This is an optimization exercise on Yosys and OpenROAD, whose aim is small area and a short achievable clock period, not a production implementation.
Function was checked by simulation only, so behaviour that the tests miss may differ from the original.
The series may have gaps, and a smaller design here may also do less where the tests do not look.

==> run_1/util_map.png <==
32 x 32 tiles, from white (low) to dark blue (high), 0 to 100% covered.
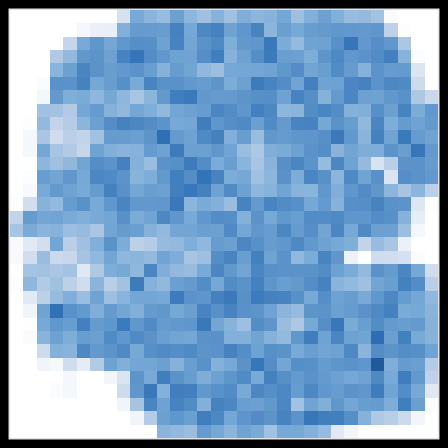
==> run_1/class_map.png <==
Fill, decap, tap and diode cells in gray.
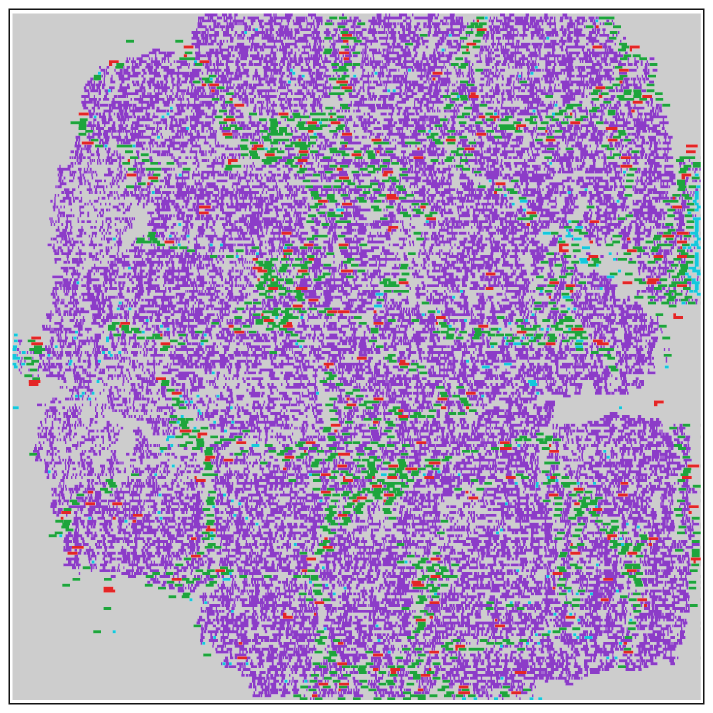
==> run_1/clock_wires.png <==
The bar under the picture is 200 µm long.
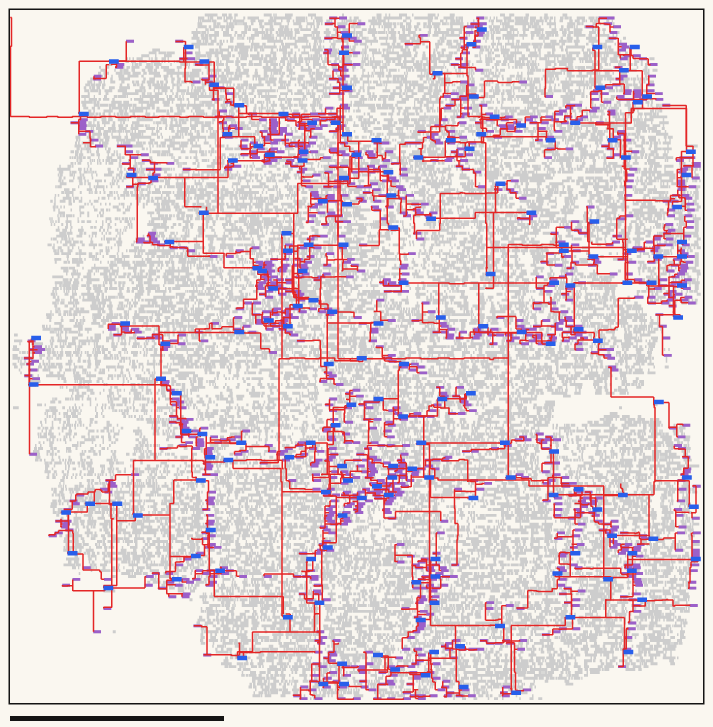
$ cat flow/config.mk
export PLATFORM = sky130hd
export DESIGN_NAME = tflaf_top
export DESIGN_NICKNAME = tflaf_top
export VERILOG_FILES = /design/flow/design.v
export SDC_FILE = /design/flow/constraint.sdc
export NUM_CORES = 4
export LEC_CHECK = 0
export ABC_AREA = 1
export CAP_MARGIN = 20
export CORE_MARGIN = 2
export CORE_UTILIZATION = 45
export PLACE_DENSITY = 0.6
export SLEW_MARGIN = 20
$ cat flow/constraint.sdc
create_clock -name core_clock -period 8.5 [get_ports {clk}]
set_input_delay 1.7000 -clock core_clock [delete_from_list [all_inputs] [get_ports {clk}]]
set_output_delay 1.7000 -clock core_clock [all_outputs]
set_load 0.01 [all_outputs]
$ cat flow/design.v
`timescale 1ns / 1ps
module DelayNUnit#( parameter BITSIZE = 8, N = 16  )
    ( input clk,
      input reset,
      input [BITSIZE-1:0] reg_in,
      output [BITSIZE-1:0] reg_out
    );
    reg [BITSIZE-1:0] shift_reg[N-1:0];
    assign reg_out = shift_reg[N-1];
    always @ (posedge clk)
    if( reset )
    begin
        shift_reg[0] <= 0;
    end
    else
    begin
        shift_reg[0] <= reg_in;            
    end
    genvar i;
    generate
        for( i = 1; i < N; i = i+1 )
        begin:stage
            always @ (posedge clk)
            if( reset )
            begin
                shift_reg[i] <= 0;            
            end
            else
            begin
                shift_reg[i] <= shift_reg[i-1];            
            end
       end
    endgenerate
    endmodule
`timescale 1ns / 1ps
module pipeline#( parameter BITSIZE = 8, N = 16 )
    ( input clk,
      input reset,
      input [BITSIZE-1:0] reg_in,
      output [N*BITSIZE-1:0] reg_out_packed
    );
    reg [BITSIZE-1:0] shift_reg[N-1:0];
    assign reg_out = shift_reg[N-1];
    always @ (posedge clk)
    if( reset )
    begin
        shift_reg[0] <= 0;
    end
    else
    begin
        shift_reg[0] <= reg_in;            
    end
    genvar i;
    generate
        for( i = 1; i < N; i = i+1 )
        begin:stage
            always @ (posedge clk)
            if( reset )
            begin
                shift_reg[i] <= 0;            
            end
            else
            begin
                shift_reg[i] <= shift_reg[i-1];            
            end
       end
    endgenerate
    genvar ind;
    generate
      for ( ind = 0; ind < N; ind=ind+1 )
        begin:outreg
          assign reg_out_packed[BITSIZE*ind+:BITSIZE] = shift_reg[ind];
        end
    endgenerate
    endmodule
`timescale 1ns / 1ps
`timescale 1ns / 1ps
`timescale 1ns / 1ps
module mul_fir_k12 (
    input [15:0] a,
    input [15:0] b,
    output [15:0] y
);
    wire t1 = a[0] ^ 1'b0;
    wire t2 = (a[1] & ~a[0] & ~1'b0) | (~a[1] & a[0] & 1'b0);
    wire t3 = a[1];
    wire t4 = (t1 & b[0]) ^ t3;
    wire t5 = ((t1 & b[1]) | (t2 & b[0])) ^ t3;
    wire t6 = ((t1 & b[2]) | (t2 & b[1])) ^ t3;
    wire t7 = ((t1 & b[3]) | (t2 & b[2])) ^ t3;
    wire t8 = ((t1 & b[4]) | (t2 & b[3])) ^ t3;
    wire t9 = ((t1 & b[5]) | (t2 & b[4])) ^ t3;
    wire t10 = ((t1 & b[6]) | (t2 & b[5])) ^ t3;
    wire t11 = ((t1 & b[7]) | (t2 & b[6])) ^ t3;
    wire t12 = ((t1 & b[8]) | (t2 & b[7])) ^ t3;
    wire t13 = ((t1 & b[9]) | (t2 & b[8])) ^ t3;
    wire t14 = ((t1 & b[10]) | (t2 & b[9])) ^ t3;
    wire t15 = ((t1 & b[11]) | (t2 & b[10])) ^ t3;
    wire t16 = ((t1 & b[12]) | (t2 & b[11])) ^ t3;
    wire t17 = ((t1 & b[13]) | (t2 & b[12])) ^ t3;
    wire t18 = ((t1 & b[14]) | (t2 & b[13])) ^ t3;
    wire t19 = ((t1 & b[15]) | (t2 & b[14])) ^ t3;
    wire t20 = ~(((t1 & b[15]) | (t2 & b[15])) ^ t3);
    wire t21 = a[2] ^ a[1];
    wire t22 = (a[3] & ~a[2] & ~a[1]) | (~a[3] & a[2] & a[1]);
    wire t23 = a[3];
    wire t24 = (t21 & b[0]) ^ t23;
    wire t25 = ((t21 & b[1]) | (t22 & b[0])) ^ t23;
    wire t26 = ((t21 & b[2]) | (t22 & b[1])) ^ t23;
    wire t27 = ((t21 & b[3]) | (t22 & b[2])) ^ t23;
    wire t28 = ((t21 & b[4]) | (t22 & b[3])) ^ t23;
    wire t29 = ((t21 & b[5]) | (t22 & b[4])) ^ t23;
    wire t30 = ((t21 & b[6]) | (t22 & b[5])) ^ t23;
    wire t31 = ((t21 & b[7]) | (t22 & b[6])) ^ t23;
    wire t32 = ((t21 & b[8]) | (t22 & b[7])) ^ t23;
    wire t33 = ((t21 & b[9]) | (t22 & b[8])) ^ t23;
    wire t34 = ((t21 & b[10]) | (t22 & b[9])) ^ t23;
    wire t35 = ((t21 & b[11]) | (t22 & b[10])) ^ t23;
    wire t36 = ((t21 & b[12]) | (t22 & b[11])) ^ t23;
    wire t37 = ((t21 & b[13]) | (t22 & b[12])) ^ t23;
    wire t38 = ((t21 & b[14]) | (t22 & b[13])) ^ t23;
    wire t39 = ((t21 & b[15]) | (t22 & b[14])) ^ t23;
    wire t40 = ~(((t21 & b[15]) | (t22 & b[15])) ^ t23);
    wire t41 = a[4] ^ a[3];
    wire t42 = (a[5] & ~a[4] & ~a[3]) | (~a[5] & a[4] & a[3]);
    wire t43 = a[5];
    wire t44 = (t41 & b[0]) ^ t43;
    wire t45 = ((t41 & b[1]) | (t42 & b[0])) ^ t43;
    wire t46 = ((t41 & b[2]) | (t42 & b[1])) ^ t43;
    wire t47 = ((t41 & b[3]) | (t42 & b[2])) ^ t43;
    wire t48 = ((t41 & b[4]) | (t42 & b[3])) ^ t43;
    wire t49 = ((t41 & b[5]) | (t42 & b[4])) ^ t43;
    wire t50 = ((t41 & b[6]) | (t42 & b[5])) ^ t43;
    wire t51 = ((t41 & b[7]) | (t42 & b[6])) ^ t43;
    wire t52 = ((t41 & b[8]) | (t42 & b[7])) ^ t43;
    wire t53 = ((t41 & b[9]) | (t42 & b[8])) ^ t43;
    wire t54 = ((t41 & b[10]) | (t42 & b[9])) ^ t43;
    wire t55 = ((t41 & b[11]) | (t42 & b[10])) ^ t43;
    wire t56 = ((t41 & b[12]) | (t42 & b[11])) ^ t43;
    wire t57 = ((t41 & b[13]) | (t42 & b[12])) ^ t43;
    wire t58 = ((t41 & b[14]) | (t42 & b[13])) ^ t43;
    wire t59 = ((t41 & b[15]) | (t42 & b[14])) ^ t43;
    wire t60 = ~(((t41 & b[15]) | (t42 & b[15])) ^ t43);
    wire t61 = a[6] ^ a[5];
    wire t62 = (a[7] & ~a[6] & ~a[5]) | (~a[7] & a[6] & a[5]);
    wire t63 = a[7];
    wire t64 = (t61 & b[0]) ^ t63;
    wire t65 = ((t61 & b[1]) | (t62 & b[0])) ^ t63;
    wire t66 = ((t61 & b[2]) | (t62 & b[1])) ^ t63;
    wire t67 = ((t61 & b[3]) | (t62 & b[2])) ^ t63;
    wire t68 = ((t61 & b[4]) | (t62 & b[3])) ^ t63;
    wire t69 = ((t61 & b[5]) | (t62 & b[4])) ^ t63;
    wire t70 = ((t61 & b[6]) | (t62 & b[5])) ^ t63;
    wire t71 = ((t61 & b[7]) | (t62 & b[6])) ^ t63;
    wire t72 = ((t61 & b[8]) | (t62 & b[7])) ^ t63;
    wire t73 = ((t61 & b[9]) | (t62 & b[8])) ^ t63;
    wire t74 = ((t61 & b[10]) | (t62 & b[9])) ^ t63;
    wire t75 = ((t61 & b[11]) | (t62 & b[10])) ^ t63;
    wire t76 = ((t61 & b[12]) | (t62 & b[11])) ^ t63;
    wire t77 = ((t61 & b[13]) | (t62 & b[12])) ^ t63;
    wire t78 = ((t61 & b[14]) | (t62 & b[13])) ^ t63;
    wire t79 = ((t61 & b[15]) | (t62 & b[14])) ^ t63;
    wire t80 = ~(((t61 & b[15]) | (t62 & b[15])) ^ t63);
    wire t81 = a[8] ^ a[7];
    wire t82 = (a[9] & ~a[8] & ~a[7]) | (~a[9] & a[8] & a[7]);
    wire t83 = a[9];
    wire t84 = (t81 & b[0]) ^ t83;
    wire t85 = ((t81 & b[1]) | (t82 & b[0])) ^ t83;
    wire t86 = ((t81 & b[2]) | (t82 & b[1])) ^ t83;
    wire t87 = ((t81 & b[3]) | (t82 & b[2])) ^ t83;
    wire t88 = ((t81 & b[4]) | (t82 & b[3])) ^ t83;
    wire t89 = ((t81 & b[5]) | (t82 & b[4])) ^ t83;
    wire t90 = ((t81 & b[6]) | (t82 & b[5])) ^ t83;
    wire t91 = ((t81 & b[7]) | (t82 & b[6])) ^ t83;
    wire t92 = ((t81 & b[8]) | (t82 & b[7])) ^ t83;
    wire t93 = ((t81 & b[9]) | (t82 & b[8])) ^ t83;
    wire t94 = ((t81 & b[10]) | (t82 & b[9])) ^ t83;
    wire t95 = ((t81 & b[11]) | (t82 & b[10])) ^ t83;
    wire t96 = ((t81 & b[12]) | (t82 & b[11])) ^ t83;
    wire t97 = ((t81 & b[13]) | (t82 & b[12])) ^ t83;
    wire t98 = ((t81 & b[14]) | (t82 & b[13])) ^ t83;
    wire t99 = ((t81 & b[15]) | (t82 & b[14])) ^ t83;
    wire t100 = ~(((t81 & b[15]) | (t82 & b[15])) ^ t83);
    wire t101 = a[10] ^ a[9];
    wire t102 = (a[11] & ~a[10] & ~a[9]) | (~a[11] & a[10] & a[9]);
    wire t103 = a[11];
    wire t104 = (t101 & b[0]) ^ t103;
    wire t105 = ((t101 & b[1]) | (t102 & b[0])) ^ t103;
    wire t106 = ((t101 & b[2]) | (t102 & b[1])) ^ t103;
    wire t107 = ((t101 & b[3]) | (t102 & b[2])) ^ t103;
    wire t108 = ((t101 & b[4]) | (t102 & b[3])) ^ t103;
    wire t109 = ((t101 & b[5]) | (t102 & b[4])) ^ t103;
    wire t110 = ((t101 & b[6]) | (t102 & b[5])) ^ t103;
    wire t111 = ((t101 & b[7]) | (t102 & b[6])) ^ t103;
    wire t112 = ((t101 & b[8]) | (t102 & b[7])) ^ t103;
    wire t113 = ((t101 & b[9]) | (t102 & b[8])) ^ t103;
    wire t114 = ((t101 & b[10]) | (t102 & b[9])) ^ t103;
    wire t115 = ((t101 & b[11]) | (t102 & b[10])) ^ t103;
    wire t116 = ((t101 & b[12]) | (t102 & b[11])) ^ t103;
    wire t117 = ((t101 & b[13]) | (t102 & b[12])) ^ t103;
    wire t118 = ((t101 & b[14]) | (t102 & b[13])) ^ t103;
    wire t119 = ((t101 & b[15]) | (t102 & b[14])) ^ t103;
    wire t120 = ~(((t101 & b[15]) | (t102 & b[15])) ^ t103);
    wire t121 = a[12] ^ a[11];
    wire t122 = (a[13] & ~a[12] & ~a[11]) | (~a[13] & a[12] & a[11]);
    wire t123 = a[13];
    wire t124 = (t121 & b[0]) ^ t123;
    wire t125 = ((t121 & b[1]) | (t122 & b[0])) ^ t123;
    wire t126 = ((t121 & b[2]) | (t122 & b[1])) ^ t123;
    wire t127 = ((t121 & b[3]) | (t122 & b[2])) ^ t123;
    wire t128 = ((t121 & b[4]) | (t122 & b[3])) ^ t123;
    wire t129 = ((t121 & b[5]) | (t122 & b[4])) ^ t123;
    wire t130 = ((t121 & b[6]) | (t122 & b[5])) ^ t123;
    wire t131 = ((t121 & b[7]) | (t122 & b[6])) ^ t123;
    wire t132 = ((t121 & b[8]) | (t122 & b[7])) ^ t123;
    wire t133 = ((t121 & b[9]) | (t122 & b[8])) ^ t123;
    wire t134 = ((t121 & b[10]) | (t122 & b[9])) ^ t123;
    wire t135 = ((t121 & b[11]) | (t122 & b[10])) ^ t123;
    wire t136 = ((t121 & b[12]) | (t122 & b[11])) ^ t123;
    wire t137 = ((t121 & b[13]) | (t122 & b[12])) ^ t123;
    wire t138 = ((t121 & b[14]) | (t122 & b[13])) ^ t123;
    wire t139 = ((t121 & b[15]) | (t122 & b[14])) ^ t123;
    wire t140 = a[14] ^ a[13];
    wire t141 = (a[15] & ~a[14] & ~a[13]) | (~a[15] & a[14] & a[13]);
    wire t142 = a[15];
    wire t143 = (t140 & b[0]) ^ t142;
    wire t144 = ((t140 & b[1]) | (t141 & b[0])) ^ t142;
    wire t145 = ((t140 & b[2]) | (t141 & b[1])) ^ t142;
    wire t146 = ((t140 & b[3]) | (t141 & b[2])) ^ t142;
    wire t147 = ((t140 & b[4]) | (t141 & b[3])) ^ t142;
    wire t148 = ((t140 & b[5]) | (t141 & b[4])) ^ t142;
    wire t149 = ((t140 & b[6]) | (t141 & b[5])) ^ t142;
    wire t150 = ((t140 & b[7]) | (t141 & b[6])) ^ t142;
    wire t151 = ((t140 & b[8]) | (t141 & b[7])) ^ t142;
    wire t152 = ((t140 & b[9]) | (t141 & b[8])) ^ t142;
    wire t153 = ((t140 & b[10]) | (t141 & b[9])) ^ t142;
    wire t154 = ((t140 & b[11]) | (t141 & b[10])) ^ t142;
    wire t155 = ((t140 & b[12]) | (t141 & b[11])) ^ t142;
    wire t156 = ((t140 & b[13]) | (t141 & b[12])) ^ t142;
    wire t157 = t14 ^ t32;
    wire t158 = t14 & t32;
    wire t159 = ~(t15 ^ t33);
    wire t160 = t15 | t33;
    wire t161 = t16 ^ t34 ^ t52;
    wire t162 = (t16 & t34) | (t16 & t52) | (t34 & t52);
    wire t163 = t70 ^ t88;
    wire t164 = t70 & t88;
    wire t165 = t17 ^ t35 ^ t53;
    wire t166 = (t17 & t35) | (t17 & t53) | (t35 & t53);
    wire t167 = t71 ^ t89;
    wire t168 = t71 & t89;
    wire t169 = t18 ^ t36 ^ t54;
    wire t170 = (t18 & t36) | (t18 & t54) | (t36 & t54);
    wire t171 = t72 ^ t90 ^ t108;
    wire t172 = (t72 & t90) | (t72 & t108) | (t90 & t108);
    wire t173 = t126 ^ t143;
    wire t174 = t126 & t143;
    wire t175 = t19 ^ t37 ^ t55;
    wire t176 = (t19 & t37) | (t19 & t55) | (t37 & t55);
    wire t177 = t73 ^ t91 ^ t109;
    wire t178 = (t73 & t91) | (t73 & t109) | (t91 & t109);
    wire t179 = t127 ^ t144;
    wire t180 = t127 & t144;
    wire t181 = ~(t20 ^ t38);
    wire t182 = t20 | t38;
    wire t183 = t56 ^ t74 ^ t92;
    wire t184 = (t56 & t74) | (t56 & t92) | (t74 & t92);
    wire t185 = t110 ^ t128 ^ t145;
    wire t186 = (t110 & t128) | (t110 & t145) | (t128 & t145);
    wire t187 = ~(t39 ^ t57);
    wire t188 = t39 | t57;
    wire t189 = t75 ^ t93 ^ t111;
    wire t190 = (t75 & t93) | (t75 & t111) | (t93 & t111);
    wire t191 = t129 ^ t146;
    wire t192 = t129 & t146;
    wire t193 = t40 ^ t58 ^ t76;
    wire t194 = (t40 & t58) | (t40 & t76) | (t58 & t76);
    wire t195 = t94 ^ t112 ^ t130;
    wire t196 = (t94 & t112) | (t94 & t130) | (t112 & t130);
    wire t197 = ~(t59 ^ t77);
    wire t198 = t59 | t77;
    wire t199 = t95 ^ t113;
    wire t200 = t95 & t113;
    wire t201 = t60 ^ t78 ^ t96;
    wire t202 = (t60 & t78) | (t60 & t96) | (t78 & t96);
    wire t203 = ~t79;
    wire t204 = t10 ^ t28;
    wire t205 = t10 & t28;
    wire t206 = t11 ^ t29;
    wire t207 = t11 & t29;
    wire t208 = t12 ^ t30 ^ t48;
    wire t209 = (t12 & t30) | (t12 & t48) | (t30 & t48);
    wire t210 = t66 ^ t84;
    wire t211 = t66 & t84;
    wire t212 = t13 ^ t31 ^ t49;
    wire t213 = (t13 & t31) | (t13 & t49) | (t31 & t49);
    wire t214 = t67 ^ t85;
    wire t215 = t67 & t85;
    wire t216 = t157 ^ t50 ^ t68;
    wire t217 = (t157 & t50) | (t157 & t68) | (t50 & t68);
    wire t218 = t86 ^ t104 ^ t103;
    wire t219 = (t86 & t104) | (t86 & t103) | (t104 & t103);
    wire t220 = t158 ^ t159 ^ t51;
    wire t221 = (t158 & t159) | (t158 & t51) | (t159 & t51);
    wire t222 = t69 ^ t87 ^ t105;
    wire t223 = (t69 & t87) | (t69 & t105) | (t87 & t105);
    wire t224 = t160 ^ t161 ^ t163;
    wire t225 = (t160 & t161) | (t160 & t163) | (t161 & t163);
    wire t226 = t106 ^ t124 ^ t123;
    wire t227 = (t106 & t124) | (t106 & t123) | (t124 & t123);
    wire t228 = t162 ^ t164 ^ t165;
    wire t229 = (t162 & t164) | (t162 & t165) | (t164 & t165);
    wire t230 = t167 ^ t107 ^ t125;
    wire t231 = (t167 & t107) | (t167 & t125) | (t107 & t125);
    wire t232 = t166 ^ t168 ^ t169;
    wire t233 = (t166 & t168) | (t166 & t169) | (t168 & t169);
    wire t234 = t171 ^ t173 ^ t142;
    wire t235 = (t171 & t173) | (t171 & t142) | (t173 & t142);
    wire t236 = t170 ^ t172 ^ t174;
    wire t237 = (t170 & t172) | (t170 & t174) | (t172 & t174);
    wire t238 = t175 ^ t177 ^ t179;
    wire t239 = (t175 & t177) | (t175 & t179) | (t177 & t179);
    wire t240 = t176 ^ t178 ^ t180;
    wire t241 = (t176 & t178) | (t176 & t180) | (t178 & t180);
    wire t242 = t181 ^ t183 ^ t185;
    wire t243 = (t181 & t183) | (t181 & t185) | (t183 & t185);
    wire t244 = t182 ^ t184 ^ t186;
    wire t245 = (t182 & t184) | (t182 & t186) | (t184 & t186);
    wire t246 = t187 ^ t189 ^ t191;
    wire t247 = (t187 & t189) | (t187 & t191) | (t189 & t191);
    wire t248 = t188 ^ t190 ^ t192;
    wire t249 = (t188 & t190) | (t188 & t192) | (t190 & t192);
    wire t250 = t193 ^ t195 ^ t147;
    wire t251 = (t193 & t195) | (t193 & t147) | (t195 & t147);
    wire t252 = t194 ^ t196 ^ t197;
    wire t253 = (t194 & t196) | (t194 & t197) | (t196 & t197);
    wire t254 = t199 ^ t131 ^ t148;
    wire t255 = (t199 & t131) | (t199 & t148) | (t131 & t148);
    wire t256 = t198 ^ t200 ^ t201;
    wire t257 = (t198 & t200) | (t198 & t201) | (t200 & t201);
    wire t258 = t114 ^ t132 ^ t149;
    wire t259 = (t114 & t132) | (t114 & t149) | (t132 & t149);
    wire t260 = t202 ^ t203 ^ t97;
    wire t261 = (t202 & t203) | (t202 & t97) | (t203 & t97);
    wire t262 = t115 ^ t133 ^ t150;
    wire t263 = (t115 & t133) | (t115 & t150) | (t133 & t150);
    wire t264 = t79 ^ t80 ^ t98;
    wire t265 = (t79 & t80) | (t79 & t98) | (t80 & t98);
    wire t266 = t116 ^ t134 ^ t151;
    wire t267 = (t116 & t134) | (t116 & t151) | (t134 & t151);
    wire t268 = ~(t99 ^ t117);
    wire t269 = t99 | t117;
    wire t270 = t135 ^ t152;
    wire t271 = t135 & t152;
    wire t272 = t100 ^ t118 ^ t136;
    wire t273 = (t100 & t118) | (t100 & t136) | (t118 & t136);
    wire t274 = ~t119;
    wire t275 = t8 ^ t26;
    wire t276 = t8 & t26;
    wire t277 = t9 ^ t27;
    wire t278 = t9 & t27;
    wire t279 = t204 ^ t46 ^ t64;
    wire t280 = (t204 & t46) | (t204 & t64) | (t46 & t64);
    wire t281 = t205 ^ t206 ^ t47;
    wire t282 = (t205 & t206) | (t205 & t47) | (t206 & t47);
    wire t283 = t207 ^ t208 ^ t210;
    wire t284 = (t207 & t208) | (t207 & t210) | (t208 & t210);
    wire t285 = t209 ^ t211 ^ t212;
    wire t286 = (t209 & t211) | (t209 & t212) | (t211 & t212);
    wire t287 = t213 ^ t215 ^ t216;
    wire t288 = (t213 & t215) | (t213 & t216) | (t215 & t216);
    wire t289 = t217 ^ t219 ^ t220;
    wire t290 = (t217 & t219) | (t217 & t220) | (t219 & t220);
    wire t291 = t221 ^ t223 ^ t224;
    wire t292 = (t221 & t223) | (t221 & t224) | (t223 & t224);
    wire t293 = t225 ^ t227 ^ t228;
    wire t294 = (t225 & t227) | (t225 & t228) | (t227 & t228);
    wire t295 = t229 ^ t231 ^ t232;
    wire t296 = (t229 & t231) | (t229 & t232) | (t231 & t232);
    wire t297 = t233 ^ t235 ^ t236;
    wire t298 = (t233 & t235) | (t233 & t236) | (t235 & t236);
    wire t299 = t237 ^ t239 ^ t240;
    wire t300 = (t237 & t239) | (t237 & t240) | (t239 & t240);
    wire t301 = t241 ^ t243 ^ t244;
    wire t302 = (t241 & t243) | (t241 & t244) | (t243 & t244);
    wire t303 = t245 ^ t247 ^ t248;
    wire t304 = (t245 & t247) | (t245 & t248) | (t247 & t248);
    wire t305 = t249 ^ t251 ^ t252;
    wire t306 = (t249 & t251) | (t249 & t252) | (t251 & t252);
    wire t307 = t253 ^ t255 ^ t256;
    wire t308 = (t253 & t255) | (t253 & t256) | (t255 & t256);
    wire t309 = t257 ^ t259 ^ t260;
    wire t310 = (t257 & t259) | (t257 & t260) | (t259 & t260);
    wire t311 = t261 ^ t263 ^ t264;
    wire t312 = (t261 & t263) | (t261 & t264) | (t263 & t264);
    wire t313 = t265 ^ t267 ^ t268;
    wire t314 = (t265 & t267) | (t265 & t268) | (t267 & t268);
    wire t315 = t269 ^ t271 ^ t272;
    wire t316 = (t269 & t271) | (t269 & t272) | (t271 & t272);
    wire t317 = t273 ^ t274 ^ t137;
    wire t318 = (t273 & t274) | (t273 & t137) | (t274 & t137);
    wire t319 = t119 ^ t120 ^ t138;
    wire t320 = (t119 & t120) | (t119 & t138) | (t120 & t138);
    wire t321 = ~t139;
    wire t322 = t6 ^ t24;
    wire t323 = t6 & t24;
    wire t324 = t7 ^ t25;
    wire t325 = t7 & t25;
    wire t326 = t275 ^ t44 ^ t43;
    wire t327 = (t275 & t44) | (t275 & t43) | (t44 & t43);
    wire t328 = t276 ^ t277 ^ t45;
    wire t329 = (t276 & t277) | (t276 & t45) | (t277 & t45);
    wire t330 = t278 ^ t279 ^ t63;
    wire t331 = (t278 & t279) | (t278 & t63) | (t279 & t63);
    wire t332 = t280 ^ t281 ^ t65;
    wire t333 = (t280 & t281) | (t280 & t65) | (t281 & t65);
    wire t334 = t282 ^ t283 ^ t83;
    wire t335 = (t282 & t283) | (t282 & t83) | (t283 & t83);
    wire t336 = t284 ^ t285 ^ t214;
    wire t337 = (t284 & t285) | (t284 & t214) | (t285 & t214);
    wire t338 = t286 ^ t287 ^ t218;
    wire t339 = (t286 & t287) | (t286 & t218) | (t287 & t218);
    wire t340 = t288 ^ t289 ^ t222;
    wire t341 = (t288 & t289) | (t288 & t222) | (t289 & t222);
    wire t342 = t290 ^ t291 ^ t226;
    wire t343 = (t290 & t291) | (t290 & t226) | (t291 & t226);
    wire t344 = t292 ^ t293 ^ t230;
    wire t345 = (t292 & t293) | (t292 & t230) | (t293 & t230);
    wire t346 = t294 ^ t295 ^ t234;
    wire t347 = (t294 & t295) | (t294 & t234) | (t295 & t234);
    wire t348 = t296 ^ t297 ^ t238;
    wire t349 = (t296 & t297) | (t296 & t238) | (t297 & t238);
    wire t350 = t298 ^ t299 ^ t242;
    wire t351 = (t298 & t299) | (t298 & t242) | (t299 & t242);
    wire t352 = t300 ^ t301 ^ t246;
    wire t353 = (t300 & t301) | (t300 & t246) | (t301 & t246);
    wire t354 = t302 ^ t303 ^ t250;
    wire t355 = (t302 & t303) | (t302 & t250) | (t303 & t250);
    wire t356 = t304 ^ t305 ^ t254;
    wire t357 = (t304 & t305) | (t304 & t254) | (t305 & t254);
    wire t358 = t306 ^ t307 ^ t258;
    wire t359 = (t306 & t307) | (t306 & t258) | (t307 & t258);
    wire t360 = t308 ^ t309 ^ t262;
    wire t361 = (t308 & t309) | (t308 & t262) | (t309 & t262);
    wire t362 = t310 ^ t311 ^ t266;
    wire t363 = (t310 & t311) | (t310 & t266) | (t311 & t266);
    wire t364 = t312 ^ t313 ^ t270;
    wire t365 = (t312 & t313) | (t312 & t270) | (t313 & t270);
    wire t366 = t314 ^ t315 ^ t153;
    wire t367 = (t314 & t315) | (t314 & t153) | (t315 & t153);
    wire t368 = t316 ^ t317 ^ t154;
    wire t369 = (t316 & t317) | (t316 & t154) | (t317 & t154);
    wire t370 = t318 ^ t319 ^ t155;
    wire t371 = (t318 & t319) | (t318 & t155) | (t319 & t155);
    wire t372 = t320 ^ t321 ^ t156;
    wire t373 = (t320 & t321) | (t320 & t156) | (t321 & t156);
    wire [27:0] ra_y = {t371, t369, t367, t365, t363, t361, t359, t357, t355, t353, t351, t349, t347, t345, t343, t341, t339, t337, t335, t333, t331, t329, t327, t325, t323, t322, t5, t4};
    wire [27:0] rb_y = {t372, t370, t368, t366, t364, t362, t360, t358, t356, t354, t352, t350, t348, t346, t344, t342, t340, t338, t336, t334, t332, t330, t328, t326, t324, t23, 1'b0, t3};
    wire [27:0] s_y = ra_y + rb_y;
    assign y = s_y[27:12];
endmodule
module mul_fir_k14 (
    input [15:0] a,
    input [15:0] b,
    output [15:0] y
);
    wire t1 = a[0] ^ 1'b0;
    wire t2 = (a[1] & ~a[0] & ~1'b0) | (~a[1] & a[0] & 1'b0);
    wire t3 = a[1];
    wire t4 = (t1 & b[0]) ^ t3;
    wire t5 = ((t1 & b[1]) | (t2 & b[0])) ^ t3;
    wire t6 = ((t1 & b[2]) | (t2 & b[1])) ^ t3;
    wire t7 = ((t1 & b[3]) | (t2 & b[2])) ^ t3;
    wire t8 = ((t1 & b[4]) | (t2 & b[3])) ^ t3;
    wire t9 = ((t1 & b[5]) | (t2 & b[4])) ^ t3;
    wire t10 = ((t1 & b[6]) | (t2 & b[5])) ^ t3;
    wire t11 = ((t1 & b[7]) | (t2 & b[6])) ^ t3;
    wire t12 = ((t1 & b[8]) | (t2 & b[7])) ^ t3;
    wire t13 = ((t1 & b[9]) | (t2 & b[8])) ^ t3;
    wire t14 = ((t1 & b[10]) | (t2 & b[9])) ^ t3;
    wire t15 = ((t1 & b[11]) | (t2 & b[10])) ^ t3;
    wire t16 = ((t1 & b[12]) | (t2 & b[11])) ^ t3;
    wire t17 = ((t1 & b[13]) | (t2 & b[12])) ^ t3;
    wire t18 = ((t1 & b[14]) | (t2 & b[13])) ^ t3;
    wire t19 = ((t1 & b[15]) | (t2 & b[14])) ^ t3;
    wire t20 = ~(((t1 & b[15]) | (t2 & b[15])) ^ t3);
    wire t21 = a[2] ^ a[1];
    wire t22 = (a[3] & ~a[2] & ~a[1]) | (~a[3] & a[2] & a[1]);
    wire t23 = a[3];
    wire t24 = (t21 & b[0]) ^ t23;
    wire t25 = ((t21 & b[1]) | (t22 & b[0])) ^ t23;
    wire t26 = ((t21 & b[2]) | (t22 & b[1])) ^ t23;
    wire t27 = ((t21 & b[3]) | (t22 & b[2])) ^ t23;
    wire t28 = ((t21 & b[4]) | (t22 & b[3])) ^ t23;
    wire t29 = ((t21 & b[5]) | (t22 & b[4])) ^ t23;
    wire t30 = ((t21 & b[6]) | (t22 & b[5])) ^ t23;
    wire t31 = ((t21 & b[7]) | (t22 & b[6])) ^ t23;
    wire t32 = ((t21 & b[8]) | (t22 & b[7])) ^ t23;
    wire t33 = ((t21 & b[9]) | (t22 & b[8])) ^ t23;
    wire t34 = ((t21 & b[10]) | (t22 & b[9])) ^ t23;
    wire t35 = ((t21 & b[11]) | (t22 & b[10])) ^ t23;
    wire t36 = ((t21 & b[12]) | (t22 & b[11])) ^ t23;
    wire t37 = ((t21 & b[13]) | (t22 & b[12])) ^ t23;
    wire t38 = ((t21 & b[14]) | (t22 & b[13])) ^ t23;
    wire t39 = ((t21 & b[15]) | (t22 & b[14])) ^ t23;
    wire t40 = ~(((t21 & b[15]) | (t22 & b[15])) ^ t23);
    wire t41 = a[4] ^ a[3];
    wire t42 = (a[5] & ~a[4] & ~a[3]) | (~a[5] & a[4] & a[3]);
    wire t43 = a[5];
    wire t44 = (t41 & b[0]) ^ t43;
    wire t45 = ((t41 & b[1]) | (t42 & b[0])) ^ t43;
    wire t46 = ((t41 & b[2]) | (t42 & b[1])) ^ t43;
    wire t47 = ((t41 & b[3]) | (t42 & b[2])) ^ t43;
    wire t48 = ((t41 & b[4]) | (t42 & b[3])) ^ t43;
    wire t49 = ((t41 & b[5]) | (t42 & b[4])) ^ t43;
    wire t50 = ((t41 & b[6]) | (t42 & b[5])) ^ t43;
    wire t51 = ((t41 & b[7]) | (t42 & b[6])) ^ t43;
    wire t52 = ((t41 & b[8]) | (t42 & b[7])) ^ t43;
    wire t53 = ((t41 & b[9]) | (t42 & b[8])) ^ t43;
    wire t54 = ((t41 & b[10]) | (t42 & b[9])) ^ t43;
    wire t55 = ((t41 & b[11]) | (t42 & b[10])) ^ t43;
    wire t56 = ((t41 & b[12]) | (t42 & b[11])) ^ t43;
    wire t57 = ((t41 & b[13]) | (t42 & b[12])) ^ t43;
    wire t58 = ((t41 & b[14]) | (t42 & b[13])) ^ t43;
    wire t59 = ((t41 & b[15]) | (t42 & b[14])) ^ t43;
    wire t60 = ~(((t41 & b[15]) | (t42 & b[15])) ^ t43);
    wire t61 = a[6] ^ a[5];
    wire t62 = (a[7] & ~a[6] & ~a[5]) | (~a[7] & a[6] & a[5]);
    wire t63 = a[7];
    wire t64 = (t61 & b[0]) ^ t63;
    wire t65 = ((t61 & b[1]) | (t62 & b[0])) ^ t63;
    wire t66 = ((t61 & b[2]) | (t62 & b[1])) ^ t63;
    wire t67 = ((t61 & b[3]) | (t62 & b[2])) ^ t63;
    wire t68 = ((t61 & b[4]) | (t62 & b[3])) ^ t63;
    wire t69 = ((t61 & b[5]) | (t62 & b[4])) ^ t63;
    wire t70 = ((t61 & b[6]) | (t62 & b[5])) ^ t63;
    wire t71 = ((t61 & b[7]) | (t62 & b[6])) ^ t63;
    wire t72 = ((t61 & b[8]) | (t62 & b[7])) ^ t63;
    wire t73 = ((t61 & b[9]) | (t62 & b[8])) ^ t63;
    wire t74 = ((t61 & b[10]) | (t62 & b[9])) ^ t63;
    wire t75 = ((t61 & b[11]) | (t62 & b[10])) ^ t63;
    wire t76 = ((t61 & b[12]) | (t62 & b[11])) ^ t63;
    wire t77 = ((t61 & b[13]) | (t62 & b[12])) ^ t63;
    wire t78 = ((t61 & b[14]) | (t62 & b[13])) ^ t63;
    wire t79 = ((t61 & b[15]) | (t62 & b[14])) ^ t63;
    wire t80 = ~(((t61 & b[15]) | (t62 & b[15])) ^ t63);
    wire t81 = a[8] ^ a[7];
    wire t82 = (a[9] & ~a[8] & ~a[7]) | (~a[9] & a[8] & a[7]);
    wire t83 = a[9];
    wire t84 = (t81 & b[0]) ^ t83;
    wire t85 = ((t81 & b[1]) | (t82 & b[0])) ^ t83;
    wire t86 = ((t81 & b[2]) | (t82 & b[1])) ^ t83;
    wire t87 = ((t81 & b[3]) | (t82 & b[2])) ^ t83;
    wire t88 = ((t81 & b[4]) | (t82 & b[3])) ^ t83;
    wire t89 = ((t81 & b[5]) | (t82 & b[4])) ^ t83;
    wire t90 = ((t81 & b[6]) | (t82 & b[5])) ^ t83;
    wire t91 = ((t81 & b[7]) | (t82 & b[6])) ^ t83;
    wire t92 = ((t81 & b[8]) | (t82 & b[7])) ^ t83;
    wire t93 = ((t81 & b[9]) | (t82 & b[8])) ^ t83;
    wire t94 = ((t81 & b[10]) | (t82 & b[9])) ^ t83;
    wire t95 = ((t81 & b[11]) | (t82 & b[10])) ^ t83;
    wire t96 = ((t81 & b[12]) | (t82 & b[11])) ^ t83;
    wire t97 = ((t81 & b[13]) | (t82 & b[12])) ^ t83;
    wire t98 = ((t81 & b[14]) | (t82 & b[13])) ^ t83;
    wire t99 = ((t81 & b[15]) | (t82 & b[14])) ^ t83;
    wire t100 = ~(((t81 & b[15]) | (t82 & b[15])) ^ t83);
    wire t101 = a[10] ^ a[9];
    wire t102 = (a[11] & ~a[10] & ~a[9]) | (~a[11] & a[10] & a[9]);
    wire t103 = a[11];
    wire t104 = (t101 & b[0]) ^ t103;
    wire t105 = ((t101 & b[1]) | (t102 & b[0])) ^ t103;
    wire t106 = ((t101 & b[2]) | (t102 & b[1])) ^ t103;
    wire t107 = ((t101 & b[3]) | (t102 & b[2])) ^ t103;
    wire t108 = ((t101 & b[4]) | (t102 & b[3])) ^ t103;
    wire t109 = ((t101 & b[5]) | (t102 & b[4])) ^ t103;
    wire t110 = ((t101 & b[6]) | (t102 & b[5])) ^ t103;
    wire t111 = ((t101 & b[7]) | (t102 & b[6])) ^ t103;
    wire t112 = ((t101 & b[8]) | (t102 & b[7])) ^ t103;
    wire t113 = ((t101 & b[9]) | (t102 & b[8])) ^ t103;
    wire t114 = ((t101 & b[10]) | (t102 & b[9])) ^ t103;
    wire t115 = ((t101 & b[11]) | (t102 & b[10])) ^ t103;
    wire t116 = ((t101 & b[12]) | (t102 & b[11])) ^ t103;
    wire t117 = ((t101 & b[13]) | (t102 & b[12])) ^ t103;
    wire t118 = ((t101 & b[14]) | (t102 & b[13])) ^ t103;
    wire t119 = ((t101 & b[15]) | (t102 & b[14])) ^ t103;
    wire t120 = ~(((t101 & b[15]) | (t102 & b[15])) ^ t103);
    wire t121 = a[12] ^ a[11];
    wire t122 = (a[13] & ~a[12] & ~a[11]) | (~a[13] & a[12] & a[11]);
    wire t123 = a[13];
    wire t124 = (t121 & b[0]) ^ t123;
    wire t125 = ((t121 & b[1]) | (t122 & b[0])) ^ t123;
    wire t126 = ((t121 & b[2]) | (t122 & b[1])) ^ t123;
    wire t127 = ((t121 & b[3]) | (t122 & b[2])) ^ t123;
    wire t128 = ((t121 & b[4]) | (t122 & b[3])) ^ t123;
    wire t129 = ((t121 & b[5]) | (t122 & b[4])) ^ t123;
    wire t130 = ((t121 & b[6]) | (t122 & b[5])) ^ t123;
    wire t131 = ((t121 & b[7]) | (t122 & b[6])) ^ t123;
    wire t132 = ((t121 & b[8]) | (t122 & b[7])) ^ t123;
    wire t133 = ((t121 & b[9]) | (t122 & b[8])) ^ t123;
    wire t134 = ((t121 & b[10]) | (t122 & b[9])) ^ t123;
    wire t135 = ((t121 & b[11]) | (t122 & b[10])) ^ t123;
    wire t136 = ((t121 & b[12]) | (t122 & b[11])) ^ t123;
    wire t137 = ((t121 & b[13]) | (t122 & b[12])) ^ t123;
    wire t138 = ((t121 & b[14]) | (t122 & b[13])) ^ t123;
    wire t139 = ((t121 & b[15]) | (t122 & b[14])) ^ t123;
    wire t140 = ~(((t121 & b[15]) | (t122 & b[15])) ^ t123);
    wire t141 = a[14] ^ a[13];
    wire t142 = a[15];
    wire t143 = (t141 & b[0]) ^ t142;
    wire t144 = (t141 & b[1]) ^ t142;
    wire t145 = (t141 & b[2]) ^ t142;
    wire t146 = (t141 & b[3]) ^ t142;
    wire t147 = (t141 & b[4]) ^ t142;
    wire t148 = (t141 & b[5]) ^ t142;
    wire t149 = (t141 & b[6]) ^ t142;
    wire t150 = (t141 & b[7]) ^ t142;
    wire t151 = (t141 & b[8]) ^ t142;
    wire t152 = (t141 & b[9]) ^ t142;
    wire t153 = (t141 & b[10]) ^ t142;
    wire t154 = (t141 & b[11]) ^ t142;
    wire t155 = (t141 & b[12]) ^ t142;
    wire t156 = (t141 & b[13]) ^ t142;
    wire t157 = (t141 & b[14]) ^ t142;
    wire t158 = (t141 & b[15]) ^ t142;
    wire t159 = t14 ^ t32;
    wire t160 = t14 & t32;
    wire t161 = t15 ^ t33;
    wire t162 = t15 & t33;
    wire t163 = t16 ^ t34 ^ t52;
    wire t164 = (t16 & t34) | (t16 & t52) | (t34 & t52);
    wire t165 = t70 ^ t88;
    wire t166 = t70 & t88;
    wire t167 = ~(t17 ^ t35);
    wire t168 = t17 | t35;
    wire t169 = t53 ^ t71 ^ t89;
    wire t170 = (t53 & t71) | (t53 & t89) | (t71 & t89);
    wire t171 = t18 ^ t36 ^ t54;
    wire t172 = (t18 & t36) | (t18 & t54) | (t36 & t54);
    wire t173 = t72 ^ t90 ^ t108;
    wire t174 = (t72 & t90) | (t72 & t108) | (t90 & t108);
    wire t175 = t126 ^ t143;
    wire t176 = t126 & t143;
    wire t177 = t19 ^ t37 ^ t55;
    wire t178 = (t19 & t37) | (t19 & t55) | (t37 & t55);
    wire t179 = t73 ^ t91 ^ t109;
    wire t180 = (t73 & t91) | (t73 & t109) | (t91 & t109);
    wire t181 = t127 ^ t144;
    wire t182 = t127 & t144;
    wire t183 = ~(t20 ^ t38);
    wire t184 = t20 | t38;
    wire t185 = t56 ^ t74 ^ t92;
    wire t186 = (t56 & t74) | (t56 & t92) | (t74 & t92);
    wire t187 = t110 ^ t128 ^ t145;
    wire t188 = (t110 & t128) | (t110 & t145) | (t128 & t145);
    wire t189 = ~(t39 ^ t57);
    wire t190 = t39 | t57;
    wire t191 = t75 ^ t93 ^ t111;
    wire t192 = (t75 & t93) | (t75 & t111) | (t93 & t111);
    wire t193 = t129 ^ t146;
    wire t194 = t129 & t146;
    wire t195 = t40 ^ t58 ^ t76;
    wire t196 = (t40 & t58) | (t40 & t76) | (t58 & t76);
    wire t197 = t94 ^ t112 ^ t130;
    wire t198 = (t94 & t112) | (t94 & t130) | (t112 & t130);
    wire t199 = ~(t59 ^ t77);
    wire t200 = t59 | t77;
    wire t201 = t95 ^ t113;
    wire t202 = t95 & t113;
    wire t203 = t60 ^ t78 ^ t96;
    wire t204 = (t60 & t78) | (t60 & t96) | (t78 & t96);
    wire t205 = ~t79;
    wire t206 = t10 ^ t28;
    wire t207 = t10 & t28;
    wire t208 = t11 ^ t29;
    wire t209 = t11 & t29;
    wire t210 = t12 ^ t30 ^ t48;
    wire t211 = (t12 & t30) | (t12 & t48) | (t30 & t48);
    wire t212 = t66 ^ t84;
    wire t213 = t66 & t84;
    wire t214 = t13 ^ t31 ^ t49;
    wire t215 = (t13 & t31) | (t13 & t49) | (t31 & t49);
    wire t216 = t67 ^ t85;
    wire t217 = t67 & t85;
    wire t218 = t159 ^ t50 ^ t68;
    wire t219 = (t159 & t50) | (t159 & t68) | (t50 & t68);
    wire t220 = t86 ^ t104 ^ t103;
    wire t221 = (t86 & t104) | (t86 & t103) | (t104 & t103);
    wire t222 = t160 ^ t161 ^ t51;
    wire t223 = (t160 & t161) | (t160 & t51) | (t161 & t51);
    wire t224 = t69 ^ t87 ^ t105;
    wire t225 = (t69 & t87) | (t69 & t105) | (t87 & t105);
    wire t226 = t162 ^ t163 ^ t165;
    wire t227 = (t162 & t163) | (t162 & t165) | (t163 & t165);
    wire t228 = t106 ^ t124 ^ t123;
    wire t229 = (t106 & t124) | (t106 & t123) | (t124 & t123);
    wire t230 = t164 ^ t166 ^ t167;
    wire t231 = (t164 & t166) | (t164 & t167) | (t166 & t167);
    wire t232 = t169 ^ t107 ^ t125;
    wire t233 = (t169 & t107) | (t169 & t125) | (t107 & t125);
    wire t234 = t168 ^ t170 ^ t171;
    wire t235 = (t168 & t170) | (t168 & t171) | (t170 & t171);
    wire t236 = t173 ^ t175 ^ t142;
    wire t237 = (t173 & t175) | (t173 & t142) | (t175 & t142);
    wire t238 = t172 ^ t174 ^ t176;
    wire t239 = (t172 & t174) | (t172 & t176) | (t174 & t176);
    wire t240 = t177 ^ t179 ^ t181;
    wire t241 = (t177 & t179) | (t177 & t181) | (t179 & t181);
    wire t242 = t178 ^ t180 ^ t182;
    wire t243 = (t178 & t180) | (t178 & t182) | (t180 & t182);
    wire t244 = t183 ^ t185 ^ t187;
    wire t245 = (t183 & t185) | (t183 & t187) | (t185 & t187);
    wire t246 = t184 ^ t186 ^ t188;
    wire t247 = (t184 & t186) | (t184 & t188) | (t186 & t188);
    wire t248 = t189 ^ t191 ^ t193;
    wire t249 = (t189 & t191) | (t189 & t193) | (t191 & t193);
    wire t250 = t190 ^ t192 ^ t194;
    wire t251 = (t190 & t192) | (t190 & t194) | (t192 & t194);
    wire t252 = t195 ^ t197 ^ t147;
    wire t253 = (t195 & t197) | (t195 & t147) | (t197 & t147);
    wire t254 = t196 ^ t198 ^ t199;
    wire t255 = (t196 & t198) | (t196 & t199) | (t198 & t199);
    wire t256 = t201 ^ t131 ^ t148;
    wire t257 = (t201 & t131) | (t201 & t148) | (t131 & t148);
    wire t258 = t200 ^ t202 ^ t203;
    wire t259 = (t200 & t202) | (t200 & t203) | (t202 & t203);
    wire t260 = t114 ^ t132 ^ t149;
    wire t261 = (t114 & t132) | (t114 & t149) | (t132 & t149);
    wire t262 = t204 ^ t205 ^ t97;
    wire t263 = (t204 & t205) | (t204 & t97) | (t205 & t97);
    wire t264 = t115 ^ t133 ^ t150;
    wire t265 = (t115 & t133) | (t115 & t150) | (t133 & t150);
    wire t266 = t79 ^ t80 ^ t98;
    wire t267 = (t79 & t80) | (t79 & t98) | (t80 & t98);
    wire t268 = t116 ^ t134 ^ t151;
    wire t269 = (t116 & t134) | (t116 & t151) | (t134 & t151);
    wire t270 = ~(t99 ^ t117);
    wire t271 = t99 | t117;
    wire t272 = t135 ^ t152;
    wire t273 = t135 & t152;
    wire t274 = t100 ^ t118 ^ t136;
    wire t275 = (t100 & t118) | (t100 & t136) | (t118 & t136);
    wire t276 = ~t119;
    wire t277 = t8 ^ t26;
    wire t278 = t8 & t26;
    wire t279 = t9 ^ t27;
    wire t280 = t9 & t27;
    wire t281 = t206 ^ t46 ^ t64;
    wire t282 = (t206 & t46) | (t206 & t64) | (t46 & t64);
    wire t283 = t207 ^ t208 ^ t47;
    wire t284 = (t207 & t208) | (t207 & t47) | (t208 & t47);
    wire t285 = t209 ^ t210 ^ t212;
    wire t286 = (t209 & t210) | (t209 & t212) | (t210 & t212);
    wire t287 = t211 ^ t213 ^ t214;
    wire t288 = (t211 & t213) | (t211 & t214) | (t213 & t214);
    wire t289 = t215 ^ t217 ^ t218;
    wire t290 = (t215 & t217) | (t215 & t218) | (t217 & t218);
    wire t291 = t219 ^ t221 ^ t222;
    wire t292 = (t219 & t221) | (t219 & t222) | (t221 & t222);
    wire t293 = t223 ^ t225 ^ t226;
    wire t294 = (t223 & t225) | (t223 & t226) | (t225 & t226);
    wire t295 = t227 ^ t229 ^ t230;
    wire t296 = (t227 & t229) | (t227 & t230) | (t229 & t230);
    wire t297 = t231 ^ t233 ^ t234;
    wire t298 = (t231 & t233) | (t231 & t234) | (t233 & t234);
    wire t299 = t235 ^ t237 ^ t238;
    wire t300 = (t235 & t237) | (t235 & t238) | (t237 & t238);
    wire t301 = t239 ^ t241 ^ t242;
    wire t302 = (t239 & t241) | (t239 & t242) | (t241 & t242);
    wire t303 = t243 ^ t245 ^ t246;
    wire t304 = (t243 & t245) | (t243 & t246) | (t245 & t246);
    wire t305 = t247 ^ t249 ^ t250;
    wire t306 = (t247 & t249) | (t247 & t250) | (t249 & t250);
    wire t307 = t251 ^ t253 ^ t254;
    wire t308 = (t251 & t253) | (t251 & t254) | (t253 & t254);
    wire t309 = t255 ^ t257 ^ t258;
    wire t310 = (t255 & t257) | (t255 & t258) | (t257 & t258);
    wire t311 = t259 ^ t261 ^ t262;
    wire t312 = (t259 & t261) | (t259 & t262) | (t261 & t262);
    wire t313 = t263 ^ t265 ^ t266;
    wire t314 = (t263 & t265) | (t263 & t266) | (t265 & t266);
    wire t315 = t267 ^ t269 ^ t270;
    wire t316 = (t267 & t269) | (t267 & t270) | (t269 & t270);
    wire t317 = t271 ^ t273 ^ t274;
    wire t318 = (t271 & t273) | (t271 & t274) | (t273 & t274);
    wire t319 = t275 ^ t276 ^ t137;
    wire t320 = (t275 & t276) | (t275 & t137) | (t276 & t137);
    wire t321 = t119 ^ t120 ^ t138;
    wire t322 = (t119 & t120) | (t119 & t138) | (t120 & t138);
    wire t323 = ~t139;
    wire t324 = t6 ^ t24;
    wire t325 = t6 & t24;
    wire t326 = t7 ^ t25;
    wire t327 = t7 & t25;
    wire t328 = t277 ^ t44 ^ t43;
    wire t329 = (t277 & t44) | (t277 & t43) | (t44 & t43);
    wire t330 = t278 ^ t279 ^ t45;
    wire t331 = (t278 & t279) | (t278 & t45) | (t279 & t45);
    wire t332 = t280 ^ t281 ^ t63;
    wire t333 = (t280 & t281) | (t280 & t63) | (t281 & t63);
    wire t334 = t282 ^ t283 ^ t65;
    wire t335 = (t282 & t283) | (t282 & t65) | (t283 & t65);
    wire t336 = t284 ^ t285 ^ t83;
    wire t337 = (t284 & t285) | (t284 & t83) | (t285 & t83);
    wire t338 = t286 ^ t287 ^ t216;
    wire t339 = (t286 & t287) | (t286 & t216) | (t287 & t216);
    wire t340 = t288 ^ t289 ^ t220;
    wire t341 = (t288 & t289) | (t288 & t220) | (t289 & t220);
    wire t342 = t290 ^ t291 ^ t224;
    wire t343 = (t290 & t291) | (t290 & t224) | (t291 & t224);
    wire t344 = t292 ^ t293 ^ t228;
    wire t345 = (t292 & t293) | (t292 & t228) | (t293 & t228);
    wire t346 = t294 ^ t295 ^ t232;
    wire t347 = (t294 & t295) | (t294 & t232) | (t295 & t232);
    wire t348 = t296 ^ t297 ^ t236;
    wire t349 = (t296 & t297) | (t296 & t236) | (t297 & t236);
    wire t350 = t298 ^ t299 ^ t240;
    wire t351 = (t298 & t299) | (t298 & t240) | (t299 & t240);
    wire t352 = t300 ^ t301 ^ t244;
    wire t353 = (t300 & t301) | (t300 & t244) | (t301 & t244);
    wire t354 = t302 ^ t303 ^ t248;
    wire t355 = (t302 & t303) | (t302 & t248) | (t303 & t248);
    wire t356 = t304 ^ t305 ^ t252;
    wire t357 = (t304 & t305) | (t304 & t252) | (t305 & t252);
    wire t358 = t306 ^ t307 ^ t256;
    wire t359 = (t306 & t307) | (t306 & t256) | (t307 & t256);
    wire t360 = t308 ^ t309 ^ t260;
    wire t361 = (t308 & t309) | (t308 & t260) | (t309 & t260);
    wire t362 = t310 ^ t311 ^ t264;
    wire t363 = (t310 & t311) | (t310 & t264) | (t311 & t264);
    wire t364 = t312 ^ t313 ^ t268;
    wire t365 = (t312 & t313) | (t312 & t268) | (t313 & t268);
    wire t366 = t314 ^ t315 ^ t272;
    wire t367 = (t314 & t315) | (t314 & t272) | (t315 & t272);
    wire t368 = t316 ^ t317 ^ t153;
    wire t369 = (t316 & t317) | (t316 & t153) | (t317 & t153);
    wire t370 = t318 ^ t319 ^ t154;
    wire t371 = (t318 & t319) | (t318 & t154) | (t319 & t154);
    wire t372 = t320 ^ t321 ^ t155;
    wire t373 = (t320 & t321) | (t320 & t155) | (t321 & t155);
    wire t374 = t322 ^ t323 ^ t156;
    wire t375 = (t322 & t323) | (t322 & t156) | (t323 & t156);
    wire t376 = t139 ^ t140 ^ t157;
    wire t377 = (t139 & t140) | (t139 & t157) | (t140 & t157);
    wire t378 = ~t158;
    wire [29:0] ra_y = {t377, t375, t373, t371, t369, t367, t365, t363, t361, t359, t357, t355, t353, t351, t349, t347, t345, t343, t341, t339, t337, t335, t333, t331, t329, t327, t325, t324, t5, t4};
    wire [29:0] rb_y = {t378, t376, t374, t372, t370, t368, t366, t364, t362, t360, t358, t356, t354, t352, t350, t348, t346, t344, t342, t340, t338, t336, t334, t332, t330, t328, t326, t23, 1'b0, t3};
    wire [29:0] s_y = ra_y + rb_y;
    assign y = s_y[29:14];
endmodule
module booth_enc9 (
    input [8:0] a,
    output [4:0] one, two, neg
);
    assign one[0] = a[0] ^ 1'b0;
    assign two[0] = (a[1] & ~a[0] & ~1'b0) | (~a[1] & a[0] & 1'b0);
    assign neg[0] = a[1];
    assign one[1] = a[2] ^ a[1];
    assign two[1] = (a[3] & ~a[2] & ~a[1]) | (~a[3] & a[2] & a[1]);
    assign neg[1] = a[3];
    assign one[2] = a[4] ^ a[3];
    assign two[2] = (a[5] & ~a[4] & ~a[3]) | (~a[5] & a[4] & a[3]);
    assign neg[2] = a[5];
    assign one[3] = a[6] ^ a[5];
    assign two[3] = (a[7] & ~a[6] & ~a[5]) | (~a[7] & a[6] & a[5]);
    assign neg[3] = a[7];
    assign one[4] = a[8] ^ a[7];
    assign two[4] = (a[8] & ~a[8] & ~a[7]) | (~a[8] & a[8] & a[7]);
    assign neg[4] = a[8];
endmodule
module mul_upd_k12 (
    input [4:0] one, two, neg,
    input [15:0] b,
    output [15:0] y
);
    wire t1 = (one[0] & b[0]) ^ neg[0];
    wire t2 = ((one[0] & b[1]) | (two[0] & b[0])) ^ neg[0];
    wire t3 = ((one[0] & b[2]) | (two[0] & b[1])) ^ neg[0];
    wire t4 = ((one[0] & b[3]) | (two[0] & b[2])) ^ neg[0];
    wire t5 = ((one[0] & b[4]) | (two[0] & b[3])) ^ neg[0];
    wire t6 = ((one[0] & b[5]) | (two[0] & b[4])) ^ neg[0];
    wire t7 = ((one[0] & b[6]) | (two[0] & b[5])) ^ neg[0];
    wire t8 = ((one[0] & b[7]) | (two[0] & b[6])) ^ neg[0];
    wire t9 = ((one[0] & b[8]) | (two[0] & b[7])) ^ neg[0];
    wire t10 = ((one[0] & b[9]) | (two[0] & b[8])) ^ neg[0];
    wire t11 = ((one[0] & b[10]) | (two[0] & b[9])) ^ neg[0];
    wire t12 = ((one[0] & b[11]) | (two[0] & b[10])) ^ neg[0];
    wire t13 = ((one[0] & b[12]) | (two[0] & b[11])) ^ neg[0];
    wire t14 = ((one[0] & b[13]) | (two[0] & b[12])) ^ neg[0];
    wire t15 = ((one[0] & b[14]) | (two[0] & b[13])) ^ neg[0];
    wire t16 = ((one[0] & b[15]) | (two[0] & b[14])) ^ neg[0];
    wire t17 = ~(((one[0] & b[15]) | (two[0] & b[15])) ^ neg[0]);
    wire t18 = (one[1] & b[0]) ^ neg[1];
    wire t19 = ((one[1] & b[1]) | (two[1] & b[0])) ^ neg[1];
    wire t20 = ((one[1] & b[2]) | (two[1] & b[1])) ^ neg[1];
    wire t21 = ((one[1] & b[3]) | (two[1] & b[2])) ^ neg[1];
    wire t22 = ((one[1] & b[4]) | (two[1] & b[3])) ^ neg[1];
    wire t23 = ((one[1] & b[5]) | (two[1] & b[4])) ^ neg[1];
    wire t24 = ((one[1] & b[6]) | (two[1] & b[5])) ^ neg[1];
    wire t25 = ((one[1] & b[7]) | (two[1] & b[6])) ^ neg[1];
    wire t26 = ((one[1] & b[8]) | (two[1] & b[7])) ^ neg[1];
    wire t27 = ((one[1] & b[9]) | (two[1] & b[8])) ^ neg[1];
    wire t28 = ((one[1] & b[10]) | (two[1] & b[9])) ^ neg[1];
    wire t29 = ((one[1] & b[11]) | (two[1] & b[10])) ^ neg[1];
    wire t30 = ((one[1] & b[12]) | (two[1] & b[11])) ^ neg[1];
    wire t31 = ((one[1] & b[13]) | (two[1] & b[12])) ^ neg[1];
    wire t32 = ((one[1] & b[14]) | (two[1] & b[13])) ^ neg[1];
    wire t33 = ((one[1] & b[15]) | (two[1] & b[14])) ^ neg[1];
    wire t34 = ~(((one[1] & b[15]) | (two[1] & b[15])) ^ neg[1]);
    wire t35 = (one[2] & b[0]) ^ neg[2];
    wire t36 = ((one[2] & b[1]) | (two[2] & b[0])) ^ neg[2];
    wire t37 = ((one[2] & b[2]) | (two[2] & b[1])) ^ neg[2];
    wire t38 = ((one[2] & b[3]) | (two[2] & b[2])) ^ neg[2];
    wire t39 = ((one[2] & b[4]) | (two[2] & b[3])) ^ neg[2];
    wire t40 = ((one[2] & b[5]) | (two[2] & b[4])) ^ neg[2];
    wire t41 = ((one[2] & b[6]) | (two[2] & b[5])) ^ neg[2];
    wire t42 = ((one[2] & b[7]) | (two[2] & b[6])) ^ neg[2];
    wire t43 = ((one[2] & b[8]) | (two[2] & b[7])) ^ neg[2];
    wire t44 = ((one[2] & b[9]) | (two[2] & b[8])) ^ neg[2];
    wire t45 = ((one[2] & b[10]) | (two[2] & b[9])) ^ neg[2];
    wire t46 = ((one[2] & b[11]) | (two[2] & b[10])) ^ neg[2];
    wire t47 = ((one[2] & b[12]) | (two[2] & b[11])) ^ neg[2];
    wire t48 = ((one[2] & b[13]) | (two[2] & b[12])) ^ neg[2];
    wire t49 = ((one[2] & b[14]) | (two[2] & b[13])) ^ neg[2];
    wire t50 = ((one[2] & b[15]) | (two[2] & b[14])) ^ neg[2];
    wire t51 = ~(((one[2] & b[15]) | (two[2] & b[15])) ^ neg[2]);
    wire t52 = (one[3] & b[0]) ^ neg[3];
    wire t53 = ((one[3] & b[1]) | (two[3] & b[0])) ^ neg[3];
    wire t54 = ((one[3] & b[2]) | (two[3] & b[1])) ^ neg[3];
    wire t55 = ((one[3] & b[3]) | (two[3] & b[2])) ^ neg[3];
    wire t56 = ((one[3] & b[4]) | (two[3] & b[3])) ^ neg[3];
    wire t57 = ((one[3] & b[5]) | (two[3] & b[4])) ^ neg[3];
    wire t58 = ((one[3] & b[6]) | (two[3] & b[5])) ^ neg[3];
    wire t59 = ((one[3] & b[7]) | (two[3] & b[6])) ^ neg[3];
    wire t60 = ((one[3] & b[8]) | (two[3] & b[7])) ^ neg[3];
    wire t61 = ((one[3] & b[9]) | (two[3] & b[8])) ^ neg[3];
    wire t62 = ((one[3] & b[10]) | (two[3] & b[9])) ^ neg[3];
    wire t63 = ((one[3] & b[11]) | (two[3] & b[10])) ^ neg[3];
    wire t64 = ((one[3] & b[12]) | (two[3] & b[11])) ^ neg[3];
    wire t65 = ((one[3] & b[13]) | (two[3] & b[12])) ^ neg[3];
    wire t66 = ((one[3] & b[14]) | (two[3] & b[13])) ^ neg[3];
    wire t67 = ((one[3] & b[15]) | (two[3] & b[14])) ^ neg[3];
    wire t68 = ~(((one[3] & b[15]) | (two[3] & b[15])) ^ neg[3]);
    wire t69 = (one[4] & b[0]) ^ neg[4];
    wire t70 = ((one[4] & b[1]) | (two[4] & b[0])) ^ neg[4];
    wire t71 = ((one[4] & b[2]) | (two[4] & b[1])) ^ neg[4];
    wire t72 = ((one[4] & b[3]) | (two[4] & b[2])) ^ neg[4];
    wire t73 = ((one[4] & b[4]) | (two[4] & b[3])) ^ neg[4];
    wire t74 = ((one[4] & b[5]) | (two[4] & b[4])) ^ neg[4];
    wire t75 = ((one[4] & b[6]) | (two[4] & b[5])) ^ neg[4];
    wire t76 = ((one[4] & b[7]) | (two[4] & b[6])) ^ neg[4];
    wire t77 = ((one[4] & b[8]) | (two[4] & b[7])) ^ neg[4];
    wire t78 = ((one[4] & b[9]) | (two[4] & b[8])) ^ neg[4];
    wire t79 = ((one[4] & b[10]) | (two[4] & b[9])) ^ neg[4];
    wire t80 = ((one[4] & b[11]) | (two[4] & b[10])) ^ neg[4];
    wire t81 = ((one[4] & b[12]) | (two[4] & b[11])) ^ neg[4];
    wire t82 = ((one[4] & b[13]) | (two[4] & b[12])) ^ neg[4];
    wire t83 = ((one[4] & b[14]) | (two[4] & b[13])) ^ neg[4];
    wire t84 = ((one[4] & b[15]) | (two[4] & b[14])) ^ neg[4];
    wire t85 = ~(((one[4] & b[15]) | (two[4] & b[15])) ^ neg[4]);
    wire t86 = t7 ^ t22;
    wire t87 = t7 & t22;
    wire t88 = t8 ^ t23;
    wire t89 = t8 & t23;
    wire t90 = t9 ^ t24 ^ t39;
    wire t91 = (t9 & t24) | (t9 & t39) | (t24 & t39);
    wire t92 = t54 ^ t69;
    wire t93 = t54 & t69;
    wire t94 = t10 ^ t25 ^ t40;
    wire t95 = (t10 & t25) | (t10 & t40) | (t25 & t40);
    wire t96 = t55 ^ t70;
    wire t97 = t55 & t70;
    wire t98 = t11 ^ t26 ^ t41;
    wire t99 = (t11 & t26) | (t11 & t41) | (t26 & t41);
    wire t100 = t56 ^ t71;
    wire t101 = t56 & t71;
    wire t102 = ~(t12 ^ t27);
    wire t103 = t12 | t27;
    wire t104 = t42 ^ t57 ^ t72;
    wire t105 = (t42 & t57) | (t42 & t72) | (t57 & t72);
    wire t106 = t13 ^ t28 ^ t43;
    wire t107 = (t13 & t28) | (t13 & t43) | (t28 & t43);
    wire t108 = t58 ^ t73;
    wire t109 = t58 & t73;
    wire t110 = t14 ^ t29 ^ t44;
    wire t111 = (t14 & t29) | (t14 & t44) | (t29 & t44);
    wire t112 = t59 ^ t74;
    wire t113 = t59 & t74;
    wire t114 = t15 ^ t30 ^ t45;
    wire t115 = (t15 & t30) | (t15 & t45) | (t30 & t45);
    wire t116 = t60 ^ t75;
    wire t117 = t60 & t75;
    wire t118 = t16 ^ t31 ^ t46;
    wire t119 = (t16 & t31) | (t16 & t46) | (t31 & t46);
    wire t120 = t61 ^ t76;
    wire t121 = t61 & t76;
    wire t122 = ~(t17 ^ t32);
    wire t123 = t17 | t32;
    wire t124 = t47 ^ t62 ^ t77;
    wire t125 = (t47 & t62) | (t47 & t77) | (t62 & t77);
    wire t126 = ~(t33 ^ t48);
    wire t127 = t33 | t48;
    wire t128 = t63 ^ t78;
    wire t129 = t63 & t78;
    wire t130 = t34 ^ t49 ^ t64;
    wire t131 = (t34 & t49) | (t34 & t64) | (t49 & t64);
    wire t132 = ~t50;
    wire t133 = t5 ^ t20;
    wire t134 = t5 & t20;
    wire t135 = t6 ^ t21;
    wire t136 = t6 & t21;
    wire t137 = t86 ^ t37 ^ t52;
    wire t138 = (t86 & t37) | (t86 & t52) | (t37 & t52);
    wire t139 = t87 ^ t88 ^ t38;
    wire t140 = (t87 & t88) | (t87 & t38) | (t88 & t38);
    wire t141 = t89 ^ t90 ^ t92;
    wire t142 = (t89 & t90) | (t89 & t92) | (t90 & t92);
    wire t143 = t91 ^ t93 ^ t94;
    wire t144 = (t91 & t93) | (t91 & t94) | (t93 & t94);
    wire t145 = t95 ^ t97 ^ t98;
    wire t146 = (t95 & t97) | (t95 & t98) | (t97 & t98);
    wire t147 = t99 ^ t101 ^ t102;
    wire t148 = (t99 & t101) | (t99 & t102) | (t101 & t102);
    wire t149 = t103 ^ t105 ^ t106;
    wire t150 = (t103 & t105) | (t103 & t106) | (t105 & t106);
    wire t151 = t107 ^ t109 ^ t110;
    wire t152 = (t107 & t109) | (t107 & t110) | (t109 & t110);
    wire t153 = t111 ^ t113 ^ t114;
    wire t154 = (t111 & t113) | (t111 & t114) | (t113 & t114);
    wire t155 = t115 ^ t117 ^ t118;
    wire t156 = (t115 & t117) | (t115 & t118) | (t117 & t118);
    wire t157 = t119 ^ t121 ^ t122;
    wire t158 = (t119 & t121) | (t119 & t122) | (t121 & t122);
    wire t159 = t123 ^ t125 ^ t126;
    wire t160 = (t123 & t125) | (t123 & t126) | (t125 & t126);
    wire t161 = t127 ^ t129 ^ t130;
    wire t162 = (t127 & t129) | (t127 & t130) | (t129 & t130);
    wire t163 = t131 ^ t132 ^ t65;
    wire t164 = (t131 & t132) | (t131 & t65) | (t132 & t65);
    wire t165 = t50 ^ t51 ^ t66;
    wire t166 = (t50 & t51) | (t50 & t66) | (t51 & t66);
    wire t167 = ~t67;
    wire t168 = t3 ^ t18;
    wire t169 = t3 & t18;
    wire t170 = t4 ^ t19;
    wire t171 = t4 & t19;
    wire t172 = t133 ^ t35 ^ neg[2];
    wire t173 = (t133 & t35) | (t133 & neg[2]) | (t35 & neg[2]);
    wire t174 = t134 ^ t135 ^ t36;
    wire t175 = (t134 & t135) | (t134 & t36) | (t135 & t36);
    wire t176 = t136 ^ t137 ^ neg[3];
    wire t177 = (t136 & t137) | (t136 & neg[3]) | (t137 & neg[3]);
    wire t178 = t138 ^ t139 ^ t53;
    wire t179 = (t138 & t139) | (t138 & t53) | (t139 & t53);
    wire t180 = t140 ^ t141 ^ neg[4];
    wire t181 = (t140 & t141) | (t140 & neg[4]) | (t141 & neg[4]);
    wire t182 = t142 ^ t143 ^ t96;
    wire t183 = (t142 & t143) | (t142 & t96) | (t143 & t96);
    wire t184 = t144 ^ t145 ^ t100;
    wire t185 = (t144 & t145) | (t144 & t100) | (t145 & t100);
    wire t186 = t146 ^ t147 ^ t104;
    wire t187 = (t146 & t147) | (t146 & t104) | (t147 & t104);
    wire t188 = t148 ^ t149 ^ t108;
    wire t189 = (t148 & t149) | (t148 & t108) | (t149 & t108);
    wire t190 = t150 ^ t151 ^ t112;
    wire t191 = (t150 & t151) | (t150 & t112) | (t151 & t112);
    wire t192 = t152 ^ t153 ^ t116;
    wire t193 = (t152 & t153) | (t152 & t116) | (t153 & t116);
    wire t194 = t154 ^ t155 ^ t120;
    wire t195 = (t154 & t155) | (t154 & t120) | (t155 & t120);
    wire t196 = t156 ^ t157 ^ t124;
    wire t197 = (t156 & t157) | (t156 & t124) | (t157 & t124);
    wire t198 = t158 ^ t159 ^ t128;
    wire t199 = (t158 & t159) | (t158 & t128) | (t159 & t128);
    wire t200 = t160 ^ t161 ^ t79;
    wire t201 = (t160 & t161) | (t160 & t79) | (t161 & t79);
    wire t202 = t162 ^ t163 ^ t80;
    wire t203 = (t162 & t163) | (t162 & t80) | (t163 & t80);
    wire t204 = t164 ^ t165 ^ t81;
    wire t205 = (t164 & t165) | (t164 & t81) | (t165 & t81);
    wire t206 = t166 ^ t167 ^ t82;
    wire t207 = (t166 & t167) | (t166 & t82) | (t167 & t82);
    wire t208 = t67 ^ t68 ^ t83;
    wire t209 = (t67 & t68) | (t67 & t83) | (t68 & t83);
    wire t210 = ~t84;
    wire [27:0] ra_y = {1'b1, 1'b1, 1'b1, t84, t209, t207, t205, t203, t201, t199, t197, t195, t193, t191, t189, t187, t185, t183, t181, t179, t177, t175, t173, t171, t169, t168, t2, t1};
    wire [27:0] rb_y = {1'b0, 1'b0, 1'b0, t85, t210, t208, t206, t204, t202, t200, t198, t196, t194, t192, t190, t188, t186, t184, t182, t180, t178, t176, t174, t172, t170, neg[1], 1'b0, neg[0]};
    wire [27:0] s_y = ra_y + rb_y;
    assign y = s_y[27:12];
endmodule
module mul_upd_k14 (
    input [4:0] one, two, neg,
    input [15:0] b,
    output [15:0] y
);
    wire t1 = (one[0] & b[0]) ^ neg[0];
    wire t2 = ((one[0] & b[1]) | (two[0] & b[0])) ^ neg[0];
    wire t3 = ((one[0] & b[2]) | (two[0] & b[1])) ^ neg[0];
    wire t4 = ((one[0] & b[3]) | (two[0] & b[2])) ^ neg[0];
    wire t5 = ((one[0] & b[4]) | (two[0] & b[3])) ^ neg[0];
    wire t6 = ((one[0] & b[5]) | (two[0] & b[4])) ^ neg[0];
    wire t7 = ((one[0] & b[6]) | (two[0] & b[5])) ^ neg[0];
    wire t8 = ((one[0] & b[7]) | (two[0] & b[6])) ^ neg[0];
    wire t9 = ((one[0] & b[8]) | (two[0] & b[7])) ^ neg[0];
    wire t10 = ((one[0] & b[9]) | (two[0] & b[8])) ^ neg[0];
    wire t11 = ((one[0] & b[10]) | (two[0] & b[9])) ^ neg[0];
    wire t12 = ((one[0] & b[11]) | (two[0] & b[10])) ^ neg[0];
    wire t13 = ((one[0] & b[12]) | (two[0] & b[11])) ^ neg[0];
    wire t14 = ((one[0] & b[13]) | (two[0] & b[12])) ^ neg[0];
    wire t15 = ((one[0] & b[14]) | (two[0] & b[13])) ^ neg[0];
    wire t16 = ((one[0] & b[15]) | (two[0] & b[14])) ^ neg[0];
    wire t17 = ~(((one[0] & b[15]) | (two[0] & b[15])) ^ neg[0]);
    wire t18 = (one[1] & b[0]) ^ neg[1];
    wire t19 = ((one[1] & b[1]) | (two[1] & b[0])) ^ neg[1];
    wire t20 = ((one[1] & b[2]) | (two[1] & b[1])) ^ neg[1];
    wire t21 = ((one[1] & b[3]) | (two[1] & b[2])) ^ neg[1];
    wire t22 = ((one[1] & b[4]) | (two[1] & b[3])) ^ neg[1];
    wire t23 = ((one[1] & b[5]) | (two[1] & b[4])) ^ neg[1];
    wire t24 = ((one[1] & b[6]) | (two[1] & b[5])) ^ neg[1];
    wire t25 = ((one[1] & b[7]) | (two[1] & b[6])) ^ neg[1];
    wire t26 = ((one[1] & b[8]) | (two[1] & b[7])) ^ neg[1];
    wire t27 = ((one[1] & b[9]) | (two[1] & b[8])) ^ neg[1];
    wire t28 = ((one[1] & b[10]) | (two[1] & b[9])) ^ neg[1];
    wire t29 = ((one[1] & b[11]) | (two[1] & b[10])) ^ neg[1];
    wire t30 = ((one[1] & b[12]) | (two[1] & b[11])) ^ neg[1];
    wire t31 = ((one[1] & b[13]) | (two[1] & b[12])) ^ neg[1];
    wire t32 = ((one[1] & b[14]) | (two[1] & b[13])) ^ neg[1];
    wire t33 = ((one[1] & b[15]) | (two[1] & b[14])) ^ neg[1];
    wire t34 = ~(((one[1] & b[15]) | (two[1] & b[15])) ^ neg[1]);
    wire t35 = (one[2] & b[0]) ^ neg[2];
    wire t36 = ((one[2] & b[1]) | (two[2] & b[0])) ^ neg[2];
    wire t37 = ((one[2] & b[2]) | (two[2] & b[1])) ^ neg[2];
    wire t38 = ((one[2] & b[3]) | (two[2] & b[2])) ^ neg[2];
    wire t39 = ((one[2] & b[4]) | (two[2] & b[3])) ^ neg[2];
    wire t40 = ((one[2] & b[5]) | (two[2] & b[4])) ^ neg[2];
    wire t41 = ((one[2] & b[6]) | (two[2] & b[5])) ^ neg[2];
    wire t42 = ((one[2] & b[7]) | (two[2] & b[6])) ^ neg[2];
    wire t43 = ((one[2] & b[8]) | (two[2] & b[7])) ^ neg[2];
    wire t44 = ((one[2] & b[9]) | (two[2] & b[8])) ^ neg[2];
    wire t45 = ((one[2] & b[10]) | (two[2] & b[9])) ^ neg[2];
    wire t46 = ((one[2] & b[11]) | (two[2] & b[10])) ^ neg[2];
    wire t47 = ((one[2] & b[12]) | (two[2] & b[11])) ^ neg[2];
    wire t48 = ((one[2] & b[13]) | (two[2] & b[12])) ^ neg[2];
    wire t49 = ((one[2] & b[14]) | (two[2] & b[13])) ^ neg[2];
    wire t50 = ((one[2] & b[15]) | (two[2] & b[14])) ^ neg[2];
    wire t51 = ~(((one[2] & b[15]) | (two[2] & b[15])) ^ neg[2]);
    wire t52 = (one[3] & b[0]) ^ neg[3];
    wire t53 = ((one[3] & b[1]) | (two[3] & b[0])) ^ neg[3];
    wire t54 = ((one[3] & b[2]) | (two[3] & b[1])) ^ neg[3];
    wire t55 = ((one[3] & b[3]) | (two[3] & b[2])) ^ neg[3];
    wire t56 = ((one[3] & b[4]) | (two[3] & b[3])) ^ neg[3];
    wire t57 = ((one[3] & b[5]) | (two[3] & b[4])) ^ neg[3];
    wire t58 = ((one[3] & b[6]) | (two[3] & b[5])) ^ neg[3];
    wire t59 = ((one[3] & b[7]) | (two[3] & b[6])) ^ neg[3];
    wire t60 = ((one[3] & b[8]) | (two[3] & b[7])) ^ neg[3];
    wire t61 = ((one[3] & b[9]) | (two[3] & b[8])) ^ neg[3];
    wire t62 = ((one[3] & b[10]) | (two[3] & b[9])) ^ neg[3];
    wire t63 = ((one[3] & b[11]) | (two[3] & b[10])) ^ neg[3];
    wire t64 = ((one[3] & b[12]) | (two[3] & b[11])) ^ neg[3];
    wire t65 = ((one[3] & b[13]) | (two[3] & b[12])) ^ neg[3];
    wire t66 = ((one[3] & b[14]) | (two[3] & b[13])) ^ neg[3];
    wire t67 = ((one[3] & b[15]) | (two[3] & b[14])) ^ neg[3];
    wire t68 = ~(((one[3] & b[15]) | (two[3] & b[15])) ^ neg[3]);
    wire t69 = (one[4] & b[0]) ^ neg[4];
    wire t70 = ((one[4] & b[1]) | (two[4] & b[0])) ^ neg[4];
    wire t71 = ((one[4] & b[2]) | (two[4] & b[1])) ^ neg[4];
    wire t72 = ((one[4] & b[3]) | (two[4] & b[2])) ^ neg[4];
    wire t73 = ((one[4] & b[4]) | (two[4] & b[3])) ^ neg[4];
    wire t74 = ((one[4] & b[5]) | (two[4] & b[4])) ^ neg[4];
    wire t75 = ((one[4] & b[6]) | (two[4] & b[5])) ^ neg[4];
    wire t76 = ((one[4] & b[7]) | (two[4] & b[6])) ^ neg[4];
    wire t77 = ((one[4] & b[8]) | (two[4] & b[7])) ^ neg[4];
    wire t78 = ((one[4] & b[9]) | (two[4] & b[8])) ^ neg[4];
    wire t79 = ((one[4] & b[10]) | (two[4] & b[9])) ^ neg[4];
    wire t80 = ((one[4] & b[11]) | (two[4] & b[10])) ^ neg[4];
    wire t81 = ((one[4] & b[12]) | (two[4] & b[11])) ^ neg[4];
    wire t82 = ((one[4] & b[13]) | (two[4] & b[12])) ^ neg[4];
    wire t83 = ((one[4] & b[14]) | (two[4] & b[13])) ^ neg[4];
    wire t84 = ((one[4] & b[15]) | (two[4] & b[14])) ^ neg[4];
    wire t85 = ~(((one[4] & b[15]) | (two[4] & b[15])) ^ neg[4]);
    wire t86 = t7 ^ t22;
    wire t87 = t7 & t22;
    wire t88 = t8 ^ t23;
    wire t89 = t8 & t23;
    wire t90 = t9 ^ t24 ^ t39;
    wire t91 = (t9 & t24) | (t9 & t39) | (t24 & t39);
    wire t92 = t54 ^ t69;
    wire t93 = t54 & t69;
    wire t94 = t10 ^ t25 ^ t40;
    wire t95 = (t10 & t25) | (t10 & t40) | (t25 & t40);
    wire t96 = t55 ^ t70;
    wire t97 = t55 & t70;
    wire t98 = t11 ^ t26 ^ t41;
    wire t99 = (t11 & t26) | (t11 & t41) | (t26 & t41);
    wire t100 = t56 ^ t71;
    wire t101 = t56 & t71;
    wire t102 = t12 ^ t27 ^ t42;
    wire t103 = (t12 & t27) | (t12 & t42) | (t27 & t42);
    wire t104 = t57 ^ t72;
    wire t105 = t57 & t72;
    wire t106 = t13 ^ t28 ^ t43;
    wire t107 = (t13 & t28) | (t13 & t43) | (t28 & t43);
    wire t108 = t58 ^ t73;
    wire t109 = t58 & t73;
    wire t110 = ~(t14 ^ t29);
    wire t111 = t14 | t29;
    wire t112 = t44 ^ t59 ^ t74;
    wire t113 = (t44 & t59) | (t44 & t74) | (t59 & t74);
    wire t114 = t15 ^ t30 ^ t45;
    wire t115 = (t15 & t30) | (t15 & t45) | (t30 & t45);
    wire t116 = t60 ^ t75;
    wire t117 = t60 & t75;
    wire t118 = t16 ^ t31 ^ t46;
    wire t119 = (t16 & t31) | (t16 & t46) | (t31 & t46);
    wire t120 = t61 ^ t76;
    wire t121 = t61 & t76;
    wire t122 = ~(t17 ^ t32);
    wire t123 = t17 | t32;
    wire t124 = t47 ^ t62 ^ t77;
    wire t125 = (t47 & t62) | (t47 & t77) | (t62 & t77);
    wire t126 = ~(t33 ^ t48);
    wire t127 = t33 | t48;
    wire t128 = t63 ^ t78;
    wire t129 = t63 & t78;
    wire t130 = t34 ^ t49 ^ t64;
    wire t131 = (t34 & t49) | (t34 & t64) | (t49 & t64);
    wire t132 = ~t50;
    wire t133 = t5 ^ t20;
    wire t134 = t5 & t20;
    wire t135 = t6 ^ t21;
    wire t136 = t6 & t21;
    wire t137 = t86 ^ t37 ^ t52;
    wire t138 = (t86 & t37) | (t86 & t52) | (t37 & t52);
    wire t139 = t87 ^ t88 ^ t38;
    wire t140 = (t87 & t88) | (t87 & t38) | (t88 & t38);
    wire t141 = t89 ^ t90 ^ t92;
    wire t142 = (t89 & t90) | (t89 & t92) | (t90 & t92);
    wire t143 = t91 ^ t93 ^ t94;
    wire t144 = (t91 & t93) | (t91 & t94) | (t93 & t94);
    wire t145 = t95 ^ t97 ^ t98;
    wire t146 = (t95 & t97) | (t95 & t98) | (t97 & t98);
    wire t147 = t99 ^ t101 ^ t102;
    wire t148 = (t99 & t101) | (t99 & t102) | (t101 & t102);
    wire t149 = t103 ^ t105 ^ t106;
    wire t150 = (t103 & t105) | (t103 & t106) | (t105 & t106);
    wire t151 = t107 ^ t109 ^ t110;
    wire t152 = (t107 & t109) | (t107 & t110) | (t109 & t110);
    wire t153 = t111 ^ t113 ^ t114;
    wire t154 = (t111 & t113) | (t111 & t114) | (t113 & t114);
    wire t155 = t115 ^ t117 ^ t118;
    wire t156 = (t115 & t117) | (t115 & t118) | (t117 & t118);
    wire t157 = t119 ^ t121 ^ t122;
    wire t158 = (t119 & t121) | (t119 & t122) | (t121 & t122);
    wire t159 = t123 ^ t125 ^ t126;
    wire t160 = (t123 & t125) | (t123 & t126) | (t125 & t126);
    wire t161 = t127 ^ t129 ^ t130;
    wire t162 = (t127 & t129) | (t127 & t130) | (t129 & t130);
    wire t163 = t131 ^ t132 ^ t65;
    wire t164 = (t131 & t132) | (t131 & t65) | (t132 & t65);
    wire t165 = t50 ^ t51 ^ t66;
    wire t166 = (t50 & t51) | (t50 & t66) | (t51 & t66);
    wire t167 = ~t67;
    wire t168 = t3 ^ t18;
    wire t169 = t3 & t18;
    wire t170 = t4 ^ t19;
    wire t171 = t4 & t19;
    wire t172 = t133 ^ t35 ^ neg[2];
    wire t173 = (t133 & t35) | (t133 & neg[2]) | (t35 & neg[2]);
    wire t174 = t134 ^ t135 ^ t36;
    wire t175 = (t134 & t135) | (t134 & t36) | (t135 & t36);
    wire t176 = t136 ^ t137 ^ neg[3];
    wire t177 = (t136 & t137) | (t136 & neg[3]) | (t137 & neg[3]);
    wire t178 = t138 ^ t139 ^ t53;
    wire t179 = (t138 & t139) | (t138 & t53) | (t139 & t53);
    wire t180 = t140 ^ t141 ^ neg[4];
    wire t181 = (t140 & t141) | (t140 & neg[4]) | (t141 & neg[4]);
    wire t182 = t142 ^ t143 ^ t96;
    wire t183 = (t142 & t143) | (t142 & t96) | (t143 & t96);
    wire t184 = t144 ^ t145 ^ t100;
    wire t185 = (t144 & t145) | (t144 & t100) | (t145 & t100);
    wire t186 = t146 ^ t147 ^ t104;
    wire t187 = (t146 & t147) | (t146 & t104) | (t147 & t104);
    wire t188 = t148 ^ t149 ^ t108;
    wire t189 = (t148 & t149) | (t148 & t108) | (t149 & t108);
    wire t190 = t150 ^ t151 ^ t112;
    wire t191 = (t150 & t151) | (t150 & t112) | (t151 & t112);
    wire t192 = t152 ^ t153 ^ t116;
    wire t193 = (t152 & t153) | (t152 & t116) | (t153 & t116);
    wire t194 = t154 ^ t155 ^ t120;
    wire t195 = (t154 & t155) | (t154 & t120) | (t155 & t120);
    wire t196 = t156 ^ t157 ^ t124;
    wire t197 = (t156 & t157) | (t156 & t124) | (t157 & t124);
    wire t198 = t158 ^ t159 ^ t128;
    wire t199 = (t158 & t159) | (t158 & t128) | (t159 & t128);
    wire t200 = t160 ^ t161 ^ t79;
    wire t201 = (t160 & t161) | (t160 & t79) | (t161 & t79);
    wire t202 = t162 ^ t163 ^ t80;
    wire t203 = (t162 & t163) | (t162 & t80) | (t163 & t80);
    wire t204 = t164 ^ t165 ^ t81;
    wire t205 = (t164 & t165) | (t164 & t81) | (t165 & t81);
    wire t206 = t166 ^ t167 ^ t82;
    wire t207 = (t166 & t167) | (t166 & t82) | (t167 & t82);
    wire t208 = t67 ^ t68 ^ t83;
    wire t209 = (t67 & t68) | (t67 & t83) | (t68 & t83);
    wire t210 = ~t84;
    wire [29:0] ra_y = {1'b1, 1'b1, 1'b1, 1'b1, 1'b1, t84, t209, t207, t205, t203, t201, t199, t197, t195, t193, t191, t189, t187, t185, t183, t181, t179, t177, t175, t173, t171, t169, t168, t2, t1};
    wire [29:0] rb_y = {1'b0, 1'b0, 1'b0, 1'b0, 1'b0, t85, t210, t208, t206, t204, t202, t200, t198, t196, t194, t192, t190, t188, t186, t184, t182, t180, t178, t176, t174, t172, t170, neg[1], 1'b0, neg[0]};
    wire [29:0] s_y = ra_y + rb_y;
    assign y = s_y[29:14];
endmodule
module add15x16 (
    input [239:0] x,
    output [15:0] y
);
    wire t1 = x[0] ^ x[16] ^ x[32];
    wire t2 = (x[0] & x[16]) | (x[0] & x[32]) | (x[16] & x[32]);
    wire t3 = x[1] ^ x[17] ^ x[33];
    wire t4 = (x[1] & x[17]) | (x[1] & x[33]) | (x[17] & x[33]);
    wire t5 = x[49] ^ x[65];
    wire t6 = x[49] & x[65];
    wire t7 = x[2] ^ x[18] ^ x[34];
    wire t8 = (x[2] & x[18]) | (x[2] & x[34]) | (x[18] & x[34]);
    wire t9 = x[50] ^ x[66] ^ x[82];
    wire t10 = (x[50] & x[66]) | (x[50] & x[82]) | (x[66] & x[82]);
    wire t11 = x[3] ^ x[19] ^ x[35];
    wire t12 = (x[3] & x[19]) | (x[3] & x[35]) | (x[19] & x[35]);
    wire t13 = x[51] ^ x[67] ^ x[83];
    wire t14 = (x[51] & x[67]) | (x[51] & x[83]) | (x[67] & x[83]);
    wire t15 = x[4] ^ x[20] ^ x[36];
    wire t16 = (x[4] & x[20]) | (x[4] & x[36]) | (x[20] & x[36]);
    wire t17 = x[52] ^ x[68] ^ x[84];
    wire t18 = (x[52] & x[68]) | (x[52] & x[84]) | (x[68] & x[84]);
    wire t19 = x[5] ^ x[21] ^ x[37];
    wire t20 = (x[5] & x[21]) | (x[5] & x[37]) | (x[21] & x[37]);
    wire t21 = x[53] ^ x[69] ^ x[85];
    wire t22 = (x[53] & x[69]) | (x[53] & x[85]) | (x[69] & x[85]);
    wire t23 = x[6] ^ x[22] ^ x[38];
    wire t24 = (x[6] & x[22]) | (x[6] & x[38]) | (x[22] & x[38]);
    wire t25 = x[54] ^ x[70] ^ x[86];
    wire t26 = (x[54] & x[70]) | (x[54] & x[86]) | (x[70] & x[86]);
    wire t27 = x[7] ^ x[23] ^ x[39];
    wire t28 = (x[7] & x[23]) | (x[7] & x[39]) | (x[23] & x[39]);
    wire t29 = x[55] ^ x[71] ^ x[87];
    wire t30 = (x[55] & x[71]) | (x[55] & x[87]) | (x[71] & x[87]);
    wire t31 = x[8] ^ x[24] ^ x[40];
    wire t32 = (x[8] & x[24]) | (x[8] & x[40]) | (x[24] & x[40]);
    wire t33 = x[56] ^ x[72] ^ x[88];
    wire t34 = (x[56] & x[72]) | (x[56] & x[88]) | (x[72] & x[88]);
    wire t35 = x[9] ^ x[25] ^ x[41];
    wire t36 = (x[9] & x[25]) | (x[9] & x[41]) | (x[25] & x[41]);
    wire t37 = x[57] ^ x[73] ^ x[89];
    wire t38 = (x[57] & x[73]) | (x[57] & x[89]) | (x[73] & x[89]);
    wire t39 = x[10] ^ x[26] ^ x[42];
    wire t40 = (x[10] & x[26]) | (x[10] & x[42]) | (x[26] & x[42]);
    wire t41 = x[58] ^ x[74] ^ x[90];
    wire t42 = (x[58] & x[74]) | (x[58] & x[90]) | (x[74] & x[90]);
    wire t43 = x[11] ^ x[27] ^ x[43];
    wire t44 = (x[11] & x[27]) | (x[11] & x[43]) | (x[27] & x[43]);
    wire t45 = x[59] ^ x[75] ^ x[91];
    wire t46 = (x[59] & x[75]) | (x[59] & x[91]) | (x[75] & x[91]);
    wire t47 = x[12] ^ x[28] ^ x[44];
    wire t48 = (x[12] & x[28]) | (x[12] & x[44]) | (x[28] & x[44]);
    wire t49 = x[60] ^ x[76] ^ x[92];
    wire t50 = (x[60] & x[76]) | (x[60] & x[92]) | (x[76] & x[92]);
    wire t51 = x[13] ^ x[29] ^ x[45];
    wire t52 = (x[13] & x[29]) | (x[13] & x[45]) | (x[29] & x[45]);
    wire t53 = x[61] ^ x[77] ^ x[93];
    wire t54 = (x[61] & x[77]) | (x[61] & x[93]) | (x[77] & x[93]);
    wire t55 = x[14] ^ x[30] ^ x[46];
    wire t56 = (x[14] & x[30]) | (x[14] & x[46]) | (x[30] & x[46]);
    wire t57 = x[62] ^ x[78] ^ x[94];
    wire t58 = (x[62] & x[78]) | (x[62] & x[94]) | (x[78] & x[94]);
    wire t59 = x[15] ^ x[31] ^ x[47];
    wire t60 = (x[15] & x[31]) | (x[15] & x[47]) | (x[31] & x[47]);
    wire t61 = x[63] ^ x[79] ^ x[95];
    wire t62 = (x[63] & x[79]) | (x[63] & x[95]) | (x[79] & x[95]);
    wire t63 = t1 ^ x[48] ^ x[64];
    wire t64 = (t1 & x[48]) | (t1 & x[64]) | (x[48] & x[64]);
    wire t65 = x[80] ^ x[96] ^ x[112];
    wire t66 = (x[80] & x[96]) | (x[80] & x[112]) | (x[96] & x[112]);
    wire t67 = t2 ^ t3 ^ t5;
    wire t68 = (t2 & t3) | (t2 & t5) | (t3 & t5);
    wire t69 = x[81] ^ x[97] ^ x[113];
    wire t70 = (x[81] & x[97]) | (x[81] & x[113]) | (x[97] & x[113]);
    wire t71 = x[129] ^ x[145] ^ x[161];
    wire t72 = (x[129] & x[145]) | (x[129] & x[161]) | (x[145] & x[161]);
    wire t73 = t4 ^ t6 ^ t7;
    wire t74 = (t4 & t6) | (t4 & t7) | (t6 & t7);
    wire t75 = t9 ^ x[98] ^ x[114];
    wire t76 = (t9 & x[98]) | (t9 & x[114]) | (x[98] & x[114]);
    wire t77 = x[130] ^ x[146] ^ x[162];
    wire t78 = (x[130] & x[146]) | (x[130] & x[162]) | (x[146] & x[162]);
    wire t79 = x[178] ^ x[194];
    wire t80 = x[178] & x[194];
    wire t81 = t8 ^ t10 ^ t11;
    wire t82 = (t8 & t10) | (t8 & t11) | (t10 & t11);
    wire t83 = t13 ^ x[99] ^ x[115];
    wire t84 = (t13 & x[99]) | (t13 & x[115]) | (x[99] & x[115]);
    wire t85 = x[131] ^ x[147] ^ x[163];
    wire t86 = (x[131] & x[147]) | (x[131] & x[163]) | (x[147] & x[163]);
    wire t87 = x[179] ^ x[195] ^ x[211];
    wire t88 = (x[179] & x[195]) | (x[179] & x[211]) | (x[195] & x[211]);
    wire t89 = t12 ^ t14 ^ t15;
    wire t90 = (t12 & t14) | (t12 & t15) | (t14 & t15);
    wire t91 = t17 ^ x[100] ^ x[116];
    wire t92 = (t17 & x[100]) | (t17 & x[116]) | (x[100] & x[116]);
    wire t93 = x[132] ^ x[148] ^ x[164];
    wire t94 = (x[132] & x[148]) | (x[132] & x[164]) | (x[148] & x[164]);
    wire t95 = x[180] ^ x[196] ^ x[212];
    wire t96 = (x[180] & x[196]) | (x[180] & x[212]) | (x[196] & x[212]);
    wire t97 = t16 ^ t18 ^ t19;
    wire t98 = (t16 & t18) | (t16 & t19) | (t18 & t19);
    wire t99 = t21 ^ x[101] ^ x[117];
    wire t100 = (t21 & x[101]) | (t21 & x[117]) | (x[101] & x[117]);
    wire t101 = x[133] ^ x[149] ^ x[165];
    wire t102 = (x[133] & x[149]) | (x[133] & x[165]) | (x[149] & x[165]);
    wire t103 = x[181] ^ x[197] ^ x[213];
    wire t104 = (x[181] & x[197]) | (x[181] & x[213]) | (x[197] & x[213]);
    wire t105 = t20 ^ t22 ^ t23;
    wire t106 = (t20 & t22) | (t20 & t23) | (t22 & t23);
    wire t107 = t25 ^ x[102] ^ x[118];
    wire t108 = (t25 & x[102]) | (t25 & x[118]) | (x[102] & x[118]);
    wire t109 = x[134] ^ x[150] ^ x[166];
    wire t110 = (x[134] & x[150]) | (x[134] & x[166]) | (x[150] & x[166]);
    wire t111 = x[182] ^ x[198] ^ x[214];
    wire t112 = (x[182] & x[198]) | (x[182] & x[214]) | (x[198] & x[214]);
    wire t113 = t24 ^ t26 ^ t27;
    wire t114 = (t24 & t26) | (t24 & t27) | (t26 & t27);
    wire t115 = t29 ^ x[103] ^ x[119];
    wire t116 = (t29 & x[103]) | (t29 & x[119]) | (x[103] & x[119]);
    wire t117 = x[135] ^ x[151] ^ x[167];
    wire t118 = (x[135] & x[151]) | (x[135] & x[167]) | (x[151] & x[167]);
    wire t119 = x[183] ^ x[199] ^ x[215];
    wire t120 = (x[183] & x[199]) | (x[183] & x[215]) | (x[199] & x[215]);
    wire t121 = t28 ^ t30 ^ t31;
    wire t122 = (t28 & t30) | (t28 & t31) | (t30 & t31);
    wire t123 = t33 ^ x[104] ^ x[120];
    wire t124 = (t33 & x[104]) | (t33 & x[120]) | (x[104] & x[120]);
    wire t125 = x[136] ^ x[152] ^ x[168];
    wire t126 = (x[136] & x[152]) | (x[136] & x[168]) | (x[152] & x[168]);
    wire t127 = x[184] ^ x[200] ^ x[216];
    wire t128 = (x[184] & x[200]) | (x[184] & x[216]) | (x[200] & x[216]);
    wire t129 = t32 ^ t34 ^ t35;
    wire t130 = (t32 & t34) | (t32 & t35) | (t34 & t35);
    wire t131 = t37 ^ x[105] ^ x[121];
    wire t132 = (t37 & x[105]) | (t37 & x[121]) | (x[105] & x[121]);
    wire t133 = x[137] ^ x[153] ^ x[169];
    wire t134 = (x[137] & x[153]) | (x[137] & x[169]) | (x[153] & x[169]);
    wire t135 = x[185] ^ x[201] ^ x[217];
    wire t136 = (x[185] & x[201]) | (x[185] & x[217]) | (x[201] & x[217]);
    wire t137 = t36 ^ t38 ^ t39;
    wire t138 = (t36 & t38) | (t36 & t39) | (t38 & t39);
    wire t139 = t41 ^ x[106] ^ x[122];
    wire t140 = (t41 & x[106]) | (t41 & x[122]) | (x[106] & x[122]);
    wire t141 = x[138] ^ x[154] ^ x[170];
    wire t142 = (x[138] & x[154]) | (x[138] & x[170]) | (x[154] & x[170]);
    wire t143 = x[186] ^ x[202] ^ x[218];
    wire t144 = (x[186] & x[202]) | (x[186] & x[218]) | (x[202] & x[218]);
    wire t145 = t40 ^ t42 ^ t43;
    wire t146 = (t40 & t42) | (t40 & t43) | (t42 & t43);
    wire t147 = t45 ^ x[107] ^ x[123];
    wire t148 = (t45 & x[107]) | (t45 & x[123]) | (x[107] & x[123]);
    wire t149 = x[139] ^ x[155] ^ x[171];
    wire t150 = (x[139] & x[155]) | (x[139] & x[171]) | (x[155] & x[171]);
    wire t151 = x[187] ^ x[203] ^ x[219];
    wire t152 = (x[187] & x[203]) | (x[187] & x[219]) | (x[203] & x[219]);
    wire t153 = t44 ^ t46 ^ t47;
    wire t154 = (t44 & t46) | (t44 & t47) | (t46 & t47);
    wire t155 = t49 ^ x[108] ^ x[124];
    wire t156 = (t49 & x[108]) | (t49 & x[124]) | (x[108] & x[124]);
    wire t157 = x[140] ^ x[156] ^ x[172];
    wire t158 = (x[140] & x[156]) | (x[140] & x[172]) | (x[156] & x[172]);
    wire t159 = x[188] ^ x[204] ^ x[220];
    wire t160 = (x[188] & x[204]) | (x[188] & x[220]) | (x[204] & x[220]);
    wire t161 = t48 ^ t50 ^ t51;
    wire t162 = (t48 & t50) | (t48 & t51) | (t50 & t51);
    wire t163 = t53 ^ x[109] ^ x[125];
    wire t164 = (t53 & x[109]) | (t53 & x[125]) | (x[109] & x[125]);
    wire t165 = x[141] ^ x[157] ^ x[173];
    wire t166 = (x[141] & x[157]) | (x[141] & x[173]) | (x[157] & x[173]);
    wire t167 = x[189] ^ x[205] ^ x[221];
    wire t168 = (x[189] & x[205]) | (x[189] & x[221]) | (x[205] & x[221]);
    wire t169 = t52 ^ t54 ^ t55;
    wire t170 = (t52 & t54) | (t52 & t55) | (t54 & t55);
    wire t171 = t57 ^ x[110] ^ x[126];
    wire t172 = (t57 & x[110]) | (t57 & x[126]) | (x[110] & x[126]);
    wire t173 = x[142] ^ x[158] ^ x[174];
    wire t174 = (x[142] & x[158]) | (x[142] & x[174]) | (x[158] & x[174]);
    wire t175 = x[190] ^ x[206] ^ x[222];
    wire t176 = (x[190] & x[206]) | (x[190] & x[222]) | (x[206] & x[222]);
    wire t177 = t56 ^ t58 ^ t59;
    wire t178 = (t56 & t58) | (t56 & t59) | (t58 & t59);
    wire t179 = t61 ^ x[111] ^ x[127];
    wire t180 = (t61 & x[111]) | (t61 & x[127]) | (x[111] & x[127]);
    wire t181 = x[143] ^ x[159] ^ x[175];
    wire t182 = (x[143] & x[159]) | (x[143] & x[175]) | (x[159] & x[175]);
    wire t183 = x[191] ^ x[207] ^ x[223];
    wire t184 = (x[191] & x[207]) | (x[191] & x[223]) | (x[207] & x[223]);
    wire t185 = t63 ^ t65 ^ x[128];
    wire t186 = (t63 & t65) | (t63 & x[128]) | (t65 & x[128]);
    wire t187 = x[144] ^ x[160];
    wire t188 = x[144] & x[160];
    wire t189 = t64 ^ t66 ^ t67;
    wire t190 = (t64 & t66) | (t64 & t67) | (t66 & t67);
    wire t191 = t69 ^ t71 ^ x[177];
    wire t192 = (t69 & t71) | (t69 & x[177]) | (t71 & x[177]);
    wire t193 = x[193] ^ x[209];
    wire t194 = x[193] & x[209];
    wire t195 = t68 ^ t70 ^ t72;
    wire t196 = (t68 & t70) | (t68 & t72) | (t70 & t72);
    wire t197 = t73 ^ t75 ^ t77;
    wire t198 = (t73 & t75) | (t73 & t77) | (t75 & t77);
    wire t199 = t79 ^ x[210] ^ x[226];
    wire t200 = (t79 & x[210]) | (t79 & x[226]) | (x[210] & x[226]);
    wire t201 = t74 ^ t76 ^ t78;
    wire t202 = (t74 & t76) | (t74 & t78) | (t76 & t78);
    wire t203 = t80 ^ t81 ^ t83;
    wire t204 = (t80 & t81) | (t80 & t83) | (t81 & t83);
    wire t205 = t85 ^ t87 ^ x[227];
    wire t206 = (t85 & t87) | (t85 & x[227]) | (t87 & x[227]);
    wire t207 = t82 ^ t84 ^ t86;
    wire t208 = (t82 & t84) | (t82 & t86) | (t84 & t86);
    wire t209 = t88 ^ t89 ^ t91;
    wire t210 = (t88 & t89) | (t88 & t91) | (t89 & t91);
    wire t211 = t93 ^ t95 ^ x[228];
    wire t212 = (t93 & t95) | (t93 & x[228]) | (t95 & x[228]);
    wire t213 = t90 ^ t92 ^ t94;
    wire t214 = (t90 & t92) | (t90 & t94) | (t92 & t94);
    wire t215 = t96 ^ t97 ^ t99;
    wire t216 = (t96 & t97) | (t96 & t99) | (t97 & t99);
    wire t217 = t101 ^ t103 ^ x[229];
    wire t218 = (t101 & t103) | (t101 & x[229]) | (t103 & x[229]);
    wire t219 = t98 ^ t100 ^ t102;
    wire t220 = (t98 & t100) | (t98 & t102) | (t100 & t102);
    wire t221 = t104 ^ t105 ^ t107;
    wire t222 = (t104 & t105) | (t104 & t107) | (t105 & t107);
    wire t223 = t109 ^ t111 ^ x[230];
    wire t224 = (t109 & t111) | (t109 & x[230]) | (t111 & x[230]);
    wire t225 = t106 ^ t108 ^ t110;
    wire t226 = (t106 & t108) | (t106 & t110) | (t108 & t110);
    wire t227 = t112 ^ t113 ^ t115;
    wire t228 = (t112 & t113) | (t112 & t115) | (t113 & t115);
    wire t229 = t117 ^ t119 ^ x[231];
    wire t230 = (t117 & t119) | (t117 & x[231]) | (t119 & x[231]);
    wire t231 = t114 ^ t116 ^ t118;
    wire t232 = (t114 & t116) | (t114 & t118) | (t116 & t118);
    wire t233 = t120 ^ t121 ^ t123;
    wire t234 = (t120 & t121) | (t120 & t123) | (t121 & t123);
    wire t235 = t125 ^ t127 ^ x[232];
    wire t236 = (t125 & t127) | (t125 & x[232]) | (t127 & x[232]);
    wire t237 = t122 ^ t124 ^ t126;
    wire t238 = (t122 & t124) | (t122 & t126) | (t124 & t126);
    wire t239 = t128 ^ t129 ^ t131;
    wire t240 = (t128 & t129) | (t128 & t131) | (t129 & t131);
    wire t241 = t133 ^ t135 ^ x[233];
    wire t242 = (t133 & t135) | (t133 & x[233]) | (t135 & x[233]);
    wire t243 = t130 ^ t132 ^ t134;
    wire t244 = (t130 & t132) | (t130 & t134) | (t132 & t134);
    wire t245 = t136 ^ t137 ^ t139;
    wire t246 = (t136 & t137) | (t136 & t139) | (t137 & t139);
    wire t247 = t141 ^ t143 ^ x[234];
    wire t248 = (t141 & t143) | (t141 & x[234]) | (t143 & x[234]);
    wire t249 = t138 ^ t140 ^ t142;
    wire t250 = (t138 & t140) | (t138 & t142) | (t140 & t142);
    wire t251 = t144 ^ t145 ^ t147;
    wire t252 = (t144 & t145) | (t144 & t147) | (t145 & t147);
    wire t253 = t149 ^ t151 ^ x[235];
    wire t254 = (t149 & t151) | (t149 & x[235]) | (t151 & x[235]);
    wire t255 = t146 ^ t148 ^ t150;
    wire t256 = (t146 & t148) | (t146 & t150) | (t148 & t150);
    wire t257 = t152 ^ t153 ^ t155;
    wire t258 = (t152 & t153) | (t152 & t155) | (t153 & t155);
    wire t259 = t157 ^ t159 ^ x[236];
    wire t260 = (t157 & t159) | (t157 & x[236]) | (t159 & x[236]);
    wire t261 = t154 ^ t156 ^ t158;
    wire t262 = (t154 & t156) | (t154 & t158) | (t156 & t158);
    wire t263 = t160 ^ t161 ^ t163;
    wire t264 = (t160 & t161) | (t160 & t163) | (t161 & t163);
    wire t265 = t165 ^ t167 ^ x[237];
    wire t266 = (t165 & t167) | (t165 & x[237]) | (t167 & x[237]);
    wire t267 = t162 ^ t164 ^ t166;
    wire t268 = (t162 & t164) | (t162 & t166) | (t164 & t166);
    wire t269 = t168 ^ t169 ^ t171;
    wire t270 = (t168 & t169) | (t168 & t171) | (t169 & t171);
    wire t271 = t173 ^ t175 ^ x[238];
    wire t272 = (t173 & t175) | (t173 & x[238]) | (t175 & x[238]);
    wire t273 = t170 ^ t172 ^ t174;
    wire t274 = (t170 & t172) | (t170 & t174) | (t172 & t174);
    wire t275 = t176 ^ t177 ^ t179;
    wire t276 = (t176 & t177) | (t176 & t179) | (t177 & t179);
    wire t277 = t181 ^ t183 ^ x[239];
    wire t278 = (t181 & t183) | (t181 & x[239]) | (t183 & x[239]);
    wire t279 = t185 ^ t187 ^ x[176];
    wire t280 = (t185 & t187) | (t185 & x[176]) | (t187 & x[176]);
    wire t281 = t186 ^ t188 ^ t189;
    wire t282 = (t186 & t188) | (t186 & t189) | (t188 & t189);
    wire t283 = t191 ^ t193;
    wire t284 = t191 & t193;
    wire t285 = t190 ^ t192 ^ t194;
    wire t286 = (t190 & t192) | (t190 & t194) | (t192 & t194);
    wire t287 = t195 ^ t197 ^ t199;
    wire t288 = (t195 & t197) | (t195 & t199) | (t197 & t199);
    wire t289 = t196 ^ t198 ^ t200;
    wire t290 = (t196 & t198) | (t196 & t200) | (t198 & t200);
    wire t291 = t201 ^ t203 ^ t205;
    wire t292 = (t201 & t203) | (t201 & t205) | (t203 & t205);
    wire t293 = t202 ^ t204 ^ t206;
    wire t294 = (t202 & t204) | (t202 & t206) | (t204 & t206);
    wire t295 = t207 ^ t209 ^ t211;
    wire t296 = (t207 & t209) | (t207 & t211) | (t209 & t211);
    wire t297 = t208 ^ t210 ^ t212;
    wire t298 = (t208 & t210) | (t208 & t212) | (t210 & t212);
    wire t299 = t213 ^ t215 ^ t217;
    wire t300 = (t213 & t215) | (t213 & t217) | (t215 & t217);
    wire t301 = t214 ^ t216 ^ t218;
    wire t302 = (t214 & t216) | (t214 & t218) | (t216 & t218);
    wire t303 = t219 ^ t221 ^ t223;
    wire t304 = (t219 & t221) | (t219 & t223) | (t221 & t223);
    wire t305 = t220 ^ t222 ^ t224;
    wire t306 = (t220 & t222) | (t220 & t224) | (t222 & t224);
    wire t307 = t225 ^ t227 ^ t229;
    wire t308 = (t225 & t227) | (t225 & t229) | (t227 & t229);
    wire t309 = t226 ^ t228 ^ t230;
    wire t310 = (t226 & t228) | (t226 & t230) | (t228 & t230);
    wire t311 = t231 ^ t233 ^ t235;
    wire t312 = (t231 & t233) | (t231 & t235) | (t233 & t235);
    wire t313 = t232 ^ t234 ^ t236;
    wire t314 = (t232 & t234) | (t232 & t236) | (t234 & t236);
    wire t315 = t237 ^ t239 ^ t241;
    wire t316 = (t237 & t239) | (t237 & t241) | (t239 & t241);
    wire t317 = t238 ^ t240 ^ t242;
    wire t318 = (t238 & t240) | (t238 & t242) | (t240 & t242);
    wire t319 = t243 ^ t245 ^ t247;
    wire t320 = (t243 & t245) | (t243 & t247) | (t245 & t247);
    wire t321 = t244 ^ t246 ^ t248;
    wire t322 = (t244 & t246) | (t244 & t248) | (t246 & t248);
    wire t323 = t249 ^ t251 ^ t253;
    wire t324 = (t249 & t251) | (t249 & t253) | (t251 & t253);
    wire t325 = t250 ^ t252 ^ t254;
    wire t326 = (t250 & t252) | (t250 & t254) | (t252 & t254);
    wire t327 = t255 ^ t257 ^ t259;
    wire t328 = (t255 & t257) | (t255 & t259) | (t257 & t259);
    wire t329 = t256 ^ t258 ^ t260;
    wire t330 = (t256 & t258) | (t256 & t260) | (t258 & t260);
    wire t331 = t261 ^ t263 ^ t265;
    wire t332 = (t261 & t263) | (t261 & t265) | (t263 & t265);
    wire t333 = t262 ^ t264 ^ t266;
    wire t334 = (t262 & t264) | (t262 & t266) | (t264 & t266);
    wire t335 = t267 ^ t269 ^ t271;
    wire t336 = (t267 & t269) | (t267 & t271) | (t269 & t271);
    wire t337 = t268 ^ t270 ^ t272;
    wire t338 = (t268 & t270) | (t268 & t272) | (t270 & t272);
    wire t339 = t273 ^ t275 ^ t277;
    wire t340 = (t273 & t275) | (t273 & t277) | (t275 & t277);
    wire t341 = t279 ^ x[192];
    wire t342 = t279 & x[192];
    wire t343 = t280 ^ t281 ^ t283;
    wire t344 = (t280 & t281) | (t280 & t283) | (t281 & t283);
    wire t345 = t282 ^ t284 ^ t285;
    wire t346 = (t282 & t284) | (t282 & t285) | (t284 & t285);
    wire t347 = t286 ^ t288 ^ t289;
    wire t348 = (t286 & t288) | (t286 & t289) | (t288 & t289);
    wire t349 = t290 ^ t292 ^ t293;
    wire t350 = (t290 & t292) | (t290 & t293) | (t292 & t293);
    wire t351 = t294 ^ t296 ^ t297;
    wire t352 = (t294 & t296) | (t294 & t297) | (t296 & t297);
    wire t353 = t298 ^ t300 ^ t301;
    wire t354 = (t298 & t300) | (t298 & t301) | (t300 & t301);
    wire t355 = t302 ^ t304 ^ t305;
    wire t356 = (t302 & t304) | (t302 & t305) | (t304 & t305);
    wire t357 = t306 ^ t308 ^ t309;
    wire t358 = (t306 & t308) | (t306 & t309) | (t308 & t309);
    wire t359 = t310 ^ t312 ^ t313;
    wire t360 = (t310 & t312) | (t310 & t313) | (t312 & t313);
    wire t361 = t314 ^ t316 ^ t317;
    wire t362 = (t314 & t316) | (t314 & t317) | (t316 & t317);
    wire t363 = t318 ^ t320 ^ t321;
    wire t364 = (t318 & t320) | (t318 & t321) | (t320 & t321);
    wire t365 = t322 ^ t324 ^ t325;
    wire t366 = (t322 & t324) | (t322 & t325) | (t324 & t325);
    wire t367 = t326 ^ t328 ^ t329;
    wire t368 = (t326 & t328) | (t326 & t329) | (t328 & t329);
    wire t369 = t330 ^ t332 ^ t333;
    wire t370 = (t330 & t332) | (t330 & t333) | (t332 & t333);
    wire t371 = t334 ^ t336 ^ t337;
    wire t372 = (t334 & t336) | (t334 & t337) | (t336 & t337);
    wire t373 = t341 ^ x[208];
    wire t374 = t341 & x[208];
    wire t375 = t342 ^ t343 ^ x[225];
    wire t376 = (t342 & t343) | (t342 & x[225]) | (t343 & x[225]);
    wire t377 = t344 ^ t345 ^ t287;
    wire t378 = (t344 & t345) | (t344 & t287) | (t345 & t287);
    wire t379 = t346 ^ t347 ^ t291;
    wire t380 = (t346 & t347) | (t346 & t291) | (t347 & t291);
    wire t381 = t348 ^ t349 ^ t295;
    wire t382 = (t348 & t349) | (t348 & t295) | (t349 & t295);
    wire t383 = t350 ^ t351 ^ t299;
    wire t384 = (t350 & t351) | (t350 & t299) | (t351 & t299);
    wire t385 = t352 ^ t353 ^ t303;
    wire t386 = (t352 & t353) | (t352 & t303) | (t353 & t303);
    wire t387 = t354 ^ t355 ^ t307;
    wire t388 = (t354 & t355) | (t354 & t307) | (t355 & t307);
    wire t389 = t356 ^ t357 ^ t311;
    wire t390 = (t356 & t357) | (t356 & t311) | (t357 & t311);
    wire t391 = t358 ^ t359 ^ t315;
    wire t392 = (t358 & t359) | (t358 & t315) | (t359 & t315);
    wire t393 = t360 ^ t361 ^ t319;
    wire t394 = (t360 & t361) | (t360 & t319) | (t361 & t319);
    wire t395 = t362 ^ t363 ^ t323;
    wire t396 = (t362 & t363) | (t362 & t323) | (t363 & t323);
    wire t397 = t364 ^ t365 ^ t327;
    wire t398 = (t364 & t365) | (t364 & t327) | (t365 & t327);
    wire t399 = t366 ^ t367 ^ t331;
    wire t400 = (t366 & t367) | (t366 & t331) | (t367 & t331);
    wire t401 = t368 ^ t369 ^ t335;
    wire t402 = (t368 & t369) | (t368 & t335) | (t369 & t335);
    wire t403 = t370 ^ t371 ^ t339;
    wire t404 = (t370 & t371) | (t370 & t339) | (t371 & t339);
    wire [15:0] ra_y = {t402, t400, t398, t396, t394, t392, t390, t388, t386, t384, t382, t380, t378, t376, t374, t373};
    wire [15:0] rb_y = {t403, t401, t399, t397, t395, t393, t391, t389, t387, t385, t383, t381, t379, t377, t375, x[224]};
    wire [15:0] s_y = ra_y + rb_y;
    assign y = s_y[15:0];
endmodule
`timescale 1ns / 1ps
`timescale 1ns / 1ps
module angle_map_pib2
#(parameter LUT_WIDTH = 5, TRUNC_WIDTH = 8)
(
    input signed [TRUNC_WIDTH-1:0] x_in,
    output reg   [LUT_WIDTH-1:0]   x_map,
    output reg                     sign_cos,
    output reg                     sign_sin
);
    localparam LUT_QP = LUT_WIDTH - 1;
    wire sign_sin_in;
    wire gr_0_5, gr_1, gr_1_5, gr_2;
    wire [TRUNC_WIDTH-2:0] x_abs, x_map_lvl1;
    localparam TWO_Q3_1  = 4'b010_0;      
    localparam ONE_Q3_1  = 4'b001_0;      
    localparam ZR_5_Q3_1 = 4'b000_1;      
    localparam ON_5_Q3_1 = 4'b001_1;      
    assign sign_sin_in = x_in[TRUNC_WIDTH-1];
    assign x_abs       = sign_sin_in ? -x_in: x_in;
    assign gr_2   = x_abs > (TWO_Q3_1 <<< (LUT_WIDTH-1));
    assign x_map_lvl1 = gr_2 ? x_abs - (TWO_Q3_1 <<< (LUT_WIDTH-1)) : x_abs;
    assign gr_0_5 = x_map_lvl1 > (ZR_5_Q3_1 <<< (LUT_WIDTH-1));
    assign gr_1   = x_map_lvl1 > (ONE_Q3_1 <<< (LUT_WIDTH-1));
    assign gr_1_5 = x_map_lvl1 > (ON_5_Q3_1 <<< (LUT_WIDTH-1));
    always @(*)
    begin
        case ({gr_1_5, gr_1, gr_0_5})
            3'b111: begin     
                x_map    = (TWO_Q3_1 <<< (LUT_WIDTH-1)) - x_map_lvl1;
                sign_sin = ~sign_sin_in;
                sign_cos = 1'b0;    
            end
            3'b011: begin     
                x_map    = x_map_lvl1 - (ONE_Q3_1 <<< (LUT_WIDTH-1));
                sign_sin = ~sign_sin_in;
                sign_cos = 1'b1;
            end
            3'b001: begin     
                x_map    = (ONE_Q3_1 <<< (LUT_WIDTH-1)) - x_map_lvl1;
                sign_sin = sign_sin_in;
                sign_cos = 1'b1;
            end
            3'b000: begin     
                x_map    = x_map_lvl1;
                sign_sin = sign_sin_in;
                sign_cos = 1'b0;
            end
            default: begin 
                x_map    = 16'bx;
                sign_sin = 1'bx;
                sign_cos = 1'bx;
            end
        endcase
    end
endmodule
`timescale 1ns / 1ps
module sin_cos_LUT_7QP
(
    input      [ 6:0] x_in1, x_in2, x_in3,
    output reg [15:0] sin1, sin2, sin3, cos1, cos2, cos3
);
    wire [15:0] mux_in_cos0, mux_in_sin0, mux_in_cos1, mux_in_sin1, mux_in_cos2, mux_in_sin2, mux_in_cos3, mux_in_sin3, mux_in_cos4, mux_in_sin4, mux_in_cos5, mux_in_sin5, mux_in_cos6, mux_in_sin6, mux_in_cos7, mux_in_sin7, mux_in_cos8, mux_in_sin8, mux_in_cos9, mux_in_sin9, mux_in_cos10, mux_in_sin10, mux_in_cos11, mux_in_sin11, mux_in_cos12, mux_in_sin12, mux_in_cos13, mux_in_sin13, mux_in_cos14, mux_in_sin14, mux_in_cos15, mux_in_sin15, mux_in_cos16, mux_in_sin16, mux_in_cos17, mux_in_sin17, mux_in_cos18, mux_in_sin18, mux_in_cos19, mux_in_sin19, mux_in_cos20, mux_in_sin20, mux_in_cos21, mux_in_sin21, mux_in_cos22, mux_in_sin22, mux_in_cos23, mux_in_sin23, mux_in_cos24, mux_in_sin24, mux_in_cos25, mux_in_sin25, mux_in_cos26, mux_in_sin26, mux_in_cos27, mux_in_sin27, mux_in_cos28, mux_in_sin28, mux_in_cos29, mux_in_sin29, mux_in_cos30, mux_in_sin30, mux_in_cos31, mux_in_sin31, mux_in_cos32, mux_in_sin32, mux_in_cos33, mux_in_sin33, mux_in_cos34, mux_in_sin34, mux_in_cos35, mux_in_sin35, mux_in_cos36, mux_in_sin36, mux_in_cos37, mux_in_sin37, mux_in_cos38, mux_in_sin38, mux_in_cos39, mux_in_sin39, mux_in_cos40, mux_in_sin40, mux_in_cos41, mux_in_sin41, mux_in_cos42, mux_in_sin42, mux_in_cos43, mux_in_sin43, mux_in_cos44, mux_in_sin44, mux_in_cos45, mux_in_sin45, mux_in_cos46, mux_in_sin46, mux_in_cos47, mux_in_sin47, mux_in_cos48, mux_in_sin48, mux_in_cos49, mux_in_sin49, mux_in_cos50, mux_in_sin50, mux_in_cos51, mux_in_sin51, mux_in_cos52, mux_in_sin52, mux_in_cos53, mux_in_sin53, mux_in_cos54, mux_in_sin54, mux_in_cos55, mux_in_sin55, mux_in_cos56, mux_in_sin56, mux_in_cos57, mux_in_sin57, mux_in_cos58, mux_in_sin58, mux_in_cos59, mux_in_sin59, mux_in_cos60, mux_in_sin60, mux_in_cos61, mux_in_sin61, mux_in_cos62, mux_in_sin62, mux_in_cos63, mux_in_sin63, mux_in_cos64, mux_in_sin64;
    assign mux_in_cos0 = 16'b1000000000000000;
    assign mux_in_sin0 = 16'b0000000000000000;
    assign mux_in_cos1 = 16'b0111111111110110;
    assign mux_in_sin1 = 16'b0000001100100100;
    assign mux_in_cos2 = 16'b0111111111011001;
    assign mux_in_sin2 = 16'b0000011001001000;
    assign mux_in_cos3 = 16'b0111111110100111;
    assign mux_in_sin3 = 16'b0000100101101011;
    assign mux_in_cos4 = 16'b0111111101100010;
    assign mux_in_sin4 = 16'b0000110010001100;
    assign mux_in_cos5 = 16'b0111111100001010;
    assign mux_in_sin5 = 16'b0000111110101011;
    assign mux_in_cos6 = 16'b0111111010011101;
    assign mux_in_sin6 = 16'b0001001011001000;
    assign mux_in_cos7 = 16'b0111111000011110;
    assign mux_in_sin7 = 16'b0001010111100010;
    assign mux_in_cos8 = 16'b0111110110001010;
    assign mux_in_sin8 = 16'b0001100011111001;
    assign mux_in_cos9 = 16'b0111110011100100;
    assign mux_in_sin9 = 16'b0001110000001100;
    assign mux_in_cos10 = 16'b0111110000101010;
    assign mux_in_sin10 = 16'b0001111100011010;
    assign mux_in_cos11 = 16'b0111101101011101;
    assign mux_in_sin11 = 16'b0010001000100100;
    assign mux_in_cos12 = 16'b0111101001111101;
    assign mux_in_sin12 = 16'b0010010100101000;
    assign mux_in_cos13 = 16'b0111100110001010;
    assign mux_in_sin13 = 16'b0010100000100111;
    assign mux_in_cos14 = 16'b0111100010000101;
    assign mux_in_sin14 = 16'b0010101100011111;
    assign mux_in_cos15 = 16'b0111011101101100;
    assign mux_in_sin15 = 16'b0010111000010001;
    assign mux_in_cos16 = 16'b0111011001000010;
    assign mux_in_sin16 = 16'b0011000011111100;
    assign mux_in_cos17 = 16'b0111010100000101;
    assign mux_in_sin17 = 16'b0011001111011111;
    assign mux_in_cos18 = 16'b0111001110110110;
    assign mux_in_sin18 = 16'b0011011010111010;
    assign mux_in_cos19 = 16'b0111001001010101;
    assign mux_in_sin19 = 16'b0011100110001101;
    assign mux_in_cos20 = 16'b0111000011100011;
    assign mux_in_sin20 = 16'b0011110001010111;
    assign mux_in_cos21 = 16'b0110111101011111;
    assign mux_in_sin21 = 16'b0011111100010111;
    assign mux_in_cos22 = 16'b0110110111001010;
    assign mux_in_sin22 = 16'b0100000111001110;
    assign mux_in_cos23 = 16'b0110110000100100;
    assign mux_in_sin23 = 16'b0100010001111011;
    assign mux_in_cos24 = 16'b0110101001101110;
    assign mux_in_sin24 = 16'b0100011100011101;
    assign mux_in_cos25 = 16'b0110100010100111;
    assign mux_in_sin25 = 16'b0100100110110100;
    assign mux_in_cos26 = 16'b0110011011010000;
    assign mux_in_sin26 = 16'b0100110001000000;
    assign mux_in_cos27 = 16'b0110010011101001;
    assign mux_in_sin27 = 16'b0100111011000000;
    assign mux_in_cos28 = 16'b0110001011110010;
    assign mux_in_sin28 = 16'b0101000100110100;
    assign mux_in_cos29 = 16'b0110000011101100;
    assign mux_in_sin29 = 16'b0101001110011011;
    assign mux_in_cos30 = 16'b0101111011010111;
    assign mux_in_sin30 = 16'b0101010111110110;
    assign mux_in_cos31 = 16'b0101110010110100;
    assign mux_in_sin31 = 16'b0101100001000011;
    assign mux_in_cos32 = 16'b0101101010000010;
    assign mux_in_sin32 = 16'b0101101010000010;
    assign mux_in_cos33 = 16'b0101100001000011;
    assign mux_in_sin33 = 16'b0101110010110100;
    assign mux_in_cos34 = 16'b0101010111110110;
    assign mux_in_sin34 = 16'b0101111011010111;
    assign mux_in_cos35 = 16'b0101001110011011;
    assign mux_in_sin35 = 16'b0110000011101100;
    assign mux_in_cos36 = 16'b0101000100110100;
    assign mux_in_sin36 = 16'b0110001011110010;
    assign mux_in_cos37 = 16'b0100111011000000;
    assign mux_in_sin37 = 16'b0110010011101001;
    assign mux_in_cos38 = 16'b0100110001000000;
    assign mux_in_sin38 = 16'b0110011011010000;
    assign mux_in_cos39 = 16'b0100100110110100;
    assign mux_in_sin39 = 16'b0110100010100111;
    assign mux_in_cos40 = 16'b0100011100011101;
    assign mux_in_sin40 = 16'b0110101001101110;
    assign mux_in_cos41 = 16'b0100010001111011;
    assign mux_in_sin41 = 16'b0110110000100100;
    assign mux_in_cos42 = 16'b0100000111001110;
    assign mux_in_sin42 = 16'b0110110111001010;
    assign mux_in_cos43 = 16'b0011111100010111;
    assign mux_in_sin43 = 16'b0110111101011111;
    assign mux_in_cos44 = 16'b0011110001010111;
    assign mux_in_sin44 = 16'b0111000011100011;
    assign mux_in_cos45 = 16'b0011100110001101;
    assign mux_in_sin45 = 16'b0111001001010101;
    assign mux_in_cos46 = 16'b0011011010111010;
    assign mux_in_sin46 = 16'b0111001110110110;
    assign mux_in_cos47 = 16'b0011001111011111;
    assign mux_in_sin47 = 16'b0111010100000101;
    assign mux_in_cos48 = 16'b0011000011111100;
    assign mux_in_sin48 = 16'b0111011001000010;
    assign mux_in_cos49 = 16'b0010111000010001;
    assign mux_in_sin49 = 16'b0111011101101100;
    assign mux_in_cos50 = 16'b0010101100011111;
    assign mux_in_sin50 = 16'b0111100010000101;
    assign mux_in_cos51 = 16'b0010100000100111;
    assign mux_in_sin51 = 16'b0111100110001010;
    assign mux_in_cos52 = 16'b0010010100101000;
    assign mux_in_sin52 = 16'b0111101001111101;
    assign mux_in_cos53 = 16'b0010001000100100;
    assign mux_in_sin53 = 16'b0111101101011101;
    assign mux_in_cos54 = 16'b0001111100011010;
    assign mux_in_sin54 = 16'b0111110000101010;
    assign mux_in_cos55 = 16'b0001110000001100;
    assign mux_in_sin55 = 16'b0111110011100100;
    assign mux_in_cos56 = 16'b0001100011111001;
    assign mux_in_sin56 = 16'b0111110110001010;
    assign mux_in_cos57 = 16'b0001010111100010;
    assign mux_in_sin57 = 16'b0111111000011110;
    assign mux_in_cos58 = 16'b0001001011001000;
    assign mux_in_sin58 = 16'b0111111010011101;
    assign mux_in_cos59 = 16'b0000111110101011;
    assign mux_in_sin59 = 16'b0111111100001010;
    assign mux_in_cos60 = 16'b0000110010001100;
    assign mux_in_sin60 = 16'b0111111101100010;
    assign mux_in_cos61 = 16'b0000100101101011;
    assign mux_in_sin61 = 16'b0111111110100111;
    assign mux_in_cos62 = 16'b0000011001001000;
    assign mux_in_sin62 = 16'b0111111111011001;
    assign mux_in_cos63 = 16'b0000001100100100;
    assign mux_in_sin63 = 16'b0111111111110110;
    assign mux_in_cos64 = 16'b0000000000000000;
    assign mux_in_sin64 = 16'b1000000000000000;
    always @ (*)
    begin
        case(x_in1)
        7'b0000000 : sin1 = mux_in_sin0;
        7'b0000001 : sin1 = mux_in_sin1;
        7'b0000010 : sin1 = mux_in_sin2;
        7'b0000011 : sin1 = mux_in_sin3;
        7'b0000100 : sin1 = mux_in_sin4;
        7'b0000101 : sin1 = mux_in_sin5;
        7'b0000110 : sin1 = mux_in_sin6;
        7'b0000111 : sin1 = mux_in_sin7;
        7'b0001000 : sin1 = mux_in_sin8;
        7'b0001001 : sin1 = mux_in_sin9;
        7'b0001010 : sin1 = mux_in_sin10;
        7'b0001011 : sin1 = mux_in_sin11;
        7'b0001100 : sin1 = mux_in_sin12;
        7'b0001101 : sin1 = mux_in_sin13;
        7'b0001110 : sin1 = mux_in_sin14;
        7'b0001111 : sin1 = mux_in_sin15;
        7'b0010000 : sin1 = mux_in_sin16;
        7'b0010001 : sin1 = mux_in_sin17;
        7'b0010010 : sin1 = mux_in_sin18;
        7'b0010011 : sin1 = mux_in_sin19;
        7'b0010100 : sin1 = mux_in_sin20;
        7'b0010101 : sin1 = mux_in_sin21;
        7'b0010110 : sin1 = mux_in_sin22;
        7'b0010111 : sin1 = mux_in_sin23;
        7'b0011000 : sin1 = mux_in_sin24;
        7'b0011001 : sin1 = mux_in_sin25;
        7'b0011010 : sin1 = mux_in_sin26;
        7'b0011011 : sin1 = mux_in_sin27;
        7'b0011100 : sin1 = mux_in_sin28;
        7'b0011101 : sin1 = mux_in_sin29;
        7'b0011110 : sin1 = mux_in_sin30;
        7'b0011111 : sin1 = mux_in_sin31;
        7'b0100000 : sin1 = mux_in_sin32;
        7'b0100001 : sin1 = mux_in_sin33;
        7'b0100010 : sin1 = mux_in_sin34;
        7'b0100011 : sin1 = mux_in_sin35;
        7'b0100100 : sin1 = mux_in_sin36;
        7'b0100101 : sin1 = mux_in_sin37;
        7'b0100110 : sin1 = mux_in_sin38;
        7'b0100111 : sin1 = mux_in_sin39;
        7'b0101000 : sin1 = mux_in_sin40;
        7'b0101001 : sin1 = mux_in_sin41;
        7'b0101010 : sin1 = mux_in_sin42;
        7'b0101011 : sin1 = mux_in_sin43;
        7'b0101100 : sin1 = mux_in_sin44;
        7'b0101101 : sin1 = mux_in_sin45;
        7'b0101110 : sin1 = mux_in_sin46;
        7'b0101111 : sin1 = mux_in_sin47;
        7'b0110000 : sin1 = mux_in_sin48;
        7'b0110001 : sin1 = mux_in_sin49;
        7'b0110010 : sin1 = mux_in_sin50;
        7'b0110011 : sin1 = mux_in_sin51;
        7'b0110100 : sin1 = mux_in_sin52;
        7'b0110101 : sin1 = mux_in_sin53;
        7'b0110110 : sin1 = mux_in_sin54;
        7'b0110111 : sin1 = mux_in_sin55;
        7'b0111000 : sin1 = mux_in_sin56;
        7'b0111001 : sin1 = mux_in_sin57;
        7'b0111010 : sin1 = mux_in_sin58;
        7'b0111011 : sin1 = mux_in_sin59;
        7'b0111100 : sin1 = mux_in_sin60;
        7'b0111101 : sin1 = mux_in_sin61;
        7'b0111110 : sin1 = mux_in_sin62;
        7'b0111111 : sin1 = mux_in_sin63;
        7'b1000000 : sin1 = mux_in_sin64;
        default: sin1 = 15'bx;
        endcase
    end
    always @ (*)
    begin
        case(x_in2)
        7'b0000000 : sin2 = mux_in_sin0;
        7'b0000001 : sin2 = mux_in_sin1;
        7'b0000010 : sin2 = mux_in_sin2;
        7'b0000011 : sin2 = mux_in_sin3;
        7'b0000100 : sin2 = mux_in_sin4;
        7'b0000101 : sin2 = mux_in_sin5;
        7'b0000110 : sin2 = mux_in_sin6;
        7'b0000111 : sin2 = mux_in_sin7;
        7'b0001000 : sin2 = mux_in_sin8;
        7'b0001001 : sin2 = mux_in_sin9;
        7'b0001010 : sin2 = mux_in_sin10;
        7'b0001011 : sin2 = mux_in_sin11;
        7'b0001100 : sin2 = mux_in_sin12;
        7'b0001101 : sin2 = mux_in_sin13;
        7'b0001110 : sin2 = mux_in_sin14;
        7'b0001111 : sin2 = mux_in_sin15;
        7'b0010000 : sin2 = mux_in_sin16;
        7'b0010001 : sin2 = mux_in_sin17;
        7'b0010010 : sin2 = mux_in_sin18;
        7'b0010011 : sin2 = mux_in_sin19;
        7'b0010100 : sin2 = mux_in_sin20;
        7'b0010101 : sin2 = mux_in_sin21;
        7'b0010110 : sin2 = mux_in_sin22;
        7'b0010111 : sin2 = mux_in_sin23;
        7'b0011000 : sin2 = mux_in_sin24;
        7'b0011001 : sin2 = mux_in_sin25;
        7'b0011010 : sin2 = mux_in_sin26;
        7'b0011011 : sin2 = mux_in_sin27;
        7'b0011100 : sin2 = mux_in_sin28;
        7'b0011101 : sin2 = mux_in_sin29;
        7'b0011110 : sin2 = mux_in_sin30;
        7'b0011111 : sin2 = mux_in_sin31;
        7'b0100000 : sin2 = mux_in_sin32;
        7'b0100001 : sin2 = mux_in_sin33;
        7'b0100010 : sin2 = mux_in_sin34;
        7'b0100011 : sin2 = mux_in_sin35;
        7'b0100100 : sin2 = mux_in_sin36;
        7'b0100101 : sin2 = mux_in_sin37;
        7'b0100110 : sin2 = mux_in_sin38;
        7'b0100111 : sin2 = mux_in_sin39;
        7'b0101000 : sin2 = mux_in_sin40;
        7'b0101001 : sin2 = mux_in_sin41;
        7'b0101010 : sin2 = mux_in_sin42;
        7'b0101011 : sin2 = mux_in_sin43;
        7'b0101100 : sin2 = mux_in_sin44;
        7'b0101101 : sin2 = mux_in_sin45;
        7'b0101110 : sin2 = mux_in_sin46;
        7'b0101111 : sin2 = mux_in_sin47;
        7'b0110000 : sin2 = mux_in_sin48;
        7'b0110001 : sin2 = mux_in_sin49;
        7'b0110010 : sin2 = mux_in_sin50;
        7'b0110011 : sin2 = mux_in_sin51;
        7'b0110100 : sin2 = mux_in_sin52;
        7'b0110101 : sin2 = mux_in_sin53;
        7'b0110110 : sin2 = mux_in_sin54;
        7'b0110111 : sin2 = mux_in_sin55;
        7'b0111000 : sin2 = mux_in_sin56;
        7'b0111001 : sin2 = mux_in_sin57;
        7'b0111010 : sin2 = mux_in_sin58;
        7'b0111011 : sin2 = mux_in_sin59;
        7'b0111100 : sin2 = mux_in_sin60;
        7'b0111101 : sin2 = mux_in_sin61;
        7'b0111110 : sin2 = mux_in_sin62;
        7'b0111111 : sin2 = mux_in_sin63;
        7'b1000000 : sin2 = mux_in_sin64;
        default: sin2 = 15'bx;
        endcase
    end
    always @ (*)
    begin
        case(x_in3)
        7'b0000000 : sin3 = mux_in_sin0;
        7'b0000001 : sin3 = mux_in_sin1;
        7'b0000010 : sin3 = mux_in_sin2;
        7'b0000011 : sin3 = mux_in_sin3;
        7'b0000100 : sin3 = mux_in_sin4;
        7'b0000101 : sin3 = mux_in_sin5;
        7'b0000110 : sin3 = mux_in_sin6;
        7'b0000111 : sin3 = mux_in_sin7;
        7'b0001000 : sin3 = mux_in_sin8;
        7'b0001001 : sin3 = mux_in_sin9;
        7'b0001010 : sin3 = mux_in_sin10;
        7'b0001011 : sin3 = mux_in_sin11;
        7'b0001100 : sin3 = mux_in_sin12;
        7'b0001101 : sin3 = mux_in_sin13;
        7'b0001110 : sin3 = mux_in_sin14;
        7'b0001111 : sin3 = mux_in_sin15;
        7'b0010000 : sin3 = mux_in_sin16;
        7'b0010001 : sin3 = mux_in_sin17;
        7'b0010010 : sin3 = mux_in_sin18;
        7'b0010011 : sin3 = mux_in_sin19;
        7'b0010100 : sin3 = mux_in_sin20;
        7'b0010101 : sin3 = mux_in_sin21;
        7'b0010110 : sin3 = mux_in_sin22;
        7'b0010111 : sin3 = mux_in_sin23;
        7'b0011000 : sin3 = mux_in_sin24;
        7'b0011001 : sin3 = mux_in_sin25;
        7'b0011010 : sin3 = mux_in_sin26;
        7'b0011011 : sin3 = mux_in_sin27;
        7'b0011100 : sin3 = mux_in_sin28;
        7'b0011101 : sin3 = mux_in_sin29;
        7'b0011110 : sin3 = mux_in_sin30;
        7'b0011111 : sin3 = mux_in_sin31;
        7'b0100000 : sin3 = mux_in_sin32;
        7'b0100001 : sin3 = mux_in_sin33;
        7'b0100010 : sin3 = mux_in_sin34;
        7'b0100011 : sin3 = mux_in_sin35;
        7'b0100100 : sin3 = mux_in_sin36;
        7'b0100101 : sin3 = mux_in_sin37;
        7'b0100110 : sin3 = mux_in_sin38;
        7'b0100111 : sin3 = mux_in_sin39;
        7'b0101000 : sin3 = mux_in_sin40;
        7'b0101001 : sin3 = mux_in_sin41;
        7'b0101010 : sin3 = mux_in_sin42;
        7'b0101011 : sin3 = mux_in_sin43;
        7'b0101100 : sin3 = mux_in_sin44;
        7'b0101101 : sin3 = mux_in_sin45;
        7'b0101110 : sin3 = mux_in_sin46;
        7'b0101111 : sin3 = mux_in_sin47;
        7'b0110000 : sin3 = mux_in_sin48;
        7'b0110001 : sin3 = mux_in_sin49;
        7'b0110010 : sin3 = mux_in_sin50;
        7'b0110011 : sin3 = mux_in_sin51;
        7'b0110100 : sin3 = mux_in_sin52;
        7'b0110101 : sin3 = mux_in_sin53;
        7'b0110110 : sin3 = mux_in_sin54;
        7'b0110111 : sin3 = mux_in_sin55;
        7'b0111000 : sin3 = mux_in_sin56;
        7'b0111001 : sin3 = mux_in_sin57;
        7'b0111010 : sin3 = mux_in_sin58;
        7'b0111011 : sin3 = mux_in_sin59;
        7'b0111100 : sin3 = mux_in_sin60;
        7'b0111101 : sin3 = mux_in_sin61;
        7'b0111110 : sin3 = mux_in_sin62;
        7'b0111111 : sin3 = mux_in_sin63;
        7'b1000000 : sin3 = mux_in_sin64;
        default: sin3 = 15'bx;
        endcase
    end
    always @ (*)
    begin
        case(x_in1)
        7'b0000000 : cos1 = mux_in_cos0;
        7'b0000001 : cos1 = mux_in_cos1;
        7'b0000010 : cos1 = mux_in_cos2;
        7'b0000011 : cos1 = mux_in_cos3;
        7'b0000100 : cos1 = mux_in_cos4;
        7'b0000101 : cos1 = mux_in_cos5;
        7'b0000110 : cos1 = mux_in_cos6;
        7'b0000111 : cos1 = mux_in_cos7;
        7'b0001000 : cos1 = mux_in_cos8;
        7'b0001001 : cos1 = mux_in_cos9;
        7'b0001010 : cos1 = mux_in_cos10;
        7'b0001011 : cos1 = mux_in_cos11;
        7'b0001100 : cos1 = mux_in_cos12;
        7'b0001101 : cos1 = mux_in_cos13;
        7'b0001110 : cos1 = mux_in_cos14;
        7'b0001111 : cos1 = mux_in_cos15;
        7'b0010000 : cos1 = mux_in_cos16;
        7'b0010001 : cos1 = mux_in_cos17;
        7'b0010010 : cos1 = mux_in_cos18;
        7'b0010011 : cos1 = mux_in_cos19;
        7'b0010100 : cos1 = mux_in_cos20;
        7'b0010101 : cos1 = mux_in_cos21;
        7'b0010110 : cos1 = mux_in_cos22;
        7'b0010111 : cos1 = mux_in_cos23;
        7'b0011000 : cos1 = mux_in_cos24;
        7'b0011001 : cos1 = mux_in_cos25;
        7'b0011010 : cos1 = mux_in_cos26;
        7'b0011011 : cos1 = mux_in_cos27;
        7'b0011100 : cos1 = mux_in_cos28;
        7'b0011101 : cos1 = mux_in_cos29;
        7'b0011110 : cos1 = mux_in_cos30;
        7'b0011111 : cos1 = mux_in_cos31;
        7'b0100000 : cos1 = mux_in_cos32;
        7'b0100001 : cos1 = mux_in_cos33;
        7'b0100010 : cos1 = mux_in_cos34;
        7'b0100011 : cos1 = mux_in_cos35;
        7'b0100100 : cos1 = mux_in_cos36;
        7'b0100101 : cos1 = mux_in_cos37;
        7'b0100110 : cos1 = mux_in_cos38;
        7'b0100111 : cos1 = mux_in_cos39;
        7'b0101000 : cos1 = mux_in_cos40;
        7'b0101001 : cos1 = mux_in_cos41;
        7'b0101010 : cos1 = mux_in_cos42;
        7'b0101011 : cos1 = mux_in_cos43;
        7'b0101100 : cos1 = mux_in_cos44;
        7'b0101101 : cos1 = mux_in_cos45;
        7'b0101110 : cos1 = mux_in_cos46;
        7'b0101111 : cos1 = mux_in_cos47;
        7'b0110000 : cos1 = mux_in_cos48;
        7'b0110001 : cos1 = mux_in_cos49;
        7'b0110010 : cos1 = mux_in_cos50;
        7'b0110011 : cos1 = mux_in_cos51;
        7'b0110100 : cos1 = mux_in_cos52;
        7'b0110101 : cos1 = mux_in_cos53;
        7'b0110110 : cos1 = mux_in_cos54;
        7'b0110111 : cos1 = mux_in_cos55;
        7'b0111000 : cos1 = mux_in_cos56;
        7'b0111001 : cos1 = mux_in_cos57;
        7'b0111010 : cos1 = mux_in_cos58;
        7'b0111011 : cos1 = mux_in_cos59;
        7'b0111100 : cos1 = mux_in_cos60;
        7'b0111101 : cos1 = mux_in_cos61;
        7'b0111110 : cos1 = mux_in_cos62;
        7'b0111111 : cos1 = mux_in_cos63;
        7'b1000000 : cos1 = mux_in_cos64;
        default: cos1 = 15'bx;
        endcase
    end
    always @ (*)
    begin
        case(x_in2)
        7'b0000000 : cos2 = mux_in_cos0;
        7'b0000001 : cos2 = mux_in_cos1;
        7'b0000010 : cos2 = mux_in_cos2;
        7'b0000011 : cos2 = mux_in_cos3;
        7'b0000100 : cos2 = mux_in_cos4;
        7'b0000101 : cos2 = mux_in_cos5;
        7'b0000110 : cos2 = mux_in_cos6;
        7'b0000111 : cos2 = mux_in_cos7;
        7'b0001000 : cos2 = mux_in_cos8;
        7'b0001001 : cos2 = mux_in_cos9;
        7'b0001010 : cos2 = mux_in_cos10;
        7'b0001011 : cos2 = mux_in_cos11;
        7'b0001100 : cos2 = mux_in_cos12;
        7'b0001101 : cos2 = mux_in_cos13;
        7'b0001110 : cos2 = mux_in_cos14;
        7'b0001111 : cos2 = mux_in_cos15;
        7'b0010000 : cos2 = mux_in_cos16;
        7'b0010001 : cos2 = mux_in_cos17;
        7'b0010010 : cos2 = mux_in_cos18;
        7'b0010011 : cos2 = mux_in_cos19;
        7'b0010100 : cos2 = mux_in_cos20;
        7'b0010101 : cos2 = mux_in_cos21;
        7'b0010110 : cos2 = mux_in_cos22;
        7'b0010111 : cos2 = mux_in_cos23;
        7'b0011000 : cos2 = mux_in_cos24;
        7'b0011001 : cos2 = mux_in_cos25;
        7'b0011010 : cos2 = mux_in_cos26;
        7'b0011011 : cos2 = mux_in_cos27;
        7'b0011100 : cos2 = mux_in_cos28;
        7'b0011101 : cos2 = mux_in_cos29;
        7'b0011110 : cos2 = mux_in_cos30;
        7'b0011111 : cos2 = mux_in_cos31;
        7'b0100000 : cos2 = mux_in_cos32;
        7'b0100001 : cos2 = mux_in_cos33;
        7'b0100010 : cos2 = mux_in_cos34;
        7'b0100011 : cos2 = mux_in_cos35;
        7'b0100100 : cos2 = mux_in_cos36;
        7'b0100101 : cos2 = mux_in_cos37;
        7'b0100110 : cos2 = mux_in_cos38;
        7'b0100111 : cos2 = mux_in_cos39;
        7'b0101000 : cos2 = mux_in_cos40;
        7'b0101001 : cos2 = mux_in_cos41;
        7'b0101010 : cos2 = mux_in_cos42;
        7'b0101011 : cos2 = mux_in_cos43;
        7'b0101100 : cos2 = mux_in_cos44;
        7'b0101101 : cos2 = mux_in_cos45;
        7'b0101110 : cos2 = mux_in_cos46;
        7'b0101111 : cos2 = mux_in_cos47;
        7'b0110000 : cos2 = mux_in_cos48;
        7'b0110001 : cos2 = mux_in_cos49;
        7'b0110010 : cos2 = mux_in_cos50;
        7'b0110011 : cos2 = mux_in_cos51;
        7'b0110100 : cos2 = mux_in_cos52;
        7'b0110101 : cos2 = mux_in_cos53;
        7'b0110110 : cos2 = mux_in_cos54;
        7'b0110111 : cos2 = mux_in_cos55;
        7'b0111000 : cos2 = mux_in_cos56;
        7'b0111001 : cos2 = mux_in_cos57;
        7'b0111010 : cos2 = mux_in_cos58;
        7'b0111011 : cos2 = mux_in_cos59;
        7'b0111100 : cos2 = mux_in_cos60;
        7'b0111101 : cos2 = mux_in_cos61;
        7'b0111110 : cos2 = mux_in_cos62;
        7'b0111111 : cos2 = mux_in_cos63;
        7'b1000000 : cos2 = mux_in_cos64;
        default: cos2 = 15'bx;
        endcase
    end
    always @ (*)
    begin
        case(x_in3)
        7'b0000000 : cos3 = mux_in_cos0;
        7'b0000001 : cos3 = mux_in_cos1;
        7'b0000010 : cos3 = mux_in_cos2;
        7'b0000011 : cos3 = mux_in_cos3;
        7'b0000100 : cos3 = mux_in_cos4;
        7'b0000101 : cos3 = mux_in_cos5;
        7'b0000110 : cos3 = mux_in_cos6;
        7'b0000111 : cos3 = mux_in_cos7;
        7'b0001000 : cos3 = mux_in_cos8;
        7'b0001001 : cos3 = mux_in_cos9;
        7'b0001010 : cos3 = mux_in_cos10;
        7'b0001011 : cos3 = mux_in_cos11;
        7'b0001100 : cos3 = mux_in_cos12;
        7'b0001101 : cos3 = mux_in_cos13;
        7'b0001110 : cos3 = mux_in_cos14;
        7'b0001111 : cos3 = mux_in_cos15;
        7'b0010000 : cos3 = mux_in_cos16;
        7'b0010001 : cos3 = mux_in_cos17;
        7'b0010010 : cos3 = mux_in_cos18;
        7'b0010011 : cos3 = mux_in_cos19;
        7'b0010100 : cos3 = mux_in_cos20;
        7'b0010101 : cos3 = mux_in_cos21;
        7'b0010110 : cos3 = mux_in_cos22;
        7'b0010111 : cos3 = mux_in_cos23;
        7'b0011000 : cos3 = mux_in_cos24;
        7'b0011001 : cos3 = mux_in_cos25;
        7'b0011010 : cos3 = mux_in_cos26;
        7'b0011011 : cos3 = mux_in_cos27;
        7'b0011100 : cos3 = mux_in_cos28;
        7'b0011101 : cos3 = mux_in_cos29;
        7'b0011110 : cos3 = mux_in_cos30;
        7'b0011111 : cos3 = mux_in_cos31;
        7'b0100000 : cos3 = mux_in_cos32;
        7'b0100001 : cos3 = mux_in_cos33;
        7'b0100010 : cos3 = mux_in_cos34;
        7'b0100011 : cos3 = mux_in_cos35;
        7'b0100100 : cos3 = mux_in_cos36;
        7'b0100101 : cos3 = mux_in_cos37;
        7'b0100110 : cos3 = mux_in_cos38;
        7'b0100111 : cos3 = mux_in_cos39;
        7'b0101000 : cos3 = mux_in_cos40;
        7'b0101001 : cos3 = mux_in_cos41;
        7'b0101010 : cos3 = mux_in_cos42;
        7'b0101011 : cos3 = mux_in_cos43;
        7'b0101100 : cos3 = mux_in_cos44;
        7'b0101101 : cos3 = mux_in_cos45;
        7'b0101110 : cos3 = mux_in_cos46;
        7'b0101111 : cos3 = mux_in_cos47;
        7'b0110000 : cos3 = mux_in_cos48;
        7'b0110001 : cos3 = mux_in_cos49;
        7'b0110010 : cos3 = mux_in_cos50;
        7'b0110011 : cos3 = mux_in_cos51;
        7'b0110100 : cos3 = mux_in_cos52;
        7'b0110101 : cos3 = mux_in_cos53;
        7'b0110110 : cos3 = mux_in_cos54;
        7'b0110111 : cos3 = mux_in_cos55;
        7'b0111000 : cos3 = mux_in_cos56;
        7'b0111001 : cos3 = mux_in_cos57;
        7'b0111010 : cos3 = mux_in_cos58;
        7'b0111011 : cos3 = mux_in_cos59;
        7'b0111100 : cos3 = mux_in_cos60;
        7'b0111101 : cos3 = mux_in_cos61;
        7'b0111110 : cos3 = mux_in_cos62;
        7'b0111111 : cos3 = mux_in_cos63;
        7'b1000000 : cos3 = mux_in_cos64;
        default: cos3 = 15'bx;
        endcase
    end
endmodule
`timescale 1ns / 1ps
module nonl_PhiMap_pip_lut
#( parameter Q_ORD = 7, WIDTH = 16, QP = 12, LUT_WIDTH = 7)
( 
    input signed [WIDTH-1:0] x_in,
    output signed [Q_ORD*WIDTH-1:0] nonl_x_out_packed     
);
    localparam TRUNC_WIDTH = LUT_WIDTH + 3;      
    wire signed [WIDTH-1:0] x_in_d, x_trunc_rnd;
    wire signed [TRUNC_WIDTH-1:0] x_trunc, x_trunc2, x_trunc3;
    wire signed [WIDTH-1:0] nonl_x_out[Q_ORD-1:0];       
    wire signed [2*WIDTH:0] theta_full[(Q_ORD-1)/2-1:0], theta_rnd[(Q_ORD-1)/2-1:0];
    wire signed [2*WIDTH:0] pi_x_in[3:0];
    wire signed [WIDTH:0] theta_in[(Q_ORD-1)/2-1:0], theta_in_d[(Q_ORD-1)/2-1:0];
    wire [LUT_WIDTH-1:0] x_map1, x_map_d, x_map2, x_map3;
    wire sign_sin1, sign_sin2, sign_sin3, sign_cos1, sign_cos2, sign_cos3;
    wire [Q_ORD*WIDTH-1:0] nonl_x_out_packed_out;
    assign nonl_x_out_packed[WIDTH-1:0] = x_in;      
    assign x_trunc_rnd = x_in + (16'b1 << (QP-LUT_WIDTH)-1 );
    assign x_trunc     = x_trunc_rnd[(QP-LUT_WIDTH)+:TRUNC_WIDTH] ;
    assign x_trunc2    = (x_trunc <<< 1);
    assign x_trunc3    = x_trunc + x_trunc2;
    angle_map_pib2 #(.LUT_WIDTH(LUT_WIDTH),
                     .TRUNC_WIDTH(TRUNC_WIDTH)) 
                 AM1(.x_in(x_trunc),
                     .x_map(x_map1),
                     .sign_cos(sign_cos1),
                     .sign_sin(sign_sin1));
    angle_map_pib2 #(.LUT_WIDTH(LUT_WIDTH),
                     .TRUNC_WIDTH(TRUNC_WIDTH)) 
                 AM2(.x_in(x_trunc2),
                     .x_map(x_map2),
                     .sign_cos(sign_cos2),
                     .sign_sin(sign_sin2));
    angle_map_pib2 #(.LUT_WIDTH(LUT_WIDTH),
                     .TRUNC_WIDTH(TRUNC_WIDTH)) 
                 AM3(.x_in(x_trunc3),
                     .x_map(x_map3),
                     .sign_cos(sign_cos3),
                     .sign_sin(sign_sin3));
    wire [WIDTH-1:0] sin1_usgn, sin2_usgn, sin3_usgn, cos1_usgn, cos2_usgn, cos3_usgn;
    sin_cos_LUT_7QP SC_LUT(.x_in1(x_map1), .x_in2(x_map2), .x_in3(x_map3), .sin1(sin1_usgn), .cos1(cos1_usgn), .sin2(sin2_usgn), .cos2(cos2_usgn), .sin3(sin3_usgn), .cos3(cos3_usgn));
    assign nonl_x_out[1] = sign_sin1 ? -(sin1_usgn >> 1): (sin1_usgn >> 1);
    assign nonl_x_out[2] = sign_cos1 ? -(cos1_usgn >> 1): (cos1_usgn >> 1);
    assign nonl_x_out[3] = sign_sin2 ? -(sin2_usgn >> 1): (sin2_usgn >> 1);
    assign nonl_x_out[4] = sign_cos2 ? -(cos2_usgn >> 1): (cos2_usgn >> 1);
    assign nonl_x_out[5] = sign_sin3 ? -(sin3_usgn >> 1): (sin3_usgn >> 1);
    assign nonl_x_out[6] = sign_cos3 ? -(cos3_usgn >> 1): (cos3_usgn >> 1);
    genvar ind;
    generate
        for ( ind = 1; ind < Q_ORD; ind=ind+1 )
        begin:out_pack
            assign nonl_x_out_packed[WIDTH*ind+:WIDTH] = (nonl_x_out[ind]);
        end
    endgenerate
endmodule
`timescale 1ns / 1ps
module tflaf_top
#(parameter L_ORD = 2, Q_ORD = 7, WIDTH = 16, QP = 12)
(
    input clk,
    input reset,
    input [WIDTH-1:0] signal_in,
    input [WIDTH-1:0] desired_in,
    output [WIDTH-1:0] filter_out_d,
    output reg [WIDTH-1:0] error_d
);
    reg  [15:0] s1, d1, d2, d3, d4;
    wire [7*16-1:0] phi;
    reg  [15:0] f0 [0:6], f1 [0:6], f2 [0:6], f3 [0:6], f4 [0:6];
    reg  [15:0] w0 [0:6], w1 [0:6], wc;
    reg  [15:0] m0 [0:6], m1 [0:6], mc;
    reg  [15:0] xe0 [0:6], xe1 [0:6], xec;
    reg  [15:0] y;
    reg  [8:0]  mu;
    wire [15:0] p0 [0:6], p1 [0:6], q0 [0:6], q1 [0:6];
    wire [4:0] mu_one, mu_two, mu_neg;
    booth_enc9 MUENC(.a(mu), .one(mu_one), .two(mu_two), .neg(mu_neg));
    nonl_PhiMap_pip_lut #(Q_ORD, WIDTH, QP) Phi(.x_in(s1), .nonl_x_out_packed(phi));
    genvar g;
    generate
        for (g = 0; g < 7; g = g + 1) begin : br
            if (g == 0) begin : k12
                mul_fir_k12 FM0(.a(f0[g]), .b(w0[g]), .y(p0[g]));
                mul_fir_k12 FM1(.a(f1[g]), .b(w1[g]), .y(p1[g]));
                mul_upd_k12 UM0(.one(mu_one), .two(mu_two), .neg(mu_neg), .b(f3[g]), .y(q0[g]));
                mul_upd_k12 UM1(.one(mu_one), .two(mu_two), .neg(mu_neg), .b(f4[g]), .y(q1[g]));
            end else begin : k14
                mul_fir_k14 FM0(.a(f0[g]), .b(w0[g]), .y(p0[g]));
                mul_fir_k14 FM1(.a(f1[g]), .b(w1[g]), .y(p1[g]));
                mul_upd_k14 UM0(.one(mu_one), .two(mu_two), .neg(mu_neg), .b(f3[g]), .y(q0[g]));
                mul_upd_k14 UM1(.one(mu_one), .two(mu_two), .neg(mu_neg), .b(f4[g]), .y(q1[g]));
            end
            always @(posedge clk) begin
                if (reset) begin
                    f0[g] <= 16'd0; f1[g] <= 16'd0; f2[g] <= 16'd0; f3[g] <= 16'd0; f4[g] <= 16'd0;
                    m0[g] <= 16'd0; m1[g] <= 16'd0;
                    xe0[g] <= 16'd0; xe1[g] <= 16'd0;
                    w0[g] <= 16'd0; w1[g] <= 16'd0;
                end else begin
                    f0[g] <= phi[16*g +: 16];
                    f1[g] <= f0[g]; f2[g] <= f1[g]; f3[g] <= f2[g]; f4[g] <= f3[g];
                    m0[g] <= p0[g]; m1[g] <= p1[g];
                    xe0[g] <= q0[g]; xe1[g] <= q1[g];
                    w0[g] <= w0[g] + xe0[g]; w1[g] <= w1[g] + xe1[g];
                end
            end
        end
    endgenerate
    wire [15:0] ysum;
    add15x16 YADD(.x({m0[0], m1[0], m0[1], m1[1], m0[2], m1[2], m0[3], m1[3],
                      m0[4], m1[4], m0[5], m1[5], m0[6], m1[6], mc}), .y(ysum));
    wire [15:0] err = d4 - y;
    wire [15:0] err_rnd = err + 16'd64;
    always @(posedge clk) begin
        if (reset) begin
            s1 <= 16'd0; d1 <= 16'd0; d2 <= 16'd0; d3 <= 16'd0; d4 <= 16'd0;
            mc <= 16'd0; xec <= 16'd0; wc <= 16'd0;
            y <= 16'd0; mu <= 9'd0; error_d <= 16'd0;
        end else begin
            s1 <= signal_in;
            d1 <= desired_in; d2 <= d1; d3 <= d2; d4 <= d3;
            mc <= wc;
            xec <= {{7{mu[8]}}, mu};
            wc <= wc + xec;
            y <= ysum;
            mu <= err_rnd[15:7];
            error_d <= err;
        end
    end
    assign filter_out_d = y;
endmodule
$ cat flow/run.sh
#!/bin/bash
# synth_recipe.tcl (not shown) runs the flow's synth.tcl, then flattens the netlist and writes it again
# the make line also repeats each setting of config.mk as NAME=value (left out here)
make -C /OpenROAD-flow-scripts/flow DESIGN_CONFIG=/design/flow/config.mk WORK_HOME=/design/flow/orfs CLKGATE_MAP_FILE= SYNTH_SCRIPT=/design/flow/synth_recipe.tcl finish
==> impl_metrics.json, run 1 <==
{
  "cts_setup_buffers": 0,
  "area_delta_synth_final_pct": 6.17,
  "gp_congestion": 0.962,
  "drv_cap": 0,
  "synth_top_family_by_area": "adder cells",
  "synth_area_leaders": "fa_1 21%, dfxtp_1 15%, xor2_1 12%, ha_1 10%, inv_1 10%",
  "grt_max_degree": 162,
  "arrival_ps": 8230,
  "filler_cell_count": 41074,
  "synth_area_per_cell_um2": 7.57,
  "routed_wl_um": 620000,
  "cp_slowest_cell": "dfxtp_1",
  "synth_fp_nets": 28200,
  "startpoint_type": "register",
  "cts_tree": "done",
  "ctsResizeCount": 0,
  "muxShareOfSynthArea": 0.000429,
  "antenna_found_initial": 40,
  "slew_viol_final": 0,
  "synth_edf_count": 0,
  "die_h_um": 648,
  "clock_path_buffers": 4,
  "status": "no timing/DRC/antenna violations",
  "ant_nets": 0,
  "hold_violations": 0,
  "yosysWarnings": 26,
  "h-tree-depth": 4,
  "clk_latency_ps": 940,
  "cts_sinks": 1356,
  "final_nets": 27470,
  "synth_area_leader_cell": "fa_1",
  "drive_gt1_frac": 0.0336,
  "end_kind": "register",
  "dp_hpwl_um": 473000,
  "slowest_delay_ps": 740,
  "synthCells": 24666,
  "grt_usage": 0.291,
  "fin_ws_ps": 1030,
  "dr.pass1.iters": 7,
  "fin_skew_ps": 71.5,
  "grt_setup_unrepaired": "no",
  "cp_max_fo": 15,
  "synth_compound_area_frac": 0.165,
  "placedCellCount": 29226,
  "fin_cells": 29565,
  "dieArea_mm2": 0.420,
  "cp.required_ps": 9260,
  "clk_pin_slew_ps": 60,
  "synth-simple-area-share": 0.119,
  "initialDrtViolationCount": 15716,
  "async_flop_share": 0,
  "critPathKind": "reg -> reg",
  "routedWlPerCell_um": 21.0,
  "drc_errors": 0,
  "synth_flop_cell": "dfxtp_1",
  "worst_hold_slack_ps": 368,
  "dieWidth_um": 648,
  "synth.top_cell.area_share": 0.212,
  "cts_root_buffer": "clkbuf_16",
  "seq_area_frac_synth": 0.145,
  "pre_cts_slack_ps": 1150,
  "setup_viol_count_final": 0,
  "synth-seq-cells": 1356,
  "synth_fa_ha_area_frac": 0.314,
  "syn_area_mm2": 0.187,
  "grt_pass1_wl_um": 956000,
  "min_period_ps": 7470,
  "relSlewSlack": 0.246,
  "synthXorXnorAreaFrac": 0.127,
  "routed-via-count": 164088,
  "grt_pass1_vias": 158726,
  "routed_via_density": 5.55,
  "fmax_ghz": 0.134,
  "worst_pin_slew_ps": 1120,
  "cts_hold_buf": 0,
  "fin_crit_sh": 0.879,
  "port_buffers": 65,
  "cts_made_buffers": 182,
  "io_pins": 66,
  "synth.distinct_cells": 74,
  "tns_ps": 0,
  "min_path_type": "reg -> reg",
  "overflow": 0,
  "cpMostUsedCell": "nand2_1",
  "placed_cell_area_mm2": 0.192
}
-- util_map.png (at the start) --
tiles over 75% full	0.20%
emptiest ninth of the die	south-west
nearly empty tiles	11%
Post-Route Utilization: 0.480
starting density of the core: 0.452
core area: 0.413 mm²

-- class_map.png (at the start) --
color	class	cells	share of their area
green	registers	1,356	14%
cyan	remaining buffers and delay cells	330	1.5%
red	clock drivers and dummy loads	327	3.3%
purple	remaining logic cells	22,066	81%
Rows: 236
Seq/total area: 0.137
post-route cell area: 0.198 mm²

-- clock_wires.png (at the start) --
[blue] clock-net drivers | count: 182
[red] clock wires | length: 24.0 mm
[purple] flip-flops | count: 1,356
routed clock nets	183
flops lie	all over the die

-- run 1: worst max-delay path, delay by kind of cell (launching register included) --
family          cells  cell delay, ps
flops               1             740
xor+xnor            1             220
fa+ha+maj           5            2360
simple gates       12            1130
buf+inv             7            1030
compound gates      9            1840
-- run 1: per-layer routing --
| layer | vias to the layer above | GRT usage | wire (µm) |
|---|---|---|---|
| li1 | 77461 | - | - |
| met1 | 79173 | 0.423 | 283000 |
| met2 | 6530 | 0.435 | 261000 |
| met3 | 910 | 0.0507 | 53700 |
| met4 | 14 | 0.0968 | 22100 |
| met5 | - | 0 | 88 |
-- run 1: logic make-up after synthesis --
kind of cell,Yosys count
AOI/OAI and AO/OA,5262
xor gates and xnor gates,2693
adders and majority gates,3500
buffers and inverters,6394
DFF,1356
muxes,8
and+or+nand+nor,5453
-- run 1: placed cells by master, fill, tap and decap left out, types with 34 or more instances in the layout --
| cell | n |
|---|---|
| buf_4 | 241 |
| o21ai_1 | 107 |
| o22ai_1 | 2291 |
| fa_1 | 1974 |
| clkbuf_16 | 183 |
| o21ai_0 | 1015 |
| nor4_1 | 34 |
| nand2_1 | 2792 |
| nor3_1 | 170 |
| ha_1 | 1526 |
| o21a_1 | 159 |
| xnor2_1 | 77 |
| inv_1 | 4949 |
| nand3_1 | 553 |
| a211oi_1 | 88 |
| a21oi_1 | 1255 |
| o21bai_1 | 37 |
| clkinv_1 | 109 |
| dfxtp_1 | 1350 |
| nand4_1 | 75 |
| inv_2 | 82 |
| xor2_1 | 2610 |
| a31oi_1 | 78 |
| clkdlybuf4s50_1 | 64 |
| o211ai_1 | 35 |
| nor2_1 | 1678 |
-- run 1: layout make-up --
class                           instances  area (µm²)  share of cell area
Tap cell                             5474        6850              0.0346
Clock buffer                          233        5050              0.0255
Antenna cell                           12        30.0            0.000152
Inverter                             5150       19400              0.0979
Sequential cell                      1356       27200               0.137
Timing Repair Buffer                  330        2950              0.0149
Multi-Input combinational cell      16916      135000               0.683
Clock inverter                         94        1330             0.00669
-- run 1: cell usage after synthesis (9+ instances only) --
master,count
a2111oi_0,12
a211oi_1,88
a21boi_0,22
a21o_1,28
a21oi_1,1255
a221oi_1,22
a31oi_1,78
a41o_1,11
a41oi_1,10
and2_1,16
buf_1,234
buf_2,35
buf_4,15
buf_6,11
clkbuf_1,947
clkinv_1,111
dfxtp_1,1356
fa_1,1974
ha_1,1526
inv_1,4954
inv_2,83
nand2_1,2796
nand2_2,29
nand3_1,553
nand3_2,15
nand3b_1,12
nand4_1,75
nor2_1,1681
nor2_2,20
nor3_1,172
nor3b_1,9
nor4_1,34
o211ai_1,35
o21a_1,159
o21ai_0,1020
o21ai_1,110
o21bai_1,37
o221ai_1,23
o22ai_1,2291
o31ai_1,23
or2_2,21
xnor2_1,77
xor2_1,2610
-- run 1: flip-flops by register name (all words and copies together) (netlist names), 112 cells and up --
| register | count |
|---|---|
| f4 | 112 |
| f3 | 112 |
| f1 | 112 |
| f2 | 112 |
| m1 | 112 |
| w0 | 112 |
| m0 | 112 |
| f0 | 112 |
| w1 | 112 |
-- run 1: final timing paths --
| check | from | slack [ps] | depth (start not counted) | end |
|---|---|---|---|---|
| worst min-delay path | f2[2][12]$_SDFF_PP0_ | 370 | 2 | f3[2][12]$_SDFF_PP0_ |
| worst min register to register | f2[2][12]$_SDFF_PP0_ | 370 | 2 | f3[2][12]$_SDFF_PP0_ |
| worst max register to register | f0[4][3]$_SDFF_PP0_ | 1030 | 34 | m0[4][10]$_SDFF_PP0_ |
| worst max-delay path | f0[4][3]$_SDFF_PP0_ | 1030 | 34 | m0[4][10]$_SDFF_PP0_ |
==> run 2: too many edits to list; what changed since run 1 <==
flow/design.v: 2474 -> 2474 lines; modules unchanged: 6
  mul_fir_k14: edited, 388 -> 397 lines
  mul_upd_k12: edited, 220 -> 220 lines
  mul_upd_k14: edited, 220 -> 225 lines
  add15x16cs: new, 411 lines
  nonl_PhiMap_pip_lut: edited, 55 -> 31 lines
  tflaf_top: edited, 75 -> 87 lines
  removed: add15x16
==> module nonl_PhiMap_pip_lut as of run 2 <==
module nonl_PhiMap_pip_lut
#( parameter Q_ORD = 7, WIDTH = 16, QP = 12, LUT_WIDTH = 7)
(
    input signed [WIDTH-1:0] x_in,
    output signed [Q_ORD*WIDTH-1:0] nonl_x_out_packed
);
    localparam TRUNC_WIDTH = LUT_WIDTH + 3;      
    wire signed [WIDTH-1:0] x_trunc_rnd;
    wire signed [TRUNC_WIDTH-1:0] x_trunc, x_trunc2, x_trunc3;
    wire [LUT_WIDTH-1:0] x_map1, x_map2, x_map3;
    wire sign_sin1, sign_sin2, sign_sin3, sign_cos1, sign_cos2, sign_cos3;
    assign nonl_x_out_packed[WIDTH-1:0] = x_in;      
    assign x_trunc_rnd = x_in + (16'b1 << (QP-LUT_WIDTH)-1 );
    assign x_trunc     = x_trunc_rnd[(QP-LUT_WIDTH)+:TRUNC_WIDTH] ;
    assign x_trunc2    = (x_trunc <<< 1);
    assign x_trunc3    = x_trunc + x_trunc2;
    angle_map_pib2 #(.LUT_WIDTH(LUT_WIDTH), .TRUNC_WIDTH(TRUNC_WIDTH))
                 AM1(.x_in(x_trunc), .x_map(x_map1), .sign_cos(sign_cos1), .sign_sin(sign_sin1));
    angle_map_pib2 #(.LUT_WIDTH(LUT_WIDTH), .TRUNC_WIDTH(TRUNC_WIDTH))
                 AM2(.x_in(x_trunc2), .x_map(x_map2), .sign_cos(sign_cos2), .sign_sin(sign_sin2));
    angle_map_pib2 #(.LUT_WIDTH(LUT_WIDTH), .TRUNC_WIDTH(TRUNC_WIDTH))
                 AM3(.x_in(x_trunc3), .x_map(x_map3), .sign_cos(sign_cos3), .sign_sin(sign_sin3));
    wire [WIDTH-1:0] sin1_usgn, sin2_usgn, sin3_usgn, cos1_usgn, cos2_usgn, cos3_usgn;
    sin_cos_LUT_7QP SC_LUT(.x_in1(x_map1), .x_in2(x_map2), .x_in3(x_map3), .sin1(sin1_usgn), .cos1(cos1_usgn), .sin2(sin2_usgn), .cos2(cos2_usgn), .sin3(sin3_usgn), .cos3(cos3_usgn));
    assign nonl_x_out_packed[1*WIDTH+:WIDTH] = {sign_sin1, sin1_usgn[15:1]};
    assign nonl_x_out_packed[2*WIDTH+:WIDTH] = {sign_cos1, cos1_usgn[15:1]};
    assign nonl_x_out_packed[3*WIDTH+:WIDTH] = {sign_sin2, sin2_usgn[15:1]};
    assign nonl_x_out_packed[4*WIDTH+:WIDTH] = {sign_cos2, cos2_usgn[15:1]};
    assign nonl_x_out_packed[5*WIDTH+:WIDTH] = {sign_sin3, sin3_usgn[15:1]};
    assign nonl_x_out_packed[6*WIDTH+:WIDTH] = {sign_cos3, cos3_usgn[15:1]};
endmodule
==> module mul_upd_k14 as of run 2 <==
module mul_upd_k14 (
    input [4:0] one, two, neg,
    input sgn,
    input [15:0] b,
    output [9:0] y
);
    wire t1 = neg[0] ^ sgn;
    wire t2 = (one[0] & b[0]) ^ t1;
    wire t3 = ((one[0] & b[1]) | (two[0] & b[0])) ^ t1;
    wire t4 = ((one[0] & b[2]) | (two[0] & b[1])) ^ t1;
    wire t5 = ((one[0] & b[3]) | (two[0] & b[2])) ^ t1;
    wire t6 = ((one[0] & b[4]) | (two[0] & b[3])) ^ t1;
    wire t7 = ((one[0] & b[5]) | (two[0] & b[4])) ^ t1;
    wire t8 = ((one[0] & b[6]) | (two[0] & b[5])) ^ t1;
    wire t9 = ((one[0] & b[7]) | (two[0] & b[6])) ^ t1;
    wire t10 = ((one[0] & b[8]) | (two[0] & b[7])) ^ t1;
    wire t11 = ((one[0] & b[9]) | (two[0] & b[8])) ^ t1;
    wire t12 = ((one[0] & b[10]) | (two[0] & b[9])) ^ t1;
    wire t13 = ((one[0] & b[11]) | (two[0] & b[10])) ^ t1;
    wire t14 = ((one[0] & b[12]) | (two[0] & b[11])) ^ t1;
    wire t15 = ((one[0] & b[13]) | (two[0] & b[12])) ^ t1;
    wire t16 = ((one[0] & b[14]) | (two[0] & b[13])) ^ t1;
    wire t17 = ((one[0] & b[15]) | (two[0] & b[14])) ^ t1;
    wire t18 = ~(((one[0] & b[15]) | (two[0] & b[15])) ^ t1);
    wire t19 = neg[1] ^ sgn;
    wire t20 = (one[1] & b[0]) ^ t19;
    wire t21 = ((one[1] & b[1]) | (two[1] & b[0])) ^ t19;
    wire t22 = ((one[1] & b[2]) | (two[1] & b[1])) ^ t19;
    wire t23 = ((one[1] & b[3]) | (two[1] & b[2])) ^ t19;
    wire t24 = ((one[1] & b[4]) | (two[1] & b[3])) ^ t19;
    wire t25 = ((one[1] & b[5]) | (two[1] & b[4])) ^ t19;
    wire t26 = ((one[1] & b[6]) | (two[1] & b[5])) ^ t19;
    wire t27 = ((one[1] & b[7]) | (two[1] & b[6])) ^ t19;
    wire t28 = ((one[1] & b[8]) | (two[1] & b[7])) ^ t19;
    wire t29 = ((one[1] & b[9]) | (two[1] & b[8])) ^ t19;
    wire t30 = ((one[1] & b[10]) | (two[1] & b[9])) ^ t19;
    wire t31 = ((one[1] & b[11]) | (two[1] & b[10])) ^ t19;
    wire t32 = ((one[1] & b[12]) | (two[1] & b[11])) ^ t19;
    wire t33 = ((one[1] & b[13]) | (two[1] & b[12])) ^ t19;
    wire t34 = ((one[1] & b[14]) | (two[1] & b[13])) ^ t19;
    wire t35 = ((one[1] & b[15]) | (two[1] & b[14])) ^ t19;
    wire t36 = ~(((one[1] & b[15]) | (two[1] & b[15])) ^ t19);
    wire t37 = neg[2] ^ sgn;
    wire t38 = (one[2] & b[0]) ^ t37;
    wire t39 = ((one[2] & b[1]) | (two[2] & b[0])) ^ t37;
    wire t40 = ((one[2] & b[2]) | (two[2] & b[1])) ^ t37;
    wire t41 = ((one[2] & b[3]) | (two[2] & b[2])) ^ t37;
    wire t42 = ((one[2] & b[4]) | (two[2] & b[3])) ^ t37;
    wire t43 = ((one[2] & b[5]) | (two[2] & b[4])) ^ t37;
    wire t44 = ((one[2] & b[6]) | (two[2] & b[5])) ^ t37;
    wire t45 = ((one[2] & b[7]) | (two[2] & b[6])) ^ t37;
    wire t46 = ((one[2] & b[8]) | (two[2] & b[7])) ^ t37;
    wire t47 = ((one[2] & b[9]) | (two[2] & b[8])) ^ t37;
    wire t48 = ((one[2] & b[10]) | (two[2] & b[9])) ^ t37;
    wire t49 = ((one[2] & b[11]) | (two[2] & b[10])) ^ t37;
    wire t50 = ((one[2] & b[12]) | (two[2] & b[11])) ^ t37;
    wire t51 = ((one[2] & b[13]) | (two[2] & b[12])) ^ t37;
    wire t52 = ((one[2] & b[14]) | (two[2] & b[13])) ^ t37;
    wire t53 = ((one[2] & b[15]) | (two[2] & b[14])) ^ t37;
    wire t54 = ~(((one[2] & b[15]) | (two[2] & b[15])) ^ t37);
    wire t55 = neg[3] ^ sgn;
    wire t56 = (one[3] & b[0]) ^ t55;
    wire t57 = ((one[3] & b[1]) | (two[3] & b[0])) ^ t55;
    wire t58 = ((one[3] & b[2]) | (two[3] & b[1])) ^ t55;
    wire t59 = ((one[3] & b[3]) | (two[3] & b[2])) ^ t55;
    wire t60 = ((one[3] & b[4]) | (two[3] & b[3])) ^ t55;
    wire t61 = ((one[3] & b[5]) | (two[3] & b[4])) ^ t55;
    wire t62 = ((one[3] & b[6]) | (two[3] & b[5])) ^ t55;
    wire t63 = ((one[3] & b[7]) | (two[3] & b[6])) ^ t55;
    wire t64 = ((one[3] & b[8]) | (two[3] & b[7])) ^ t55;
    wire t65 = ((one[3] & b[9]) | (two[3] & b[8])) ^ t55;
    wire t66 = ((one[3] & b[10]) | (two[3] & b[9])) ^ t55;
    wire t67 = ((one[3] & b[11]) | (two[3] & b[10])) ^ t55;
    wire t68 = ((one[3] & b[12]) | (two[3] & b[11])) ^ t55;
    wire t69 = ((one[3] & b[13]) | (two[3] & b[12])) ^ t55;
    wire t70 = ((one[3] & b[14]) | (two[3] & b[13])) ^ t55;
    wire t71 = ((one[3] & b[15]) | (two[3] & b[14])) ^ t55;
    wire t72 = ~(((one[3] & b[15]) | (two[3] & b[15])) ^ t55);
    wire t73 = neg[4] ^ sgn;
    wire t74 = (one[4] & b[0]) ^ t73;
    wire t75 = ((one[4] & b[1]) | (two[4] & b[0])) ^ t73;
    wire t76 = ((one[4] & b[2]) | (two[4] & b[1])) ^ t73;
    wire t77 = ((one[4] & b[3]) | (two[4] & b[2])) ^ t73;
    wire t78 = ((one[4] & b[4]) | (two[4] & b[3])) ^ t73;
    wire t79 = ((one[4] & b[5]) | (two[4] & b[4])) ^ t73;
    wire t80 = ((one[4] & b[6]) | (two[4] & b[5])) ^ t73;
    wire t81 = ((one[4] & b[7]) | (two[4] & b[6])) ^ t73;
    wire t82 = ((one[4] & b[8]) | (two[4] & b[7])) ^ t73;
    wire t83 = ((one[4] & b[9]) | (two[4] & b[8])) ^ t73;
    wire t84 = ((one[4] & b[10]) | (two[4] & b[9])) ^ t73;
    wire t85 = ((one[4] & b[11]) | (two[4] & b[10])) ^ t73;
    wire t86 = ((one[4] & b[12]) | (two[4] & b[11])) ^ t73;
    wire t87 = ((one[4] & b[13]) | (two[4] & b[12])) ^ t73;
    wire t88 = ((one[4] & b[14]) | (two[4] & b[13])) ^ t73;
    wire t89 = ((one[4] & b[15]) | (two[4] & b[14])) ^ t73;
    wire t90 = t8 ^ t24;
    wire t91 = t8 & t24;
    wire t92 = t9 ^ t25;
    wire t93 = t9 & t25;
    wire t94 = t10 ^ t26 ^ t42;
    wire t95 = (t10 & t26) | (t10 & t42) | (t26 & t42);
    wire t96 = t58 ^ t74;
    wire t97 = t58 & t74;
    wire t98 = t11 ^ t27 ^ t43;
    wire t99 = (t11 & t27) | (t11 & t43) | (t27 & t43);
    wire t100 = t59 ^ t75;
    wire t101 = t59 & t75;
    wire t102 = t12 ^ t28 ^ t44;
    wire t103 = (t12 & t28) | (t12 & t44) | (t28 & t44);
    wire t104 = t60 ^ t76;
    wire t105 = t60 & t76;
    wire t106 = t13 ^ t29 ^ t45;
    wire t107 = (t13 & t29) | (t13 & t45) | (t29 & t45);
    wire t108 = t61 ^ t77;
    wire t109 = t61 & t77;
    wire t110 = t14 ^ t30 ^ t46;
    wire t111 = (t14 & t30) | (t14 & t46) | (t30 & t46);
    wire t112 = t62 ^ t78;
    wire t113 = t62 & t78;
    wire t114 = ~(t15 ^ t31);
    wire t115 = t15 | t31;
    wire t116 = t47 ^ t63 ^ t79;
    wire t117 = (t47 & t63) | (t47 & t79) | (t63 & t79);
    wire t118 = t16 ^ t32 ^ t48;
    wire t119 = (t16 & t32) | (t16 & t48) | (t32 & t48);
    wire t120 = t64 ^ t80;
    wire t121 = t64 & t80;
    wire t122 = t17 ^ t33 ^ t49;
    wire t123 = (t17 & t33) | (t17 & t49) | (t33 & t49);
    wire t124 = t65 ^ t81;
    wire t125 = t65 & t81;
    wire t126 = ~(t18 ^ t34);
    wire t127 = t18 | t34;
    wire t128 = t50 ^ t66 ^ t82;
    wire t129 = (t50 & t66) | (t50 & t82) | (t66 & t82);
    wire t130 = ~(t35 ^ t51);
    wire t131 = t35 | t51;
    wire t132 = t67 ^ t83;
    wire t133 = t67 & t83;
    wire t134 = t36 ^ t52 ^ t68;
    wire t135 = (t36 & t52) | (t36 & t68) | (t52 & t68);
    wire t136 = ~t53;
    wire t137 = t6 ^ t22;
    wire t138 = t6 & t22;
    wire t139 = t7 ^ t23;
    wire t140 = t7 & t23;
    wire t141 = t90 ^ t40 ^ t56;
    wire t142 = (t90 & t40) | (t90 & t56) | (t40 & t56);
    wire t143 = t91 ^ t92 ^ t41;
    wire t144 = (t91 & t92) | (t91 & t41) | (t92 & t41);
    wire t145 = t93 ^ t94 ^ t96;
    wire t146 = (t93 & t94) | (t93 & t96) | (t94 & t96);
    wire t147 = t95 ^ t97 ^ t98;
    wire t148 = (t95 & t97) | (t95 & t98) | (t97 & t98);
    wire t149 = t99 ^ t101 ^ t102;
    wire t150 = (t99 & t101) | (t99 & t102) | (t101 & t102);
    wire t151 = t103 ^ t105 ^ t106;
    wire t152 = (t103 & t105) | (t103 & t106) | (t105 & t106);
    wire t153 = t107 ^ t109 ^ t110;
    wire t154 = (t107 & t109) | (t107 & t110) | (t109 & t110);
    wire t155 = t111 ^ t113 ^ t114;
    wire t156 = (t111 & t113) | (t111 & t114) | (t113 & t114);
    wire t157 = t115 ^ t117 ^ t118;
    wire t158 = (t115 & t117) | (t115 & t118) | (t117 & t118);
    wire t159 = t119 ^ t121 ^ t122;
    wire t160 = (t119 & t121) | (t119 & t122) | (t121 & t122);
    wire t161 = t123 ^ t125 ^ t126;
    wire t162 = (t123 & t125) | (t123 & t126) | (t125 & t126);
    wire t163 = t127 ^ t129 ^ t130;
    wire t164 = (t127 & t129) | (t127 & t130) | (t129 & t130);
    wire t165 = t131 ^ t133 ^ t134;
    wire t166 = (t131 & t133) | (t131 & t134) | (t133 & t134);
    wire t167 = t135 ^ t136 ^ t69;
    wire t168 = (t135 & t136) | (t135 & t69) | (t136 & t69);
    wire t169 = t53 ^ t54 ^ t70;
    wire t170 = (t53 & t54) | (t53 & t70) | (t54 & t70);
    wire t171 = ~t71;
    wire t172 = t4 ^ t20;
    wire t173 = t4 & t20;
    wire t174 = t5 ^ t21;
    wire t175 = t5 & t21;
    wire t176 = t137 ^ t38 ^ t37;
    wire t177 = (t137 & t38) | (t137 & t37) | (t38 & t37);
    wire t178 = t138 ^ t139 ^ t39;
    wire t179 = (t138 & t139) | (t138 & t39) | (t139 & t39);
    wire t180 = t140 ^ t141 ^ t55;
    wire t181 = (t140 & t141) | (t140 & t55) | (t141 & t55);
    wire t182 = t142 ^ t143 ^ t57;
    wire t183 = (t142 & t143) | (t142 & t57) | (t143 & t57);
    wire t184 = t144 ^ t145 ^ t73;
    wire t185 = (t144 & t145) | (t144 & t73) | (t145 & t73);
    wire t186 = t146 ^ t147 ^ t100;
    wire t187 = (t146 & t147) | (t146 & t100) | (t147 & t100);
    wire t188 = t148 ^ t149 ^ t104;
    wire t189 = (t148 & t149) | (t148 & t104) | (t149 & t104);
    wire t190 = t150 ^ t151 ^ t108;
    wire t191 = (t150 & t151) | (t150 & t108) | (t151 & t108);
    wire t192 = t152 ^ t153 ^ t112;
    wire t193 = (t152 & t153) | (t152 & t112) | (t153 & t112);
    wire t194 = t154 ^ t155 ^ t116;
    wire t195 = (t154 & t155) | (t154 & t116) | (t155 & t116);
    wire t196 = t156 ^ t157 ^ t120;
    wire t197 = (t156 & t157) | (t156 & t120) | (t157 & t120);
    wire t198 = t158 ^ t159 ^ t124;
    wire t199 = (t158 & t159) | (t158 & t124) | (t159 & t124);
    wire t200 = t160 ^ t161 ^ t128;
    wire t201 = (t160 & t161) | (t160 & t128) | (t161 & t128);
    wire t202 = t162 ^ t163 ^ t132;
    wire t203 = (t162 & t163) | (t162 & t132) | (t163 & t132);
    wire t204 = t164 ^ t165 ^ t84;
    wire t205 = (t164 & t165) | (t164 & t84) | (t165 & t84);
    wire t206 = t166 ^ t167 ^ t85;
    wire t207 = (t166 & t167) | (t166 & t85) | (t167 & t85);
    wire t208 = t168 ^ t169 ^ t86;
    wire t209 = (t168 & t169) | (t168 & t86) | (t169 & t86);
    wire t210 = t170 ^ t171 ^ t87;
    wire t211 = (t170 & t171) | (t170 & t87) | (t171 & t87);
    wire t212 = t71 ^ t72 ^ t88;
    wire t213 = (t71 & t72) | (t71 & t88) | (t72 & t88);
    wire t214 = ~t89;
    wire [23:0] ra_y = {t213, t211, t209, t207, t205, t203, t201, t199, t197, t195, t193, t191, t189, t187, t185, t183, t181, t179, t177, t175, t173, t172, t3, t2};
    wire [23:0] rb_y = {t214, t212, t210, t208, t206, t204, t202, t200, t198, t196, t194, t192, t190, t188, t186, t184, t182, t180, t178, t176, t174, t19, 1'b0, t1};
    wire [23:0] s_y = ra_y + rb_y;
    assign y = s_y[23:14];
endmodule
--- a/flow/config.mk
+++ b/flow/config.mk
@@ -11,3 +11,4 @@
 export CORE_UTILIZATION = 45
 export PLACE_DENSITY = 0.6
+export SETUP_SLACK_MARGIN = 2.5
 export SLEW_MARGIN = 20
==> run_2/clock_wires.png <==
The bar under the picture is 200 µm long.
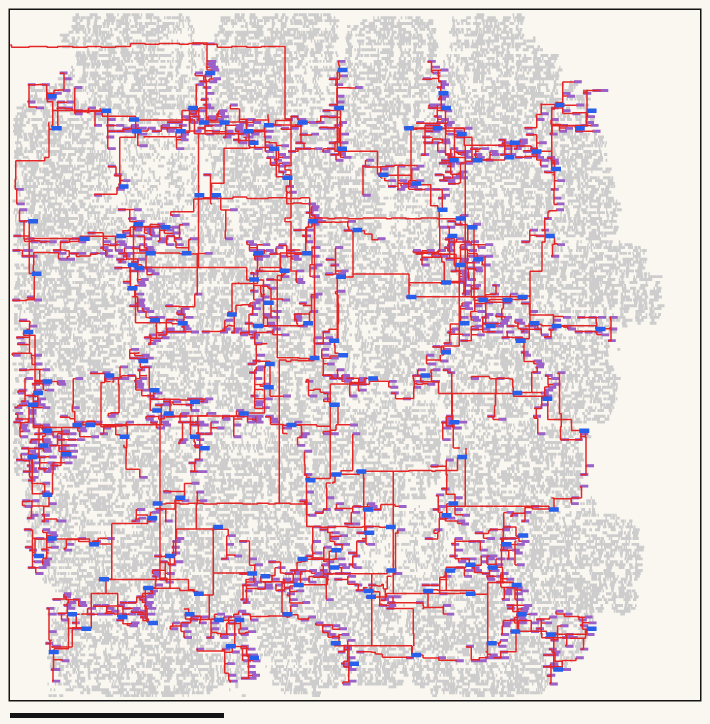
[red] clock wires | length: 22.8 mm
[blue] clock-net drivers | count: 173
[purple] flip-flops | count: 1,340
flops lie	all over the die
clock skew: 52.4 ps
Skew-Pair Late Insertion Delay: 920 ps

==> run_2/class_map.png <==
Fill, decap, tap and diode cells in gray.
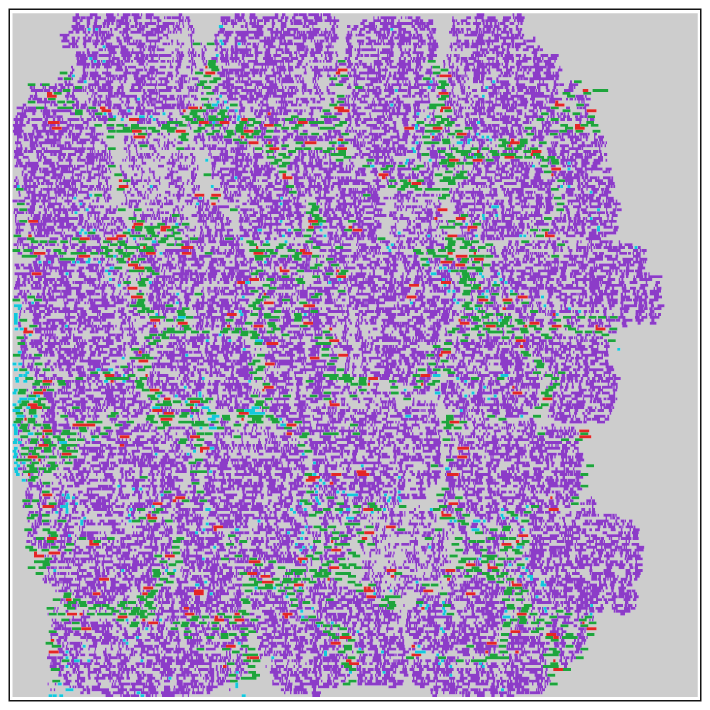
Post-Route Utilization: 0.487
Rows: 235
Seq/total area: 0.135
core area: 0.409 mm²
post-route cell area: 0.199 mm²

==> run 2 against run 1 <==
Net effect: worst hold slack gained 6.5 ps; utilization up 0.76 points; setup slack better by 1600 ps; first-iteration DRC count decreased by 4.3%; final cell count fell by 2.0%; count of clock-buffer cells in the layout shrank 23; die area shrank 0.92%; maximum frequency up 27%; register-to-register slack better by 1600 ps; global-route usage rose by 0.075 points; critical path type unchanged; highest routed layer unchanged.
==> impl_metrics.json, run 2 <==
{
  "grt_setup_unrepaired": "yes",
  "antenna_found_initial": 39,
  "synth_flop_cell": "dfxtp_1",
  "routed-via-count": 161827,
  "synth_area_leaders": "fa_1 21%, dfxtp_1 15%, xor2_1 14%, ha_1 10%, inv_1 8.6%",
  "tns_ps": 0,
  "dr.pass1.iters": 6,
  "cp_max_fo": 16,
  "slowest_delay_ps": 550,
  "cp.required_ps": 9260,
  "die_h_um": 645,
  "hold_violations": 0,
  "fmax_ghz": 0.170,
  "final_common_cell": "inv_1",
  "synthTopCellsByCount": "4,213 x inv_1, 2,912 x xor2_1, 2,669 x nand2_1, 2,280 x o22ai_1, 1,965 x fa_1",
  "drive_gt1_frac": 0.0520,
  "area_delta_synth_final_pct": 7.85,
  "startpoint_type": "register",
  "grt_pass1_wl_um": 955000,
  "final_nets": 26888,
  "whs_endpoint": "f3[4][10]$_SDFF_PP0_",
  "min_path_type": "reg -> reg",
  "grt_usage": 0.292,
  "synth_area_per_cell_um2": 7.78,
  "grt_pass1_vias": 159361,
  "grt_max_degree": 154,
  "placedCellCount": 28531,
  "worst_pin_slew_ps": 1260,
  "initialDrtViolationCount": 15035,
  "fin_crit_sh": 0.691,
  "dp_hpwl_um": 470000,
  "wl_met3_um": 57100,
  "filler_cell_count": 40569,
  "cpMostUsedCell": "fa_1",
  "rrSetupSlack_ps": 2620,
  "fin_cells": 28971,
  "min_period_ps": 5880,
  "reg2reg_to": "m0[6][14]$_SDFF_PP0_",
  "drv_cap": 0,
  "port_buffers": 65,
  "io_pins": 66,
  "routed_via_density": 5.59,
  "synth_area_leader_cell": "fa_1",
  "clk_pin_slew_ps": 60,
  "dieArea_mm2": 0.416,
  "wl_met1_um": 270000,
  "rr_startpoint": "f0[6][15]$_SDFF_PP0_",
  "setup_viol_count_final": 0,
  "rr_worst_depth": 18,
  "yosysMostFrequentCell": "inv_1",
  "routedWlPerCell_um": 21.3,
  "synth.top_cell.area_share": 0.213,
  "drc_errors": 0,
  "min_path_cells": 2,
  "cp_slowest_cell": "fa_1",
  "synth_fp_nets": 27296,
  "gp_congestion": 0.977,
  "synth-seq-cells": 1340,
  "dr_wl_met2_um": 263000,
  "slew_viol_final": 0,
  "relSlewSlack": 0.158,
  "h-tree-depth": 4,
  "ant_nets": 0,
  "cts_root_buffer": "clkbuf_16",
  "dieWidth_um": 645,
  "synth_edf_count": 0,
  "hp-start": "f2[4][10]$_SDFF_PP0_",
  "cts_made_buffers": 173,
  "syn_area_mm2": 0.185,
  "path_cells": "buf_4 > xnor2_2 > buf_4 > clkinvlp_4 > xor2_1 > fa_1 > inv_1 > fa_1 > fa_1 > inv_1 > fa_1 > ha_1 > nand2_1 > nor3_1 > nand4_1 > nand3_1 > nand2_1 > nor2_2",
  "synthCells": 23763,
  "seq_area_frac_synth": 0.145,
  "layout_common_cells": "4,186 x inv_1, 2,904 x xor2_1, 2,594 x nand2_1",
  "end_kind": "register",
  "status": "no timing/DRC/antenna violations",
  "cts_hold_buf": 0,
  "overflow": 0,
  "worst_hold_slack_ps": 375,
  "cts_sinks": 1340,
  "routed_wl_um": 617000,
  "critPathKind": "reg -> reg",
  "start_util": 0.452,
  "top_layer_used": "met5",
  "synth.distinct_cells": 70,
  "yosysWarnings": 25,
  "clock_path_buffers": 4,
  "cts_tree": "done",
  "arrival_ps": 6630,
  "async_flop_share": 0
}
==> run 2: layout make-up <==
class	count	area (µm²)	area share
multi-input combinational	16915	138000	0.694
sequential	1340	26900	0.135
inverter	4458	17000	0.0852
tap	5451	6820	0.0342
clock buffer	210	4680	0.0235
timing repair buffer	466	4070	0.0204
clock inverter	106	1410	0.00709
antenna	24	60.1	0.000301
timing repair inverter	1	5.00	0.0000251
==> run 2: worst max path at each step <==
| stage | startpoint | to | slack, ps | cells after the start |
|---|---|---|---|---|
| after floorplan | f0[0][3]$_SDFF_PP0_ | m0[0][13]$_SDFF_PP0_ | 2630 | 32 |
| after CTS | f1[0][3]$_SDFF_PP0_ | m1[0][14]$_SDFF_PP0_ | 2380 | 31 |
| after global routing | f1[0][3]$_SDFF_PP0_ | m1[0][14]$_SDFF_PP0_ | 2350 | 32 |
| after detailed placement | f1[0][9]$_SDFF_PP0_ | m1[0][14]$_SDFF_PP0_ | 1580 | 27 |
| after global placement | f1[0][9]$_SDFF_PP0_ | m1[0][14]$_SDFF_PP0_ | 1580 | 27 |
| final | f0[6][15]$_SDFF_PP0_ | m0[6][14]$_SDFF_PP0_ | 2620 | 18 |
==> run 2: layer usage <==
layer,up-vias,GRT usage
li1,75936,-
met1,78017,0.408
met2,6757,0.442
met3,1099,0.0615
met4,18,0.110
met5,-,0
==> run 2: logic make-up (layout without fill, tap and decap cells) <==
family	after synthesis	after routing	synth area share
AO/OA/AOI/OAI	5151	5151	0.163
XOR/XNOR	3200	3200	0.152
adder cells (fa/ha/maj)	3499	3499	0.317
buffers and inverters	5508	5241	0.113
flip-flops	1340	1340	0.145
multiplexers	6	6	0.000325
other	0	24	0
AND/OR/NAND/NOR	5059	5059	0.111
==> run 2: worst max-delay path, delay by kind of cell (launching register included) <==
| kind | cells | cell delay, ps |
|---|---|---|
| fa+ha+maj | 5 | 2430 |
| xor+xnor | 2 | 420 |
| buf+inv | 5 | 1130 |
| flops | 1 | 320 |
| simple gates | 6 | 1420 |
==> run 2: repair_timing <==
item / 4_1_cts / 5_1_grt
endpoints found under the setup margin: 98 / 261
gates resized for setup: 75 / 277
cloned: 0 / 1
buffers inserted: 20 / 78
pin swaps: 0 / 10
==> run 2: stage by stage <==
stage                     instance area (µm²)  setup WS [ps]  utilization
final                                  199000           2620        0.487
after global routing                   199000           2350        0.487
after CTS                              198000           2380        0.483
after detailed placement               191000           1580        0.467
after global placement                 191000           1580        0.467
after floorplan                        185000           2630            -

-- port drivers added, routing unchanged --
The flow's constraints put no driver on any port. The routed layouts listed below were extracted and timed again, unchanged, in two steps.
Step 1 sets driving cells, clkbuf_16 on the clock port and buf_2 on the other inputs (assumed; they add their load-dependent delay and slew).
Step 2 adds t to the input delays and takes it off the output delays; t is the mean of the earliest and latest rising clock arrival at the registers after step 1. Input paths then give back, and output paths get back, about the clock's delay inside the block.
Slacks: ideal / step 1 / step 2; pairs: ideal / step 1.
run	t, ns	setup slack, ns	clock arrival spread, ns
run 1	1.043	1.032 / 1.032 / 1.032	0.079 / 0.079
run 2	1.015	2.622 / 2.622 / 2.622	0.073 / 0.072
After both steps setup and hold are still met in every run listed.
